Context: an optimization exercise on an open-source flow, tuned for small area and a short achievable clock period. The choices shown serve that exercise and are no tape-out recipe.
At most, simulation tests tie the RTL to the original design; equivalence was not proved.
Some runs may be left out. An edit can pass the tests and still lose a function that they never use.
The RTL of run 5 was laid out without a check of its function.
In runs 6 to 9 the design's own scripts or RTL, not TritonCTS, make the clock network.
The clock port is modelled as an ideal driver, which makes a skipped or thinned clock tree look cheaper than it is; a real chip needs a root buffer or a tree.

==> design/flow/design.v <==
`timescale 1ns / 1ps
`timescale 1ns / 1ps
`timescale 1ns / 1ps
`timescale 1ns / 1ps
`timescale 1ns / 1ps
module csa4 (input [30:0] r0, input [30:0] r1, input [30:0] r2, input [30:0] r3, input ci, output [31:0] sa, output [31:0] sb);
    wire s1;
    wire c2;
    wire s3;
    wire c4;
    wire s5;
    wire c6;
    wire s7;
    wire c8;
    wire s9;
    wire c10;
    wire s11;
    wire c12;
    wire s13;
    wire c14;
    wire s15;
    wire c16;
    wire s17;
    wire c18;
    wire s19;
    wire c20;
    wire s21;
    wire c22;
    wire s23;
    wire c24;
    wire s25;
    wire c26;
    wire s27;
    wire c28;
    wire s29;
    wire c30;
    wire s31;
    wire c32;
    wire s33;
    wire c34;
    wire s35;
    wire c36;
    wire s37;
    wire c38;
    wire s39;
    wire c40;
    wire s41;
    wire c42;
    wire s43;
    wire c44;
    wire s45;
    wire c46;
    wire s47;
    wire c48;
    wire s49;
    wire c50;
    wire s51;
    wire c52;
    wire s53;
    wire c54;
    wire s55;
    wire c56;
    wire s57;
    wire c58;
    wire s59;
    wire c60;
    wire s61;
    wire c62;
    wire s63;
    wire c64;
    wire s65;
    wire c66;
    wire s67;
    wire c68;
    wire s69;
    wire c70;
    wire s71;
    wire c72;
    wire s73;
    wire c74;
    wire s75;
    wire c76;
    wire s77;
    wire c78;
    wire s79;
    wire c80;
    wire s81;
    wire c82;
    wire s83;
    wire c84;
    wire s85;
    wire c86;
    wire s87;
    wire c88;
    wire s89;
    wire c90;
    wire s91;
    wire c92;
    wire s93;
    wire c94;
    wire s95;
    wire c96;
    wire s97;
    wire c98;
    wire s99;
    wire c100;
    wire s101;
    wire c102;
    wire s103;
    wire c104;
    wire s105;
    wire c106;
    wire s107;
    wire c108;
    wire s109;
    wire c110;
    wire s111;
    wire c112;
    wire s113;
    wire c114;
    wire s115;
    wire c116;
    wire s117;
    wire c118;
    wire s119;
    wire c120;
    wire s121;
    wire c122;
    wire s123;
    wire c124;
    fa_cell us1 (.a(r0[0]), .b(r1[0]), .c(r2[0]), .s(s1), .co(c2));
    fa_cell us3 (.a(r0[1]), .b(r1[1]), .c(r2[1]), .s(s3), .co(c4));
    fa_cell us5 (.a(r0[2]), .b(r1[2]), .c(r2[2]), .s(s5), .co(c6));
    fa_cell us7 (.a(r0[3]), .b(r1[3]), .c(r2[3]), .s(s7), .co(c8));
    fa_cell us9 (.a(r0[4]), .b(r1[4]), .c(r2[4]), .s(s9), .co(c10));
    fa_cell us11 (.a(r0[5]), .b(r1[5]), .c(r2[5]), .s(s11), .co(c12));
    fa_cell us13 (.a(r0[6]), .b(r1[6]), .c(r2[6]), .s(s13), .co(c14));
    fa_cell us15 (.a(r0[7]), .b(r1[7]), .c(r2[7]), .s(s15), .co(c16));
    fa_cell us17 (.a(r0[8]), .b(r1[8]), .c(r2[8]), .s(s17), .co(c18));
    fa_cell us19 (.a(r0[9]), .b(r1[9]), .c(r2[9]), .s(s19), .co(c20));
    fa_cell us21 (.a(r0[10]), .b(r1[10]), .c(r2[10]), .s(s21), .co(c22));
    fa_cell us23 (.a(r0[11]), .b(r1[11]), .c(r2[11]), .s(s23), .co(c24));
    fa_cell us25 (.a(r0[12]), .b(r1[12]), .c(r2[12]), .s(s25), .co(c26));
    fa_cell us27 (.a(r0[13]), .b(r1[13]), .c(r2[13]), .s(s27), .co(c28));
    fa_cell us29 (.a(r0[14]), .b(r1[14]), .c(r2[14]), .s(s29), .co(c30));
    fa_cell us31 (.a(r0[15]), .b(r1[15]), .c(r2[15]), .s(s31), .co(c32));
    fa_cell us33 (.a(r0[16]), .b(r1[16]), .c(r2[16]), .s(s33), .co(c34));
    fa_cell us35 (.a(r0[17]), .b(r1[17]), .c(r2[17]), .s(s35), .co(c36));
    fa_cell us37 (.a(r0[18]), .b(r1[18]), .c(r2[18]), .s(s37), .co(c38));
    fa_cell us39 (.a(r0[19]), .b(r1[19]), .c(r2[19]), .s(s39), .co(c40));
    fa_cell us41 (.a(r0[20]), .b(r1[20]), .c(r2[20]), .s(s41), .co(c42));
    fa_cell us43 (.a(r0[21]), .b(r1[21]), .c(r2[21]), .s(s43), .co(c44));
    fa_cell us45 (.a(r0[22]), .b(r1[22]), .c(r2[22]), .s(s45), .co(c46));
    fa_cell us47 (.a(r0[23]), .b(r1[23]), .c(r2[23]), .s(s47), .co(c48));
    fa_cell us49 (.a(r0[24]), .b(r1[24]), .c(r2[24]), .s(s49), .co(c50));
    fa_cell us51 (.a(r0[25]), .b(r1[25]), .c(r2[25]), .s(s51), .co(c52));
    fa_cell us53 (.a(r0[26]), .b(r1[26]), .c(r2[26]), .s(s53), .co(c54));
    fa_cell us55 (.a(r0[27]), .b(r1[27]), .c(r2[27]), .s(s55), .co(c56));
    fa_cell us57 (.a(r0[28]), .b(r1[28]), .c(r2[28]), .s(s57), .co(c58));
    fa_cell us59 (.a(r0[29]), .b(r1[29]), .c(r2[29]), .s(s59), .co(c60));
    fa_cell us61 (.a(r0[30]), .b(r1[30]), .c(r2[30]), .s(s61), .co(c62));
    fa_cell us63 (.a(s1), .b(r3[0]), .c(ci), .s(s63), .co(c64));
    fa_cell us65 (.a(s3), .b(r3[1]), .c(c2), .s(s65), .co(c66));
    fa_cell us67 (.a(s5), .b(r3[2]), .c(c4), .s(s67), .co(c68));
    fa_cell us69 (.a(s7), .b(r3[3]), .c(c6), .s(s69), .co(c70));
    fa_cell us71 (.a(s9), .b(r3[4]), .c(c8), .s(s71), .co(c72));
    fa_cell us73 (.a(s11), .b(r3[5]), .c(c10), .s(s73), .co(c74));
    fa_cell us75 (.a(s13), .b(r3[6]), .c(c12), .s(s75), .co(c76));
    fa_cell us77 (.a(s15), .b(r3[7]), .c(c14), .s(s77), .co(c78));
    fa_cell us79 (.a(s17), .b(r3[8]), .c(c16), .s(s79), .co(c80));
    fa_cell us81 (.a(s19), .b(r3[9]), .c(c18), .s(s81), .co(c82));
    fa_cell us83 (.a(s21), .b(r3[10]), .c(c20), .s(s83), .co(c84));
    fa_cell us85 (.a(s23), .b(r3[11]), .c(c22), .s(s85), .co(c86));
    fa_cell us87 (.a(s25), .b(r3[12]), .c(c24), .s(s87), .co(c88));
    fa_cell us89 (.a(s27), .b(r3[13]), .c(c26), .s(s89), .co(c90));
    fa_cell us91 (.a(s29), .b(r3[14]), .c(c28), .s(s91), .co(c92));
    fa_cell us93 (.a(s31), .b(r3[15]), .c(c30), .s(s93), .co(c94));
    fa_cell us95 (.a(s33), .b(r3[16]), .c(c32), .s(s95), .co(c96));
    fa_cell us97 (.a(s35), .b(r3[17]), .c(c34), .s(s97), .co(c98));
    fa_cell us99 (.a(s37), .b(r3[18]), .c(c36), .s(s99), .co(c100));
    fa_cell us101 (.a(s39), .b(r3[19]), .c(c38), .s(s101), .co(c102));
    fa_cell us103 (.a(s41), .b(r3[20]), .c(c40), .s(s103), .co(c104));
    fa_cell us105 (.a(s43), .b(r3[21]), .c(c42), .s(s105), .co(c106));
    fa_cell us107 (.a(s45), .b(r3[22]), .c(c44), .s(s107), .co(c108));
    fa_cell us109 (.a(s47), .b(r3[23]), .c(c46), .s(s109), .co(c110));
    fa_cell us111 (.a(s49), .b(r3[24]), .c(c48), .s(s111), .co(c112));
    fa_cell us113 (.a(s51), .b(r3[25]), .c(c50), .s(s113), .co(c114));
    fa_cell us115 (.a(s53), .b(r3[26]), .c(c52), .s(s115), .co(c116));
    fa_cell us117 (.a(s55), .b(r3[27]), .c(c54), .s(s117), .co(c118));
    fa_cell us119 (.a(s57), .b(r3[28]), .c(c56), .s(s119), .co(c120));
    fa_cell us121 (.a(s59), .b(r3[29]), .c(c58), .s(s121), .co(c122));
    fa_cell us123 (.a(s61), .b(r3[30]), .c(c60), .s(s123), .co(c124));
    assign sa = {c62, s123, s121, s119, s117, s115, s113, s111, s109, s107, s105, s103, s101, s99, s97, s95, s93, s91, s89, s87, s85, s83, s81, s79, s77, s75, s73, s71, s69, s67, s65, s63};
    assign sb = {c124, c122, c120, c118, c116, c114, c112, c110, c108, c106, c104, c102, c100, c98, c96, c94, c92, c90, c88, c86, c84, c82, c80, c78, c76, c74, c72, c70, c68, c66, c64, 1'b1};
endmodule
module csa3 (input [30:0] r0, input [30:0] r1, input [30:0] r2, input ci, output [31:0] sa, output [31:0] sb);
    wire s1;
    wire c2;
    wire s3;
    wire c4;
    wire s5;
    wire c6;
    wire s7;
    wire c8;
    wire s9;
    wire c10;
    wire s11;
    wire c12;
    wire s13;
    wire c14;
    wire s15;
    wire c16;
    wire s17;
    wire c18;
    wire s19;
    wire c20;
    wire s21;
    wire c22;
    wire s23;
    wire c24;
    wire s25;
    wire c26;
    wire s27;
    wire c28;
    wire s29;
    wire c30;
    wire s31;
    wire c32;
    wire s33;
    wire c34;
    wire s35;
    wire c36;
    wire s37;
    wire c38;
    wire s39;
    wire c40;
    wire s41;
    wire c42;
    wire s43;
    wire c44;
    wire s45;
    wire c46;
    wire s47;
    wire c48;
    wire s49;
    wire c50;
    wire s51;
    wire c52;
    wire s53;
    wire c54;
    wire s55;
    wire c56;
    wire s57;
    wire c58;
    wire s59;
    wire c60;
    wire s61;
    wire c62;
    fa_cell us1 (.a(r0[0]), .b(r1[0]), .c(r2[0]), .s(s1), .co(c2));
    fa_cell us3 (.a(r0[1]), .b(r1[1]), .c(r2[1]), .s(s3), .co(c4));
    fa_cell us5 (.a(r0[2]), .b(r1[2]), .c(r2[2]), .s(s5), .co(c6));
    fa_cell us7 (.a(r0[3]), .b(r1[3]), .c(r2[3]), .s(s7), .co(c8));
    fa_cell us9 (.a(r0[4]), .b(r1[4]), .c(r2[4]), .s(s9), .co(c10));
    fa_cell us11 (.a(r0[5]), .b(r1[5]), .c(r2[5]), .s(s11), .co(c12));
    fa_cell us13 (.a(r0[6]), .b(r1[6]), .c(r2[6]), .s(s13), .co(c14));
    fa_cell us15 (.a(r0[7]), .b(r1[7]), .c(r2[7]), .s(s15), .co(c16));
    fa_cell us17 (.a(r0[8]), .b(r1[8]), .c(r2[8]), .s(s17), .co(c18));
    fa_cell us19 (.a(r0[9]), .b(r1[9]), .c(r2[9]), .s(s19), .co(c20));
    fa_cell us21 (.a(r0[10]), .b(r1[10]), .c(r2[10]), .s(s21), .co(c22));
    fa_cell us23 (.a(r0[11]), .b(r1[11]), .c(r2[11]), .s(s23), .co(c24));
    fa_cell us25 (.a(r0[12]), .b(r1[12]), .c(r2[12]), .s(s25), .co(c26));
    fa_cell us27 (.a(r0[13]), .b(r1[13]), .c(r2[13]), .s(s27), .co(c28));
    fa_cell us29 (.a(r0[14]), .b(r1[14]), .c(r2[14]), .s(s29), .co(c30));
    fa_cell us31 (.a(r0[15]), .b(r1[15]), .c(r2[15]), .s(s31), .co(c32));
    fa_cell us33 (.a(r0[16]), .b(r1[16]), .c(r2[16]), .s(s33), .co(c34));
    fa_cell us35 (.a(r0[17]), .b(r1[17]), .c(r2[17]), .s(s35), .co(c36));
    fa_cell us37 (.a(r0[18]), .b(r1[18]), .c(r2[18]), .s(s37), .co(c38));
    fa_cell us39 (.a(r0[19]), .b(r1[19]), .c(r2[19]), .s(s39), .co(c40));
    fa_cell us41 (.a(r0[20]), .b(r1[20]), .c(r2[20]), .s(s41), .co(c42));
    fa_cell us43 (.a(r0[21]), .b(r1[21]), .c(r2[21]), .s(s43), .co(c44));
    fa_cell us45 (.a(r0[22]), .b(r1[22]), .c(r2[22]), .s(s45), .co(c46));
    fa_cell us47 (.a(r0[23]), .b(r1[23]), .c(r2[23]), .s(s47), .co(c48));
    fa_cell us49 (.a(r0[24]), .b(r1[24]), .c(r2[24]), .s(s49), .co(c50));
    fa_cell us51 (.a(r0[25]), .b(r1[25]), .c(r2[25]), .s(s51), .co(c52));
    fa_cell us53 (.a(r0[26]), .b(r1[26]), .c(r2[26]), .s(s53), .co(c54));
    fa_cell us55 (.a(r0[27]), .b(r1[27]), .c(r2[27]), .s(s55), .co(c56));
    fa_cell us57 (.a(r0[28]), .b(r1[28]), .c(r2[28]), .s(s57), .co(c58));
    fa_cell us59 (.a(r0[29]), .b(r1[29]), .c(r2[29]), .s(s59), .co(c60));
    fa_cell us61 (.a(r0[30]), .b(r1[30]), .c(r2[30]), .s(s61), .co(c62));
    assign sa = {1'b1, s61, s59, s57, s55, s53, s51, s49, s47, s45, s43, s41, s39, s37, s35, s33, s31, s29, s27, s25, s23, s21, s19, s17, s15, s13, s11, s9, s7, s5, s3, s1};
    assign sb = {c62, c60, c58, c56, c54, c52, c50, c48, c46, c44, c42, c40, c38, c36, c34, c32, c30, c28, c26, c24, c22, c20, c18, c16, c14, c12, c10, c8, c6, c4, c2, ci};
endmodule
module cadd32 (input [31:0] a, input [31:0] b, output [31:0] s0, output [31:0] s1, output co0, output co1);
    wire [31:0] g = a & b;
    wire [31:0] p = a ^ b;
    wire G1_1 = g[1] | (p[1] & g[0]);
    wire P1_1 = p[1] & p[0];
    wire G3_2 = g[3] | (p[3] & g[2]);
    wire P3_2 = p[3] & p[2];
    wire G5_3 = g[5] | (p[5] & g[4]);
    wire P5_3 = p[5] & p[4];
    wire G7_4 = g[7] | (p[7] & g[6]);
    wire P7_4 = p[7] & p[6];
    wire G9_5 = g[9] | (p[9] & g[8]);
    wire P9_5 = p[9] & p[8];
    wire G11_6 = g[11] | (p[11] & g[10]);
    wire P11_6 = p[11] & p[10];
    wire G13_7 = g[13] | (p[13] & g[12]);
    wire P13_7 = p[13] & p[12];
    wire G15_8 = g[15] | (p[15] & g[14]);
    wire P15_8 = p[15] & p[14];
    wire G17_9 = g[17] | (p[17] & g[16]);
    wire P17_9 = p[17] & p[16];
    wire G19_10 = g[19] | (p[19] & g[18]);
    wire P19_10 = p[19] & p[18];
    wire G21_11 = g[21] | (p[21] & g[20]);
    wire P21_11 = p[21] & p[20];
    wire G23_12 = g[23] | (p[23] & g[22]);
    wire P23_12 = p[23] & p[22];
    wire G25_13 = g[25] | (p[25] & g[24]);
    wire P25_13 = p[25] & p[24];
    wire G27_14 = g[27] | (p[27] & g[26]);
    wire P27_14 = p[27] & p[26];
    wire G29_15 = g[29] | (p[29] & g[28]);
    wire P29_15 = p[29] & p[28];
    wire G31_16 = g[31] | (p[31] & g[30]);
    wire P31_16 = p[31] & p[30];
    wire G2_17 = g[2] | (p[2] & G1_1);
    wire P2_17 = p[2] & P1_1;
    wire G3_18 = G3_2 | (P3_2 & G1_1);
    wire P3_18 = P3_2 & P1_1;
    wire G6_19 = g[6] | (p[6] & G5_3);
    wire P6_19 = p[6] & P5_3;
    wire G7_20 = G7_4 | (P7_4 & G5_3);
    wire P7_20 = P7_4 & P5_3;
    wire G10_21 = g[10] | (p[10] & G9_5);
    wire P10_21 = p[10] & P9_5;
    wire G11_22 = G11_6 | (P11_6 & G9_5);
    wire P11_22 = P11_6 & P9_5;
    wire G14_23 = g[14] | (p[14] & G13_7);
    wire P14_23 = p[14] & P13_7;
    wire G15_24 = G15_8 | (P15_8 & G13_7);
    wire P15_24 = P15_8 & P13_7;
    wire G18_25 = g[18] | (p[18] & G17_9);
    wire P18_25 = p[18] & P17_9;
    wire G19_26 = G19_10 | (P19_10 & G17_9);
    wire P19_26 = P19_10 & P17_9;
    wire G22_27 = g[22] | (p[22] & G21_11);
    wire P22_27 = p[22] & P21_11;
    wire G23_28 = G23_12 | (P23_12 & G21_11);
    wire P23_28 = P23_12 & P21_11;
    wire G26_29 = g[26] | (p[26] & G25_13);
    wire P26_29 = p[26] & P25_13;
    wire G27_30 = G27_14 | (P27_14 & G25_13);
    wire P27_30 = P27_14 & P25_13;
    wire G30_31 = g[30] | (p[30] & G29_15);
    wire P30_31 = p[30] & P29_15;
    wire G31_32 = G31_16 | (P31_16 & G29_15);
    wire P31_32 = P31_16 & P29_15;
    wire G4_33 = g[4] | (p[4] & G3_18);
    wire P4_33 = p[4] & P3_18;
    wire G5_34 = G5_3 | (P5_3 & G3_18);
    wire P5_34 = P5_3 & P3_18;
    wire G6_35 = G6_19 | (P6_19 & G3_18);
    wire P6_35 = P6_19 & P3_18;
    wire G7_36 = G7_20 | (P7_20 & G3_18);
    wire P7_36 = P7_20 & P3_18;
    wire G12_37 = g[12] | (p[12] & G11_22);
    wire P12_37 = p[12] & P11_22;
    wire G13_38 = G13_7 | (P13_7 & G11_22);
    wire P13_38 = P13_7 & P11_22;
    wire G14_39 = G14_23 | (P14_23 & G11_22);
    wire P14_39 = P14_23 & P11_22;
    wire G15_40 = G15_24 | (P15_24 & G11_22);
    wire P15_40 = P15_24 & P11_22;
    wire G20_41 = g[20] | (p[20] & G19_26);
    wire P20_41 = p[20] & P19_26;
    wire G21_42 = G21_11 | (P21_11 & G19_26);
    wire P21_42 = P21_11 & P19_26;
    wire G22_43 = G22_27 | (P22_27 & G19_26);
    wire P22_43 = P22_27 & P19_26;
    wire G23_44 = G23_28 | (P23_28 & G19_26);
    wire P23_44 = P23_28 & P19_26;
    wire G28_45 = g[28] | (p[28] & G27_30);
    wire P28_45 = p[28] & P27_30;
    wire G29_46 = G29_15 | (P29_15 & G27_30);
    wire P29_46 = P29_15 & P27_30;
    wire G30_47 = G30_31 | (P30_31 & G27_30);
    wire P30_47 = P30_31 & P27_30;
    wire G31_48 = G31_32 | (P31_32 & G27_30);
    wire P31_48 = P31_32 & P27_30;
    wire G8_49 = g[8] | (p[8] & G7_36);
    wire P8_49 = p[8] & P7_36;
    wire G9_50 = G9_5 | (P9_5 & G7_36);
    wire P9_50 = P9_5 & P7_36;
    wire G10_51 = G10_21 | (P10_21 & G7_36);
    wire P10_51 = P10_21 & P7_36;
    wire G11_52 = G11_22 | (P11_22 & G7_36);
    wire P11_52 = P11_22 & P7_36;
    wire G12_53 = G12_37 | (P12_37 & G7_36);
    wire P12_53 = P12_37 & P7_36;
    wire G13_54 = G13_38 | (P13_38 & G7_36);
    wire P13_54 = P13_38 & P7_36;
    wire G14_55 = G14_39 | (P14_39 & G7_36);
    wire P14_55 = P14_39 & P7_36;
    wire G15_56 = G15_40 | (P15_40 & G7_36);
    wire P15_56 = P15_40 & P7_36;
    wire G24_57 = g[24] | (p[24] & G23_44);
    wire P24_57 = p[24] & P23_44;
    wire G25_58 = G25_13 | (P25_13 & G23_44);
    wire P25_58 = P25_13 & P23_44;
    wire G26_59 = G26_29 | (P26_29 & G23_44);
    wire P26_59 = P26_29 & P23_44;
    wire G27_60 = G27_30 | (P27_30 & G23_44);
    wire P27_60 = P27_30 & P23_44;
    wire G28_61 = G28_45 | (P28_45 & G23_44);
    wire P28_61 = P28_45 & P23_44;
    wire G29_62 = G29_46 | (P29_46 & G23_44);
    wire P29_62 = P29_46 & P23_44;
    wire G30_63 = G30_47 | (P30_47 & G23_44);
    wire P30_63 = P30_47 & P23_44;
    wire G31_64 = G31_48 | (P31_48 & G23_44);
    wire P31_64 = P31_48 & P23_44;
    wire G16_65 = g[16] | (p[16] & G15_56);
    wire P16_65 = p[16] & P15_56;
    wire G17_66 = G17_9 | (P17_9 & G15_56);
    wire P17_66 = P17_9 & P15_56;
    wire G18_67 = G18_25 | (P18_25 & G15_56);
    wire P18_67 = P18_25 & P15_56;
    wire G19_68 = G19_26 | (P19_26 & G15_56);
    wire P19_68 = P19_26 & P15_56;
    wire G20_69 = G20_41 | (P20_41 & G15_56);
    wire P20_69 = P20_41 & P15_56;
    wire G21_70 = G21_42 | (P21_42 & G15_56);
    wire P21_70 = P21_42 & P15_56;
    wire G22_71 = G22_43 | (P22_43 & G15_56);
    wire P22_71 = P22_43 & P15_56;
    wire G23_72 = G23_44 | (P23_44 & G15_56);
    wire P23_72 = P23_44 & P15_56;
    wire G24_73 = G24_57 | (P24_57 & G15_56);
    wire P24_73 = P24_57 & P15_56;
    wire G25_74 = G25_58 | (P25_58 & G15_56);
    wire P25_74 = P25_58 & P15_56;
    wire G26_75 = G26_59 | (P26_59 & G15_56);
    wire P26_75 = P26_59 & P15_56;
    wire G27_76 = G27_60 | (P27_60 & G15_56);
    wire P27_76 = P27_60 & P15_56;
    wire G28_77 = G28_61 | (P28_61 & G15_56);
    wire P28_77 = P28_61 & P15_56;
    wire G29_78 = G29_62 | (P29_62 & G15_56);
    wire P29_78 = P29_62 & P15_56;
    wire G30_79 = G30_63 | (P30_63 & G15_56);
    wire P30_79 = P30_63 & P15_56;
    wire G31_80 = G31_64 | (P31_64 & G15_56);
    wire P31_80 = P31_64 & P15_56;
    assign s0 = p ^ {G30_79, G29_78, G28_77, G27_76, G26_75, G25_74, G24_73, G23_72, G22_71, G21_70, G20_69, G19_68, G18_67, G17_66, G16_65, G15_56, G14_55, G13_54, G12_53, G11_52, G10_51, G9_50, G8_49, G7_36, G6_35, G5_34, G4_33, G3_18, G2_17, G1_1, g[0], 1'b0};
    assign s1 = p ^ {(G30_79 | P30_79), (G29_78 | P29_78), (G28_77 | P28_77), (G27_76 | P27_76), (G26_75 | P26_75), (G25_74 | P25_74), (G24_73 | P24_73), (G23_72 | P23_72), (G22_71 | P22_71), (G21_70 | P21_70), (G20_69 | P20_69), (G19_68 | P19_68), (G18_67 | P18_67), (G17_66 | P17_66), (G16_65 | P16_65), (G15_56 | P15_56), (G14_55 | P14_55), (G13_54 | P13_54), (G12_53 | P12_53), (G11_52 | P11_52), (G10_51 | P10_51), (G9_50 | P9_50), (G8_49 | P8_49), (G7_36 | P7_36), (G6_35 | P6_35), (G5_34 | P5_34), (G4_33 | P4_33), (G3_18 | P3_18), (G2_17 | P2_17), (G1_1 | P1_1), (g[0] | p[0]), 1'b1};
    assign co0 = G31_80;
    assign co1 = G31_80 | P31_80;
endmodule
module cadd31 (input [30:0] a, input [30:0] b, output [30:0] s0, output [30:0] s1, output co0, output co1);
    wire [30:0] g = a & b;
    wire [30:0] p = a ^ b;
    wire G1_1 = g[1] | (p[1] & g[0]);
    wire P1_1 = p[1] & p[0];
    wire G3_2 = g[3] | (p[3] & g[2]);
    wire P3_2 = p[3] & p[2];
    wire G5_3 = g[5] | (p[5] & g[4]);
    wire P5_3 = p[5] & p[4];
    wire G7_4 = g[7] | (p[7] & g[6]);
    wire P7_4 = p[7] & p[6];
    wire G9_5 = g[9] | (p[9] & g[8]);
    wire P9_5 = p[9] & p[8];
    wire G11_6 = g[11] | (p[11] & g[10]);
    wire P11_6 = p[11] & p[10];
    wire G13_7 = g[13] | (p[13] & g[12]);
    wire P13_7 = p[13] & p[12];
    wire G15_8 = g[15] | (p[15] & g[14]);
    wire P15_8 = p[15] & p[14];
    wire G17_9 = g[17] | (p[17] & g[16]);
    wire P17_9 = p[17] & p[16];
    wire G19_10 = g[19] | (p[19] & g[18]);
    wire P19_10 = p[19] & p[18];
    wire G21_11 = g[21] | (p[21] & g[20]);
    wire P21_11 = p[21] & p[20];
    wire G23_12 = g[23] | (p[23] & g[22]);
    wire P23_12 = p[23] & p[22];
    wire G25_13 = g[25] | (p[25] & g[24]);
    wire P25_13 = p[25] & p[24];
    wire G27_14 = g[27] | (p[27] & g[26]);
    wire P27_14 = p[27] & p[26];
    wire G29_15 = g[29] | (p[29] & g[28]);
    wire P29_15 = p[29] & p[28];
    wire G3_16 = G3_2 | (P3_2 & G1_1);
    wire P3_16 = P3_2 & P1_1;
    wire G7_17 = G7_4 | (P7_4 & G5_3);
    wire P7_17 = P7_4 & P5_3;
    wire G11_18 = G11_6 | (P11_6 & G9_5);
    wire P11_18 = P11_6 & P9_5;
    wire G15_19 = G15_8 | (P15_8 & G13_7);
    wire P15_19 = P15_8 & P13_7;
    wire G19_20 = G19_10 | (P19_10 & G17_9);
    wire P19_20 = P19_10 & P17_9;
    wire G23_21 = G23_12 | (P23_12 & G21_11);
    wire P23_21 = P23_12 & P21_11;
    wire G27_22 = G27_14 | (P27_14 & G25_13);
    wire P27_22 = P27_14 & P25_13;
    wire G7_23 = G7_17 | (P7_17 & G3_16);
    wire P7_23 = P7_17 & P3_16;
    wire G15_24 = G15_19 | (P15_19 & G11_18);
    wire P15_24 = P15_19 & P11_18;
    wire G23_25 = G23_21 | (P23_21 & G19_20);
    wire P23_25 = P23_21 & P19_20;
    wire G15_26 = G15_24 | (P15_24 & G7_23);
    wire P15_26 = P15_24 & P7_23;
    wire G2_27 = g[2] | (p[2] & G1_1);
    wire P2_27 = p[2] & P1_1;
    wire G4_28 = g[4] | (p[4] & G3_16);
    wire P4_28 = p[4] & P3_16;
    wire G5_29 = G5_3 | (P5_3 & G3_16);
    wire P5_29 = P5_3 & P3_16;
    wire G6_30 = g[6] | (p[6] & G5_29);
    wire P6_30 = p[6] & P5_29;
    wire G8_31 = g[8] | (p[8] & G7_23);
    wire P8_31 = p[8] & P7_23;
    wire G9_32 = G9_5 | (P9_5 & G7_23);
    wire P9_32 = P9_5 & P7_23;
    wire G10_33 = g[10] | (p[10] & G9_32);
    wire P10_33 = p[10] & P9_32;
    wire G11_34 = G11_18 | (P11_18 & G7_23);
    wire P11_34 = P11_18 & P7_23;
    wire G12_35 = g[12] | (p[12] & G11_34);
    wire P12_35 = p[12] & P11_34;
    wire G13_36 = G13_7 | (P13_7 & G11_34);
    wire P13_36 = P13_7 & P11_34;
    wire G14_37 = g[14] | (p[14] & G13_36);
    wire P14_37 = p[14] & P13_36;
    wire G16_38 = g[16] | (p[16] & G15_26);
    wire P16_38 = p[16] & P15_26;
    wire G17_39 = G17_9 | (P17_9 & G15_26);
    wire P17_39 = P17_9 & P15_26;
    wire G18_40 = g[18] | (p[18] & G17_39);
    wire P18_40 = p[18] & P17_39;
    wire G19_41 = G19_20 | (P19_20 & G15_26);
    wire P19_41 = P19_20 & P15_26;
    wire G20_42 = g[20] | (p[20] & G19_41);
    wire P20_42 = p[20] & P19_41;
    wire G21_43 = G21_11 | (P21_11 & G19_41);
    wire P21_43 = P21_11 & P19_41;
    wire G22_44 = g[22] | (p[22] & G21_43);
    wire P22_44 = p[22] & P21_43;
    wire G23_45 = G23_25 | (P23_25 & G15_26);
    wire P23_45 = P23_25 & P15_26;
    wire G24_46 = g[24] | (p[24] & G23_45);
    wire P24_46 = p[24] & P23_45;
    wire G25_47 = G25_13 | (P25_13 & G23_45);
    wire P25_47 = P25_13 & P23_45;
    wire G26_48 = g[26] | (p[26] & G25_47);
    wire P26_48 = p[26] & P25_47;
    wire G27_49 = G27_22 | (P27_22 & G23_45);
    wire P27_49 = P27_22 & P23_45;
    wire G28_50 = g[28] | (p[28] & G27_49);
    wire P28_50 = p[28] & P27_49;
    wire G29_51 = G29_15 | (P29_15 & G27_49);
    wire P29_51 = P29_15 & P27_49;
    wire G30_52 = g[30] | (p[30] & G29_51);
    wire P30_52 = p[30] & P29_51;
    assign s0 = p ^ {G29_51, G28_50, G27_49, G26_48, G25_47, G24_46, G23_45, G22_44, G21_43, G20_42, G19_41, G18_40, G17_39, G16_38, G15_26, G14_37, G13_36, G12_35, G11_34, G10_33, G9_32, G8_31, G7_23, G6_30, G5_29, G4_28, G3_16, G2_27, G1_1, g[0], 1'b0};
    assign s1 = p ^ {(G29_51 | P29_51), (G28_50 | P28_50), (G27_49 | P27_49), (G26_48 | P26_48), (G25_47 | P25_47), (G24_46 | P24_46), (G23_45 | P23_45), (G22_44 | P22_44), (G21_43 | P21_43), (G20_42 | P20_42), (G19_41 | P19_41), (G18_40 | P18_40), (G17_39 | P17_39), (G16_38 | P16_38), (G15_26 | P15_26), (G14_37 | P14_37), (G13_36 | P13_36), (G12_35 | P12_35), (G11_34 | P11_34), (G10_33 | P10_33), (G9_32 | P9_32), (G8_31 | P8_31), (G7_23 | P7_23), (G6_30 | P6_30), (G5_29 | P5_29), (G4_28 | P4_28), (G3_16 | P3_16), (G2_27 | P2_27), (G1_1 | P1_1), (g[0] | p[0]), 1'b1};
    assign co0 = G30_52;
    assign co1 = G30_52 | P30_52;
endmodule
module wrap31 (input [30:0] ra, input [30:0] rb, output c);
    wire g1 = (ra[1] & rb[1]) | ((ra[1] | rb[1]) & (ra[0] & rb[0]));
    wire t1 = (ra[1] | rb[1]) & (ra[0] | rb[0]);
    wire g2 = (ra[3] & rb[3]) | ((ra[3] | rb[3]) & (ra[2] & rb[2]));
    wire t2 = (ra[3] | rb[3]) & (ra[2] | rb[2]);
    wire g3 = (ra[5] & rb[5]) | ((ra[5] | rb[5]) & (ra[4] & rb[4]));
    wire t3 = (ra[5] | rb[5]) & (ra[4] | rb[4]);
    wire g4 = (ra[7] & rb[7]) | ((ra[7] | rb[7]) & (ra[6] & rb[6]));
    wire t4 = (ra[7] | rb[7]) & (ra[6] | rb[6]);
    wire g5 = (ra[9] & rb[9]) | ((ra[9] | rb[9]) & (ra[8] & rb[8]));
    wire t5 = (ra[9] | rb[9]) & (ra[8] | rb[8]);
    wire g6 = (ra[11] & rb[11]) | ((ra[11] | rb[11]) & (ra[10] & rb[10]));
    wire t6 = (ra[11] | rb[11]) & (ra[10] | rb[10]);
    wire g7 = (ra[13] & rb[13]) | ((ra[13] | rb[13]) & (ra[12] & rb[12]));
    wire t7 = (ra[13] | rb[13]) & (ra[12] | rb[12]);
    wire g8 = (ra[15] & rb[15]) | ((ra[15] | rb[15]) & (ra[14] & rb[14]));
    wire t8 = (ra[15] | rb[15]) & (ra[14] | rb[14]);
    wire g9 = (ra[17] & rb[17]) | ((ra[17] | rb[17]) & (ra[16] & rb[16]));
    wire t9 = (ra[17] | rb[17]) & (ra[16] | rb[16]);
    wire g10 = (ra[19] & rb[19]) | ((ra[19] | rb[19]) & (ra[18] & rb[18]));
    wire t10 = (ra[19] | rb[19]) & (ra[18] | rb[18]);
    wire g11 = (ra[21] & rb[21]) | ((ra[21] | rb[21]) & (ra[20] & rb[20]));
    wire t11 = (ra[21] | rb[21]) & (ra[20] | rb[20]);
    wire g12 = (ra[23] & rb[23]) | ((ra[23] | rb[23]) & (ra[22] & rb[22]));
    wire t12 = (ra[23] | rb[23]) & (ra[22] | rb[22]);
    wire g13 = (ra[25] & rb[25]) | ((ra[25] | rb[25]) & (ra[24] & rb[24]));
    wire t13 = (ra[25] | rb[25]) & (ra[24] | rb[24]);
    wire g14 = (ra[27] & rb[27]) | ((ra[27] | rb[27]) & (ra[26] & rb[26]));
    wire t14 = (ra[27] | rb[27]) & (ra[26] | rb[26]);
    wire g15 = (ra[29] & rb[29]) | ((ra[29] | rb[29]) & (ra[28] & rb[28]));
    wire t15 = (ra[29] | rb[29]) & (ra[28] | rb[28]);
    wire g16 = g2 | (t2 & g1);
    wire t16 = t2 & t1;
    wire g17 = g4 | (t4 & g3);
    wire t17 = t4 & t3;
    wire g18 = g6 | (t6 & g5);
    wire t18 = t6 & t5;
    wire g19 = g8 | (t8 & g7);
    wire t19 = t8 & t7;
    wire g20 = g10 | (t10 & g9);
    wire t20 = t10 & t9;
    wire g21 = g12 | (t12 & g11);
    wire t21 = t12 & t11;
    wire g22 = g14 | (t14 & g13);
    wire t22 = t14 & t13;
    wire g23 = (ra[30] & rb[30]) | ((ra[30] | rb[30]) & g15);
    wire t23 = (ra[30] | rb[30]) & t15;
    wire g24 = g17 | (t17 & g16);
    wire t24 = t17 & t16;
    wire g25 = g19 | (t19 & g18);
    wire t25 = t19 & t18;
    wire g26 = g21 | (t21 & g20);
    wire t26 = t21 & t20;
    wire g27 = g23 | (t23 & g22);
    wire t27 = t23 & t22;
    wire g28 = g25 | (t25 & g24);
    wire t28 = t25 & t24;
    wire g29 = g27 | (t27 & g26);
    wire t29 = t27 & t26;
    wire g30 = g29 | (t29 & g28);
    wire t30 = t29 & t28;
    assign c = ~(g30 | t30);
endmodule
`timescale 1ns / 1ps
`timescale 1ns / 1ps
`timescale 1ns / 1ps
module mul_rows (input [30:0] a, input [23:0] b, output [30:0] ra, output [30:0] rb);
    wire pp1;
    wire pp2;
    wire pp3;
    wire pp4;
    wire pp5;
    wire pp6;
    wire pp7;
    wire pp8;
    wire pp9;
    wire pp10;
    wire pp11;
    wire pp12;
    wire pp13;
    wire pp14;
    wire pp15;
    wire pp16;
    wire pp17;
    wire pp18;
    wire pp19;
    wire pp20;
    wire pp21;
    wire pp22;
    wire pp23;
    wire pp24;
    wire pp25;
    wire pp26;
    wire pp27;
    wire pp28;
    wire pp29;
    wire pp30;
    wire pp31;
    wire pp32;
    wire pp33;
    wire pp34;
    wire pp35;
    wire pp36;
    wire pp37;
    wire pp38;
    wire pp39;
    wire pp40;
    wire pp41;
    wire pp42;
    wire pp43;
    wire pp44;
    wire pp45;
    wire pp46;
    wire pp47;
    wire pp48;
    wire pp49;
    wire pp50;
    wire pp51;
    wire pp52;
    wire pp53;
    wire pp54;
    wire pp55;
    wire pp56;
    wire pp57;
    wire pp58;
    wire pp59;
    wire pp60;
    wire pp61;
    wire pp62;
    wire pp63;
    wire pp64;
    wire pp65;
    wire pp66;
    wire pp67;
    wire pp68;
    wire pp69;
    wire pp70;
    wire pp71;
    wire pp72;
    wire pp73;
    wire pp74;
    wire pp75;
    wire pp76;
    wire pp77;
    wire pp78;
    wire pp79;
    wire pp80;
    wire pp81;
    wire pp82;
    wire pp83;
    wire pp84;
    wire pp85;
    wire pp86;
    wire pp87;
    wire pp88;
    wire pp89;
    wire pp90;
    wire pp91;
    wire pp92;
    wire pp93;
    wire pp94;
    wire pp95;
    wire pp96;
    wire pp97;
    wire pp98;
    wire pp99;
    wire pp100;
    wire pp101;
    wire pp102;
    wire pp103;
    wire pp104;
    wire pp105;
    wire pp106;
    wire pp107;
    wire pp108;
    wire pp109;
    wire pp110;
    wire pp111;
    wire pp112;
    wire pp113;
    wire pp114;
    wire pp115;
    wire pp116;
    wire pp117;
    wire pp118;
    wire pp119;
    wire pp120;
    wire pp121;
    wire pp122;
    wire pp123;
    wire pp124;
    wire pp125;
    wire pp126;
    wire pp127;
    wire pp128;
    wire pp129;
    wire pp130;
    wire pp131;
    wire pp132;
    wire pp133;
    wire pp134;
    wire pp135;
    wire pp136;
    wire pp137;
    wire pp138;
    wire pp139;
    wire pp140;
    wire pp141;
    wire pp142;
    wire pp143;
    wire pp144;
    wire pp145;
    wire pp146;
    wire pp147;
    wire pp148;
    wire pp149;
    wire pp150;
    wire pp151;
    wire pp152;
    wire pp153;
    wire pp154;
    wire pp155;
    wire pp156;
    wire pp157;
    wire pp158;
    wire pp159;
    wire pp160;
    wire pp161;
    wire pp162;
    wire pp163;
    wire pp164;
    wire pp165;
    wire pp166;
    wire pp167;
    wire pp168;
    wire pp169;
    wire pp170;
    wire pp171;
    wire pp172;
    wire pp173;
    wire pp174;
    wire pp175;
    wire pp176;
    wire pp177;
    wire pp178;
    wire pp179;
    wire pp180;
    wire pp181;
    wire pp182;
    wire pp183;
    wire pp184;
    wire pp185;
    wire pp186;
    wire pp187;
    wire pp188;
    wire pp189;
    wire pp190;
    wire pp191;
    wire pp192;
    wire pp193;
    wire pp194;
    wire pp195;
    wire pp196;
    wire pp197;
    wire pp198;
    wire pp199;
    wire pp200;
    wire pp201;
    wire pp202;
    wire pp203;
    wire pp204;
    wire pp205;
    wire pp206;
    wire pp207;
    wire pp208;
    wire pp209;
    wire pp210;
    wire pp211;
    wire pp212;
    wire pp213;
    wire pp214;
    wire pp215;
    wire pp216;
    wire pp217;
    wire pp218;
    wire pp219;
    wire pp220;
    wire pp221;
    wire pp222;
    wire pp223;
    wire pp224;
    wire pp225;
    wire pp226;
    wire pp227;
    wire pp228;
    wire pp229;
    wire pp230;
    wire pp231;
    wire pp232;
    wire pp233;
    wire pp234;
    wire pp235;
    wire pp236;
    wire pp237;
    wire pp238;
    wire pp239;
    wire pp240;
    wire pp241;
    wire pp242;
    wire pp243;
    wire pp244;
    wire pp245;
    wire pp246;
    wire pp247;
    wire pp248;
    wire pp249;
    wire pp250;
    wire pp251;
    wire pp252;
    wire pp253;
    wire pp254;
    wire pp255;
    wire pp256;
    wire pp257;
    wire pp258;
    wire pp259;
    wire pp260;
    wire pp261;
    wire pp262;
    wire pp263;
    wire pp264;
    wire pp265;
    wire pp266;
    wire pp267;
    wire pp268;
    wire pp269;
    wire pp270;
    wire pp271;
    wire pp272;
    wire pp273;
    wire pp274;
    wire pp275;
    wire pp276;
    wire pp277;
    wire pp278;
    wire pp279;
    wire pp280;
    wire pp281;
    wire pp282;
    wire pp283;
    wire pp284;
    wire pp285;
    wire pp286;
    wire pp287;
    wire pp288;
    wire pp289;
    wire pp290;
    wire pp291;
    wire pp292;
    wire pp293;
    wire pp294;
    wire pp295;
    wire pp296;
    wire pp297;
    wire pp298;
    wire pp299;
    wire pp300;
    wire pp301;
    wire pp302;
    wire pp303;
    wire pp304;
    wire pp305;
    wire pp306;
    wire pp307;
    wire pp308;
    wire pp309;
    wire pp310;
    wire pp311;
    wire pp312;
    wire pp313;
    wire pp314;
    wire pp315;
    wire pp316;
    wire pp317;
    wire pp318;
    wire pp319;
    wire pp320;
    wire pp321;
    wire pp322;
    wire pp323;
    wire pp324;
    wire pp325;
    wire pp326;
    wire pp327;
    wire pp328;
    wire pp329;
    wire pp330;
    wire pp331;
    wire pp332;
    wire pp333;
    wire pp334;
    wire pp335;
    wire pp336;
    wire pp337;
    wire pp338;
    wire pp339;
    wire pp340;
    wire pp341;
    wire pp342;
    wire pp343;
    wire pp344;
    wire pp345;
    wire pp346;
    wire pp347;
    wire pp348;
    wire pp349;
    wire pp350;
    wire pp351;
    wire pp352;
    wire pp353;
    wire pp354;
    wire pp355;
    wire pp356;
    wire pp357;
    wire pp358;
    wire pp359;
    wire pp360;
    wire pp361;
    wire pp362;
    wire pp363;
    wire pp364;
    wire pp365;
    wire pp366;
    wire pp367;
    wire pp368;
    wire pp369;
    wire pp370;
    wire pp371;
    wire pp372;
    wire pp373;
    wire pp374;
    wire pp375;
    wire pp376;
    wire pp377;
    wire pp378;
    wire pp379;
    wire pp380;
    wire pp381;
    wire pp382;
    wire pp383;
    wire pp384;
    wire pp385;
    wire pp386;
    wire pp387;
    wire pp388;
    wire pp389;
    wire pp390;
    wire pp391;
    wire pp392;
    wire pp393;
    wire pp394;
    wire pp395;
    wire pp396;
    wire pp397;
    wire pp398;
    wire pp399;
    wire pp400;
    wire pp401;
    wire pp402;
    wire pp403;
    wire pp404;
    wire pp405;
    wire pp406;
    wire pp407;
    wire pp408;
    wire pp409;
    wire pp410;
    wire pp411;
    wire pp412;
    wire pp413;
    wire pp414;
    wire pp415;
    wire pp416;
    wire pp417;
    wire pp418;
    wire pp419;
    wire pp420;
    wire pp421;
    wire pp422;
    wire pp423;
    wire pp424;
    wire pp425;
    wire pp426;
    wire pp427;
    wire pp428;
    wire pp429;
    wire pp430;
    wire pp431;
    wire pp432;
    wire pp433;
    wire pp434;
    wire pp435;
    wire pp436;
    wire pp437;
    wire pp438;
    wire pp439;
    wire pp440;
    wire pp441;
    wire pp442;
    wire pp443;
    wire pp444;
    wire pp445;
    wire pp446;
    wire pp447;
    wire pp448;
    wire pp449;
    wire pp450;
    wire pp451;
    wire pp452;
    wire pp453;
    wire pp454;
    wire pp455;
    wire pp456;
    wire pp457;
    wire pp458;
    wire pp459;
    wire pp460;
    wire pp461;
    wire pp462;
    wire pp463;
    wire pp464;
    wire pp465;
    wire pp466;
    wire pp467;
    wire pp468;
    wire pp469;
    wire pp470;
    wire pp471;
    wire pp472;
    wire pp473;
    wire pp474;
    wire pp475;
    wire pp476;
    wire pp477;
    wire pp478;
    wire pp479;
    wire pp480;
    wire pp481;
    wire pp482;
    wire pp483;
    wire pp484;
    wire pp485;
    wire pp486;
    wire pp487;
    wire pp488;
    wire pp489;
    wire pp490;
    wire pp491;
    wire pp492;
    wire pp493;
    wire pp494;
    wire pp495;
    wire pp496;
    wire pp497;
    wire pp498;
    wire pp499;
    wire pp500;
    wire pp501;
    wire pp502;
    wire pp503;
    wire pp504;
    wire pp505;
    wire pp506;
    wire pp507;
    wire pp508;
    wire pp509;
    wire pp510;
    wire pp511;
    wire pp512;
    wire pp513;
    wire pp514;
    wire pp515;
    wire pp516;
    wire pp517;
    wire pp518;
    wire pp519;
    wire pp520;
    wire pp521;
    wire pp522;
    wire pp523;
    wire pp524;
    wire pp525;
    wire pp526;
    wire pp527;
    wire pp528;
    wire pp529;
    wire pp530;
    wire pp531;
    wire pp532;
    wire pp533;
    wire pp534;
    wire pp535;
    wire pp536;
    wire pp537;
    wire pp538;
    wire pp539;
    wire pp540;
    wire pp541;
    wire pp542;
    wire pp543;
    wire pp544;
    wire pp545;
    wire pp546;
    wire pp547;
    wire pp548;
    wire pp549;
    wire pp550;
    wire pp551;
    wire pp552;
    wire pp553;
    wire pp554;
    wire pp555;
    wire pp556;
    wire pp557;
    wire pp558;
    wire pp559;
    wire pp560;
    wire pp561;
    wire pp562;
    wire pp563;
    wire pp564;
    wire pp565;
    wire pp566;
    wire pp567;
    wire pp568;
    wire pp569;
    wire pp570;
    wire pp571;
    wire pp572;
    wire pp573;
    wire pp574;
    wire pp575;
    wire pp576;
    wire pp577;
    wire pp578;
    wire pp579;
    wire pp580;
    wire s581;
    wire c582;
    wire s583;
    wire c584;
    wire s585;
    wire c586;
    wire s587;
    wire c588;
    wire s589;
    wire c590;
    wire s591;
    wire c592;
    wire s593;
    wire c594;
    wire s595;
    wire c596;
    wire s597;
    wire c598;
    wire s599;
    wire c600;
    wire s601;
    wire c602;
    wire s603;
    wire c604;
    wire s605;
    wire c606;
    wire s607;
    wire c608;
    wire s609;
    wire c610;
    wire s611;
    wire c612;
    wire s613;
    wire c614;
    wire s615;
    wire c616;
    wire s617;
    wire c618;
    wire s619;
    wire c620;
    wire s621;
    wire c622;
    wire s623;
    wire c624;
    wire s625;
    wire c626;
    wire s627;
    wire c628;
    wire s629;
    wire c630;
    wire s631;
    wire c632;
    wire s633;
    wire c634;
    wire s635;
    wire c636;
    wire s637;
    wire c638;
    wire s639;
    wire c640;
    wire s641;
    wire c642;
    wire s643;
    wire c644;
    wire s645;
    wire c646;
    wire s647;
    wire c648;
    wire s649;
    wire c650;
    wire s651;
    wire c652;
    wire s653;
    wire c654;
    wire s655;
    wire c656;
    wire s657;
    wire c658;
    wire s659;
    wire c660;
    wire s661;
    wire c662;
    wire s663;
    wire c664;
    wire s665;
    wire c666;
    wire s667;
    wire c668;
    wire s669;
    wire c670;
    wire s671;
    wire c672;
    wire s673;
    wire c674;
    wire s675;
    wire c676;
    wire s677;
    wire c678;
    wire s679;
    wire c680;
    wire s681;
    wire c682;
    wire s683;
    wire c684;
    wire s685;
    wire c686;
    wire s687;
    wire c688;
    wire s689;
    wire c690;
    wire s691;
    wire c692;
    wire s693;
    wire c694;
    wire s695;
    wire c696;
    wire s697;
    wire c698;
    wire s699;
    wire c700;
    wire s701;
    wire c702;
    wire s703;
    wire c704;
    wire s705;
    wire c706;
    wire s707;
    wire c708;
    wire s709;
    wire c710;
    wire s711;
    wire c712;
    wire s713;
    wire c714;
    wire s715;
    wire c716;
    wire s717;
    wire c718;
    wire s719;
    wire c720;
    wire s721;
    wire c722;
    wire s723;
    wire c724;
    wire s725;
    wire c726;
    wire s727;
    wire c728;
    wire s729;
    wire c730;
    wire s731;
    wire c732;
    wire s733;
    wire c734;
    wire s735;
    wire c736;
    wire s737;
    wire c738;
    wire s739;
    wire c740;
    wire s741;
    wire c742;
    wire s743;
    wire c744;
    wire s745;
    wire c746;
    wire s747;
    wire c748;
    wire s749;
    wire c750;
    wire s751;
    wire c752;
    wire s753;
    wire c754;
    wire s755;
    wire c756;
    wire s757;
    wire c758;
    wire s759;
    wire c760;
    wire s761;
    wire c762;
    wire s763;
    wire c764;
    wire s765;
    wire c766;
    wire s767;
    wire c768;
    wire s769;
    wire c770;
    wire s771;
    wire c772;
    wire s773;
    wire c774;
    wire s775;
    wire c776;
    wire s777;
    wire c778;
    wire s779;
    wire c780;
    wire s781;
    wire c782;
    wire s783;
    wire c784;
    wire s785;
    wire c786;
    wire s787;
    wire c788;
    wire s789;
    wire c790;
    wire s791;
    wire c792;
    wire s793;
    wire c794;
    wire s795;
    wire c796;
    wire s797;
    wire c798;
    wire s799;
    wire c800;
    wire s801;
    wire c802;
    wire s803;
    wire c804;
    wire s805;
    wire c806;
    wire s807;
    wire c808;
    wire s809;
    wire c810;
    wire s811;
    wire c812;
    wire s813;
    wire c814;
    wire s815;
    wire c816;
    wire s817;
    wire c818;
    wire s819;
    wire c820;
    wire s821;
    wire c822;
    wire s823;
    wire c824;
    wire s825;
    wire c826;
    wire s827;
    wire c828;
    wire s829;
    wire c830;
    wire s831;
    wire c832;
    wire s833;
    wire c834;
    wire s835;
    wire c836;
    wire s837;
    wire c838;
    wire s839;
    wire c840;
    wire s841;
    wire c842;
    wire s843;
    wire c844;
    wire s845;
    wire c846;
    wire s847;
    wire c848;
    wire s849;
    wire c850;
    wire s851;
    wire c852;
    wire s853;
    wire c854;
    wire s855;
    wire c856;
    wire s857;
    wire c858;
    wire s859;
    wire c860;
    wire s861;
    wire c862;
    wire s863;
    wire c864;
    wire s865;
    wire c866;
    wire s867;
    wire c868;
    wire s869;
    wire c870;
    wire s871;
    wire c872;
    wire s873;
    wire c874;
    wire s875;
    wire c876;
    wire s877;
    wire c878;
    wire s879;
    wire c880;
    wire s881;
    wire c882;
    wire s883;
    wire c884;
    wire s885;
    wire c886;
    wire s887;
    wire c888;
    wire s889;
    wire c890;
    wire s891;
    wire c892;
    wire s893;
    wire c894;
    wire s895;
    wire c896;
    wire s897;
    wire c898;
    wire s899;
    wire c900;
    wire s901;
    wire c902;
    wire s903;
    wire c904;
    wire s905;
    wire c906;
    wire s907;
    wire c908;
    wire s909;
    wire c910;
    wire s911;
    wire c912;
    wire s913;
    wire c914;
    wire s915;
    wire c916;
    wire s917;
    wire c918;
    wire s919;
    wire c920;
    wire s921;
    wire c922;
    wire s923;
    wire c924;
    wire s925;
    wire c926;
    wire s927;
    wire c928;
    wire s929;
    wire c930;
    wire s931;
    wire c932;
    wire s933;
    wire c934;
    wire s935;
    wire c936;
    wire s937;
    wire c938;
    wire s939;
    wire c940;
    wire s941;
    wire c942;
    wire s943;
    wire c944;
    wire s945;
    wire c946;
    wire s947;
    wire c948;
    wire s949;
    wire c950;
    wire s951;
    wire c952;
    wire s953;
    wire c954;
    wire s955;
    wire c956;
    wire s957;
    wire c958;
    wire s959;
    wire c960;
    wire s961;
    wire c962;
    wire s963;
    wire c964;
    wire s965;
    wire c966;
    wire s967;
    wire c968;
    wire s969;
    wire c970;
    wire s971;
    wire c972;
    wire s973;
    wire c974;
    wire s975;
    wire c976;
    wire s977;
    wire c978;
    wire s979;
    wire c980;
    wire s981;
    wire c982;
    wire s983;
    wire c984;
    wire s985;
    wire c986;
    wire s987;
    wire c988;
    wire s989;
    wire c990;
    wire s991;
    wire c992;
    wire s993;
    wire c994;
    wire s995;
    wire c996;
    wire s997;
    wire c998;
    wire s999;
    wire c1000;
    wire s1001;
    wire c1002;
    wire s1003;
    wire c1004;
    wire s1005;
    wire c1006;
    wire s1007;
    wire c1008;
    wire s1009;
    wire c1010;
    wire s1011;
    wire c1012;
    wire s1013;
    wire c1014;
    wire s1015;
    wire c1016;
    wire s1017;
    wire c1018;
    wire s1019;
    wire c1020;
    wire s1021;
    wire c1022;
    wire s1023;
    wire c1024;
    wire s1025;
    wire c1026;
    wire s1027;
    wire c1028;
    wire s1029;
    wire c1030;
    wire s1031;
    wire c1032;
    wire s1033;
    wire c1034;
    wire s1035;
    wire c1036;
    wire s1037;
    wire c1038;
    wire s1039;
    wire c1040;
    wire s1041;
    wire c1042;
    wire s1043;
    wire c1044;
    wire s1045;
    wire c1046;
    wire s1047;
    wire c1048;
    wire s1049;
    wire c1050;
    wire s1051;
    wire c1052;
    wire s1053;
    wire c1054;
    wire s1055;
    wire c1056;
    wire s1057;
    wire c1058;
    wire s1059;
    wire c1060;
    wire s1061;
    wire c1062;
    wire s1063;
    wire c1064;
    wire s1065;
    wire c1066;
    wire s1067;
    wire c1068;
    wire s1069;
    wire c1070;
    wire s1071;
    wire c1072;
    wire s1073;
    wire c1074;
    wire s1075;
    wire c1076;
    wire s1077;
    wire c1078;
    wire s1079;
    wire c1080;
    wire s1081;
    wire c1082;
    wire s1083;
    wire c1084;
    wire s1085;
    wire c1086;
    wire s1087;
    wire c1088;
    wire s1089;
    wire c1090;
    wire s1091;
    wire c1092;
    wire s1093;
    wire c1094;
    wire s1095;
    wire c1096;
    wire s1097;
    wire c1098;
    wire s1099;
    wire c1100;
    wire s1101;
    wire c1102;
    wire s1103;
    wire c1104;
    wire s1105;
    wire c1106;
    wire s1107;
    wire c1108;
    wire s1109;
    wire c1110;
    wire s1111;
    wire c1112;
    wire s1113;
    wire c1114;
    wire s1115;
    wire c1116;
    wire s1117;
    wire c1118;
    wire s1119;
    wire c1120;
    wire s1121;
    wire c1122;
    wire s1123;
    wire c1124;
    wire s1125;
    wire c1126;
    wire s1127;
    wire c1128;
    wire s1129;
    wire c1130;
    wire s1131;
    wire c1132;
    wire s1133;
    wire c1134;
    wire s1135;
    wire c1136;
    wire s1137;
    wire c1138;
    wire s1139;
    wire c1140;
    wire s1141;
    wire c1142;
    wire s1143;
    wire c1144;
    wire s1145;
    wire c1146;
    wire s1147;
    wire c1148;
    wire s1149;
    wire c1150;
    wire s1151;
    wire c1152;
    wire s1153;
    wire c1154;
    wire s1155;
    wire c1156;
    wire s1157;
    wire c1158;
    wire s1159;
    wire c1160;
    wire s1161;
    wire c1162;
    wire s1163;
    wire c1164;
    wire s1165;
    wire c1166;
    wire s1167;
    wire c1168;
    wire s1169;
    wire c1170;
    wire s1171;
    wire c1172;
    wire s1173;
    wire c1174;
    wire s1175;
    wire c1176;
    wire s1177;
    wire c1178;
    wire s1179;
    wire c1180;
    wire s1181;
    wire c1182;
    wire s1183;
    wire c1184;
    wire s1185;
    wire c1186;
    wire s1187;
    wire c1188;
    wire s1189;
    wire c1190;
    wire s1191;
    wire c1192;
    wire s1193;
    wire c1194;
    wire s1195;
    wire c1196;
    wire s1197;
    wire c1198;
    wire s1199;
    wire c1200;
    wire s1201;
    wire c1202;
    wire s1203;
    wire c1204;
    wire s1205;
    wire c1206;
    wire s1207;
    wire c1208;
    wire s1209;
    wire c1210;
    wire s1211;
    wire c1212;
    wire s1213;
    wire c1214;
    wire s1215;
    wire c1216;
    wire s1217;
    wire c1218;
    wire s1219;
    wire c1220;
    wire s1221;
    wire c1222;
    wire s1223;
    wire c1224;
    wire s1225;
    wire c1226;
    wire s1227;
    wire c1228;
    wire s1229;
    wire c1230;
    wire s1231;
    wire c1232;
    wire s1233;
    wire c1234;
    wire s1235;
    wire c1236;
    wire s1237;
    wire c1238;
    wire s1239;
    wire c1240;
    wire s1241;
    wire c1242;
    wire s1243;
    wire c1244;
    wire s1245;
    wire c1246;
    wire s1247;
    wire c1248;
    wire s1249;
    wire c1250;
    wire s1251;
    wire c1252;
    wire s1253;
    wire c1254;
    wire s1255;
    wire c1256;
    wire s1257;
    wire c1258;
    wire s1259;
    wire c1260;
    wire s1261;
    wire c1262;
    wire s1263;
    wire c1264;
    wire s1265;
    wire c1266;
    wire s1267;
    wire c1268;
    wire s1269;
    wire c1270;
    wire s1271;
    wire c1272;
    wire s1273;
    wire c1274;
    wire s1275;
    wire c1276;
    wire s1277;
    wire c1278;
    wire s1279;
    wire c1280;
    wire s1281;
    wire c1282;
    wire s1283;
    wire c1284;
    wire s1285;
    wire c1286;
    wire s1287;
    wire c1288;
    wire s1289;
    wire c1290;
    wire s1291;
    wire c1292;
    wire s1293;
    wire c1294;
    wire s1295;
    wire c1296;
    wire s1297;
    wire c1298;
    wire s1299;
    wire c1300;
    wire s1301;
    wire c1302;
    wire s1303;
    wire c1304;
    wire s1305;
    wire c1306;
    wire s1307;
    wire c1308;
    wire s1309;
    wire c1310;
    wire s1311;
    wire c1312;
    wire s1313;
    wire c1314;
    wire s1315;
    wire c1316;
    wire s1317;
    wire c1318;
    wire s1319;
    wire c1320;
    wire s1321;
    wire c1322;
    wire s1323;
    wire c1324;
    wire s1325;
    wire c1326;
    wire s1327;
    wire c1328;
    wire s1329;
    wire c1330;
    wire s1331;
    wire c1332;
    wire s1333;
    wire c1334;
    wire s1335;
    wire c1336;
    wire s1337;
    wire c1338;
    wire s1339;
    wire c1340;
    wire s1341;
    wire c1342;
    wire s1343;
    wire c1344;
    wire s1345;
    wire c1346;
    wire s1347;
    wire c1348;
    wire s1349;
    wire c1350;
    wire s1351;
    wire c1352;
    wire s1353;
    wire c1354;
    wire s1355;
    wire c1356;
    wire s1357;
    wire c1358;
    wire s1359;
    wire c1360;
    wire s1361;
    wire c1362;
    wire s1363;
    wire c1364;
    wire s1365;
    wire c1366;
    wire s1367;
    wire c1368;
    wire s1369;
    wire c1370;
    wire s1371;
    wire c1372;
    wire s1373;
    wire c1374;
    wire s1375;
    wire c1376;
    wire s1377;
    wire c1378;
    wire s1379;
    wire c1380;
    wire s1381;
    wire c1382;
    wire s1383;
    wire c1384;
    wire s1385;
    wire c1386;
    wire s1387;
    wire c1388;
    wire s1389;
    wire c1390;
    wire s1391;
    wire c1392;
    wire s1393;
    wire c1394;
    wire s1395;
    wire c1396;
    wire s1397;
    wire c1398;
    wire s1399;
    wire c1400;
    wire s1401;
    wire c1402;
    wire s1403;
    wire c1404;
    wire s1405;
    wire c1406;
    wire s1407;
    wire c1408;
    wire s1409;
    wire c1410;
    wire s1411;
    wire c1412;
    wire s1413;
    wire c1414;
    wire s1415;
    wire c1416;
    wire s1417;
    wire c1418;
    wire s1419;
    wire c1420;
    wire s1421;
    wire c1422;
    wire s1423;
    wire c1424;
    wire s1425;
    wire c1426;
    wire s1427;
    wire c1428;
    wire s1429;
    wire c1430;
    wire s1431;
    wire c1432;
    wire s1433;
    wire c1434;
    wire s1435;
    wire c1436;
    wire s1437;
    wire c1438;
    wire s1439;
    wire c1440;
    wire s1441;
    wire c1442;
    wire s1443;
    wire c1444;
    wire s1445;
    wire c1446;
    wire s1447;
    wire c1448;
    wire s1449;
    wire c1450;
    wire s1451;
    wire c1452;
    wire s1453;
    wire c1454;
    wire s1455;
    wire c1456;
    wire s1457;
    wire c1458;
    wire s1459;
    wire c1460;
    wire s1461;
    wire c1462;
    wire s1463;
    wire c1464;
    wire s1465;
    wire c1466;
    wire s1467;
    wire c1468;
    wire s1469;
    wire c1470;
    wire s1471;
    wire c1472;
    wire s1473;
    wire c1474;
    wire s1475;
    wire c1476;
    wire s1477;
    wire c1478;
    wire s1479;
    wire c1480;
    wire s1481;
    wire c1482;
    wire s1483;
    wire c1484;
    wire s1485;
    wire c1486;
    wire s1487;
    wire c1488;
    wire s1489;
    wire c1490;
    wire s1491;
    wire c1492;
    wire s1493;
    wire c1494;
    wire s1495;
    wire c1496;
    wire s1497;
    wire c1498;
    wire s1499;
    wire c1500;
    wire s1501;
    wire c1502;
    wire s1503;
    wire c1504;
    wire s1505;
    wire c1506;
    wire s1507;
    wire c1508;
    wire s1509;
    wire c1510;
    wire s1511;
    wire c1512;
    wire s1513;
    wire c1514;
    wire s1515;
    wire c1516;
    wire s1517;
    wire c1518;
    wire s1519;
    wire c1520;
    wire s1521;
    wire c1522;
    wire s1523;
    wire c1524;
    wire s1525;
    wire c1526;
    wire s1527;
    wire c1528;
    wire s1529;
    wire c1530;
    wire s1531;
    wire c1532;
    wire s1533;
    wire c1534;
    wire s1535;
    wire c1536;
    wire s1537;
    wire c1538;
    wire s1539;
    wire c1540;
    wire s1541;
    wire c1542;
    wire s1543;
    wire c1544;
    wire s1545;
    wire c1546;
    wire s1547;
    wire c1548;
    wire s1549;
    wire c1550;
    wire s1551;
    wire c1552;
    wire s1553;
    wire c1554;
    wire s1555;
    wire c1556;
    wire s1557;
    wire c1558;
    wire s1559;
    wire c1560;
    wire s1561;
    wire c1562;
    wire s1563;
    wire c1564;
    wire s1565;
    wire c1566;
    wire s1567;
    wire c1568;
    wire s1569;
    wire c1570;
    wire s1571;
    wire c1572;
    wire s1573;
    wire c1574;
    wire s1575;
    wire c1576;
    wire s1577;
    wire c1578;
    wire s1579;
    wire c1580;
    wire s1581;
    wire c1582;
    wire s1583;
    wire c1584;
    wire s1585;
    wire c1586;
    wire s1587;
    wire c1588;
    wire s1589;
    wire c1590;
    wire s1591;
    wire c1592;
    wire s1593;
    wire c1594;
    wire s1595;
    wire c1596;
    wire s1597;
    wire c1598;
    wire s1599;
    wire c1600;
    wire s1601;
    wire c1602;
    wire s1603;
    wire c1604;
    wire s1605;
    wire c1606;
    wire s1607;
    wire c1608;
    wire s1609;
    wire c1610;
    wire s1611;
    wire c1612;
    wire s1613;
    wire c1614;
    wire s1615;
    wire c1616;
    wire s1617;
    wire c1618;
    wire s1619;
    wire c1620;
    wire s1621;
    wire c1622;
    wire s1623;
    wire c1624;
    wire s1625;
    wire c1626;
    wire s1627;
    wire c1628;
    wire s1629;
    wire c1630;
    assign pp1 = ~(a[16] & b[0]);
    assign pp2 = ~(a[17] & b[0]);
    assign pp3 = ~(a[18] & b[0]);
    assign pp4 = ~(a[19] & b[0]);
    assign pp5 = ~(a[20] & b[0]);
    assign pp6 = ~(a[21] & b[0]);
    assign pp7 = ~(a[22] & b[0]);
    assign pp8 = ~(a[23] & b[0]);
    assign pp9 = ~(a[24] & b[0]);
    assign pp10 = ~(a[25] & b[0]);
    assign pp11 = ~(a[26] & b[0]);
    assign pp12 = ~(a[27] & b[0]);
    assign pp13 = ~(a[28] & b[0]);
    assign pp14 = ~(a[29] & b[0]);
    assign pp15 = ~(a[30] & b[0]);
    assign pp16 = ~(a[15] & b[1]);
    assign pp17 = ~(a[16] & b[1]);
    assign pp18 = ~(a[17] & b[1]);
    assign pp19 = ~(a[18] & b[1]);
    assign pp20 = ~(a[19] & b[1]);
    assign pp21 = ~(a[20] & b[1]);
    assign pp22 = ~(a[21] & b[1]);
    assign pp23 = ~(a[22] & b[1]);
    assign pp24 = ~(a[23] & b[1]);
    assign pp25 = ~(a[24] & b[1]);
    assign pp26 = ~(a[25] & b[1]);
    assign pp27 = ~(a[26] & b[1]);
    assign pp28 = ~(a[27] & b[1]);
    assign pp29 = ~(a[28] & b[1]);
    assign pp30 = ~(a[29] & b[1]);
    assign pp31 = ~(a[30] & b[1]);
    assign pp32 = ~(a[14] & b[2]);
    assign pp33 = ~(a[15] & b[2]);
    assign pp34 = ~(a[16] & b[2]);
    assign pp35 = ~(a[17] & b[2]);
    assign pp36 = ~(a[18] & b[2]);
    assign pp37 = ~(a[19] & b[2]);
    assign pp38 = ~(a[20] & b[2]);
    assign pp39 = ~(a[21] & b[2]);
    assign pp40 = ~(a[22] & b[2]);
    assign pp41 = ~(a[23] & b[2]);
    assign pp42 = ~(a[24] & b[2]);
    assign pp43 = ~(a[25] & b[2]);
    assign pp44 = ~(a[26] & b[2]);
    assign pp45 = ~(a[27] & b[2]);
    assign pp46 = ~(a[28] & b[2]);
    assign pp47 = ~(a[29] & b[2]);
    assign pp48 = ~(a[30] & b[2]);
    assign pp49 = ~(a[13] & b[3]);
    assign pp50 = ~(a[14] & b[3]);
    assign pp51 = ~(a[15] & b[3]);
    assign pp52 = ~(a[16] & b[3]);
    assign pp53 = ~(a[17] & b[3]);
    assign pp54 = ~(a[18] & b[3]);
    assign pp55 = ~(a[19] & b[3]);
    assign pp56 = ~(a[20] & b[3]);
    assign pp57 = ~(a[21] & b[3]);
    assign pp58 = ~(a[22] & b[3]);
    assign pp59 = ~(a[23] & b[3]);
    assign pp60 = ~(a[24] & b[3]);
    assign pp61 = ~(a[25] & b[3]);
    assign pp62 = ~(a[26] & b[3]);
    assign pp63 = ~(a[27] & b[3]);
    assign pp64 = ~(a[28] & b[3]);
    assign pp65 = ~(a[29] & b[3]);
    assign pp66 = ~(a[30] & b[3]);
    assign pp67 = ~(a[12] & b[4]);
    assign pp68 = ~(a[13] & b[4]);
    assign pp69 = ~(a[14] & b[4]);
    assign pp70 = ~(a[15] & b[4]);
    assign pp71 = ~(a[16] & b[4]);
    assign pp72 = ~(a[17] & b[4]);
    assign pp73 = ~(a[18] & b[4]);
    assign pp74 = ~(a[19] & b[4]);
    assign pp75 = ~(a[20] & b[4]);
    assign pp76 = ~(a[21] & b[4]);
    assign pp77 = ~(a[22] & b[4]);
    assign pp78 = ~(a[23] & b[4]);
    assign pp79 = ~(a[24] & b[4]);
    assign pp80 = ~(a[25] & b[4]);
    assign pp81 = ~(a[26] & b[4]);
    assign pp82 = ~(a[27] & b[4]);
    assign pp83 = ~(a[28] & b[4]);
    assign pp84 = ~(a[29] & b[4]);
    assign pp85 = ~(a[30] & b[4]);
    assign pp86 = ~(a[11] & b[5]);
    assign pp87 = ~(a[12] & b[5]);
    assign pp88 = ~(a[13] & b[5]);
    assign pp89 = ~(a[14] & b[5]);
    assign pp90 = ~(a[15] & b[5]);
    assign pp91 = ~(a[16] & b[5]);
    assign pp92 = ~(a[17] & b[5]);
    assign pp93 = ~(a[18] & b[5]);
    assign pp94 = ~(a[19] & b[5]);
    assign pp95 = ~(a[20] & b[5]);
    assign pp96 = ~(a[21] & b[5]);
    assign pp97 = ~(a[22] & b[5]);
    assign pp98 = ~(a[23] & b[5]);
    assign pp99 = ~(a[24] & b[5]);
    assign pp100 = ~(a[25] & b[5]);
    assign pp101 = ~(a[26] & b[5]);
    assign pp102 = ~(a[27] & b[5]);
    assign pp103 = ~(a[28] & b[5]);
    assign pp104 = ~(a[29] & b[5]);
    assign pp105 = ~(a[30] & b[5]);
    assign pp106 = ~(a[10] & b[6]);
    assign pp107 = ~(a[11] & b[6]);
    assign pp108 = ~(a[12] & b[6]);
    assign pp109 = ~(a[13] & b[6]);
    assign pp110 = ~(a[14] & b[6]);
    assign pp111 = ~(a[15] & b[6]);
    assign pp112 = ~(a[16] & b[6]);
    assign pp113 = ~(a[17] & b[6]);
    assign pp114 = ~(a[18] & b[6]);
    assign pp115 = ~(a[19] & b[6]);
    assign pp116 = ~(a[20] & b[6]);
    assign pp117 = ~(a[21] & b[6]);
    assign pp118 = ~(a[22] & b[6]);
    assign pp119 = ~(a[23] & b[6]);
    assign pp120 = ~(a[24] & b[6]);
    assign pp121 = ~(a[25] & b[6]);
    assign pp122 = ~(a[26] & b[6]);
    assign pp123 = ~(a[27] & b[6]);
    assign pp124 = ~(a[28] & b[6]);
    assign pp125 = ~(a[29] & b[6]);
    assign pp126 = ~(a[30] & b[6]);
    assign pp127 = ~(a[9] & b[7]);
    assign pp128 = ~(a[10] & b[7]);
    assign pp129 = ~(a[11] & b[7]);
    assign pp130 = ~(a[12] & b[7]);
    assign pp131 = ~(a[13] & b[7]);
    assign pp132 = ~(a[14] & b[7]);
    assign pp133 = ~(a[15] & b[7]);
    assign pp134 = ~(a[16] & b[7]);
    assign pp135 = ~(a[17] & b[7]);
    assign pp136 = ~(a[18] & b[7]);
    assign pp137 = ~(a[19] & b[7]);
    assign pp138 = ~(a[20] & b[7]);
    assign pp139 = ~(a[21] & b[7]);
    assign pp140 = ~(a[22] & b[7]);
    assign pp141 = ~(a[23] & b[7]);
    assign pp142 = ~(a[24] & b[7]);
    assign pp143 = ~(a[25] & b[7]);
    assign pp144 = ~(a[26] & b[7]);
    assign pp145 = ~(a[27] & b[7]);
    assign pp146 = ~(a[28] & b[7]);
    assign pp147 = ~(a[29] & b[7]);
    assign pp148 = ~(a[30] & b[7]);
    assign pp149 = ~(a[8] & b[8]);
    assign pp150 = ~(a[9] & b[8]);
    assign pp151 = ~(a[10] & b[8]);
    assign pp152 = ~(a[11] & b[8]);
    assign pp153 = ~(a[12] & b[8]);
    assign pp154 = ~(a[13] & b[8]);
    assign pp155 = ~(a[14] & b[8]);
    assign pp156 = ~(a[15] & b[8]);
    assign pp157 = ~(a[16] & b[8]);
    assign pp158 = ~(a[17] & b[8]);
    assign pp159 = ~(a[18] & b[8]);
    assign pp160 = ~(a[19] & b[8]);
    assign pp161 = ~(a[20] & b[8]);
    assign pp162 = ~(a[21] & b[8]);
    assign pp163 = ~(a[22] & b[8]);
    assign pp164 = ~(a[23] & b[8]);
    assign pp165 = ~(a[24] & b[8]);
    assign pp166 = ~(a[25] & b[8]);
    assign pp167 = ~(a[26] & b[8]);
    assign pp168 = ~(a[27] & b[8]);
    assign pp169 = ~(a[28] & b[8]);
    assign pp170 = ~(a[29] & b[8]);
    assign pp171 = ~(a[30] & b[8]);
    assign pp172 = ~(a[7] & b[9]);
    assign pp173 = ~(a[8] & b[9]);
    assign pp174 = ~(a[9] & b[9]);
    assign pp175 = ~(a[10] & b[9]);
    assign pp176 = ~(a[11] & b[9]);
    assign pp177 = ~(a[12] & b[9]);
    assign pp178 = ~(a[13] & b[9]);
    assign pp179 = ~(a[14] & b[9]);
    assign pp180 = ~(a[15] & b[9]);
    assign pp181 = ~(a[16] & b[9]);
    assign pp182 = ~(a[17] & b[9]);
    assign pp183 = ~(a[18] & b[9]);
    assign pp184 = ~(a[19] & b[9]);
    assign pp185 = ~(a[20] & b[9]);
    assign pp186 = ~(a[21] & b[9]);
    assign pp187 = ~(a[22] & b[9]);
    assign pp188 = ~(a[23] & b[9]);
    assign pp189 = ~(a[24] & b[9]);
    assign pp190 = ~(a[25] & b[9]);
    assign pp191 = ~(a[26] & b[9]);
    assign pp192 = ~(a[27] & b[9]);
    assign pp193 = ~(a[28] & b[9]);
    assign pp194 = ~(a[29] & b[9]);
    assign pp195 = ~(a[30] & b[9]);
    assign pp196 = ~(a[6] & b[10]);
    assign pp197 = ~(a[7] & b[10]);
    assign pp198 = ~(a[8] & b[10]);
    assign pp199 = ~(a[9] & b[10]);
    assign pp200 = ~(a[10] & b[10]);
    assign pp201 = ~(a[11] & b[10]);
    assign pp202 = ~(a[12] & b[10]);
    assign pp203 = ~(a[13] & b[10]);
    assign pp204 = ~(a[14] & b[10]);
    assign pp205 = ~(a[15] & b[10]);
    assign pp206 = ~(a[16] & b[10]);
    assign pp207 = ~(a[17] & b[10]);
    assign pp208 = ~(a[18] & b[10]);
    assign pp209 = ~(a[19] & b[10]);
    assign pp210 = ~(a[20] & b[10]);
    assign pp211 = ~(a[21] & b[10]);
    assign pp212 = ~(a[22] & b[10]);
    assign pp213 = ~(a[23] & b[10]);
    assign pp214 = ~(a[24] & b[10]);
    assign pp215 = ~(a[25] & b[10]);
    assign pp216 = ~(a[26] & b[10]);
    assign pp217 = ~(a[27] & b[10]);
    assign pp218 = ~(a[28] & b[10]);
    assign pp219 = ~(a[29] & b[10]);
    assign pp220 = ~(a[30] & b[10]);
    assign pp221 = ~(a[5] & b[11]);
    assign pp222 = ~(a[6] & b[11]);
    assign pp223 = ~(a[7] & b[11]);
    assign pp224 = ~(a[8] & b[11]);
    assign pp225 = ~(a[9] & b[11]);
    assign pp226 = ~(a[10] & b[11]);
    assign pp227 = ~(a[11] & b[11]);
    assign pp228 = ~(a[12] & b[11]);
    assign pp229 = ~(a[13] & b[11]);
    assign pp230 = ~(a[14] & b[11]);
    assign pp231 = ~(a[15] & b[11]);
    assign pp232 = ~(a[16] & b[11]);
    assign pp233 = ~(a[17] & b[11]);
    assign pp234 = ~(a[18] & b[11]);
    assign pp235 = ~(a[19] & b[11]);
    assign pp236 = ~(a[20] & b[11]);
    assign pp237 = ~(a[21] & b[11]);
    assign pp238 = ~(a[22] & b[11]);
    assign pp239 = ~(a[23] & b[11]);
    assign pp240 = ~(a[24] & b[11]);
    assign pp241 = ~(a[25] & b[11]);
    assign pp242 = ~(a[26] & b[11]);
    assign pp243 = ~(a[27] & b[11]);
    assign pp244 = ~(a[28] & b[11]);
    assign pp245 = ~(a[29] & b[11]);
    assign pp246 = ~(a[30] & b[11]);
    assign pp247 = ~(a[4] & b[12]);
    assign pp248 = ~(a[5] & b[12]);
    assign pp249 = ~(a[6] & b[12]);
    assign pp250 = ~(a[7] & b[12]);
    assign pp251 = ~(a[8] & b[12]);
    assign pp252 = ~(a[9] & b[12]);
    assign pp253 = ~(a[10] & b[12]);
    assign pp254 = ~(a[11] & b[12]);
    assign pp255 = ~(a[12] & b[12]);
    assign pp256 = ~(a[13] & b[12]);
    assign pp257 = ~(a[14] & b[12]);
    assign pp258 = ~(a[15] & b[12]);
    assign pp259 = ~(a[16] & b[12]);
    assign pp260 = ~(a[17] & b[12]);
    assign pp261 = ~(a[18] & b[12]);
    assign pp262 = ~(a[19] & b[12]);
    assign pp263 = ~(a[20] & b[12]);
    assign pp264 = ~(a[21] & b[12]);
    assign pp265 = ~(a[22] & b[12]);
    assign pp266 = ~(a[23] & b[12]);
    assign pp267 = ~(a[24] & b[12]);
    assign pp268 = ~(a[25] & b[12]);
    assign pp269 = ~(a[26] & b[12]);
    assign pp270 = ~(a[27] & b[12]);
    assign pp271 = ~(a[28] & b[12]);
    assign pp272 = ~(a[29] & b[12]);
    assign pp273 = ~(a[30] & b[12]);
    assign pp274 = ~(a[3] & b[13]);
    assign pp275 = ~(a[4] & b[13]);
    assign pp276 = ~(a[5] & b[13]);
    assign pp277 = ~(a[6] & b[13]);
    assign pp278 = ~(a[7] & b[13]);
    assign pp279 = ~(a[8] & b[13]);
    assign pp280 = ~(a[9] & b[13]);
    assign pp281 = ~(a[10] & b[13]);
    assign pp282 = ~(a[11] & b[13]);
    assign pp283 = ~(a[12] & b[13]);
    assign pp284 = ~(a[13] & b[13]);
    assign pp285 = ~(a[14] & b[13]);
    assign pp286 = ~(a[15] & b[13]);
    assign pp287 = ~(a[16] & b[13]);
    assign pp288 = ~(a[17] & b[13]);
    assign pp289 = ~(a[18] & b[13]);
    assign pp290 = ~(a[19] & b[13]);
    assign pp291 = ~(a[20] & b[13]);
    assign pp292 = ~(a[21] & b[13]);
    assign pp293 = ~(a[22] & b[13]);
    assign pp294 = ~(a[23] & b[13]);
    assign pp295 = ~(a[24] & b[13]);
    assign pp296 = ~(a[25] & b[13]);
    assign pp297 = ~(a[26] & b[13]);
    assign pp298 = ~(a[27] & b[13]);
    assign pp299 = ~(a[28] & b[13]);
    assign pp300 = ~(a[29] & b[13]);
    assign pp301 = ~(a[30] & b[13]);
    assign pp302 = ~(a[2] & b[14]);
    assign pp303 = ~(a[3] & b[14]);
    assign pp304 = ~(a[4] & b[14]);
    assign pp305 = ~(a[5] & b[14]);
    assign pp306 = ~(a[6] & b[14]);
    assign pp307 = ~(a[7] & b[14]);
    assign pp308 = ~(a[8] & b[14]);
    assign pp309 = ~(a[9] & b[14]);
    assign pp310 = ~(a[10] & b[14]);
    assign pp311 = ~(a[11] & b[14]);
    assign pp312 = ~(a[12] & b[14]);
    assign pp313 = ~(a[13] & b[14]);
    assign pp314 = ~(a[14] & b[14]);
    assign pp315 = ~(a[15] & b[14]);
    assign pp316 = ~(a[16] & b[14]);
    assign pp317 = ~(a[17] & b[14]);
    assign pp318 = ~(a[18] & b[14]);
    assign pp319 = ~(a[19] & b[14]);
    assign pp320 = ~(a[20] & b[14]);
    assign pp321 = ~(a[21] & b[14]);
    assign pp322 = ~(a[22] & b[14]);
    assign pp323 = ~(a[23] & b[14]);
    assign pp324 = ~(a[24] & b[14]);
    assign pp325 = ~(a[25] & b[14]);
    assign pp326 = ~(a[26] & b[14]);
    assign pp327 = ~(a[27] & b[14]);
    assign pp328 = ~(a[28] & b[14]);
    assign pp329 = ~(a[29] & b[14]);
    assign pp330 = ~(a[30] & b[14]);
    assign pp331 = ~(a[1] & b[15]);
    assign pp332 = ~(a[2] & b[15]);
    assign pp333 = ~(a[3] & b[15]);
    assign pp334 = ~(a[4] & b[15]);
    assign pp335 = ~(a[5] & b[15]);
    assign pp336 = ~(a[6] & b[15]);
    assign pp337 = ~(a[7] & b[15]);
    assign pp338 = ~(a[8] & b[15]);
    assign pp339 = ~(a[9] & b[15]);
    assign pp340 = ~(a[10] & b[15]);
    assign pp341 = ~(a[11] & b[15]);
    assign pp342 = ~(a[12] & b[15]);
    assign pp343 = ~(a[13] & b[15]);
    assign pp344 = ~(a[14] & b[15]);
    assign pp345 = ~(a[15] & b[15]);
    assign pp346 = ~(a[16] & b[15]);
    assign pp347 = ~(a[17] & b[15]);
    assign pp348 = ~(a[18] & b[15]);
    assign pp349 = ~(a[19] & b[15]);
    assign pp350 = ~(a[20] & b[15]);
    assign pp351 = ~(a[21] & b[15]);
    assign pp352 = ~(a[22] & b[15]);
    assign pp353 = ~(a[23] & b[15]);
    assign pp354 = ~(a[24] & b[15]);
    assign pp355 = ~(a[25] & b[15]);
    assign pp356 = ~(a[26] & b[15]);
    assign pp357 = ~(a[27] & b[15]);
    assign pp358 = ~(a[28] & b[15]);
    assign pp359 = ~(a[29] & b[15]);
    assign pp360 = ~(a[30] & b[15]);
    assign pp361 = ~(a[0] & b[16]);
    assign pp362 = ~(a[1] & b[16]);
    assign pp363 = ~(a[2] & b[16]);
    assign pp364 = ~(a[3] & b[16]);
    assign pp365 = ~(a[4] & b[16]);
    assign pp366 = ~(a[5] & b[16]);
    assign pp367 = ~(a[6] & b[16]);
    assign pp368 = ~(a[7] & b[16]);
    assign pp369 = ~(a[8] & b[16]);
    assign pp370 = ~(a[9] & b[16]);
    assign pp371 = ~(a[10] & b[16]);
    assign pp372 = ~(a[11] & b[16]);
    assign pp373 = ~(a[12] & b[16]);
    assign pp374 = ~(a[13] & b[16]);
    assign pp375 = ~(a[14] & b[16]);
    assign pp376 = ~(a[15] & b[16]);
    assign pp377 = ~(a[16] & b[16]);
    assign pp378 = ~(a[17] & b[16]);
    assign pp379 = ~(a[18] & b[16]);
    assign pp380 = ~(a[19] & b[16]);
    assign pp381 = ~(a[20] & b[16]);
    assign pp382 = ~(a[21] & b[16]);
    assign pp383 = ~(a[22] & b[16]);
    assign pp384 = ~(a[23] & b[16]);
    assign pp385 = ~(a[24] & b[16]);
    assign pp386 = ~(a[25] & b[16]);
    assign pp387 = ~(a[26] & b[16]);
    assign pp388 = ~(a[27] & b[16]);
    assign pp389 = ~(a[28] & b[16]);
    assign pp390 = ~(a[29] & b[16]);
    assign pp391 = ~(a[30] & b[16]);
    assign pp392 = ~(a[0] & b[17]);
    assign pp393 = ~(a[1] & b[17]);
    assign pp394 = ~(a[2] & b[17]);
    assign pp395 = ~(a[3] & b[17]);
    assign pp396 = ~(a[4] & b[17]);
    assign pp397 = ~(a[5] & b[17]);
    assign pp398 = ~(a[6] & b[17]);
    assign pp399 = ~(a[7] & b[17]);
    assign pp400 = ~(a[8] & b[17]);
    assign pp401 = ~(a[9] & b[17]);
    assign pp402 = ~(a[10] & b[17]);
    assign pp403 = ~(a[11] & b[17]);
    assign pp404 = ~(a[12] & b[17]);
    assign pp405 = ~(a[13] & b[17]);
    assign pp406 = ~(a[14] & b[17]);
    assign pp407 = ~(a[15] & b[17]);
    assign pp408 = ~(a[16] & b[17]);
    assign pp409 = ~(a[17] & b[17]);
    assign pp410 = ~(a[18] & b[17]);
    assign pp411 = ~(a[19] & b[17]);
    assign pp412 = ~(a[20] & b[17]);
    assign pp413 = ~(a[21] & b[17]);
    assign pp414 = ~(a[22] & b[17]);
    assign pp415 = ~(a[23] & b[17]);
    assign pp416 = ~(a[24] & b[17]);
    assign pp417 = ~(a[25] & b[17]);
    assign pp418 = ~(a[26] & b[17]);
    assign pp419 = ~(a[27] & b[17]);
    assign pp420 = ~(a[28] & b[17]);
    assign pp421 = ~(a[29] & b[17]);
    assign pp422 = ~(a[0] & b[18]);
    assign pp423 = ~(a[1] & b[18]);
    assign pp424 = ~(a[2] & b[18]);
    assign pp425 = ~(a[3] & b[18]);
    assign pp426 = ~(a[4] & b[18]);
    assign pp427 = ~(a[5] & b[18]);
    assign pp428 = ~(a[6] & b[18]);
    assign pp429 = ~(a[7] & b[18]);
    assign pp430 = ~(a[8] & b[18]);
    assign pp431 = ~(a[9] & b[18]);
    assign pp432 = ~(a[10] & b[18]);
    assign pp433 = ~(a[11] & b[18]);
    assign pp434 = ~(a[12] & b[18]);
    assign pp435 = ~(a[13] & b[18]);
    assign pp436 = ~(a[14] & b[18]);
    assign pp437 = ~(a[15] & b[18]);
    assign pp438 = ~(a[16] & b[18]);
    assign pp439 = ~(a[17] & b[18]);
    assign pp440 = ~(a[18] & b[18]);
    assign pp441 = ~(a[19] & b[18]);
    assign pp442 = ~(a[20] & b[18]);
    assign pp443 = ~(a[21] & b[18]);
    assign pp444 = ~(a[22] & b[18]);
    assign pp445 = ~(a[23] & b[18]);
    assign pp446 = ~(a[24] & b[18]);
    assign pp447 = ~(a[25] & b[18]);
    assign pp448 = ~(a[26] & b[18]);
    assign pp449 = ~(a[27] & b[18]);
    assign pp450 = ~(a[28] & b[18]);
    assign pp451 = ~(a[0] & b[19]);
    assign pp452 = ~(a[1] & b[19]);
    assign pp453 = ~(a[2] & b[19]);
    assign pp454 = ~(a[3] & b[19]);
    assign pp455 = ~(a[4] & b[19]);
    assign pp456 = ~(a[5] & b[19]);
    assign pp457 = ~(a[6] & b[19]);
    assign pp458 = ~(a[7] & b[19]);
    assign pp459 = ~(a[8] & b[19]);
    assign pp460 = ~(a[9] & b[19]);
    assign pp461 = ~(a[10] & b[19]);
    assign pp462 = ~(a[11] & b[19]);
    assign pp463 = ~(a[12] & b[19]);
    assign pp464 = ~(a[13] & b[19]);
    assign pp465 = ~(a[14] & b[19]);
    assign pp466 = ~(a[15] & b[19]);
    assign pp467 = ~(a[16] & b[19]);
    assign pp468 = ~(a[17] & b[19]);
    assign pp469 = ~(a[18] & b[19]);
    assign pp470 = ~(a[19] & b[19]);
    assign pp471 = ~(a[20] & b[19]);
    assign pp472 = ~(a[21] & b[19]);
    assign pp473 = ~(a[22] & b[19]);
    assign pp474 = ~(a[23] & b[19]);
    assign pp475 = ~(a[24] & b[19]);
    assign pp476 = ~(a[25] & b[19]);
    assign pp477 = ~(a[26] & b[19]);
    assign pp478 = ~(a[27] & b[19]);
    assign pp479 = ~(a[0] & b[20]);
    assign pp480 = ~(a[1] & b[20]);
    assign pp481 = ~(a[2] & b[20]);
    assign pp482 = ~(a[3] & b[20]);
    assign pp483 = ~(a[4] & b[20]);
    assign pp484 = ~(a[5] & b[20]);
    assign pp485 = ~(a[6] & b[20]);
    assign pp486 = ~(a[7] & b[20]);
    assign pp487 = ~(a[8] & b[20]);
    assign pp488 = ~(a[9] & b[20]);
    assign pp489 = ~(a[10] & b[20]);
    assign pp490 = ~(a[11] & b[20]);
    assign pp491 = ~(a[12] & b[20]);
    assign pp492 = ~(a[13] & b[20]);
    assign pp493 = ~(a[14] & b[20]);
    assign pp494 = ~(a[15] & b[20]);
    assign pp495 = ~(a[16] & b[20]);
    assign pp496 = ~(a[17] & b[20]);
    assign pp497 = ~(a[18] & b[20]);
    assign pp498 = ~(a[19] & b[20]);
    assign pp499 = ~(a[20] & b[20]);
    assign pp500 = ~(a[21] & b[20]);
    assign pp501 = ~(a[22] & b[20]);
    assign pp502 = ~(a[23] & b[20]);
    assign pp503 = ~(a[24] & b[20]);
    assign pp504 = ~(a[25] & b[20]);
    assign pp505 = ~(a[26] & b[20]);
    assign pp506 = ~(a[0] & b[21]);
    assign pp507 = ~(a[1] & b[21]);
    assign pp508 = ~(a[2] & b[21]);
    assign pp509 = ~(a[3] & b[21]);
    assign pp510 = ~(a[4] & b[21]);
    assign pp511 = ~(a[5] & b[21]);
    assign pp512 = ~(a[6] & b[21]);
    assign pp513 = ~(a[7] & b[21]);
    assign pp514 = ~(a[8] & b[21]);
    assign pp515 = ~(a[9] & b[21]);
    assign pp516 = ~(a[10] & b[21]);
    assign pp517 = ~(a[11] & b[21]);
    assign pp518 = ~(a[12] & b[21]);
    assign pp519 = ~(a[13] & b[21]);
    assign pp520 = ~(a[14] & b[21]);
    assign pp521 = ~(a[15] & b[21]);
    assign pp522 = ~(a[16] & b[21]);
    assign pp523 = ~(a[17] & b[21]);
    assign pp524 = ~(a[18] & b[21]);
    assign pp525 = ~(a[19] & b[21]);
    assign pp526 = ~(a[20] & b[21]);
    assign pp527 = ~(a[21] & b[21]);
    assign pp528 = ~(a[22] & b[21]);
    assign pp529 = ~(a[23] & b[21]);
    assign pp530 = ~(a[24] & b[21]);
    assign pp531 = ~(a[25] & b[21]);
    assign pp532 = ~(a[0] & b[22]);
    assign pp533 = ~(a[1] & b[22]);
    assign pp534 = ~(a[2] & b[22]);
    assign pp535 = ~(a[3] & b[22]);
    assign pp536 = ~(a[4] & b[22]);
    assign pp537 = ~(a[5] & b[22]);
    assign pp538 = ~(a[6] & b[22]);
    assign pp539 = ~(a[7] & b[22]);
    assign pp540 = ~(a[8] & b[22]);
    assign pp541 = ~(a[9] & b[22]);
    assign pp542 = ~(a[10] & b[22]);
    assign pp543 = ~(a[11] & b[22]);
    assign pp544 = ~(a[12] & b[22]);
    assign pp545 = ~(a[13] & b[22]);
    assign pp546 = ~(a[14] & b[22]);
    assign pp547 = ~(a[15] & b[22]);
    assign pp548 = ~(a[16] & b[22]);
    assign pp549 = ~(a[17] & b[22]);
    assign pp550 = ~(a[18] & b[22]);
    assign pp551 = ~(a[19] & b[22]);
    assign pp552 = ~(a[20] & b[22]);
    assign pp553 = ~(a[21] & b[22]);
    assign pp554 = ~(a[22] & b[22]);
    assign pp555 = ~(a[23] & b[22]);
    assign pp556 = ~(a[24] & b[22]);
    assign pp557 = ~(a[0] & b[23]);
    assign pp558 = ~(a[1] & b[23]);
    assign pp559 = ~(a[2] & b[23]);
    assign pp560 = ~(a[3] & b[23]);
    assign pp561 = ~(a[4] & b[23]);
    assign pp562 = ~(a[5] & b[23]);
    assign pp563 = ~(a[6] & b[23]);
    assign pp564 = ~(a[7] & b[23]);
    assign pp565 = ~(a[8] & b[23]);
    assign pp566 = ~(a[9] & b[23]);
    assign pp567 = ~(a[10] & b[23]);
    assign pp568 = ~(a[11] & b[23]);
    assign pp569 = ~(a[12] & b[23]);
    assign pp570 = ~(a[13] & b[23]);
    assign pp571 = ~(a[14] & b[23]);
    assign pp572 = ~(a[15] & b[23]);
    assign pp573 = ~(a[16] & b[23]);
    assign pp574 = ~(a[17] & b[23]);
    assign pp575 = ~(a[18] & b[23]);
    assign pp576 = ~(a[19] & b[23]);
    assign pp577 = ~(a[20] & b[23]);
    assign pp578 = ~(a[21] & b[23]);
    assign pp579 = ~(a[22] & b[23]);
    assign pp580 = ~(a[23] & b[23]);
    fa_cell us581 (.a(pp4), .b(pp19), .c(1'b1), .s(s581), .co(c582));
    fa_cell us583 (.a(pp5), .b(pp20), .c(pp36), .s(s583), .co(c584));
    fa_cell us585 (.a(pp53), .b(pp71), .c(1'b1), .s(s585), .co(c586));
    fa_cell us587 (.a(pp6), .b(pp21), .c(pp37), .s(s587), .co(c588));
    fa_cell us589 (.a(pp54), .b(pp72), .c(pp91), .s(s589), .co(c590));
    fa_cell us591 (.a(pp111), .b(pp132), .c(1'b1), .s(s591), .co(c592));
    fa_cell us593 (.a(pp7), .b(pp22), .c(pp38), .s(s593), .co(c594));
    fa_cell us595 (.a(pp55), .b(pp73), .c(pp92), .s(s595), .co(c596));
    fa_cell us597 (.a(pp112), .b(pp133), .c(pp155), .s(s597), .co(c598));
    fa_cell us599 (.a(pp178), .b(pp202), .c(1'b1), .s(s599), .co(c600));
    fa_cell us601 (.a(pp8), .b(pp23), .c(pp39), .s(s601), .co(c602));
    fa_cell us603 (.a(pp56), .b(pp74), .c(pp93), .s(s603), .co(c604));
    fa_cell us605 (.a(pp113), .b(pp134), .c(pp156), .s(s605), .co(c606));
    fa_cell us607 (.a(pp179), .b(pp203), .c(pp228), .s(s607), .co(c608));
    fa_cell us609 (.a(pp254), .b(pp281), .c(1'b1), .s(s609), .co(c610));
    fa_cell us611 (.a(pp9), .b(pp24), .c(pp40), .s(s611), .co(c612));
    fa_cell us613 (.a(pp57), .b(pp75), .c(pp94), .s(s613), .co(c614));
    fa_cell us615 (.a(pp114), .b(pp135), .c(pp157), .s(s615), .co(c616));
    fa_cell us617 (.a(pp180), .b(pp204), .c(pp229), .s(s617), .co(c618));
    fa_cell us619 (.a(pp255), .b(pp282), .c(pp310), .s(s619), .co(c620));
    fa_cell us621 (.a(pp10), .b(pp25), .c(pp41), .s(s621), .co(c622));
    fa_cell us623 (.a(pp58), .b(pp76), .c(pp95), .s(s623), .co(c624));
    fa_cell us625 (.a(pp115), .b(pp136), .c(pp158), .s(s625), .co(c626));
    fa_cell us627 (.a(pp181), .b(pp205), .c(pp230), .s(s627), .co(c628));
    fa_cell us629 (.a(pp256), .b(pp283), .c(pp311), .s(s629), .co(c630));
    fa_cell us631 (.a(pp11), .b(pp26), .c(pp42), .s(s631), .co(c632));
    fa_cell us633 (.a(pp59), .b(pp77), .c(pp96), .s(s633), .co(c634));
    fa_cell us635 (.a(pp116), .b(pp137), .c(pp159), .s(s635), .co(c636));
    fa_cell us637 (.a(pp182), .b(pp206), .c(pp231), .s(s637), .co(c638));
    fa_cell us639 (.a(pp257), .b(pp284), .c(pp312), .s(s639), .co(c640));
    fa_cell us641 (.a(pp12), .b(pp27), .c(pp43), .s(s641), .co(c642));
    fa_cell us643 (.a(pp60), .b(pp78), .c(pp97), .s(s643), .co(c644));
    fa_cell us645 (.a(pp117), .b(pp138), .c(pp160), .s(s645), .co(c646));
    fa_cell us647 (.a(pp183), .b(pp207), .c(pp232), .s(s647), .co(c648));
    fa_cell us649 (.a(pp258), .b(pp285), .c(pp313), .s(s649), .co(c650));
    fa_cell us651 (.a(pp13), .b(pp28), .c(pp44), .s(s651), .co(c652));
    fa_cell us653 (.a(pp61), .b(pp79), .c(pp98), .s(s653), .co(c654));
    fa_cell us655 (.a(pp118), .b(pp139), .c(pp161), .s(s655), .co(c656));
    fa_cell us657 (.a(pp184), .b(pp208), .c(pp233), .s(s657), .co(c658));
    fa_cell us659 (.a(pp259), .b(pp286), .c(pp314), .s(s659), .co(c660));
    fa_cell us661 (.a(pp14), .b(pp29), .c(pp45), .s(s661), .co(c662));
    fa_cell us663 (.a(pp62), .b(pp80), .c(pp99), .s(s663), .co(c664));
    fa_cell us665 (.a(pp119), .b(pp140), .c(pp162), .s(s665), .co(c666));
    fa_cell us667 (.a(pp185), .b(pp209), .c(pp234), .s(s667), .co(c668));
    fa_cell us669 (.a(pp260), .b(pp287), .c(pp315), .s(s669), .co(c670));
    fa_cell us671 (.a(pp15), .b(pp30), .c(pp46), .s(s671), .co(c672));
    fa_cell us673 (.a(pp63), .b(pp81), .c(pp100), .s(s673), .co(c674));
    fa_cell us675 (.a(pp120), .b(pp141), .c(pp163), .s(s675), .co(c676));
    fa_cell us677 (.a(pp186), .b(pp210), .c(pp235), .s(s677), .co(c678));
    fa_cell us679 (.a(pp261), .b(pp288), .c(pp316), .s(s679), .co(c680));
    fa_cell us681 (.a(pp31), .b(pp47), .c(pp64), .s(s681), .co(c682));
    fa_cell us683 (.a(pp82), .b(pp101), .c(pp121), .s(s683), .co(c684));
    fa_cell us685 (.a(pp142), .b(pp164), .c(pp187), .s(s685), .co(c686));
    fa_cell us687 (.a(pp211), .b(pp236), .c(pp262), .s(s687), .co(c688));
    fa_cell us689 (.a(pp289), .b(pp317), .c(1'b1), .s(s689), .co(c690));
    fa_cell us691 (.a(pp48), .b(pp65), .c(pp83), .s(s691), .co(c692));
    fa_cell us693 (.a(pp102), .b(pp122), .c(pp143), .s(s693), .co(c694));
    fa_cell us695 (.a(pp165), .b(pp188), .c(pp212), .s(s695), .co(c696));
    fa_cell us697 (.a(pp237), .b(pp263), .c(pp290), .s(s697), .co(c698));
    fa_cell us699 (.a(pp66), .b(pp84), .c(pp103), .s(s699), .co(c700));
    fa_cell us701 (.a(pp123), .b(pp144), .c(pp166), .s(s701), .co(c702));
    fa_cell us703 (.a(pp189), .b(pp213), .c(pp238), .s(s703), .co(c704));
    fa_cell us705 (.a(pp85), .b(pp104), .c(pp124), .s(s705), .co(c706));
    fa_cell us707 (.a(pp145), .b(pp167), .c(pp190), .s(s707), .co(c708));
    fa_cell us709 (.a(pp105), .b(pp125), .c(pp146), .s(s709), .co(c710));
    fa_cell us711 (.a(pp1), .b(pp16), .c(pp32), .s(s711), .co(c712));
    fa_cell us713 (.a(pp49), .b(pp67), .c(pp86), .s(s713), .co(c714));
    fa_cell us715 (.a(pp2), .b(pp17), .c(pp33), .s(s715), .co(c716));
    fa_cell us717 (.a(pp50), .b(pp68), .c(pp87), .s(s717), .co(c718));
    fa_cell us719 (.a(pp107), .b(pp128), .c(pp150), .s(s719), .co(c720));
    fa_cell us721 (.a(pp173), .b(pp197), .c(1'b1), .s(s721), .co(c722));
    fa_cell us723 (.a(pp3), .b(pp18), .c(pp34), .s(s723), .co(c724));
    fa_cell us725 (.a(pp51), .b(pp69), .c(pp88), .s(s725), .co(c726));
    fa_cell us727 (.a(pp108), .b(pp129), .c(pp151), .s(s727), .co(c728));
    fa_cell us729 (.a(pp174), .b(pp198), .c(pp223), .s(s729), .co(c730));
    fa_cell us731 (.a(pp249), .b(pp276), .c(pp304), .s(s731), .co(c732));
    fa_cell us733 (.a(s581), .b(pp35), .c(pp52), .s(s733), .co(c734));
    fa_cell us735 (.a(pp70), .b(pp89), .c(pp109), .s(s735), .co(c736));
    fa_cell us737 (.a(pp130), .b(pp152), .c(pp175), .s(s737), .co(c738));
    fa_cell us739 (.a(pp199), .b(pp224), .c(pp250), .s(s739), .co(c740));
    fa_cell us741 (.a(pp277), .b(pp305), .c(pp334), .s(s741), .co(c742));
    fa_cell us743 (.a(pp364), .b(pp394), .c(1'b1), .s(s743), .co(c744));
    fa_cell us745 (.a(c582), .b(s583), .c(s585), .s(s745), .co(c746));
    fa_cell us747 (.a(pp90), .b(pp110), .c(pp131), .s(s747), .co(c748));
    fa_cell us749 (.a(pp153), .b(pp176), .c(pp200), .s(s749), .co(c750));
    fa_cell us751 (.a(pp225), .b(pp251), .c(pp278), .s(s751), .co(c752));
    fa_cell us753 (.a(pp306), .b(pp335), .c(pp365), .s(s753), .co(c754));
    fa_cell us755 (.a(pp395), .b(pp424), .c(pp452), .s(s755), .co(c756));
    fa_cell us757 (.a(c584), .b(c586), .c(s587), .s(s757), .co(c758));
    fa_cell us759 (.a(s589), .b(s591), .c(pp154), .s(s759), .co(c760));
    fa_cell us761 (.a(pp177), .b(pp201), .c(pp226), .s(s761), .co(c762));
    fa_cell us763 (.a(pp252), .b(pp279), .c(pp307), .s(s763), .co(c764));
    fa_cell us765 (.a(pp336), .b(pp366), .c(pp396), .s(s765), .co(c766));
    fa_cell us767 (.a(pp425), .b(pp453), .c(pp480), .s(s767), .co(c768));
    fa_cell us769 (.a(c588), .b(c590), .c(c592), .s(s769), .co(c770));
    fa_cell us771 (.a(s593), .b(s595), .c(s597), .s(s771), .co(c772));
    fa_cell us773 (.a(s599), .b(pp227), .c(pp253), .s(s773), .co(c774));
    fa_cell us775 (.a(pp280), .b(pp308), .c(pp337), .s(s775), .co(c776));
    fa_cell us777 (.a(pp367), .b(pp397), .c(pp426), .s(s777), .co(c778));
    fa_cell us779 (.a(pp454), .b(pp481), .c(pp507), .s(s779), .co(c780));
    fa_cell us781 (.a(c594), .b(c596), .c(c598), .s(s781), .co(c782));
    fa_cell us783 (.a(c600), .b(s601), .c(s603), .s(s783), .co(c784));
    fa_cell us785 (.a(s605), .b(s607), .c(s609), .s(s785), .co(c786));
    fa_cell us787 (.a(pp309), .b(pp338), .c(pp368), .s(s787), .co(c788));
    fa_cell us789 (.a(pp398), .b(pp427), .c(pp455), .s(s789), .co(c790));
    fa_cell us791 (.a(pp482), .b(pp508), .c(pp533), .s(s791), .co(c792));
    fa_cell us793 (.a(c602), .b(c604), .c(c606), .s(s793), .co(c794));
    fa_cell us795 (.a(c608), .b(c610), .c(s611), .s(s795), .co(c796));
    fa_cell us797 (.a(s613), .b(s615), .c(s617), .s(s797), .co(c798));
    fa_cell us799 (.a(s619), .b(pp339), .c(pp369), .s(s799), .co(c800));
    fa_cell us801 (.a(pp399), .b(pp428), .c(pp456), .s(s801), .co(c802));
    fa_cell us803 (.a(pp483), .b(pp509), .c(pp534), .s(s803), .co(c804));
    fa_cell us805 (.a(c612), .b(c614), .c(c616), .s(s805), .co(c806));
    fa_cell us807 (.a(c618), .b(c620), .c(s621), .s(s807), .co(c808));
    fa_cell us809 (.a(s623), .b(s625), .c(s627), .s(s809), .co(c810));
    fa_cell us811 (.a(s629), .b(pp340), .c(pp370), .s(s811), .co(c812));
    fa_cell us813 (.a(pp400), .b(pp429), .c(pp457), .s(s813), .co(c814));
    fa_cell us815 (.a(pp484), .b(pp510), .c(pp535), .s(s815), .co(c816));
    fa_cell us817 (.a(c622), .b(c624), .c(c626), .s(s817), .co(c818));
    fa_cell us819 (.a(c628), .b(c630), .c(s631), .s(s819), .co(c820));
    fa_cell us821 (.a(s633), .b(s635), .c(s637), .s(s821), .co(c822));
    fa_cell us823 (.a(s639), .b(pp341), .c(pp371), .s(s823), .co(c824));
    fa_cell us825 (.a(pp401), .b(pp430), .c(pp458), .s(s825), .co(c826));
    fa_cell us827 (.a(pp485), .b(pp511), .c(pp536), .s(s827), .co(c828));
    fa_cell us829 (.a(c632), .b(c634), .c(c636), .s(s829), .co(c830));
    fa_cell us831 (.a(c638), .b(c640), .c(s641), .s(s831), .co(c832));
    fa_cell us833 (.a(s643), .b(s645), .c(s647), .s(s833), .co(c834));
    fa_cell us835 (.a(s649), .b(pp342), .c(pp372), .s(s835), .co(c836));
    fa_cell us837 (.a(pp402), .b(pp431), .c(pp459), .s(s837), .co(c838));
    fa_cell us839 (.a(pp486), .b(pp512), .c(pp537), .s(s839), .co(c840));
    fa_cell us841 (.a(c642), .b(c644), .c(c646), .s(s841), .co(c842));
    fa_cell us843 (.a(c648), .b(c650), .c(s651), .s(s843), .co(c844));
    fa_cell us845 (.a(s653), .b(s655), .c(s657), .s(s845), .co(c846));
    fa_cell us847 (.a(s659), .b(pp343), .c(pp373), .s(s847), .co(c848));
    fa_cell us849 (.a(pp403), .b(pp432), .c(pp460), .s(s849), .co(c850));
    fa_cell us851 (.a(pp487), .b(pp513), .c(pp538), .s(s851), .co(c852));
    fa_cell us853 (.a(c652), .b(c654), .c(c656), .s(s853), .co(c854));
    fa_cell us855 (.a(c658), .b(c660), .c(s661), .s(s855), .co(c856));
    fa_cell us857 (.a(s663), .b(s665), .c(s667), .s(s857), .co(c858));
    fa_cell us859 (.a(s669), .b(pp344), .c(pp374), .s(s859), .co(c860));
    fa_cell us861 (.a(pp404), .b(pp433), .c(pp461), .s(s861), .co(c862));
    fa_cell us863 (.a(pp488), .b(pp514), .c(pp539), .s(s863), .co(c864));
    fa_cell us865 (.a(c662), .b(c664), .c(c666), .s(s865), .co(c866));
    fa_cell us867 (.a(c668), .b(c670), .c(s671), .s(s867), .co(c868));
    fa_cell us869 (.a(s673), .b(s675), .c(s677), .s(s869), .co(c870));
    fa_cell us871 (.a(s679), .b(pp345), .c(pp375), .s(s871), .co(c872));
    fa_cell us873 (.a(pp405), .b(pp434), .c(pp462), .s(s873), .co(c874));
    fa_cell us875 (.a(pp489), .b(pp515), .c(pp540), .s(s875), .co(c876));
    fa_cell us877 (.a(c672), .b(c674), .c(c676), .s(s877), .co(c878));
    fa_cell us879 (.a(c678), .b(c680), .c(s681), .s(s879), .co(c880));
    fa_cell us881 (.a(s683), .b(s685), .c(s687), .s(s881), .co(c882));
    fa_cell us883 (.a(s689), .b(pp346), .c(pp376), .s(s883), .co(c884));
    fa_cell us885 (.a(pp406), .b(pp435), .c(pp463), .s(s885), .co(c886));
    fa_cell us887 (.a(pp490), .b(pp516), .c(pp541), .s(s887), .co(c888));
    fa_cell us889 (.a(c682), .b(c684), .c(c686), .s(s889), .co(c890));
    fa_cell us891 (.a(c688), .b(c690), .c(s691), .s(s891), .co(c892));
    fa_cell us893 (.a(s693), .b(s695), .c(s697), .s(s893), .co(c894));
    fa_cell us895 (.a(pp318), .b(pp347), .c(pp377), .s(s895), .co(c896));
    fa_cell us897 (.a(pp407), .b(pp436), .c(pp464), .s(s897), .co(c898));
    fa_cell us899 (.a(pp491), .b(pp517), .c(pp542), .s(s899), .co(c900));
    fa_cell us901 (.a(c692), .b(c694), .c(c696), .s(s901), .co(c902));
    fa_cell us903 (.a(c698), .b(s699), .c(s701), .s(s903), .co(c904));
    fa_cell us905 (.a(s703), .b(pp264), .c(pp291), .s(s905), .co(c906));
    fa_cell us907 (.a(pp319), .b(pp348), .c(pp378), .s(s907), .co(c908));
    fa_cell us909 (.a(pp408), .b(pp437), .c(pp465), .s(s909), .co(c910));
    fa_cell us911 (.a(pp492), .b(pp518), .c(pp543), .s(s911), .co(c912));
    fa_cell us913 (.a(c700), .b(c702), .c(c704), .s(s913), .co(c914));
    fa_cell us915 (.a(s705), .b(s707), .c(pp214), .s(s915), .co(c916));
    fa_cell us917 (.a(pp239), .b(pp265), .c(pp292), .s(s917), .co(c918));
    fa_cell us919 (.a(pp320), .b(pp349), .c(pp379), .s(s919), .co(c920));
    fa_cell us921 (.a(pp409), .b(pp438), .c(pp466), .s(s921), .co(c922));
    fa_cell us923 (.a(pp493), .b(pp519), .c(pp544), .s(s923), .co(c924));
    fa_cell us925 (.a(c706), .b(c708), .c(s709), .s(s925), .co(c926));
    fa_cell us927 (.a(pp168), .b(pp191), .c(pp215), .s(s927), .co(c928));
    fa_cell us929 (.a(pp240), .b(pp266), .c(pp293), .s(s929), .co(c930));
    fa_cell us931 (.a(pp321), .b(pp350), .c(pp380), .s(s931), .co(c932));
    fa_cell us933 (.a(pp410), .b(pp439), .c(pp467), .s(s933), .co(c934));
    fa_cell us935 (.a(pp494), .b(pp520), .c(pp545), .s(s935), .co(c936));
    fa_cell us937 (.a(c710), .b(pp126), .c(pp147), .s(s937), .co(c938));
    fa_cell us939 (.a(pp169), .b(pp192), .c(pp216), .s(s939), .co(c940));
    fa_cell us941 (.a(pp241), .b(pp267), .c(pp294), .s(s941), .co(c942));
    fa_cell us943 (.a(pp322), .b(pp351), .c(pp381), .s(s943), .co(c944));
    fa_cell us945 (.a(pp411), .b(pp440), .c(pp468), .s(s945), .co(c946));
    fa_cell us947 (.a(pp495), .b(pp521), .c(pp546), .s(s947), .co(c948));
    fa_cell us949 (.a(pp148), .b(pp170), .c(pp193), .s(s949), .co(c950));
    fa_cell us951 (.a(pp217), .b(pp242), .c(pp268), .s(s951), .co(c952));
    fa_cell us953 (.a(pp295), .b(pp323), .c(pp352), .s(s953), .co(c954));
    fa_cell us955 (.a(pp382), .b(pp412), .c(pp441), .s(s955), .co(c956));
    fa_cell us957 (.a(pp469), .b(pp496), .c(pp522), .s(s957), .co(c958));
    fa_cell us959 (.a(pp171), .b(pp194), .c(pp218), .s(s959), .co(c960));
    fa_cell us961 (.a(pp243), .b(pp269), .c(pp296), .s(s961), .co(c962));
    fa_cell us963 (.a(pp324), .b(pp353), .c(pp383), .s(s963), .co(c964));
    fa_cell us965 (.a(pp413), .b(pp442), .c(pp470), .s(s965), .co(c966));
    fa_cell us967 (.a(pp195), .b(pp219), .c(pp244), .s(s967), .co(c968));
    fa_cell us969 (.a(pp270), .b(pp297), .c(pp325), .s(s969), .co(c970));
    fa_cell us971 (.a(pp354), .b(pp384), .c(pp414), .s(s971), .co(c972));
    fa_cell us973 (.a(pp220), .b(pp245), .c(pp271), .s(s973), .co(c974));
    fa_cell us975 (.a(pp298), .b(pp326), .c(pp355), .s(s975), .co(c976));
    fa_cell us977 (.a(pp246), .b(pp272), .c(pp299), .s(s977), .co(c978));
    fa_cell us979 (.a(s711), .b(s713), .c(pp106), .s(s979), .co(c980));
    fa_cell us981 (.a(pp127), .b(pp149), .c(pp172), .s(s981), .co(c982));
    fa_cell us983 (.a(c712), .b(c714), .c(s715), .s(s983), .co(c984));
    fa_cell us985 (.a(s717), .b(s719), .c(s721), .s(s985), .co(c986));
    fa_cell us987 (.a(pp222), .b(pp248), .c(pp275), .s(s987), .co(c988));
    fa_cell us989 (.a(c716), .b(c718), .c(c720), .s(s989), .co(c990));
    fa_cell us991 (.a(c722), .b(s723), .c(s725), .s(s991), .co(c992));
    fa_cell us993 (.a(s727), .b(s729), .c(s731), .s(s993), .co(c994));
    fa_cell us995 (.a(pp333), .b(pp363), .c(1'b1), .s(s995), .co(c996));
    fa_cell us997 (.a(c724), .b(c726), .c(c728), .s(s997), .co(c998));
    fa_cell us999 (.a(c730), .b(c732), .c(s733), .s(s999), .co(c1000));
    fa_cell us1001 (.a(s735), .b(s737), .c(s739), .s(s1001), .co(c1002));
    fa_cell us1003 (.a(s741), .b(s743), .c(pp423), .s(s1003), .co(c1004));
    fa_cell us1005 (.a(c734), .b(c736), .c(c738), .s(s1005), .co(c1006));
    fa_cell us1007 (.a(c740), .b(c742), .c(c744), .s(s1007), .co(c1008));
    fa_cell us1009 (.a(s745), .b(s747), .c(s749), .s(s1009), .co(c1010));
    fa_cell us1011 (.a(s751), .b(s753), .c(s755), .s(s1011), .co(c1012));
    fa_cell us1013 (.a(c746), .b(c748), .c(c750), .s(s1013), .co(c1014));
    fa_cell us1015 (.a(c752), .b(c754), .c(c756), .s(s1015), .co(c1016));
    fa_cell us1017 (.a(s757), .b(s759), .c(s761), .s(s1017), .co(c1018));
    fa_cell us1019 (.a(s763), .b(s765), .c(s767), .s(s1019), .co(c1020));
    fa_cell us1021 (.a(c758), .b(c760), .c(c762), .s(s1021), .co(c1022));
    fa_cell us1023 (.a(c764), .b(c766), .c(c768), .s(s1023), .co(c1024));
    fa_cell us1025 (.a(s769), .b(s771), .c(s773), .s(s1025), .co(c1026));
    fa_cell us1027 (.a(s775), .b(s777), .c(s779), .s(s1027), .co(c1028));
    fa_cell us1029 (.a(c770), .b(c772), .c(c774), .s(s1029), .co(c1030));
    fa_cell us1031 (.a(c776), .b(c778), .c(c780), .s(s1031), .co(c1032));
    fa_cell us1033 (.a(s781), .b(s783), .c(s785), .s(s1033), .co(c1034));
    fa_cell us1035 (.a(s787), .b(s789), .c(s791), .s(s1035), .co(c1036));
    fa_cell us1037 (.a(c782), .b(c784), .c(c786), .s(s1037), .co(c1038));
    fa_cell us1039 (.a(c788), .b(c790), .c(c792), .s(s1039), .co(c1040));
    fa_cell us1041 (.a(s793), .b(s795), .c(s797), .s(s1041), .co(c1042));
    fa_cell us1043 (.a(s799), .b(s801), .c(s803), .s(s1043), .co(c1044));
    fa_cell us1045 (.a(c794), .b(c796), .c(c798), .s(s1045), .co(c1046));
    fa_cell us1047 (.a(c800), .b(c802), .c(c804), .s(s1047), .co(c1048));
    fa_cell us1049 (.a(s805), .b(s807), .c(s809), .s(s1049), .co(c1050));
    fa_cell us1051 (.a(s811), .b(s813), .c(s815), .s(s1051), .co(c1052));
    fa_cell us1053 (.a(c806), .b(c808), .c(c810), .s(s1053), .co(c1054));
    fa_cell us1055 (.a(c812), .b(c814), .c(c816), .s(s1055), .co(c1056));
    fa_cell us1057 (.a(s817), .b(s819), .c(s821), .s(s1057), .co(c1058));
    fa_cell us1059 (.a(s823), .b(s825), .c(s827), .s(s1059), .co(c1060));
    fa_cell us1061 (.a(c818), .b(c820), .c(c822), .s(s1061), .co(c1062));
    fa_cell us1063 (.a(c824), .b(c826), .c(c828), .s(s1063), .co(c1064));
    fa_cell us1065 (.a(s829), .b(s831), .c(s833), .s(s1065), .co(c1066));
    fa_cell us1067 (.a(s835), .b(s837), .c(s839), .s(s1067), .co(c1068));
    fa_cell us1069 (.a(c830), .b(c832), .c(c834), .s(s1069), .co(c1070));
    fa_cell us1071 (.a(c836), .b(c838), .c(c840), .s(s1071), .co(c1072));
    fa_cell us1073 (.a(s841), .b(s843), .c(s845), .s(s1073), .co(c1074));
    fa_cell us1075 (.a(s847), .b(s849), .c(s851), .s(s1075), .co(c1076));
    fa_cell us1077 (.a(c842), .b(c844), .c(c846), .s(s1077), .co(c1078));
    fa_cell us1079 (.a(c848), .b(c850), .c(c852), .s(s1079), .co(c1080));
    fa_cell us1081 (.a(s853), .b(s855), .c(s857), .s(s1081), .co(c1082));
    fa_cell us1083 (.a(s859), .b(s861), .c(s863), .s(s1083), .co(c1084));
    fa_cell us1085 (.a(c854), .b(c856), .c(c858), .s(s1085), .co(c1086));
    fa_cell us1087 (.a(c860), .b(c862), .c(c864), .s(s1087), .co(c1088));
    fa_cell us1089 (.a(s865), .b(s867), .c(s869), .s(s1089), .co(c1090));
    fa_cell us1091 (.a(s871), .b(s873), .c(s875), .s(s1091), .co(c1092));
    fa_cell us1093 (.a(c866), .b(c868), .c(c870), .s(s1093), .co(c1094));
    fa_cell us1095 (.a(c872), .b(c874), .c(c876), .s(s1095), .co(c1096));
    fa_cell us1097 (.a(s877), .b(s879), .c(s881), .s(s1097), .co(c1098));
    fa_cell us1099 (.a(s883), .b(s885), .c(s887), .s(s1099), .co(c1100));
    fa_cell us1101 (.a(c878), .b(c880), .c(c882), .s(s1101), .co(c1102));
    fa_cell us1103 (.a(c884), .b(c886), .c(c888), .s(s1103), .co(c1104));
    fa_cell us1105 (.a(s889), .b(s891), .c(s893), .s(s1105), .co(c1106));
    fa_cell us1107 (.a(s895), .b(s897), .c(s899), .s(s1107), .co(c1108));
    fa_cell us1109 (.a(c890), .b(c892), .c(c894), .s(s1109), .co(c1110));
    fa_cell us1111 (.a(c896), .b(c898), .c(c900), .s(s1111), .co(c1112));
    fa_cell us1113 (.a(s901), .b(s903), .c(s905), .s(s1113), .co(c1114));
    fa_cell us1115 (.a(s907), .b(s909), .c(s911), .s(s1115), .co(c1116));
    fa_cell us1117 (.a(c902), .b(c904), .c(c906), .s(s1117), .co(c1118));
    fa_cell us1119 (.a(c908), .b(c910), .c(c912), .s(s1119), .co(c1120));
    fa_cell us1121 (.a(s913), .b(s915), .c(s917), .s(s1121), .co(c1122));
    fa_cell us1123 (.a(s919), .b(s921), .c(s923), .s(s1123), .co(c1124));
    fa_cell us1125 (.a(c914), .b(c916), .c(c918), .s(s1125), .co(c1126));
    fa_cell us1127 (.a(c920), .b(c922), .c(c924), .s(s1127), .co(c1128));
    fa_cell us1129 (.a(s925), .b(s927), .c(s929), .s(s1129), .co(c1130));
    fa_cell us1131 (.a(s931), .b(s933), .c(s935), .s(s1131), .co(c1132));
    fa_cell us1133 (.a(c926), .b(c928), .c(c930), .s(s1133), .co(c1134));
    fa_cell us1135 (.a(c932), .b(c934), .c(c936), .s(s1135), .co(c1136));
    fa_cell us1137 (.a(s937), .b(s939), .c(s941), .s(s1137), .co(c1138));
    fa_cell us1139 (.a(s943), .b(s945), .c(s947), .s(s1139), .co(c1140));
    fa_cell us1141 (.a(c938), .b(c940), .c(c942), .s(s1141), .co(c1142));
    fa_cell us1143 (.a(c944), .b(c946), .c(c948), .s(s1143), .co(c1144));
    fa_cell us1145 (.a(s949), .b(s951), .c(s953), .s(s1145), .co(c1146));
    fa_cell us1147 (.a(s955), .b(s957), .c(pp547), .s(s1147), .co(c1148));
    fa_cell us1149 (.a(c950), .b(c952), .c(c954), .s(s1149), .co(c1150));
    fa_cell us1151 (.a(c956), .b(c958), .c(s959), .s(s1151), .co(c1152));
    fa_cell us1153 (.a(s961), .b(s963), .c(s965), .s(s1153), .co(c1154));
    fa_cell us1155 (.a(pp497), .b(pp523), .c(pp548), .s(s1155), .co(c1156));
    fa_cell us1157 (.a(c960), .b(c962), .c(c964), .s(s1157), .co(c1158));
    fa_cell us1159 (.a(c966), .b(s967), .c(s969), .s(s1159), .co(c1160));
    fa_cell us1161 (.a(s971), .b(pp443), .c(pp471), .s(s1161), .co(c1162));
    fa_cell us1163 (.a(pp498), .b(pp524), .c(pp549), .s(s1163), .co(c1164));
    fa_cell us1165 (.a(c968), .b(c970), .c(c972), .s(s1165), .co(c1166));
    fa_cell us1167 (.a(s973), .b(s975), .c(pp385), .s(s1167), .co(c1168));
    fa_cell us1169 (.a(pp415), .b(pp444), .c(pp472), .s(s1169), .co(c1170));
    fa_cell us1171 (.a(pp499), .b(pp525), .c(pp550), .s(s1171), .co(c1172));
    fa_cell us1173 (.a(c974), .b(c976), .c(s977), .s(s1173), .co(c1174));
    fa_cell us1175 (.a(pp327), .b(pp356), .c(pp386), .s(s1175), .co(c1176));
    fa_cell us1177 (.a(pp416), .b(pp445), .c(pp473), .s(s1177), .co(c1178));
    fa_cell us1179 (.a(pp500), .b(pp526), .c(pp551), .s(s1179), .co(c1180));
    fa_cell us1181 (.a(c978), .b(pp273), .c(pp300), .s(s1181), .co(c1182));
    fa_cell us1183 (.a(pp328), .b(pp357), .c(pp387), .s(s1183), .co(c1184));
    fa_cell us1185 (.a(pp417), .b(pp446), .c(pp474), .s(s1185), .co(c1186));
    fa_cell us1187 (.a(pp501), .b(pp527), .c(pp552), .s(s1187), .co(c1188));
    fa_cell us1189 (.a(pp301), .b(pp329), .c(pp358), .s(s1189), .co(c1190));
    fa_cell us1191 (.a(pp388), .b(pp418), .c(pp447), .s(s1191), .co(c1192));
    fa_cell us1193 (.a(pp475), .b(pp502), .c(pp528), .s(s1193), .co(c1194));
    fa_cell us1195 (.a(pp330), .b(pp359), .c(pp389), .s(s1195), .co(c1196));
    fa_cell us1197 (.a(pp419), .b(pp448), .c(pp476), .s(s1197), .co(c1198));
    fa_cell us1199 (.a(pp360), .b(pp390), .c(pp420), .s(s1199), .co(c1200));
    fa_cell us1201 (.a(s979), .b(s981), .c(pp196), .s(s1201), .co(c1202));
    fa_cell us1203 (.a(pp221), .b(pp247), .c(1'b1), .s(s1203), .co(c1204));
    fa_cell us1205 (.a(c980), .b(c982), .c(s983), .s(s1205), .co(c1206));
    fa_cell us1207 (.a(s985), .b(s987), .c(pp303), .s(s1207), .co(c1208));
    fa_cell us1209 (.a(pp332), .b(pp362), .c(1'b1), .s(s1209), .co(c1210));
    fa_cell us1211 (.a(c984), .b(c986), .c(c988), .s(s1211), .co(c1212));
    fa_cell us1213 (.a(s989), .b(s991), .c(s993), .s(s1213), .co(c1214));
    fa_cell us1215 (.a(s995), .b(pp393), .c(pp422), .s(s1215), .co(c1216));
    fa_cell us1217 (.a(c990), .b(c992), .c(c994), .s(s1217), .co(c1218));
    fa_cell us1219 (.a(c996), .b(s997), .c(s999), .s(s1219), .co(c1220));
    fa_cell us1221 (.a(s1001), .b(s1003), .c(pp451), .s(s1221), .co(c1222));
    fa_cell us1223 (.a(c998), .b(c1000), .c(c1002), .s(s1223), .co(c1224));
    fa_cell us1225 (.a(c1004), .b(s1005), .c(s1007), .s(s1225), .co(c1226));
    fa_cell us1227 (.a(s1009), .b(s1011), .c(pp479), .s(s1227), .co(c1228));
    fa_cell us1229 (.a(c1006), .b(c1008), .c(c1010), .s(s1229), .co(c1230));
    fa_cell us1231 (.a(c1012), .b(s1013), .c(s1015), .s(s1231), .co(c1232));
    fa_cell us1233 (.a(s1017), .b(s1019), .c(pp506), .s(s1233), .co(c1234));
    fa_cell us1235 (.a(c1014), .b(c1016), .c(c1018), .s(s1235), .co(c1236));
    fa_cell us1237 (.a(c1020), .b(s1021), .c(s1023), .s(s1237), .co(c1238));
    fa_cell us1239 (.a(s1025), .b(s1027), .c(pp532), .s(s1239), .co(c1240));
    fa_cell us1241 (.a(c1022), .b(c1024), .c(c1026), .s(s1241), .co(c1242));
    fa_cell us1243 (.a(c1028), .b(s1029), .c(s1031), .s(s1243), .co(c1244));
    fa_cell us1245 (.a(s1033), .b(s1035), .c(pp557), .s(s1245), .co(c1246));
    fa_cell us1247 (.a(c1030), .b(c1032), .c(c1034), .s(s1247), .co(c1248));
    fa_cell us1249 (.a(c1036), .b(s1037), .c(s1039), .s(s1249), .co(c1250));
    fa_cell us1251 (.a(s1041), .b(s1043), .c(pp558), .s(s1251), .co(c1252));
    fa_cell us1253 (.a(c1038), .b(c1040), .c(c1042), .s(s1253), .co(c1254));
    fa_cell us1255 (.a(c1044), .b(s1045), .c(s1047), .s(s1255), .co(c1256));
    fa_cell us1257 (.a(s1049), .b(s1051), .c(pp559), .s(s1257), .co(c1258));
    fa_cell us1259 (.a(c1046), .b(c1048), .c(c1050), .s(s1259), .co(c1260));
    fa_cell us1261 (.a(c1052), .b(s1053), .c(s1055), .s(s1261), .co(c1262));
    fa_cell us1263 (.a(s1057), .b(s1059), .c(pp560), .s(s1263), .co(c1264));
    fa_cell us1265 (.a(c1054), .b(c1056), .c(c1058), .s(s1265), .co(c1266));
    fa_cell us1267 (.a(c1060), .b(s1061), .c(s1063), .s(s1267), .co(c1268));
    fa_cell us1269 (.a(s1065), .b(s1067), .c(pp561), .s(s1269), .co(c1270));
    fa_cell us1271 (.a(c1062), .b(c1064), .c(c1066), .s(s1271), .co(c1272));
    fa_cell us1273 (.a(c1068), .b(s1069), .c(s1071), .s(s1273), .co(c1274));
    fa_cell us1275 (.a(s1073), .b(s1075), .c(pp562), .s(s1275), .co(c1276));
    fa_cell us1277 (.a(c1070), .b(c1072), .c(c1074), .s(s1277), .co(c1278));
    fa_cell us1279 (.a(c1076), .b(s1077), .c(s1079), .s(s1279), .co(c1280));
    fa_cell us1281 (.a(s1081), .b(s1083), .c(pp563), .s(s1281), .co(c1282));
    fa_cell us1283 (.a(c1078), .b(c1080), .c(c1082), .s(s1283), .co(c1284));
    fa_cell us1285 (.a(c1084), .b(s1085), .c(s1087), .s(s1285), .co(c1286));
    fa_cell us1287 (.a(s1089), .b(s1091), .c(pp564), .s(s1287), .co(c1288));
    fa_cell us1289 (.a(c1086), .b(c1088), .c(c1090), .s(s1289), .co(c1290));
    fa_cell us1291 (.a(c1092), .b(s1093), .c(s1095), .s(s1291), .co(c1292));
    fa_cell us1293 (.a(s1097), .b(s1099), .c(pp565), .s(s1293), .co(c1294));
    fa_cell us1295 (.a(c1094), .b(c1096), .c(c1098), .s(s1295), .co(c1296));
    fa_cell us1297 (.a(c1100), .b(s1101), .c(s1103), .s(s1297), .co(c1298));
    fa_cell us1299 (.a(s1105), .b(s1107), .c(pp566), .s(s1299), .co(c1300));
    fa_cell us1301 (.a(c1102), .b(c1104), .c(c1106), .s(s1301), .co(c1302));
    fa_cell us1303 (.a(c1108), .b(s1109), .c(s1111), .s(s1303), .co(c1304));
    fa_cell us1305 (.a(s1113), .b(s1115), .c(pp567), .s(s1305), .co(c1306));
    fa_cell us1307 (.a(c1110), .b(c1112), .c(c1114), .s(s1307), .co(c1308));
    fa_cell us1309 (.a(c1116), .b(s1117), .c(s1119), .s(s1309), .co(c1310));
    fa_cell us1311 (.a(s1121), .b(s1123), .c(pp568), .s(s1311), .co(c1312));
    fa_cell us1313 (.a(c1118), .b(c1120), .c(c1122), .s(s1313), .co(c1314));
    fa_cell us1315 (.a(c1124), .b(s1125), .c(s1127), .s(s1315), .co(c1316));
    fa_cell us1317 (.a(s1129), .b(s1131), .c(pp569), .s(s1317), .co(c1318));
    fa_cell us1319 (.a(c1126), .b(c1128), .c(c1130), .s(s1319), .co(c1320));
    fa_cell us1321 (.a(c1132), .b(s1133), .c(s1135), .s(s1321), .co(c1322));
    fa_cell us1323 (.a(s1137), .b(s1139), .c(pp570), .s(s1323), .co(c1324));
    fa_cell us1325 (.a(c1134), .b(c1136), .c(c1138), .s(s1325), .co(c1326));
    fa_cell us1327 (.a(c1140), .b(s1141), .c(s1143), .s(s1327), .co(c1328));
    fa_cell us1329 (.a(s1145), .b(s1147), .c(pp571), .s(s1329), .co(c1330));
    fa_cell us1331 (.a(c1142), .b(c1144), .c(c1146), .s(s1331), .co(c1332));
    fa_cell us1333 (.a(c1148), .b(s1149), .c(s1151), .s(s1333), .co(c1334));
    fa_cell us1335 (.a(s1153), .b(s1155), .c(pp572), .s(s1335), .co(c1336));
    fa_cell us1337 (.a(c1150), .b(c1152), .c(c1154), .s(s1337), .co(c1338));
    fa_cell us1339 (.a(c1156), .b(s1157), .c(s1159), .s(s1339), .co(c1340));
    fa_cell us1341 (.a(s1161), .b(s1163), .c(pp573), .s(s1341), .co(c1342));
    fa_cell us1343 (.a(c1158), .b(c1160), .c(c1162), .s(s1343), .co(c1344));
    fa_cell us1345 (.a(c1164), .b(s1165), .c(s1167), .s(s1345), .co(c1346));
    fa_cell us1347 (.a(s1169), .b(s1171), .c(pp574), .s(s1347), .co(c1348));
    fa_cell us1349 (.a(c1166), .b(c1168), .c(c1170), .s(s1349), .co(c1350));
    fa_cell us1351 (.a(c1172), .b(s1173), .c(s1175), .s(s1351), .co(c1352));
    fa_cell us1353 (.a(s1177), .b(s1179), .c(pp575), .s(s1353), .co(c1354));
    fa_cell us1355 (.a(c1174), .b(c1176), .c(c1178), .s(s1355), .co(c1356));
    fa_cell us1357 (.a(c1180), .b(s1181), .c(s1183), .s(s1357), .co(c1358));
    fa_cell us1359 (.a(s1185), .b(s1187), .c(pp576), .s(s1359), .co(c1360));
    fa_cell us1361 (.a(c1182), .b(c1184), .c(c1186), .s(s1361), .co(c1362));
    fa_cell us1363 (.a(c1188), .b(s1189), .c(s1191), .s(s1363), .co(c1364));
    fa_cell us1365 (.a(s1193), .b(pp553), .c(pp577), .s(s1365), .co(c1366));
    fa_cell us1367 (.a(c1190), .b(c1192), .c(c1194), .s(s1367), .co(c1368));
    fa_cell us1369 (.a(s1195), .b(s1197), .c(pp503), .s(s1369), .co(c1370));
    fa_cell us1371 (.a(pp529), .b(pp554), .c(pp578), .s(s1371), .co(c1372));
    fa_cell us1373 (.a(c1196), .b(c1198), .c(s1199), .s(s1373), .co(c1374));
    fa_cell us1375 (.a(pp449), .b(pp477), .c(pp504), .s(s1375), .co(c1376));
    fa_cell us1377 (.a(pp530), .b(pp555), .c(pp579), .s(s1377), .co(c1378));
    fa_cell us1379 (.a(c1200), .b(pp391), .c(pp421), .s(s1379), .co(c1380));
    fa_cell us1381 (.a(pp450), .b(pp478), .c(pp505), .s(s1381), .co(c1382));
    fa_cell us1383 (.a(pp531), .b(pp556), .c(pp580), .s(s1383), .co(c1384));
    fa_cell us1385 (.a(s1201), .b(s1203), .c(pp274), .s(s1385), .co(c1386));
    fa_cell us1387 (.a(c1202), .b(c1204), .c(s1205), .s(s1387), .co(c1388));
    fa_cell us1389 (.a(s1207), .b(s1209), .c(1'b1), .s(s1389), .co(c1390));
    fa_cell us1391 (.a(c1206), .b(c1208), .c(c1210), .s(s1391), .co(c1392));
    fa_cell us1393 (.a(s1211), .b(s1213), .c(s1215), .s(s1393), .co(c1394));
    fa_cell us1395 (.a(c1212), .b(c1214), .c(c1216), .s(s1395), .co(c1396));
    fa_cell us1397 (.a(s1217), .b(s1219), .c(s1221), .s(s1397), .co(c1398));
    fa_cell us1399 (.a(c1218), .b(c1220), .c(c1222), .s(s1399), .co(c1400));
    fa_cell us1401 (.a(s1223), .b(s1225), .c(s1227), .s(s1401), .co(c1402));
    fa_cell us1403 (.a(c1224), .b(c1226), .c(c1228), .s(s1403), .co(c1404));
    fa_cell us1405 (.a(s1229), .b(s1231), .c(s1233), .s(s1405), .co(c1406));
    fa_cell us1407 (.a(c1230), .b(c1232), .c(c1234), .s(s1407), .co(c1408));
    fa_cell us1409 (.a(s1235), .b(s1237), .c(s1239), .s(s1409), .co(c1410));
    fa_cell us1411 (.a(c1236), .b(c1238), .c(c1240), .s(s1411), .co(c1412));
    fa_cell us1413 (.a(s1241), .b(s1243), .c(s1245), .s(s1413), .co(c1414));
    fa_cell us1415 (.a(c1242), .b(c1244), .c(c1246), .s(s1415), .co(c1416));
    fa_cell us1417 (.a(s1247), .b(s1249), .c(s1251), .s(s1417), .co(c1418));
    fa_cell us1419 (.a(c1248), .b(c1250), .c(c1252), .s(s1419), .co(c1420));
    fa_cell us1421 (.a(s1253), .b(s1255), .c(s1257), .s(s1421), .co(c1422));
    fa_cell us1423 (.a(c1254), .b(c1256), .c(c1258), .s(s1423), .co(c1424));
    fa_cell us1425 (.a(s1259), .b(s1261), .c(s1263), .s(s1425), .co(c1426));
    fa_cell us1427 (.a(c1260), .b(c1262), .c(c1264), .s(s1427), .co(c1428));
    fa_cell us1429 (.a(s1265), .b(s1267), .c(s1269), .s(s1429), .co(c1430));
    fa_cell us1431 (.a(c1266), .b(c1268), .c(c1270), .s(s1431), .co(c1432));
    fa_cell us1433 (.a(s1271), .b(s1273), .c(s1275), .s(s1433), .co(c1434));
    fa_cell us1435 (.a(c1272), .b(c1274), .c(c1276), .s(s1435), .co(c1436));
    fa_cell us1437 (.a(s1277), .b(s1279), .c(s1281), .s(s1437), .co(c1438));
    fa_cell us1439 (.a(c1278), .b(c1280), .c(c1282), .s(s1439), .co(c1440));
    fa_cell us1441 (.a(s1283), .b(s1285), .c(s1287), .s(s1441), .co(c1442));
    fa_cell us1443 (.a(c1284), .b(c1286), .c(c1288), .s(s1443), .co(c1444));
    fa_cell us1445 (.a(s1289), .b(s1291), .c(s1293), .s(s1445), .co(c1446));
    fa_cell us1447 (.a(c1290), .b(c1292), .c(c1294), .s(s1447), .co(c1448));
    fa_cell us1449 (.a(s1295), .b(s1297), .c(s1299), .s(s1449), .co(c1450));
    fa_cell us1451 (.a(c1296), .b(c1298), .c(c1300), .s(s1451), .co(c1452));
    fa_cell us1453 (.a(s1301), .b(s1303), .c(s1305), .s(s1453), .co(c1454));
    fa_cell us1455 (.a(c1302), .b(c1304), .c(c1306), .s(s1455), .co(c1456));
    fa_cell us1457 (.a(s1307), .b(s1309), .c(s1311), .s(s1457), .co(c1458));
    fa_cell us1459 (.a(c1308), .b(c1310), .c(c1312), .s(s1459), .co(c1460));
    fa_cell us1461 (.a(s1313), .b(s1315), .c(s1317), .s(s1461), .co(c1462));
    fa_cell us1463 (.a(c1314), .b(c1316), .c(c1318), .s(s1463), .co(c1464));
    fa_cell us1465 (.a(s1319), .b(s1321), .c(s1323), .s(s1465), .co(c1466));
    fa_cell us1467 (.a(c1320), .b(c1322), .c(c1324), .s(s1467), .co(c1468));
    fa_cell us1469 (.a(s1325), .b(s1327), .c(s1329), .s(s1469), .co(c1470));
    fa_cell us1471 (.a(c1326), .b(c1328), .c(c1330), .s(s1471), .co(c1472));
    fa_cell us1473 (.a(s1331), .b(s1333), .c(s1335), .s(s1473), .co(c1474));
    fa_cell us1475 (.a(c1332), .b(c1334), .c(c1336), .s(s1475), .co(c1476));
    fa_cell us1477 (.a(s1337), .b(s1339), .c(s1341), .s(s1477), .co(c1478));
    fa_cell us1479 (.a(c1338), .b(c1340), .c(c1342), .s(s1479), .co(c1480));
    fa_cell us1481 (.a(s1343), .b(s1345), .c(s1347), .s(s1481), .co(c1482));
    fa_cell us1483 (.a(c1344), .b(c1346), .c(c1348), .s(s1483), .co(c1484));
    fa_cell us1485 (.a(s1349), .b(s1351), .c(s1353), .s(s1485), .co(c1486));
    fa_cell us1487 (.a(c1350), .b(c1352), .c(c1354), .s(s1487), .co(c1488));
    fa_cell us1489 (.a(s1355), .b(s1357), .c(s1359), .s(s1489), .co(c1490));
    fa_cell us1491 (.a(c1356), .b(c1358), .c(c1360), .s(s1491), .co(c1492));
    fa_cell us1493 (.a(s1361), .b(s1363), .c(s1365), .s(s1493), .co(c1494));
    fa_cell us1495 (.a(c1362), .b(c1364), .c(c1366), .s(s1495), .co(c1496));
    fa_cell us1497 (.a(s1367), .b(s1369), .c(s1371), .s(s1497), .co(c1498));
    fa_cell us1499 (.a(c1368), .b(c1370), .c(c1372), .s(s1499), .co(c1500));
    fa_cell us1501 (.a(s1373), .b(s1375), .c(s1377), .s(s1501), .co(c1502));
    fa_cell us1503 (.a(c1374), .b(c1376), .c(c1378), .s(s1503), .co(c1504));
    fa_cell us1505 (.a(s1379), .b(s1381), .c(s1383), .s(s1505), .co(c1506));
    fa_cell us1507 (.a(s1385), .b(pp302), .c(1'b1), .s(s1507), .co(c1508));
    fa_cell us1509 (.a(c1386), .b(s1387), .c(s1389), .s(s1509), .co(c1510));
    fa_cell us1511 (.a(c1388), .b(c1390), .c(s1391), .s(s1511), .co(c1512));
    fa_cell us1513 (.a(c1392), .b(c1394), .c(s1395), .s(s1513), .co(c1514));
    fa_cell us1515 (.a(c1396), .b(c1398), .c(s1399), .s(s1515), .co(c1516));
    fa_cell us1517 (.a(c1400), .b(c1402), .c(s1403), .s(s1517), .co(c1518));
    fa_cell us1519 (.a(c1404), .b(c1406), .c(s1407), .s(s1519), .co(c1520));
    fa_cell us1521 (.a(c1408), .b(c1410), .c(s1411), .s(s1521), .co(c1522));
    fa_cell us1523 (.a(c1412), .b(c1414), .c(s1415), .s(s1523), .co(c1524));
    fa_cell us1525 (.a(c1416), .b(c1418), .c(s1419), .s(s1525), .co(c1526));
    fa_cell us1527 (.a(c1420), .b(c1422), .c(s1423), .s(s1527), .co(c1528));
    fa_cell us1529 (.a(c1424), .b(c1426), .c(s1427), .s(s1529), .co(c1530));
    fa_cell us1531 (.a(c1428), .b(c1430), .c(s1431), .s(s1531), .co(c1532));
    fa_cell us1533 (.a(c1432), .b(c1434), .c(s1435), .s(s1533), .co(c1534));
    fa_cell us1535 (.a(c1436), .b(c1438), .c(s1439), .s(s1535), .co(c1536));
    fa_cell us1537 (.a(c1440), .b(c1442), .c(s1443), .s(s1537), .co(c1538));
    fa_cell us1539 (.a(c1444), .b(c1446), .c(s1447), .s(s1539), .co(c1540));
    fa_cell us1541 (.a(c1448), .b(c1450), .c(s1451), .s(s1541), .co(c1542));
    fa_cell us1543 (.a(c1452), .b(c1454), .c(s1455), .s(s1543), .co(c1544));
    fa_cell us1545 (.a(c1456), .b(c1458), .c(s1459), .s(s1545), .co(c1546));
    fa_cell us1547 (.a(c1460), .b(c1462), .c(s1463), .s(s1547), .co(c1548));
    fa_cell us1549 (.a(c1464), .b(c1466), .c(s1467), .s(s1549), .co(c1550));
    fa_cell us1551 (.a(c1468), .b(c1470), .c(s1471), .s(s1551), .co(c1552));
    fa_cell us1553 (.a(c1472), .b(c1474), .c(s1475), .s(s1553), .co(c1554));
    fa_cell us1555 (.a(c1476), .b(c1478), .c(s1479), .s(s1555), .co(c1556));
    fa_cell us1557 (.a(c1480), .b(c1482), .c(s1483), .s(s1557), .co(c1558));
    fa_cell us1559 (.a(c1484), .b(c1486), .c(s1487), .s(s1559), .co(c1560));
    fa_cell us1561 (.a(c1488), .b(c1490), .c(s1491), .s(s1561), .co(c1562));
    fa_cell us1563 (.a(c1492), .b(c1494), .c(s1495), .s(s1563), .co(c1564));
    fa_cell us1565 (.a(c1496), .b(c1498), .c(s1499), .s(s1565), .co(c1566));
    fa_cell us1567 (.a(c1500), .b(c1502), .c(s1503), .s(s1567), .co(c1568));
    fa_cell us1569 (.a(s1507), .b(pp331), .c(1'b1), .s(s1569), .co(c1570));
    fa_cell us1571 (.a(c1508), .b(s1509), .c(pp392), .s(s1571), .co(c1572));
    fa_cell us1573 (.a(c1510), .b(s1511), .c(s1393), .s(s1573), .co(c1574));
    fa_cell us1575 (.a(c1512), .b(s1513), .c(s1397), .s(s1575), .co(c1576));
    fa_cell us1577 (.a(c1514), .b(s1515), .c(s1401), .s(s1577), .co(c1578));
    fa_cell us1579 (.a(c1516), .b(s1517), .c(s1405), .s(s1579), .co(c1580));
    fa_cell us1581 (.a(c1518), .b(s1519), .c(s1409), .s(s1581), .co(c1582));
    fa_cell us1583 (.a(c1520), .b(s1521), .c(s1413), .s(s1583), .co(c1584));
    fa_cell us1585 (.a(c1522), .b(s1523), .c(s1417), .s(s1585), .co(c1586));
    fa_cell us1587 (.a(c1524), .b(s1525), .c(s1421), .s(s1587), .co(c1588));
    fa_cell us1589 (.a(c1526), .b(s1527), .c(s1425), .s(s1589), .co(c1590));
    fa_cell us1591 (.a(c1528), .b(s1529), .c(s1429), .s(s1591), .co(c1592));
    fa_cell us1593 (.a(c1530), .b(s1531), .c(s1433), .s(s1593), .co(c1594));
    fa_cell us1595 (.a(c1532), .b(s1533), .c(s1437), .s(s1595), .co(c1596));
    fa_cell us1597 (.a(c1534), .b(s1535), .c(s1441), .s(s1597), .co(c1598));
    fa_cell us1599 (.a(c1536), .b(s1537), .c(s1445), .s(s1599), .co(c1600));
    fa_cell us1601 (.a(c1538), .b(s1539), .c(s1449), .s(s1601), .co(c1602));
    fa_cell us1603 (.a(c1540), .b(s1541), .c(s1453), .s(s1603), .co(c1604));
    fa_cell us1605 (.a(c1542), .b(s1543), .c(s1457), .s(s1605), .co(c1606));
    fa_cell us1607 (.a(c1544), .b(s1545), .c(s1461), .s(s1607), .co(c1608));
    fa_cell us1609 (.a(c1546), .b(s1547), .c(s1465), .s(s1609), .co(c1610));
    fa_cell us1611 (.a(c1548), .b(s1549), .c(s1469), .s(s1611), .co(c1612));
    fa_cell us1613 (.a(c1550), .b(s1551), .c(s1473), .s(s1613), .co(c1614));
    fa_cell us1615 (.a(c1552), .b(s1553), .c(s1477), .s(s1615), .co(c1616));
    fa_cell us1617 (.a(c1554), .b(s1555), .c(s1481), .s(s1617), .co(c1618));
    fa_cell us1619 (.a(c1556), .b(s1557), .c(s1485), .s(s1619), .co(c1620));
    fa_cell us1621 (.a(c1558), .b(s1559), .c(s1489), .s(s1621), .co(c1622));
    fa_cell us1623 (.a(c1560), .b(s1561), .c(s1493), .s(s1623), .co(c1624));
    fa_cell us1625 (.a(c1562), .b(s1563), .c(s1497), .s(s1625), .co(c1626));
    fa_cell us1627 (.a(c1564), .b(s1565), .c(s1501), .s(s1627), .co(c1628));
    fa_cell us1629 (.a(c1566), .b(s1567), .c(s1505), .s(s1629), .co(c1630));
    assign ra = {c1628, c1626, c1624, c1622, c1620, c1618, c1616, c1614, c1612, c1610, c1608, c1606, c1604, c1602, c1600, c1598, c1596, c1594, c1592, c1590, c1588, c1586, c1584, c1582, c1580, c1578, c1576, c1574, c1572, c1570, s1569};
    assign rb = {s1629, s1627, s1625, s1623, s1621, s1619, s1617, s1615, s1613, s1611, s1609, s1607, s1605, s1603, s1601, s1599, s1597, s1595, s1593, s1591, s1589, s1587, s1585, s1583, s1581, s1579, s1577, s1575, s1573, s1571, pp361};
endmodule
module fa_cell (input a, input b, input c, output s, output co);
    assign s  = a ^ b ^ c;
    assign co = (a & b) | (a & c) | (b & c);
endmodule
`timescale 1ns / 1ps
`timescale 1ns / 1ps
module pair_add (
    input  [30:0] ra1, input [30:0] rb1, input s1,
    input  [30:0] ra2, input [30:0] rb2, input s2,
    output [31:0] z
);
    wire        op = s1 ^ s2;
    wire [31:0] sa, sb, h0, h1;
    wire        c1, c2, u0, u1;
    csa4 cs (.r0(ra1), .r1(rb1), .r2(ra2 ^ {31{op}}), .r3(rb2 ^ {31{op}}), .ci(~op), .sa(sa), .sb(sb));
    cadd32 ad (.a(sa), .b(sb), .s0(h0), .s1(h1), .co0(u0), .co1(u1));
    wrap31 w1 (.ra(ra1), .rb(rb1), .c(c1));
    wrap31 w2 (.ra(ra2), .rb(rb2), .c(c2));
    wire        neg = op & (~h0[31] ^ c1 ^ c2);
    assign z[30:0] = ~op ? ~h1[30:0] : (neg ? h1[30:0] : ~h0[30:0]);
    assign z[31]   = neg ? s2 : s1;
endmodule
module p9_add (
    input  [30:0] xi, input sx,
    input  [30:0] ra, input [30:0] rb, input s9,
    output [31:0] z
);
    wire        op = sx ^ s9;
    wire [31:0] sa, sb, h0, h1;
    wire        c9, u0, u1;
    csa3 cs (.r0(xi), .r1(ra ^ {31{op}}), .r2(rb ^ {31{op}}), .ci(~op), .sa(sa), .sb(sb));
    cadd32 ad (.a(sa), .b(sb), .s0(h0), .s1(h1), .co0(u0), .co1(u1));
    wrap31 w9 (.ra(ra), .rb(rb), .c(c9));
    wire        neg = op & (~h0[31] ^ c9);
    assign z[30:0] = ~op ? ~h1[30:0] : (neg ? h1[30:0] : ~h0[30:0]);
    assign z[31]   = neg ? s9 : sx;
endmodule
module smadd #(parameter INV = 0) (
    input  [31:0] x,
    input  [31:0] y,
    output [31:0] z
);
    wire        op = x[31] ^ y[31];
    wire [30:0] u0, u1;
    wire        c0, ge;
    cadd31 ad (.a(x[30:0]), .b(y[30:0] ^ {31{op}}), .s0(u0), .s1(u1), .co0(c0), .co1(ge));
    wire [30:0] m = ~op ? u0 : (ge ? u1 : ~u0);
    assign z[30:0] = INV ? ~m : m;
    assign z[31]   = (op & ~ge) ? y[31] : x[31];
endmodule
`timescale 1ns / 1ps
module conv2d_3x3 #(
    parameter SIZE  = 32 ,
    WEIGHT = 34,
    LENGHT = 302
) (
    input clk,
    input reset_n,
    input load,
    input en,
    input [SIZE-1:0] in,
    input [SIZE-1:0] k1,
    input [SIZE-1:0] k2,
    input [SIZE-1:0] k3,
    input [SIZE-1:0] k4,
    input [SIZE-1:0] k5,
    input [SIZE-1:0] k6,
    input [SIZE-1:0] k7,
    input [SIZE-1:0] k8,
    input [SIZE-1:0] k9,
    output valid_out,
    output[SIZE-1:0] out
);
    localparam W = WEIGHT;
    localparam N = 2 * W + 4;    
    reg  [32*N-1:0] chain;
    always @(posedge clk)
        if (load) chain <= {chain[32*(N-1)-1:0], in};
    wire [31:0] c [0:N-1];
    genvar g;
    generate
        for (g = 0; g < N; g = g + 1) begin : cw
            assign c[g] = chain[32*g +: 32];
        end
    endgenerate
    reg [6:0] cnt;
    always @(posedge clk or negedge reset_n)
        if (!reset_n)              cnt <= 7'd0;
        else if (load && cnt != N) cnt <= cnt + 7'd1;
    reg e1, e2, e3, e4, e5;
    always @(posedge clk or negedge reset_n)
        if (!reset_n) {e1, e2, e3, e4, e5} <= 5'b0;
        else if (load) {e1, e2, e3, e4, e5} <= {en, e1, e2, e3, e4};
    reg [24:0] kr1, kr2, kr3, kr4, kr5, kr6, kr7, kr8, kr9;
    always @(posedge clk)
        if (load) begin
            kr1 <= {k1[31], k1[23:0] & {24{cnt >= 2*W+3}}};
            kr2 <= {k2[31], k2[23:0] & {24{cnt >= 2*W+2}}};
            kr3 <= {k3[31], k3[23:0] & {24{cnt >= 2*W+1}}};
            kr4 <= {k4[31], k4[23:0] & {24{cnt >= W+3}}};
            kr5 <= {k5[31], k5[23:0] & {24{cnt >= W+2}}};
            kr6 <= {k6[31], k6[23:0] & {24{cnt >= W+1}}};
            kr7 <= {k7[31], k7[23:0] & {24{cnt >= 3}}};
            kr8 <= {k8[31], k8[23:0] & {24{cnt >= 2}}};
            kr9 <= {k9[31], k9[23:0] & {24{cnt >= 1}}};
        end
    wire [30:0] ra1, rb1, ra2, rb2, ra3, rb3, ra4, rb4;
    wire [30:0] ra5, rb5, ra6, rb6, ra7, rb7, ra8, rb8, ra9, rb9;
    mul_rows m1 (.a(c[2*W+3][30:0]), .b(kr1[23:0]), .ra(ra1), .rb(rb1));
    mul_rows m2 (.a(c[2*W+2][30:0]), .b(kr2[23:0]), .ra(ra2), .rb(rb2));
    mul_rows m3 (.a(c[2*W+1][30:0]), .b(kr3[23:0]), .ra(ra3), .rb(rb3));
    mul_rows m4 (.a(c[W+3][30:0]),   .b(kr4[23:0]), .ra(ra4), .rb(rb4));
    mul_rows m5 (.a(c[W+2][30:0]),   .b(kr5[23:0]), .ra(ra5), .rb(rb5));
    mul_rows m6 (.a(c[W+1][30:0]),   .b(kr6[23:0]), .ra(ra6), .rb(rb6));
    mul_rows m7 (.a(c[3][30:0]),     .b(kr7[23:0]), .ra(ra7), .rb(rb7));
    mul_rows m8 (.a(c[2][30:0]),     .b(kr8[23:0]), .ra(ra8), .rb(rb8));
    wire sg1 = kr1[24] ^ (c[2*W+3][31] & (cnt > 2*W+3));
    wire sg2 = kr2[24] ^ (c[2*W+2][31] & (cnt > 2*W+2));
    wire sg3 = kr3[24] ^ (c[2*W+1][31] & (cnt > 2*W+1));
    wire sg4 = kr4[24] ^ (c[W+3][31]   & (cnt > W+3));
    wire sg5 = kr5[24] ^ (c[W+2][31]   & (cnt > W+2));
    wire sg6 = kr6[24] ^ (c[W+1][31]   & (cnt > W+1));
    wire sg7 = kr7[24] ^ (c[3][31]     & (cnt > 3));
    wire sg8 = kr8[24] ^ (c[2][31]     & (cnt > 2));
    wire [31:0] s12, s34, s56, s78;
    pair_add a12 (.ra1(ra1), .rb1(rb1), .s1(sg1), .ra2(ra2), .rb2(rb2), .s2(sg2), .z(s12));
    pair_add a34 (.ra1(ra3), .rb1(rb3), .s1(sg3), .ra2(ra4), .rb2(rb4), .s2(sg4), .z(s34));
    pair_add a56 (.ra1(ra5), .rb1(rb5), .s1(sg5), .ra2(ra6), .rb2(rb6), .s2(sg6), .z(s56));
    pair_add a78 (.ra1(ra7), .rb1(rb7), .s1(sg7), .ra2(ra8), .rb2(rb8), .s2(sg8), .z(s78));
    reg [31:0] r12, r34, r56, r78;
    reg [24:0] kd9;
    always @(posedge clk)
        if (load) begin
            r12 <= s12; r34 <= s34; r56 <= s56; r78 <= s78; kd9 <= kr9;
        end
    wire [31:0] s1234, s5678, s18;
    smadd           a1234 (.x(r12), .y(r34), .z(s1234));
    smadd           a5678 (.x(r56), .y(r78), .z(s5678));
    smadd #(.INV(1)) a18  (.x(s1234), .y(s5678), .z(s18));    
    reg [31:0] r18;
    reg [24:0] kdd9;
    always @(posedge clk)
        if (load) begin
            r18 <= s18; kdd9 <= kd9;
        end
    mul_rows m9 (.a(c[3][30:0]), .b(kdd9[23:0]), .ra(ra9), .rb(rb9));
    wire sg9 = kdd9[24] ^ (c[3][31] & (cnt > 3));
    wire [31:0] sall;
    p9_add a19 (.xi(r18[30:0]), .sx(r18[31]), .ra(ra9), .rb(rb9), .s9(sg9), .z(sall));
    reg [31:0] r19;
    always @(posedge clk)
        if (load) r19 <= sall;
    reg [31:0] r_out;
    always @(posedge clk)
        if (load) r_out <= r19;
    assign out       = r_out;
    assign valid_out = e5;
endmodule
==> design/flow/flow/run.sh <==
#!/bin/bash
# Standard ORFS layout (standard.sh) with:
#  - timing repair aimed below the design's period: repair_timing treats
#    slack under SETUP_SLACK_MARGIN as a violation (the SDC is the standard flow's);
#  - plain buffers on the ports;
#  - after repair_design, flow/load_tree.tcl rebuilds the buffer tree of the
#    load input as a clustered two-level tree, and puts each output's port
#    buffer and its flip-flop next to the pin;
#  - larger clock-tree sink clusters.
set -euo pipefail
export SETUP_SLACK_MARGIN=30.55
export BUFFER_PORTS_ARGS="-buffer_cell sky130_fd_sc_hd__buf_4"
export POST_RESIZE_TCL=$PWD/flow/load_tree.tcl
export CTS_ARGS="-sink_clustering_enable -repair_clock_nets -sink_clustering_size 25 -sink_clustering_max_diameter 120 -dont_use_dummy_load"
bash standard.sh > flow_make.log 2>&1
==> design/flow/flow/load_tree.tcl <==
# Rebuild the buffer tree of the load input as a balanced, clustered tree.
# Sourced after repair_design (POST_RESIZE), before detailed placement.
namespace eval lt {
  variable block
  proc is_buf {inst} {
    return [regexp {__(buf|clkbuf|bufbuf)_[0-9]+$} [[$inst getMaster] getName]]
  }
  proc drv_iterm {net} {
    foreach it [$net getITerms] { if {[$it isOutputSignal]} { return $it } }
    return ""
  }
  # all non-buffer sinks below net, deleting the buffers in between
  proc collect {net sinksVar} {
    upvar $sinksVar sinks
    foreach it [$net getITerms] {
      if {[$it isOutputSignal]} continue
      set inst [$it getInst]
      if {[is_buf $inst]} {
        set onet ""
        foreach o [$inst getITerms] { if {[$o isOutputSignal]} { set onet [$o getNet] } }
        if {$onet ne "" && $onet ne "NULL"} { collect $onet sinks }
        odb::dbInst_destroy $inst
        if {$onet ne "" && $onet ne "NULL"} { odb::dbNet_destroy $onet }
      } else {
        lappend sinks $it
      }
    }
  }
  proc center {inst} {
    set b [$inst getBBox]
    return [list [expr {([$b xMin] + [$b xMax]) / 2}] [expr {([$b yMin] + [$b yMax]) / 2}]]
  }
  # k-means of points {x y}, returns list of cluster index per point
  proc kmeans {pts k} {
    set n [llength $pts]
    set cs {}
    for {set i 0} {$i < $k} {incr i} { lappend cs [lindex $pts [expr {($i * $n) / $k}]] }
    # seed by sorting along x then y bands for a spread start
    set asg [lrepeat $n 0]
    for {set it 0} {$it < 25} {incr it} {
      set asg {}
      foreach p $pts {
        set best 0; set bd 1e30; set j 0
        lassign $p px py
        foreach c $cs {
          lassign $c cx cy
          set d [expr {abs($px - $cx) + abs($py - $cy)}]
          if {$d < $bd} { set bd $d; set best $j }
          incr j
        }
        lappend asg $best
      }
      set sx [lrepeat $k 0.0]; set sy [lrepeat $k 0.0]; set sn [lrepeat $k 0]
      foreach p $pts a $asg {
        lset sx $a [expr {[lindex $sx $a] + [lindex $p 0]}]
        lset sy $a [expr {[lindex $sy $a] + [lindex $p 1]}]
        lset sn $a [expr {[lindex $sn $a] + 1}]
      }
      set ncs {}
      for {set j 0} {$j < $k} {incr j} {
        if {[lindex $sn $j] > 0} {
          lappend ncs [list [expr {int([lindex $sx $j] / [lindex $sn $j])}] [expr {int([lindex $sy $j] / [lindex $sn $j])}]]
        } else { lappend ncs [lindex $cs $j] }
      }
      set cs $ncs
    }
    return [list $asg $cs]
  }
  variable cnt 0
  proc mkbuf {master x y innet outnet} {
    variable block; variable cnt
    incr cnt
    set inst [odb::dbInst_create $block $master "ltbuf_$cnt"]
    $inst setLocation $x $y
    $inst setPlacementStatus PLACED
    [$inst findITerm A] connect $innet
    [$inst findITerm X] connect $outnet
    return $inst
  }
  proc mknet {} {
    variable block; variable cnt
    incr cnt
    set net [odb::dbNet_create $block "ltnet_$cnt"]
    $net setSigType SIGNAL
    return $net
  }
  proc build {port leaf_size fan2 leafcell midcell} {
    variable block
    set block [ord::get_db_block]
    set db [ord::get_db]
    set bt [$block findBTerm $port]
    set pnet [$bt getNet]
    # the input buffer on the port
    set ibuf ""
    foreach it [$pnet getITerms] { set ibuf [$it getInst] }
    set root ""
    foreach o [$ibuf getITerms] { if {[$o isOutputSignal]} { set root [$o getNet] } }
    set sinks {}
    collect $root sinks
    foreach it $sinks { $it disconnect }
    set n [llength $sinks]
    set pts {}
    foreach it $sinks { lappend pts [center [$it getInst]] }
    set k1 [expr {($n + $leaf_size - 1) / $leaf_size}]
    lassign [kmeans $pts $k1] asg cs
    set lm [$db findMaster $leafcell]
    set mm [$db findMaster $midcell]
    # level 2 clustering of leaf buffers
    set k2 [expr {($k1 + $fan2 - 1) / $fan2}]
    lassign [kmeans $cs $k2] asg2 cs2
    set midnets {}
    foreach c $cs2 {
      set net [mknet]
      lassign $c x y
      mkbuf $mm $x $y $root $net
      lappend midnets $net
    }
    set j 0
    foreach c $cs a2 $asg2 {
      set net [mknet]
      lassign $c x y
      mkbuf $lm $x $y [lindex $midnets $a2] $net
      set leafnets($j) $net
      incr j
    }
    foreach it $sinks a $asg { $it connect $leafnets($a) }
    puts "load tree: $n sinks, $k1 leaf buffers ($leafcell), $k2 mid buffers ($midcell)"
  }
}
lt::build load 50 8 sky130_fd_sc_hd__buf_6 sky130_fd_sc_hd__buf_16

# Put each output's port buffer and the flip-flop that drives it next to the
# port's pin, so that the register-to-output paths stay short.
namespace eval lt {
  proc out_regs {} {
    set block [ord::get_db_block]
    set core [$block getCoreArea]
    set cx0 [$core xMin]; set cy0 [$core yMin]; set cx1 [$core xMax]; set cy1 [$core yMax]
    set moved 0
    foreach bt [$block getBTerms] {
      if {[$bt getIoType] ne "OUTPUT"} continue
      set net [$bt getNet]
      set buf ""
      foreach it [$net getITerms] { if {[$it isOutputSignal]} { set buf [$it getInst] } }
      if {$buf eq ""} continue
      set bnet [[$buf findITerm A] getNet]
      set ff ""
      foreach it [$bnet getITerms] { if {[$it isOutputSignal]} { set ff [$it getInst] } }
      if {$ff eq ""} continue
      set bb [$bt getBBox]
      set px [expr {([$bb xMin] + [$bb xMax]) / 2}]
      set py [expr {([$bb yMin] + [$bb yMax]) / 2}]
      # inside the core, a little away from the edge
      set m 4000
      set x [expr {min(max($px, $cx0 + $m), $cx1 - $m - 20000)}]
      set y [expr {min(max($py, $cy0 + $m), $cy1 - $m - 3000)}]
      # direction towards the core: flop one cell further in
      set dx 0; set dy 0
      if {$px <= $cx0} { set dx 6000 } elseif {$px >= $cx1} { set dx -6000 } elseif {$py <= $cy0} { set dy 3000 } else { set dy -3000 }
      $buf setLocation $x $y
      $ff setLocation [expr {$x + $dx}] [expr {$y + $dy}]
      incr moved
    }
    puts "output registers moved next to their pins: $moved"
  }
}
lt::out_regs

# Inputs other than load have time to spare: their port buffers can be the
# smallest buffer (repair_timing sizes them up if a path needs it).
namespace eval lt {
  proc small_inbufs {keep cell} {
    set block [ord::get_db_block]
    set m [[ord::get_db] findMaster $cell]
    set n 0
    foreach bt [$block getBTerms] {
      if {[$bt getIoType] ne "INPUT" || [lsearch $keep [$bt getName]] >= 0} continue
      set net [$bt getNet]
      if {$net eq "NULL"} continue
      foreach it [$net getITerms] {
        set inst [$it getInst]
        if {[regexp {__buf_[0-9]+$} [[$inst getMaster] getName]]} { $inst swapMaster $m; incr n }
      }
    }
    puts "input port buffers set to $cell: $n"
  }
}
lt::small_inbufs {load clk reset_n} sky130_fd_sc_hd__buf_1
==> design/flow/standard.sh <==
#!/bin/bash
# synth_recipe.tcl (not shown) runs the flow's synth.tcl, then flattens the netlist and writes it again
# the make line also repeats each setting of config.mk as NAME=value (left out here)
make -C /OpenROAD-flow-scripts/flow DESIGN_CONFIG=/design/flow/config.mk WORK_HOME=/design/flow/orfs CLKGATE_MAP_FILE= SYNTH_SCRIPT=/design/flow/synth_recipe.tcl "${@:-finish}"
==> design/flow/config.mk <==
export PLATFORM = sky130hd
export DESIGN_NAME = conv2d_3x3
export DESIGN_NICKNAME = conv2d_3x3
export VERILOG_FILES = /design/flow/design.v
export SDC_FILE = /design/flow/constraint.sdc
export NUM_CORES = 8
export LEC_CHECK = 0
export CAP_MARGIN = 20
export CORE_MARGIN = 2
export CORE_UTILIZATION = 66
export PLACE_DENSITY = 0.76
export SLEW_MARGIN = 20
export SYNTH_HIERARCHICAL = 1
==> design/flow/constraint.sdc <==
create_clock -name core_clock -period 40.0 [get_ports {clk}]
set_input_delay 8.0000 -clock core_clock [delete_from_list [all_inputs] [get_ports {clk}]]
set_output_delay 8.0000 -clock core_clock [all_outputs]
set_load 0.01 [all_outputs]
==> flow_metrics.env, run 1 <==
export IMPL_drtPass1Iterations=10
export IMPL_r2r_start="chain[1144]$_DFFE_PP_"
export IMPL_required_ns=32.00
export IMPL_max_cap_viol_count=0
export IMPL_clk_latency_ns=0.91
export IMPL_post_place_ws_ns=29.54
export IMPL_cts_buffer_depth=4
export IMPL_hp_start="chain[447]$_DFFE_PP_"
export IMPL_met1_length_um=211000
export IMPL_final_cell_mix="5459 x nand2_1, 5071 x fa_1, 2803 x edfxtp_1"
export IMPL_final_cell_area_mm2=0.256
export IMPL_syn_area_mm2=0.253
export IMPL_cts_sinks=2815
export IMPL_status="complete, no violations"
export IMPL_cp_endpoint="out[30]"
export IMPL_rsz0062_at_grt="yes"
export IMPL_syn_inst=19700
export IMPL_critPathTopFamily="flip-flops"
export IMPL_dominant_cells="multi-input combinational cells"
export IMPL_path_clk_slew_ns=0.10
export IMPL_fp_coreArea_mm2=0.382
export IMPL_detail_route_antenna_nets=0
export IMPL_nFillCells=26300
export IMPL_top_register="chain"
export IMPL_use_met1_pct=42.3
export IMPL_skew_ns=0.103
export IMPL_final_util_pct=66.9
export IMPL_viasPerCell=6.44
export IMPL_setup_worst_path_class="register to output port"
export IMPL_dp_hpwl_um=433000
export IMPL_die_w_um=623
export IMPL_inverters=111
export IMPL_final_setup_viol_count=0
export IMPL_dieArea_mm2=0.388
export IMPL_cts_hold_buf=0
export IMPL_drc=0
**Run 1: clock network drawn from the DEF**

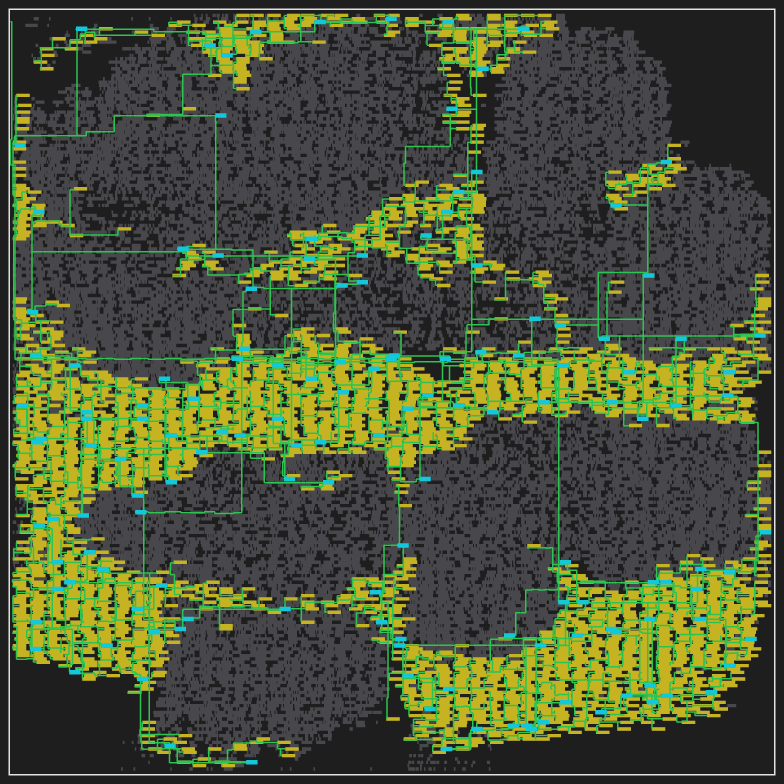
[yellow] flip-flops | count: 2815
[green] clock wires | length: 29.5 mm
[cyan] clock-net drivers | count: 146
flops lie: all over the die

**Run 1: wiring heat map**

31 x 31 tiles, from dark purple (low) to yellow (high), scaled to the fullest tile. Values are wire area over tile area, all layers added.
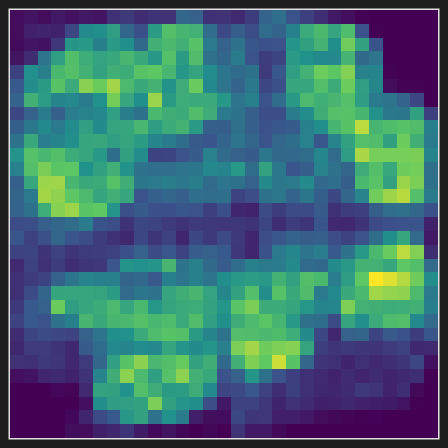
emptiest ninth of the die: bottom right
tiles over half the peak: 35%
mean over tiles: 0.29
fullest tile: 0.76

**Run 1: signal wires on met2**

Cells faint in the background.
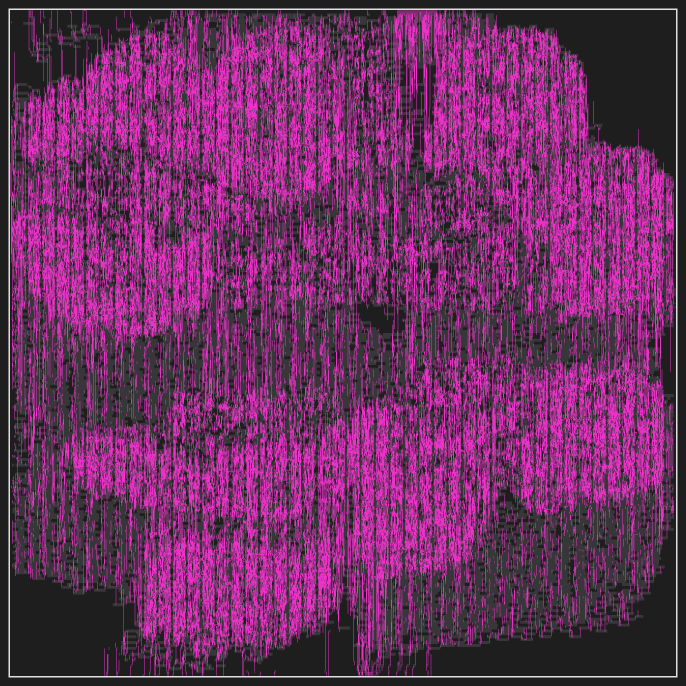
wire length on this layer: 291 mm
nets with wire on the layer: 21633

==> inputs of run 2 (changes only) <==
--- a/design/flow/config.mk
+++ b/design/flow/config.mk
@@ -9,4 +9,4 @@
 export CORE_MARGIN = 2
-export CORE_UTILIZATION = 66
-export PLACE_DENSITY = 0.76
+export CORE_UTILIZATION = 45
+export PLACE_DENSITY = 0.55
 export SLEW_MARGIN = 20
**Run 2: clock network drawn from the DEF**

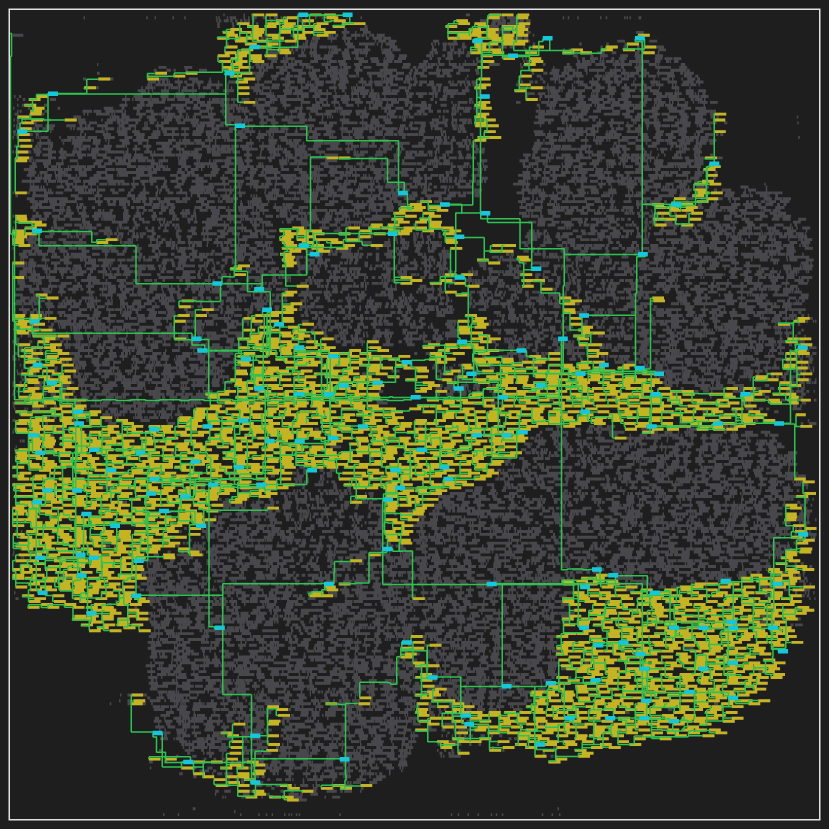
[cyan] clock-net drivers | count: 153
[green] clock wires | length: 34.1 mm
[yellow] flip-flops | count: 2815
routed clock nets: 154
Post-Route Skew: 0.0871 ns
Skew-Pair Late Insertion Delay: 0.92 ns

**Run 2: wiring heat map**

38 x 38 tiles, from dark purple (low) to yellow (high), scaled to the fullest tile. Values are wire area over tile area, all layers added.
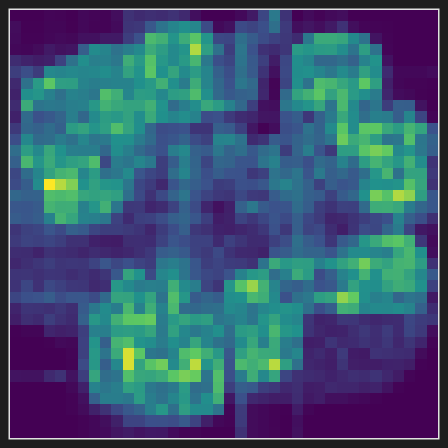
mean over tiles: 0.20
fullest tile: 0.66
nearly empty tiles: 13%
tiles over half the peak: 20%
Total Wirelength: 674000 µm
Avg WL per Cell: 25.8 µm
All-Layer GR Usage: 24.0%
vias: 148000

==> run 2 against run 1 <==
Net effect: first-iteration DRC count shrank 17%; global-route usage shrank 9.3 points; routed wire length rose by 6.8%; count of clock-buffer cells in the layout up 7; worst hold slack improved by 0.0073 ns; critical path depth did not move; flip-flop and latch count unchanged; core utilization down 21 points; non-clock buffer count decreased by 16; register-to-register slack hardly changed.
==> flow_metrics.env, run 2 <==
export IMPL_rsz0062_at_grt="yes"
export IMPL_cts_root_buf="clkbuf_16"
export IMPL_hold_path_end="chain[2132]$_DFFE_PP_"
export IMPL_syn_area_mm2=0.253
export IMPL_max_cap_viol_count=0
export IMPL_status="complete, no violations"
export IMPL_required_ns=32.00
export IMPL_drc=0
export IMPL_nets=24300
export IMPL_cts_hold_buf=0
export IMPL_critPathTopFamily="flip-flops"
export IMPL_inverters=111
export IMPL_detail_route_antenna_nets=0
export IMPL_use_met1_pct=32.2
export IMPL_hold_class="register to register"
export IMPL_fp_coreArea_mm2=0.561
export IMPL_dominant_cells="multi-input combinational cells"
export IMPL_antenna_found_initial=19
export IMPL_final_cell_mix="5460 x nand2_1, 5065 x fa_1, 2803 x edfxtp_1"
export IMPL_final_util_pct=46.1
export IMPL_nFillCells=50000
export IMPL_viasPerCell=5.68
export IMPL_r2r_start="kr6[6]$_DFFE_PP_"
export IMPL_cts_sinks=2815
export IMPL_cp_endpoint="out[10]"
export IMPL_cts_buffer_depth=4
export IMPL_hp_start="chain[2100]$_DFFE_PP_"
export IMPL_busiest_layer="met2"
export IMPL_tightest_slew_ns=1.15
export IMPL_setup_worst_path_class="register to output port"
export IMPL_final_setup_viol_count=0
export IMPL_final_cell_area_mm2=0.258
export IMPL_drtPass1Iterations=8
export IMPL_dp_hpwl_um=465000
export IMPL_met1_length_um=265000
export IMPL_path_clk_slew_ns=0.10
export IMPL_dieArea_mm2=0.568
export IMPL_die_w_um=754
export IMPL_post_place_ws_ns=29.50
export IMPL_top_register="chain"
export IMPL_syn_inst=19700
==> inputs of run 3 (changes only) <==
--- a/design/flow/flow/run.sh
+++ b/design/flow/flow/run.sh
@@ -13,2 +13,3 @@
 export POST_RESIZE_TCL=$PWD/flow/load_tree.tcl
+export PRE_GLOBAL_PLACE_TCL=$PWD/flow/pre_gp.tcl
 export CTS_ARGS="-sink_clustering_enable -repair_clock_nets -sink_clustering_size 25 -sink_clustering_max_diameter 120 -dont_use_dummy_load"
==> design/flow/flow/pre_gp.tcl (new file) <==
# Without timing-driven global placement ORFS keeps the buffers that
# synthesis (abc) inserted; remove them before placement as the
# timing-driven mode does.
remove_buffers
--- a/design/flow/config.mk
+++ b/design/flow/config.mk
@@ -10,2 +10,3 @@
 export CORE_UTILIZATION = 45
+export GPL_TIMING_DRIVEN = 0
 export PLACE_DENSITY = 0.55
**Run 3: wiring heat map**

38 x 38 tiles, from dark purple (low) to yellow (high), scaled to the fullest tile. Values are wire area over tile area, all layers added.
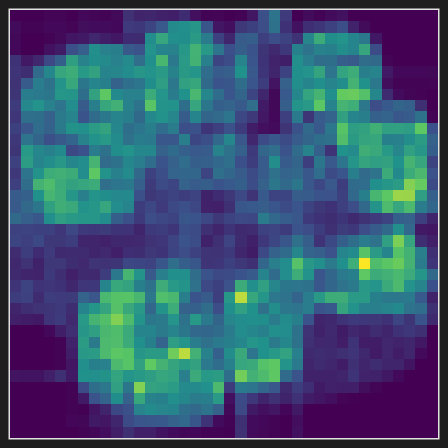
mean over tiles: 0.20
emptiest ninth of the die: bottom right
tiles over half the peak: 19%
nearly empty tiles: 13%
Total Wirelength: 691000 µm
Avg WL per Cell: 25.9 µm
All-Layer GR Usage: 24.6%

**Run 3: routing congestion**

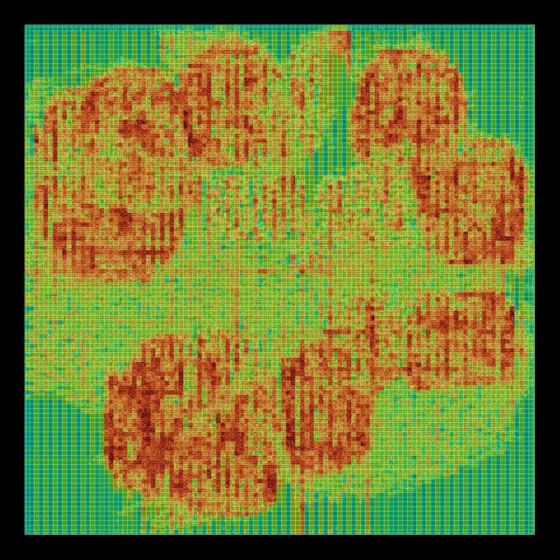
met3 Usage GRT: 4.99%
GR met2 Demand/Resource: 40.0%
met1 Use GR: 32.6%
Final Core Density: 48.0%
global route hottest layer: met2

==> run 3 against run 2 <==
Net effect: maximum frequency fell by 0.13%; routed wire length rose by 2.5%; sequential share of layout area fell by 1.3 points; die area did not move; first-iteration DRC count rose by 0.11%; critical path depth did not move.
==> flow_metrics.env, run 3 <==
export IMPL_detail_route_antenna_nets=0
export IMPL_viasPerCell=5.65
export IMPL_cts_buffer_depth=4
export IMPL_drtPass1Iterations=6
export IMPL_antenna_found_initial=23
export IMPL_r2r_start="chain[2298]$_DFFE_PP_"
export IMPL_tightest_slew_ns=1.20
export IMPL_hp_start="chain[1053]$_DFFE_PP_"
export IMPL_fp_coreArea_mm2=0.561
export IMPL_required_ns=32.00
export IMPL_cts_root_buf="clkbuf_16"
export IMPL_cp_endpoint="out[15]"
export IMPL_path_clk_slew_ns=0.10
export IMPL_post_place_ws_ns=30.01
export IMPL_setup_worst_path_class="register to output port"
export IMPL_syn_area_mm2=0.253
export IMPL_inverters=111
export IMPL_nFillCells=48800
export IMPL_max_cap_viol_count=0
export IMPL_final_cell_mix="5460 x nand2_1, 5066 x fa_1, 2803 x edfxtp_1"
export IMPL_critPathTopFamily="flip-flops"
export IMPL_cts_sinks=2815
export IMPL_top_register="chain"
export IMPL_final_cell_area_mm2=0.269
export IMPL_status="complete, no violations"
export IMPL_hold_class="register to register"
export IMPL_syn_inst=19700
export IMPL_dp_hpwl_um=518000
export IMPL_rsz0062_at_grt="yes"
==> inputs of run 4 (changes only) <==
--- a/design/flow/flow/run.sh
+++ b/design/flow/flow/run.sh
@@ -8,8 +8,10 @@
 #    buffer and its flip-flop next to the pin;
-#  - larger clock-tree sink clusters.
+#  - larger clock-tree sink clusters; after CTS, flow/clk_inv.tcl turns the
+#    tree's first two levels into inverters (two per path, so every
+#    register still sees the clock unchanged, with less insertion delay).
 set -euo pipefail
-export SETUP_SLACK_MARGIN=30.55
+export SETUP_SLACK_MARGIN=30.75
 export BUFFER_PORTS_ARGS="-buffer_cell sky130_fd_sc_hd__buf_4"
 export POST_RESIZE_TCL=$PWD/flow/load_tree.tcl
-export PRE_GLOBAL_PLACE_TCL=$PWD/flow/pre_gp.tcl
+export POST_CTS_TCL=$PWD/flow/clk_inv.tcl
 export CTS_ARGS="-sink_clustering_enable -repair_clock_nets -sink_clustering_size 25 -sink_clustering_max_diameter 120 -dont_use_dummy_load"
==> design/flow/flow/clk_inv.tcl (new file) <==
# The clock tree's first two levels (the root buffer and the buffers it
# drives) become inverters: every path from the clock port keeps an even
# number of inversions (two inverters, then buffers), and the inverters'
# single stage shortens the insertion delay of all registers alike.
namespace eval ci {
  proc is_clkbuf {inst} { return [regexp {__clkbuf_[0-9]+$} [[$inst getMaster] getName]] }
  proc outnet {inst} {
    foreach it [$inst getITerms] { if {[$it isOutputSignal]} { return [$it getNet] } }
    return "NULL"
  }
  proc swap {inst cell} {
    set block [ord::get_db_block]
    set db [ord::get_db]
    set inet [[$inst findITerm A] getNet]
    set onet [[$inst findITerm X] getNet]
    lassign [$inst getLocation] x y
    set name [$inst getName]
    odb::dbInst_destroy $inst
    set ni [odb::dbInst_create $block [$db findMaster $cell] "${name}_inv"]
    $ni setLocation $x $y
    $ni setPlacementStatus PLACED
    [$ni findITerm A] connect $inet
    [$ni findITerm Y] connect $onet
  }
  proc run {cell} {
    set block [ord::get_db_block]
    set cnet [[$block findBTerm clk] getNet]
    set roots {}
    foreach it [$cnet getITerms] { lappend roots [$it getInst] }
    if {[llength $roots] != 1 || ![is_clkbuf [lindex $roots 0]]} { puts "clk_inv: clock port does not drive one buffer, nothing done"; return }
    set root [lindex $roots 0]
    set kids {}
    foreach it [[outnet $root] getITerms] {
      if {[$it isOutputSignal]} continue
      set k [$it getInst]
      if {![is_clkbuf $k]} { puts "clk_inv: root drives a non-buffer ([$k getName]), nothing done"; return }
      lappend kids $k
    }
    foreach k $kids {
      foreach it [[outnet $k] getITerms] {
        if {[$it isOutputSignal]} continue
        if {![is_clkbuf [$it getInst]]} { puts "clk_inv: level-2 buffer drives a non-buffer, nothing done"; return }
      }
    }
    swap $root $cell
    foreach k $kids { swap $k $cell }
    puts "clk_inv: root and [llength $kids] level-2 clock buffers replaced by $cell"
  }
}
ci::run sky130_fd_sc_hd__clkinv_16
detailed_placement
check_placement -verbose
estimate_parasitics -placement
repair_timing_helper
detailed_placement
check_placement -verbose
--- a/design/flow/config.mk
+++ b/design/flow/config.mk
@@ -9,5 +9,4 @@
 export CORE_MARGIN = 2
-export CORE_UTILIZATION = 45
-export GPL_TIMING_DRIVEN = 0
-export PLACE_DENSITY = 0.55
+export CORE_UTILIZATION = 50
+export PLACE_DENSITY = 0.6
 export SLEW_MARGIN = 20
removed: design/flow/flow/pre_gp.tcl
**Run 4: signal wires on met2**

Cells faint in the background.
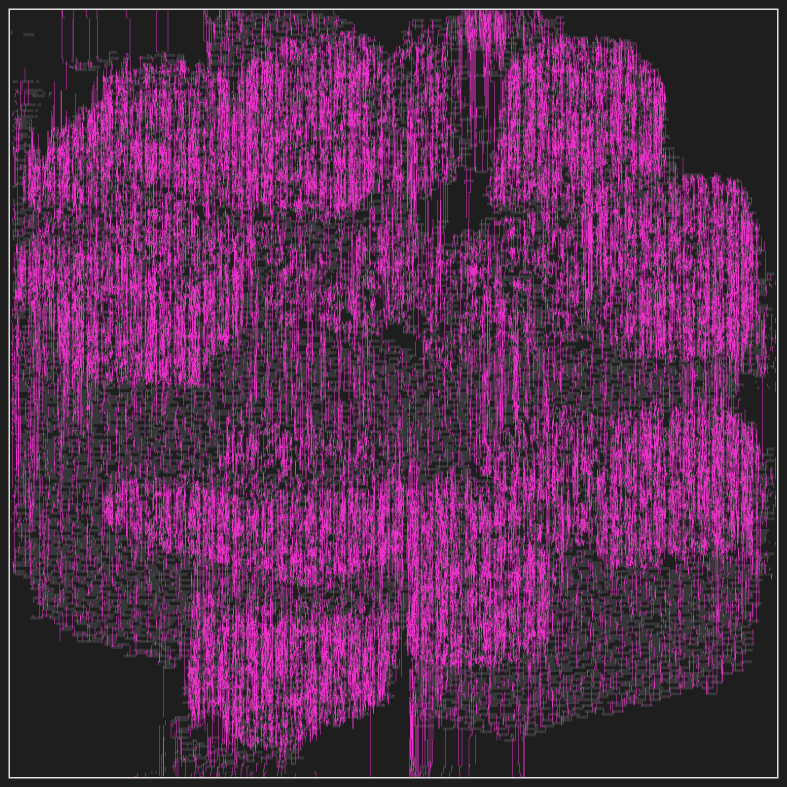
share of all routed wire: 47%
longest straight run: 179 µm
nets with wire on the layer: 21444
wire length on this layer: 303 mm

**Run 4: wiring heat map**

36 x 36 tiles, from dark purple (low) to yellow (high), scaled to the fullest tile. Values are wire area over tile area, all layers added.
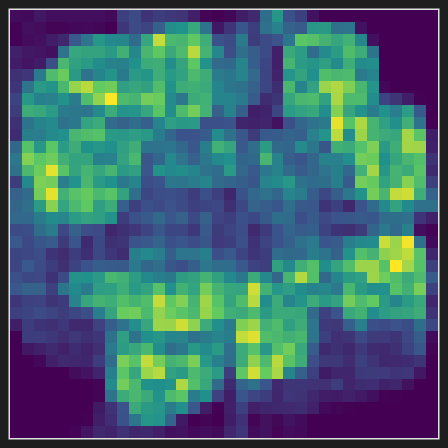
nearly empty tiles: 11%
fullest tile: 0.59
mean over tiles: 0.22
Avg WL per Cell: 25.5 µm
vias: 149000
Total Wirelength: 648000 µm
All-Layer GR Usage: 25.9%

==> run 4 against run 3 <==
Net effect: first-iteration DRC count down 4.0%; die area down 9.9%; worst setup slack better by 0.18 ns; via count down 1.3%; synthesized cell count unchanged; core utilization up 3.1 points; global-route usage up 1.3 points; cell count down 5.0%; sequential share of layout area up 1.4 points.
==> flow_metrics.env, run 4 <==
export IMPL_inverters=116
export IMPL_final_cell_area_mm2=0.258
export IMPL_nFillCells=42900
export IMPL_dp_hpwl_um=451000
export IMPL_fp_coreArea_mm2=0.505
export IMPL_use_met1_pct=34.1
export IMPL_status="complete, no violations"
export IMPL_detail_route_antenna_nets=0
export IMPL_path_clk_slew_ns=0.09
export IMPL_tightest_slew_ns=1.15
export IMPL_post_place_ws_ns=29.39
export IMPL_final_setup_viol_count=0
export IMPL_grt_util_met3_pct=5.32
export IMPL_max_cap_viol_count=0
export IMPL_busiest_layer="met2"
export IMPL_cts_sinks=2815
export IMPL_final_cell_mix="5459 x nand2_1, 5060 x fa_1, 2803 x edfxtp_1"
export IMPL_drtPass1Iterations=6
export IMPL_dominant_cells="multi-input combinational cells"
export IMPL_critPathTopFamily="flip-flops"
export IMPL_viasPerCell=5.87
export IMPL_hold_class="register to register"
export IMPL_setup_worst_path_class="register to output port"
export IMPL_final_util_pct=51.1
export IMPL_gr_usage_met2_pct=41.1
export IMPL_syn_inst=19700
export IMPL_rsz0062_at_grt="yes"
export IMPL_hp_start="chain[800]$_DFFE_PP_"
export IMPL_top_register="chain"
export IMPL_cp_endpoint="out[6]"
export IMPL_antenna_found_initial=7
export IMPL_required_ns=32.00
==> inputs of run 5 (changes only) <==
--- a/design/flow/design.v
+++ b/design/flow/design.v
@@ -292,3 +292,3 @@
 endmodule
-module cadd32 (input [31:0] a, input [31:0] b, output [31:0] s0, output [31:0] s1, output co0, output co1);
+module cadd32 (input [31:0] a, input [31:0] b, output [31:0] s0, output [31:0] s1, output co0, output co1, output cm);
     wire [31:0] g = a & b;
@@ -457,2 +457,3 @@
     assign s1 = p ^ {(G30_79 | P30_79), (G29_78 | P29_78), (G28_77 | P28_77), (G27_76 | P27_76), (G26_75 | P26_75), (G25_74 | P25_74), (G24_73 | P24_73), (G23_72 | P23_72), (G22_71 | P22_71), (G21_70 | P21_70), (G20_69 | P20_69), (G19_68 | P19_68), (G18_67 | P18_67), (G17_66 | P17_66), (G16_65 | P16_65), (G15_56 | P15_56), (G14_55 | P14_55), (G13_54 | P13_54), (G12_53 | P12_53), (G11_52 | P11_52), (G10_51 | P10_51), (G9_50 | P9_50), (G8_49 | P8_49), (G7_36 | P7_36), (G6_35 | P6_35), (G5_34 | P5_34), (G4_33 | P4_33), (G3_18 | P3_18), (G2_17 | P2_17), (G1_1 | P1_1), (g[0] | p[0]), 1'b1};
+    assign cm = G30_79;
     assign co0 = G31_80;
@@ -460,3 +461,3 @@
 endmodule
-module cadd31 (input [30:0] a, input [30:0] b, output [30:0] s0, output [30:0] s1, output co0, output co1);
+module cadd31 (input [30:0] a, input [30:0] b, output [30:0] s0, output [30:0] s1, output co0, output co1, output cm);
     wire [30:0] g = a & b;
@@ -569,2 +570,3 @@
     assign s1 = p ^ {(G29_51 | P29_51), (G28_50 | P28_50), (G27_49 | P27_49), (G26_48 | P26_48), (G25_47 | P25_47), (G24_46 | P24_46), (G23_45 | P23_45), (G22_44 | P22_44), (G21_43 | P21_43), (G20_42 | P20_42), (G19_41 | P19_41), (G18_40 | P18_40), (G17_39 | P17_39), (G16_38 | P16_38), (G15_26 | P15_26), (G14_37 | P14_37), (G13_36 | P13_36), (G12_35 | P12_35), (G11_34 | P11_34), (G10_33 | P10_33), (G9_32 | P9_32), (G8_31 | P8_31), (G7_23 | P7_23), (G6_30 | P6_30), (G5_29 | P5_29), (G4_28 | P4_28), (G3_16 | P3_16), (G2_27 | P2_27), (G1_1 | P1_1), (g[0] | p[0]), 1'b1};
+    assign cm = G29_51;
     assign co0 = G30_52;
@@ -635,2 +637,5 @@
 endmodule
+module pick31 (input [30:0] a, input [30:0] b, input s, output [30:0] z);
+    assign z = s ? a : b;
+endmodule
 `timescale 1ns / 1ps
@@ -3390,10 +3395,13 @@
     wire [31:0] sa, sb, h0, h1;
-    wire        c1, c2, u0, u1;
+    wire        c1, c2, u0, u1, g30;
     csa4 cs (.r0(ra1), .r1(rb1), .r2(ra2 ^ {31{op}}), .r3(rb2 ^ {31{op}}), .ci(~op), .sa(sa), .sb(sb));
-    cadd32 ad (.a(sa), .b(sb), .s0(h0), .s1(h1), .co0(u0), .co1(u1));
+    cadd32 ad (.a(sa), .b(sb), .s0(h0), .s1(h1), .co0(u0), .co1(u1), .cm(g30));
     wrap31 w1 (.ra(ra1), .rb(rb1), .c(c1));
     wrap31 w2 (.ra(ra2), .rb(rb2), .c(c2));
-    wire        neg = op & (~h0[31] ^ c1 ^ c2);
-    assign z[30:0] = ~op ? ~h1[30:0] : (neg ? h1[30:0] : ~h0[30:0]);
-    assign z[31]   = neg ? s2 : s1;
+    wire        y   = ~(sa[31] ^ sb[31]) ^ c1 ^ c2;
+    wire        neg = op & (y ^ g30);
+    wire [30:0] za  = ~op ? ~h1[30:0] : (y ? ~h0[30:0] : h1[30:0]);    
+    wire [30:0] zb  = ~op ? ~h1[30:0] : (y ? h1[30:0] : ~h0[30:0]);    
+    pick31 pk (.a(za), .b(zb), .s(g30), .z(z[30:0]));
+    assign z[31] = neg ? s2 : s1;
 endmodule
@@ -3406,9 +3414,12 @@
     wire [31:0] sa, sb, h0, h1;
-    wire        c9, u0, u1;
+    wire        c9, u0, u1, g30;
     csa3 cs (.r0(xi), .r1(ra ^ {31{op}}), .r2(rb ^ {31{op}}), .ci(~op), .sa(sa), .sb(sb));
-    cadd32 ad (.a(sa), .b(sb), .s0(h0), .s1(h1), .co0(u0), .co1(u1));
+    cadd32 ad (.a(sa), .b(sb), .s0(h0), .s1(h1), .co0(u0), .co1(u1), .cm(g30));
     wrap31 w9 (.ra(ra), .rb(rb), .c(c9));
-    wire        neg = op & (~h0[31] ^ c9);
-    assign z[30:0] = ~op ? ~h1[30:0] : (neg ? h1[30:0] : ~h0[30:0]);
-    assign z[31]   = neg ? s9 : sx;
+    wire        y   = ~(sa[31] ^ sb[31]) ^ c9;
+    wire        neg = op & (y ^ g30);
+    wire [30:0] za  = ~op ? ~h1[30:0] : (y ? ~h0[30:0] : h1[30:0]);
+    wire [30:0] zb  = ~op ? ~h1[30:0] : (y ? h1[30:0] : ~h0[30:0]);
+    pick31 pk (.a(za), .b(zb), .s(g30), .z(z[30:0]));
+    assign z[31] = neg ? s9 : sx;
 endmodule
@@ -3422,3 +3433,4 @@
     wire        c0, ge;
-    cadd31 ad (.a(x[30:0]), .b(y[30:0] ^ {31{op}}), .s0(u0), .s1(u1), .co0(c0), .co1(ge));
+    wire        cm;
+    cadd31 ad (.a(x[30:0]), .b(y[30:0] ^ {31{op}}), .s0(u0), .s1(u1), .co0(c0), .co1(ge), .cm(cm));
     wire [30:0] m = ~op ? u0 : (ge ? u1 : ~u0);
**Run 5: wiring heat map**

36 x 36 tiles, from dark purple (low) to yellow (high), scaled to the fullest tile. Values are wire area over tile area, all layers added.
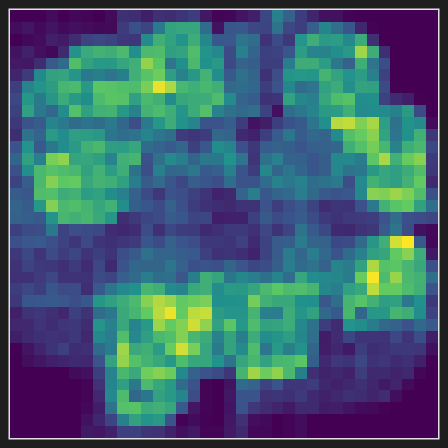
fullest tile: 0.64
emptiest ninth of the die: bottom right
nearly empty tiles: 11%
tiles over half the peak: 29%

**Run 5: signal wires on met2**

Cells faint in the background.
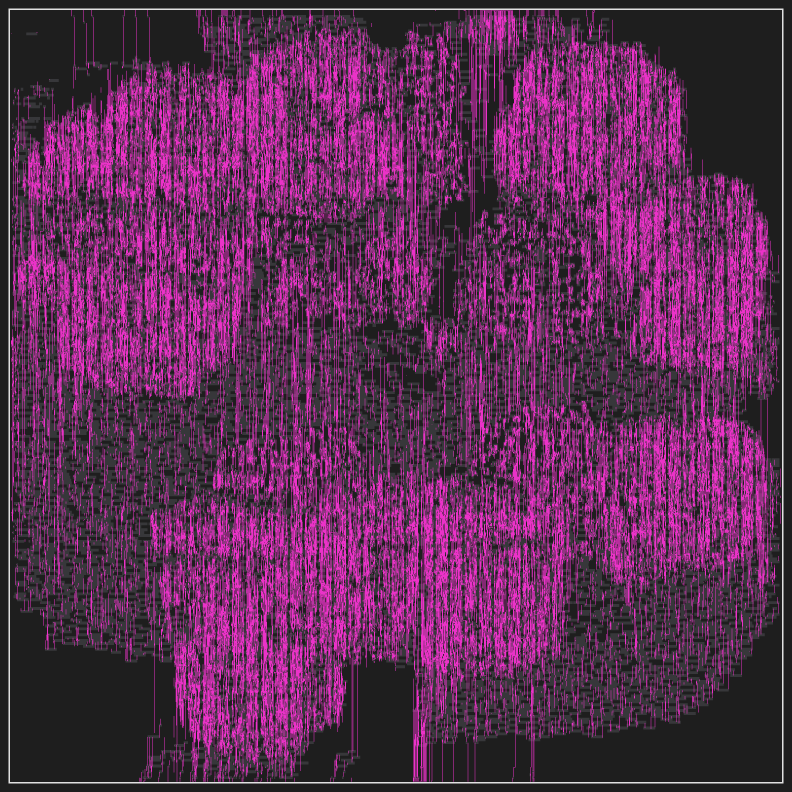
main direction: vertical
longest straight run: 229 µm
nets with wire on the layer: 21887
share of all routed wire: 47%
wire length on this layer: 311 mm
Total Wirelength: 666000 µm
GR met2 Demand/Resource: 41.7%
vias: 154000

==> run 5 against run 4 <==
Net effect: clock skew fell by 0.0012 ns; area after synthesis rose by 1.3%; die area rose by 1.3%; design area rose by 1.7%; critical path depth did not move.
==> flow_metrics.env, run 5 <==
export IMPL_status="complete, no violations"
export IMPL_grt_usage_pct=26.1
export IMPL_wl_per_cell_um=25.7
export IMPL_dp_hpwl_um=458000
export IMPL_busiest_layer="met2"
export IMPL_use_met1_pct=34.5
export IMPL_dominant_cells="multi-input combinational cells"
export IMPL_viasPerCell=5.92
export IMPL_critPathTopFamily="flip-flops"
export IMPL_path_clk_slew_ns=0.09
export IMPL_antenna_found_initial=8
export IMPL_final_cell_area_mm2=0.262
export IMPL_fp_coreArea_mm2=0.510
export IMPL_detail_route_antenna_nets=0
export IMPL_top_register="chain"
export IMPL_post_place_ws_ns=29.61
export IMPL_rsz0062_at_grt="yes"
export IMPL_final_cell_mix="5567 x nand2_1, 5055 x fa_1, 2803 x edfxtp_1"
export IMPL_cp_endpoint="out[10]"
export IMPL_drtPass1Iterations=8
export IMPL_inverters=144
export IMPL_tightest_slew_ns=1.14
export IMPL_grt_util_met3_pct=5.60
export IMPL_setup_worst_path_class="register to output port"
export IMPL_final_util_pct=51.4
==> inputs of run 6 (changes only) <==
--- a/design/flow/design.v
+++ b/design/flow/design.v
@@ -292,3 +292,3 @@
 endmodule
-module cadd32 (input [31:0] a, input [31:0] b, output [31:0] s0, output [31:0] s1, output co0, output co1, output cm);
+module cadd32 (input [31:0] a, input [31:0] b, output [31:0] s0, output [31:0] s1, output co0, output co1);
     wire [31:0] g = a & b;
@@ -457,3 +457,2 @@
     assign s1 = p ^ {(G30_79 | P30_79), (G29_78 | P29_78), (G28_77 | P28_77), (G27_76 | P27_76), (G26_75 | P26_75), (G25_74 | P25_74), (G24_73 | P24_73), (G23_72 | P23_72), (G22_71 | P22_71), (G21_70 | P21_70), (G20_69 | P20_69), (G19_68 | P19_68), (G18_67 | P18_67), (G17_66 | P17_66), (G16_65 | P16_65), (G15_56 | P15_56), (G14_55 | P14_55), (G13_54 | P13_54), (G12_53 | P12_53), (G11_52 | P11_52), (G10_51 | P10_51), (G9_50 | P9_50), (G8_49 | P8_49), (G7_36 | P7_36), (G6_35 | P6_35), (G5_34 | P5_34), (G4_33 | P4_33), (G3_18 | P3_18), (G2_17 | P2_17), (G1_1 | P1_1), (g[0] | p[0]), 1'b1};
-    assign cm = G30_79;
     assign co0 = G31_80;
@@ -461,3 +460,3 @@
 endmodule
-module cadd31 (input [30:0] a, input [30:0] b, output [30:0] s0, output [30:0] s1, output co0, output co1, output cm);
+module cadd31 (input [30:0] a, input [30:0] b, output [30:0] s0, output [30:0] s1, output co0, output co1);
     wire [30:0] g = a & b;
@@ -570,3 +569,2 @@
     assign s1 = p ^ {(G29_51 | P29_51), (G28_50 | P28_50), (G27_49 | P27_49), (G26_48 | P26_48), (G25_47 | P25_47), (G24_46 | P24_46), (G23_45 | P23_45), (G22_44 | P22_44), (G21_43 | P21_43), (G20_42 | P20_42), (G19_41 | P19_41), (G18_40 | P18_40), (G17_39 | P17_39), (G16_38 | P16_38), (G15_26 | P15_26), (G14_37 | P14_37), (G13_36 | P13_36), (G12_35 | P12_35), (G11_34 | P11_34), (G10_33 | P10_33), (G9_32 | P9_32), (G8_31 | P8_31), (G7_23 | P7_23), (G6_30 | P6_30), (G5_29 | P5_29), (G4_28 | P4_28), (G3_16 | P3_16), (G2_27 | P2_27), (G1_1 | P1_1), (g[0] | p[0]), 1'b1};
-    assign cm = G29_51;
     assign co0 = G30_52;
@@ -637,5 +635,2 @@
 endmodule
-module pick31 (input [30:0] a, input [30:0] b, input s, output [30:0] z);
-    assign z = s ? a : b;
-endmodule
 `timescale 1ns / 1ps
@@ -3395,13 +3390,10 @@
     wire [31:0] sa, sb, h0, h1;
-    wire        c1, c2, u0, u1, g30;
+    wire        c1, c2, u0, u1;
     csa4 cs (.r0(ra1), .r1(rb1), .r2(ra2 ^ {31{op}}), .r3(rb2 ^ {31{op}}), .ci(~op), .sa(sa), .sb(sb));
-    cadd32 ad (.a(sa), .b(sb), .s0(h0), .s1(h1), .co0(u0), .co1(u1), .cm(g30));
+    cadd32 ad (.a(sa), .b(sb), .s0(h0), .s1(h1), .co0(u0), .co1(u1));
     wrap31 w1 (.ra(ra1), .rb(rb1), .c(c1));
     wrap31 w2 (.ra(ra2), .rb(rb2), .c(c2));
-    wire        y   = ~(sa[31] ^ sb[31]) ^ c1 ^ c2;
-    wire        neg = op & (y ^ g30);
-    wire [30:0] za  = ~op ? ~h1[30:0] : (y ? ~h0[30:0] : h1[30:0]);    
-    wire [30:0] zb  = ~op ? ~h1[30:0] : (y ? h1[30:0] : ~h0[30:0]);    
-    pick31 pk (.a(za), .b(zb), .s(g30), .z(z[30:0]));
-    assign z[31] = neg ? s2 : s1;
+    wire        neg = op & (~h0[31] ^ c1 ^ c2);
+    assign z[30:0] = ~op ? ~h1[30:0] : (neg ? h1[30:0] : ~h0[30:0]);
+    assign z[31]   = neg ? s2 : s1;
 endmodule
@@ -3414,12 +3406,9 @@
     wire [31:0] sa, sb, h0, h1;
-    wire        c9, u0, u1, g30;
+    wire        c9, u0, u1;
     csa3 cs (.r0(xi), .r1(ra ^ {31{op}}), .r2(rb ^ {31{op}}), .ci(~op), .sa(sa), .sb(sb));
-    cadd32 ad (.a(sa), .b(sb), .s0(h0), .s1(h1), .co0(u0), .co1(u1), .cm(g30));
+    cadd32 ad (.a(sa), .b(sb), .s0(h0), .s1(h1), .co0(u0), .co1(u1));
     wrap31 w9 (.ra(ra), .rb(rb), .c(c9));
-    wire        y   = ~(sa[31] ^ sb[31]) ^ c9;
-    wire        neg = op & (y ^ g30);
-    wire [30:0] za  = ~op ? ~h1[30:0] : (y ? ~h0[30:0] : h1[30:0]);
-    wire [30:0] zb  = ~op ? ~h1[30:0] : (y ? h1[30:0] : ~h0[30:0]);
-    pick31 pk (.a(za), .b(zb), .s(g30), .z(z[30:0]));
-    assign z[31] = neg ? s9 : sx;
+    wire        neg = op & (~h0[31] ^ c9);
+    assign z[30:0] = ~op ? ~h1[30:0] : (neg ? h1[30:0] : ~h0[30:0]);
+    assign z[31]   = neg ? s9 : sx;
 endmodule
@@ -3433,4 +3422,3 @@
     wire        c0, ge;
-    wire        cm;
-    cadd31 ad (.a(x[30:0]), .b(y[30:0] ^ {31{op}}), .s0(u0), .s1(u1), .co0(c0), .co1(ge), .cm(cm));
+    cadd31 ad (.a(x[30:0]), .b(y[30:0] ^ {31{op}}), .s0(u0), .s1(u1), .co0(c0), .co1(ge));
     wire [30:0] m = ~op ? u0 : (ge ? u1 : ~u0);
--- a/design/flow/flow/run.sh
+++ b/design/flow/flow/run.sh
@@ -9,6 +9,6 @@
 #  - larger clock-tree sink clusters; after CTS, flow/clk_inv.tcl turns the
-#    tree's first two levels into inverters (two per path, so every
+#    tree's buffers into inverters (an even number per path, so every
 #    register still sees the clock unchanged, with less insertion delay).
 set -euo pipefail
-export SETUP_SLACK_MARGIN=30.75
+export SETUP_SLACK_MARGIN=30.85
 export BUFFER_PORTS_ARGS="-buffer_cell sky130_fd_sc_hd__buf_4"
--- a/design/flow/flow/clk_inv.tcl
+++ b/design/flow/flow/clk_inv.tcl
@@ -44,5 +44,36 @@
     }
-    swap $root $cell
-    foreach k $kids { swap $k $cell }
-    puts "clk_inv: root and [llength $kids] level-2 clock buffers replaced by $cell"
+    # every root-to-register path must hold the same number of buffers
+    set level [list $root]
+    set depth 1
+    set all {}
+    set leaves {}
+    while {[llength $level]} {
+      set next {}
+      foreach b $level {
+        lappend all [list $b $depth]
+        set nb 0; set nr 0
+        foreach it [[outnet $b] getITerms] {
+          if {[$it isOutputSignal]} continue
+          if {[is_clkbuf [$it getInst]]} { lappend next [$it getInst]; incr nb } else { incr nr }
+        }
+        if {$nb && $nr} { puts "clk_inv: mixed buffer drives registers and buffers, nothing done"; return }
+        if {$nr} { lappend leaves [list $b $depth $nr] }
+      }
+      set level $next
+      incr depth
+    }
+    set depths [lsort -unique [lmap l $leaves {lindex $l 1}]]
+    if {[llength $depths] != 1 || [lindex $depths 0] % 2} { puts "clk_inv: leaf depths $depths, nothing done"; return }
+    set nl 0
+    foreach l $leaves {
+      lassign $l b d nr
+      if {$nr > 30} { set c sky130_fd_sc_hd__clkinv_16 } elseif {$nr > 12} { set c sky130_fd_sc_hd__clkinv_8 } else { set c sky130_fd_sc_hd__clkinv_4 }
+      set leafcell([$b getName]) $c
+    }
+    foreach a $all {
+      lassign $a b d
+      set nm [$b getName]
+      if {[info exists leafcell($nm)]} { swap $b $leafcell($nm); incr nl } else { swap $b $cell }
+    }
+    puts "clk_inv: [llength $all] clock buffers (depth [lindex $depths 0]) replaced by inverters, $nl leaves sized by fanout"
   }
--- a/design/flow/config.mk
+++ b/design/flow/config.mk
@@ -9,4 +9,4 @@
 export CORE_MARGIN = 2
-export CORE_UTILIZATION = 50
-export PLACE_DENSITY = 0.6
+export CORE_UTILIZATION = 60
+export PLACE_DENSITY = 0.7
 export SLEW_MARGIN = 20
**Run 6: routing congestion**

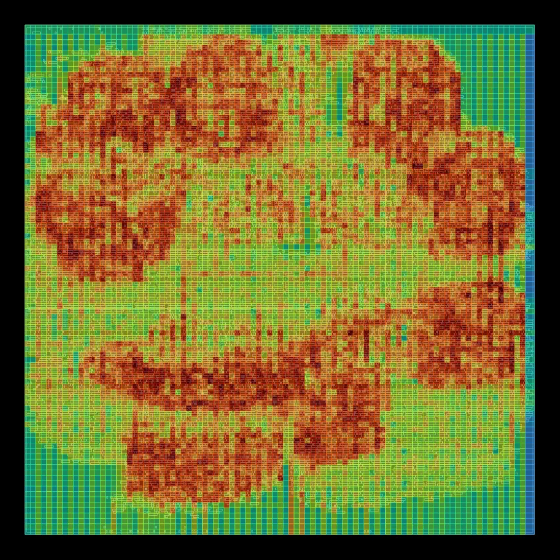
met3 Usage GRT: 7.19%
Final Core Density: 61.0%
GR met2 Demand/Resource: 46.8%

**Run 6: signal wires on met2**

Cells faint in the background.
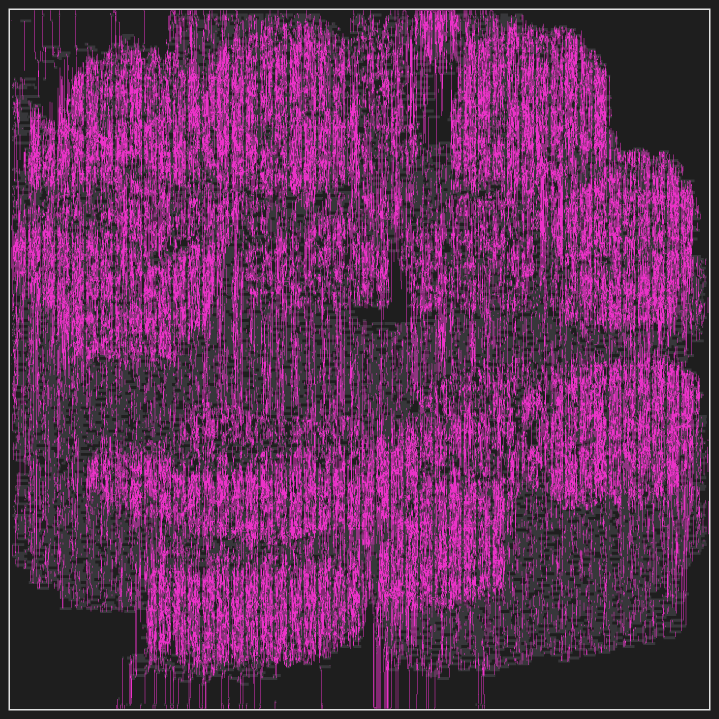
wire length on this layer: 289 mm
longest straight run: 151 µm
vias: 151000
Total Wirelength: 625000 µm

==> run 6 against run 5 <==
Net effect: still clean on timing, DRC and antenna; design area shrank 2.2%; die area decreased by 18%; core utilization grew 9.6 points; flip-flop and latch count is the same; critical path depth is the same; clock skew increased by 0.017 ns; area after synthesis decreased by 1.3%; sequential share of layout area increased by 0.74 points; worst setup slack improved by 0.055 ns; worst hold slack got worse by 0.016 ns.
==> flow_metrics.env, run 6 <==
export IMPL_max_stage_delay_ns=0.44
export IMPL_grt_usage_pct=30.0
export IMPL_critical_path_cell_chain="buf_6"
export IMPL_hold_class="register to register"
export IMPL_portBuffers=293
export IMPL_top_register="chain"
export IMPL_antenna_cells=3
export IMPL_rsz0062_at_grt="yes"
export IMPL_cp_endpoint="out[17]"
export IMPL_drtPass1Iterations=8
export IMPL_final_cell_mix="5460 x nand2_1, 5059 x fa_1, 2803 x edfxtp_1"
export IMPL_fp_coreArea_mm2=0.420
export IMPL_skew_ns=0.128
export IMPL_setup_worst_path_class="register to output port"
export IMPL_highest_layer="met5"
export IMPL_worst_slack_ns=30.77
export IMPL_hp_start="chain[2005]$_DFFE_PP_"
export IMPL_final_cell_area_mm2=0.256
export IMPL_dpl_cell_area_mm2=0.249
export IMPL_dominant_cells="multi-input combinational cells"
export IMPL_antenna_found_initial=13
export IMPL_viasPerCell=6.19
export IMPL_wl_met2_um=289000
export IMPL_post_place_ws_ns=29.17
export IMPL_wl_per_cell_um=25.7
export IMPL_dieArea_mm2=0.427
export IMPL_status="complete, no violations"
export IMPL_use_met1_pct=38.6
export IMPL_tightest_slew_ns=1.22
==> inputs of run 7 (changes only) <==
--- a/design/flow/config.mk
+++ b/design/flow/config.mk
@@ -9,4 +9,4 @@
 export CORE_MARGIN = 2
-export CORE_UTILIZATION = 60
-export PLACE_DENSITY = 0.7
+export CORE_UTILIZATION = 50
+export PLACE_DENSITY = 0.6
 export SLEW_MARGIN = 20
**Run 7: clock network drawn from the DEF**

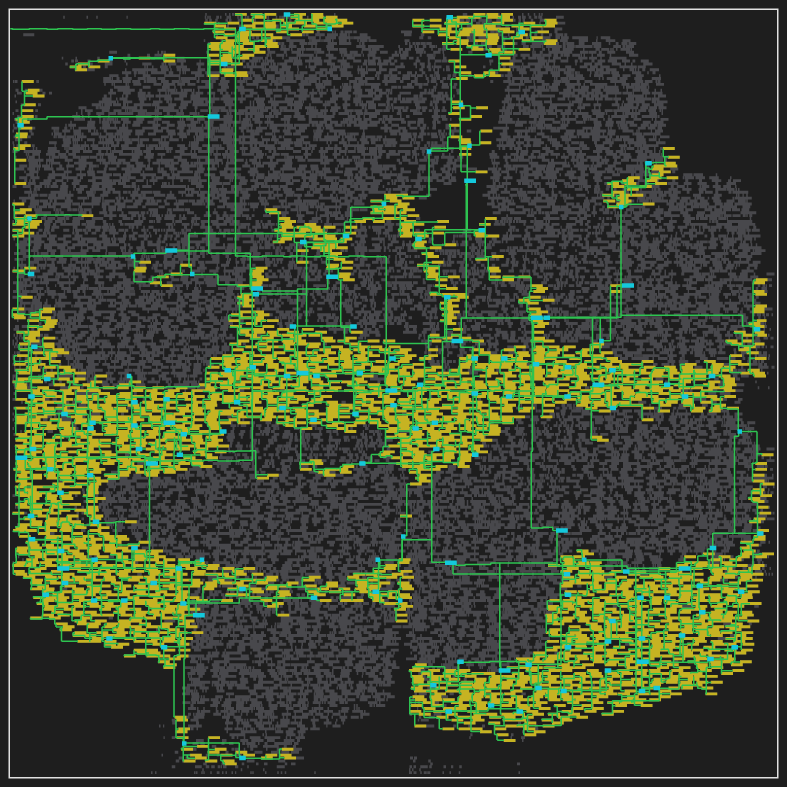
[green] clock wires | length: 31.3 mm
[cyan] clock-net drivers | count: 152
[yellow] flip-flops | count: 2815
routed clock nets: 153

**Run 7: wiring heat map**

36 x 36 tiles, from dark purple (low) to yellow (high), scaled to the fullest tile. Values are wire area over tile area, all layers added.
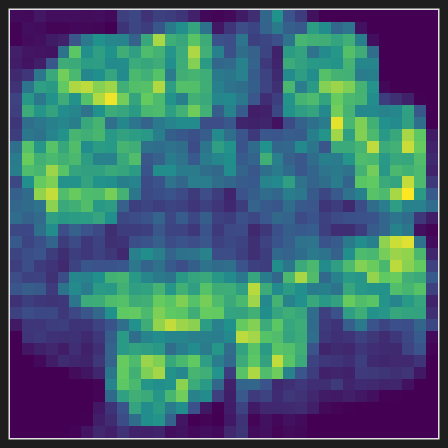
mean over tiles: 0.22
emptiest ninth of the die: bottom right
tiles over half the peak: 32%
fullest tile: 0.60
nearly empty tiles: 11%

==> run 7 against run 6 <==
Net effect: worst hold slack gained 0.021 ns; first-iteration DRC count shrank 10%; die area grew 20%; maximum frequency grew 0.13%; core utilization shrank 9.9 points; clock skew shrank 0.0035 ns; flip-flop and latch count is the same.
==> flow_metrics.env, run 7 <==
export IMPL_viasPerCell=5.88
export IMPL_critical_path_cell_chain="buf_6"
export IMPL_grt_usage_pct=26.0
export IMPL_post_place_ws_ns=29.39
export IMPL_dominant_cells="multi-input combinational cells"
export IMPL_cp_endpoint="out[23]"
export IMPL_drtPass1Iterations=6
export IMPL_antenna_cells=5
export IMPL_hp_start="chain[800]$_DFFE_PP_"
export IMPL_portBuffers=293
export IMPL_worst_slack_ns=30.78
export IMPL_final_cell_mix="5459 x nand2_1, 5049 x fa_1, 2803 x edfxtp_1"
export IMPL_final_util_pct=51.0
export IMPL_gr_usage_met2_pct=41.3
export IMPL_finalWirelength_um=653000
export IMPL_top_register="chain"
export IMPL_antenna_found_initial=12
export IMPL_wl_per_cell_um=25.7
export IMPL_grt_util_met3_pct=5.33
export IMPL_highest_layer="met5"
export IMPL_max_stage_delay_ns=0.43
export IMPL_dieArea_mm2=0.512
export IMPL_skew_ns=0.125
export IMPL_period_needed_ns=9.22
export IMPL_syn_area_mm2=0.253
export IMPL_tightest_slew_ns=1.15
export IMPL_syn2layout_area_growth_pct=1.72
export IMPL_fp_coreArea_mm2=0.505
export IMPL_status="complete, no violations"
export IMPL_num_vias=149000
==> inputs of run 8 (changes only) <==
--- a/design/flow/flow/clk_inv.tcl
+++ b/design/flow/flow/clk_inv.tcl
@@ -1,5 +1,8 @@
-# The clock tree's first two levels (the root buffer and the buffers it
-# drives) become inverters: every path from the clock port keeps an even
-# number of inversions (two inverters, then buffers), and the inverters'
-# single stage shortens the insertion delay of all registers alike.
+# Sourced after CTS (POST_CTS).  Every buffer of the clock tree becomes an
+# inverter, provided that every path from the clock port to a register
+# passes the same, even number of buffers (it is 4 here): each register
+# still sees the clock unchanged, and the inverters' single stage shortens
+# the insertion delay of all registers alike.  Inner levels use clkinv_16,
+# the last level an inverter sized by the number of registers it drives.
+# The tree is then legalized and timing repaired again.
 namespace eval ci {
--- a/design/flow/flow/load_tree.tcl
+++ b/design/flow/flow/load_tree.tcl
@@ -37,3 +37,2 @@
     for {set i 0} {$i < $k} {incr i} { lappend cs [lindex $pts [expr {($i * $n) / $k}]] }
-    # seed by sorting along x then y bands for a spread start
     set asg [lrepeat $n 0]
**Run 8: signal wires on met2**

Cells faint in the background.
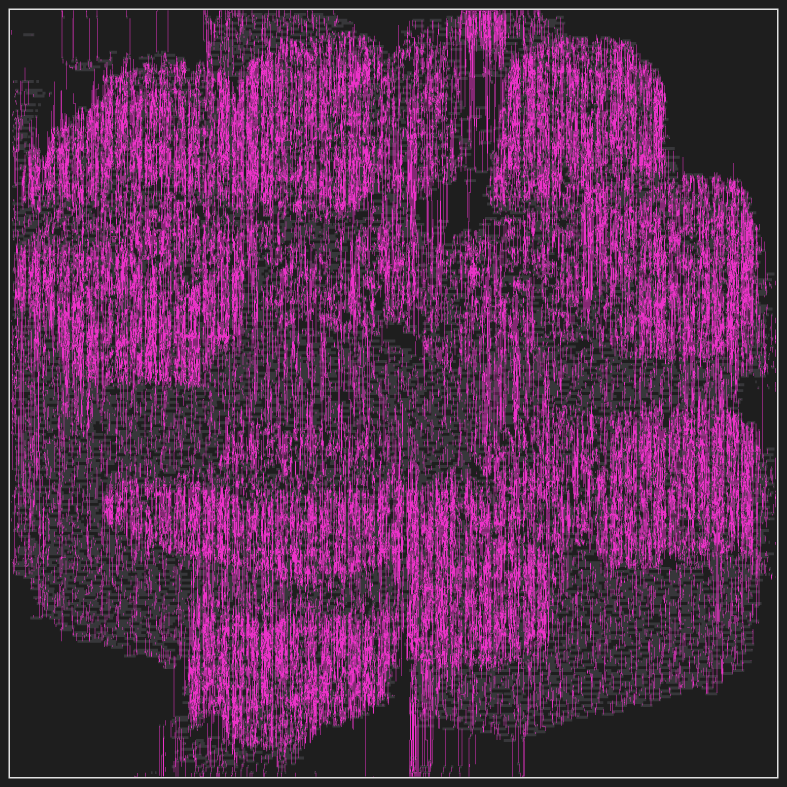
wire length on this layer: 305 mm
nets with wire on the layer: 21521
main direction: vertical
longest straight run: 161 µm

**Run 8: routing congestion**

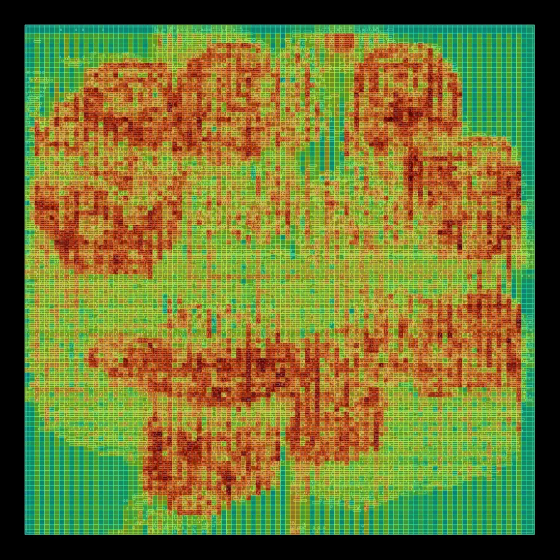
met1 Use GR: 34.2%
met3 Usage GRT: 5.33%
Avg WL per Cell: 25.7 µm

==> run 8 against run 7 <==
Net effect: global-route usage unchanged; via count unchanged; worst setup slack unchanged; cell count unchanged; flip-flop and latch count unchanged; design area unchanged; clock skew unchanged; sequential share of layout area unchanged; core utilization unchanged.
==> flow_metrics.env, run 8 <==
export IMPL_num_vias=149000
export IMPL_rsz0062_at_grt="yes"
export IMPL_status="complete, no violations"
export IMPL_highest_layer="met5"
export IMPL_gr_usage_met2_pct=41.3
export IMPL_max_stage_delay_ns=0.43
export IMPL_finalWirelength_um=653000
export IMPL_hp_start="chain[800]$_DFFE_PP_"
export IMPL_final_cell_mix="5459 x nand2_1, 5049 x fa_1, 2803 x edfxtp_1"
export IMPL_dieArea_mm2=0.512
export IMPL_top_register="chain"
export IMPL_critical_path_cell_chain="buf_6"
export IMPL_syn_area_mm2=0.253
export IMPL_skew_ns=0.125
export IMPL_period_needed_ns=9.22
export IMPL_grt_usage_pct=26.0
export IMPL_portBuffers=293
export IMPL_antenna_cells=5
export IMPL_syn2layout_area_growth_pct=1.72
export IMPL_post_place_ws_ns=29.39
export IMPL_final_util_pct=51.0
export IMPL_wl_met2_um=305000
export IMPL_fp_coreArea_mm2=0.505
export IMPL_tightest_slew_ns=1.15
export IMPL_r2r_start="chain[115]$_DFFE_PP_"
export IMPL_relSlewSlack_pct=23.0
==> inputs of run 9 (changes only) <==
--- a/design/flow/flow/run.sh
+++ b/design/flow/flow/run.sh
@@ -12,3 +12,3 @@
 set -euo pipefail
-export SETUP_SLACK_MARGIN=30.85
+export SETUP_SLACK_MARGIN=30.80
 export BUFFER_PORTS_ARGS="-buffer_cell sky130_fd_sc_hd__buf_4"
**Run 9: signal wires on met2**

Cells faint in the background.
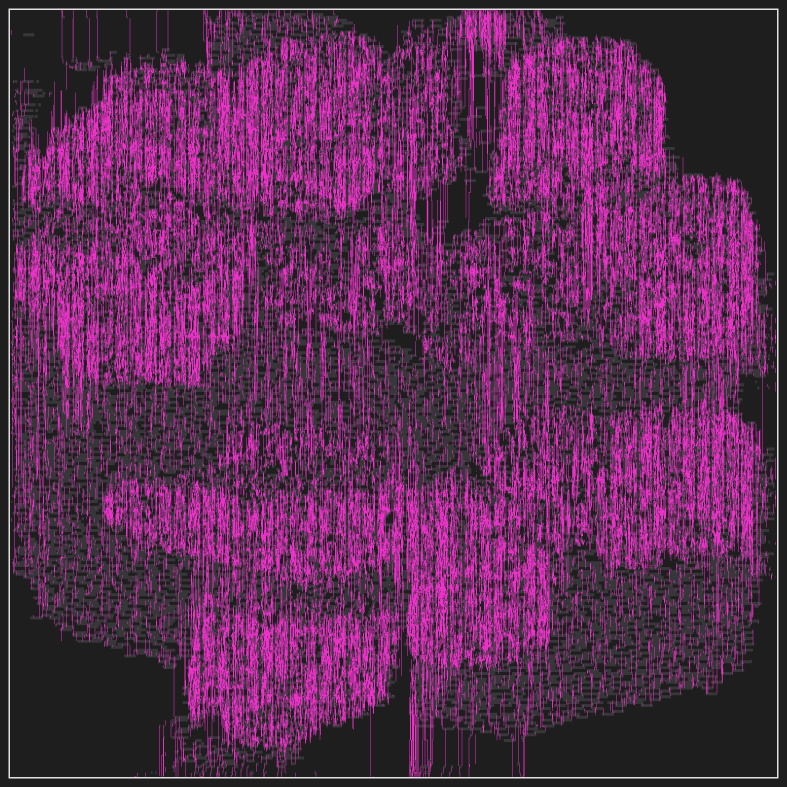
nets with wire on the layer: 21492
wire length on this layer: 305 mm
longest straight run: 155 µm
main direction: vertical
share of all routed wire: 47%
Total Wirelength: 653000 µm
vias: 149000

**Run 9: clock network drawn from the DEF**

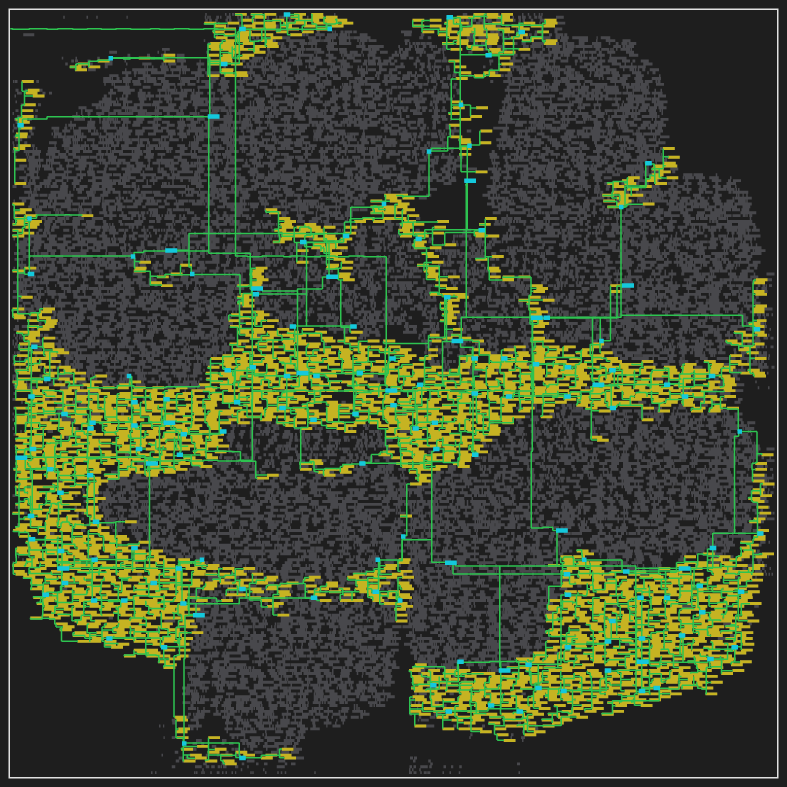
[green] clock wires | length: 31.3 mm
[yellow] flip-flops | count: 2815
[cyan] clock-net drivers | count: 152
routed clock nets: 153
Post-Route Skew: 0.124 ns
Skew-Pair Late Insertion Delay: 0.68 ns

==> run 9 against run 8 <==
Net effect: critical endpoint is now out[6]; core utilization shrank 0.062 points; area after synthesis is the same; worst hold slack gained 0.0024 ns; largest cell class unchanged; clock skew is essentially flat; maximum frequency is essentially flat; still clean on timing, DRC and antenna; worst setup slack lost 0.00070 ns; die area is the same; routed wire length is essentially flat.
==> flow_metrics.env, run 9 <==
export IMPL_dieArea_mm2=0.512
export IMPL_portBuffers=293
export IMPL_use_met1_pct=34.2
export IMPL_rsz0062_at_grt="yes"
export IMPL_hp_start="chain[800]$_DFFE_PP_"
export IMPL_final_util_pct=51.0
export IMPL_viasPerCell=5.88
export IMPL_status="complete, no violations"
export IMPL_wl_per_cell_um=25.7
export IMPL_finalMaxSlewViolations=0
export IMPL_gr_usage_met2_pct=41.2
export IMPL_syn2layout_area_growth_pct=1.60
export IMPL_top_register="chain"
export IMPL_max_cap_viol_count=0
export IMPL_seq_share_pct=32.9
export IMPL_layout_commonest_cell="nand2_1"
export IMPL_tightest_slew_ns=1.14
export IMPL_grt_util_met3_pct=5.29
export IMPL_detail_route_antenna_nets=0
export IMPL_antenna_found_initial=10
export IMPL_final_setup_viol_count=0
export IMPL_relSlewSlack_pct=23.8
export IMPL_wl_met2_um=305000
export IMPL_syn_area_mm2=0.253
export IMPL_final_cell_mix="5459 x nand2_1, 5057 x fa_1, 2803 x edfxtp_1"
export IMPL_max_stage_delay_ns=0.43
export IMPL_finalHoldViolCount=0
export IMPL_seq_cells=2815
export IMPL_grt_usage_pct=25.9
export IMPL_antenna_cells=5
export IMPL_endpoint_kind="output port"
export IMPL_die_y_um=715
export IMPL_fp_coreArea_mm2=0.505
export IMPL_post_place_ws_ns=29.39
export IMPL_critical_path_cell_chain="buf_6"
export IMPL_r2r_start="chain[115]$_DFFE_PP_"
export IMPL_period_needed_ns=9.22

separate check: timing with driven ports:
Ports are ideal in the flow. The routed layouts listed here were re-timed in OpenROAD. Step 1, drivers: a clkbuf_16 drives clk and a buf_2 each remaining input, both assumed. Step 2 also shifts input and output timing later by t, the mid clock arrival at the registers, as if the neighbouring blocks saw the same clock. a / b / c = no drivers / after step 1 / after step 2; a / b = the first two.
| run | t, ns | slack for setup (ns) | latest minus earliest clock arrival (ns) |
|---|---|---|---|
| run 1 | 0.983 | 30.530 / 30.406 / 30.267 | 0.106 / 0.106 |
| run 2 | 0.998 | 30.540 / 30.412 / 30.186 | 0.106 / 0.106 |
| run 3 | 0.999 | 30.528 / 30.405 / 30.092 | 0.119 / 0.119 |
| run 4 | 0.859 | 30.705 / 30.546 / 30.207 | 0.113 / 0.113 |
| run 5 | 0.846 | 30.711 / 30.553 / 30.223 | 0.138 / 0.138 |
| run 6 | 0.803 | 30.766 / 30.609 / 30.139 | 0.155 / 0.155 |
| run 7 | 0.792 | 30.779 / 30.620 / 30.228 | 0.166 / 0.165 |
| run 8 | 0.792 | 30.779 / 30.620 / 30.228 | 0.166 / 0.165 |
| run 9 | 0.792 | 30.778 / 30.617 / 30.223 | 0.165 / 0.165 |
After both steps every run listed still meets setup and hold. The setup slack of run 6, which loses most, moves by -0.157 ns with the drivers and by -0.627 ns with both steps.
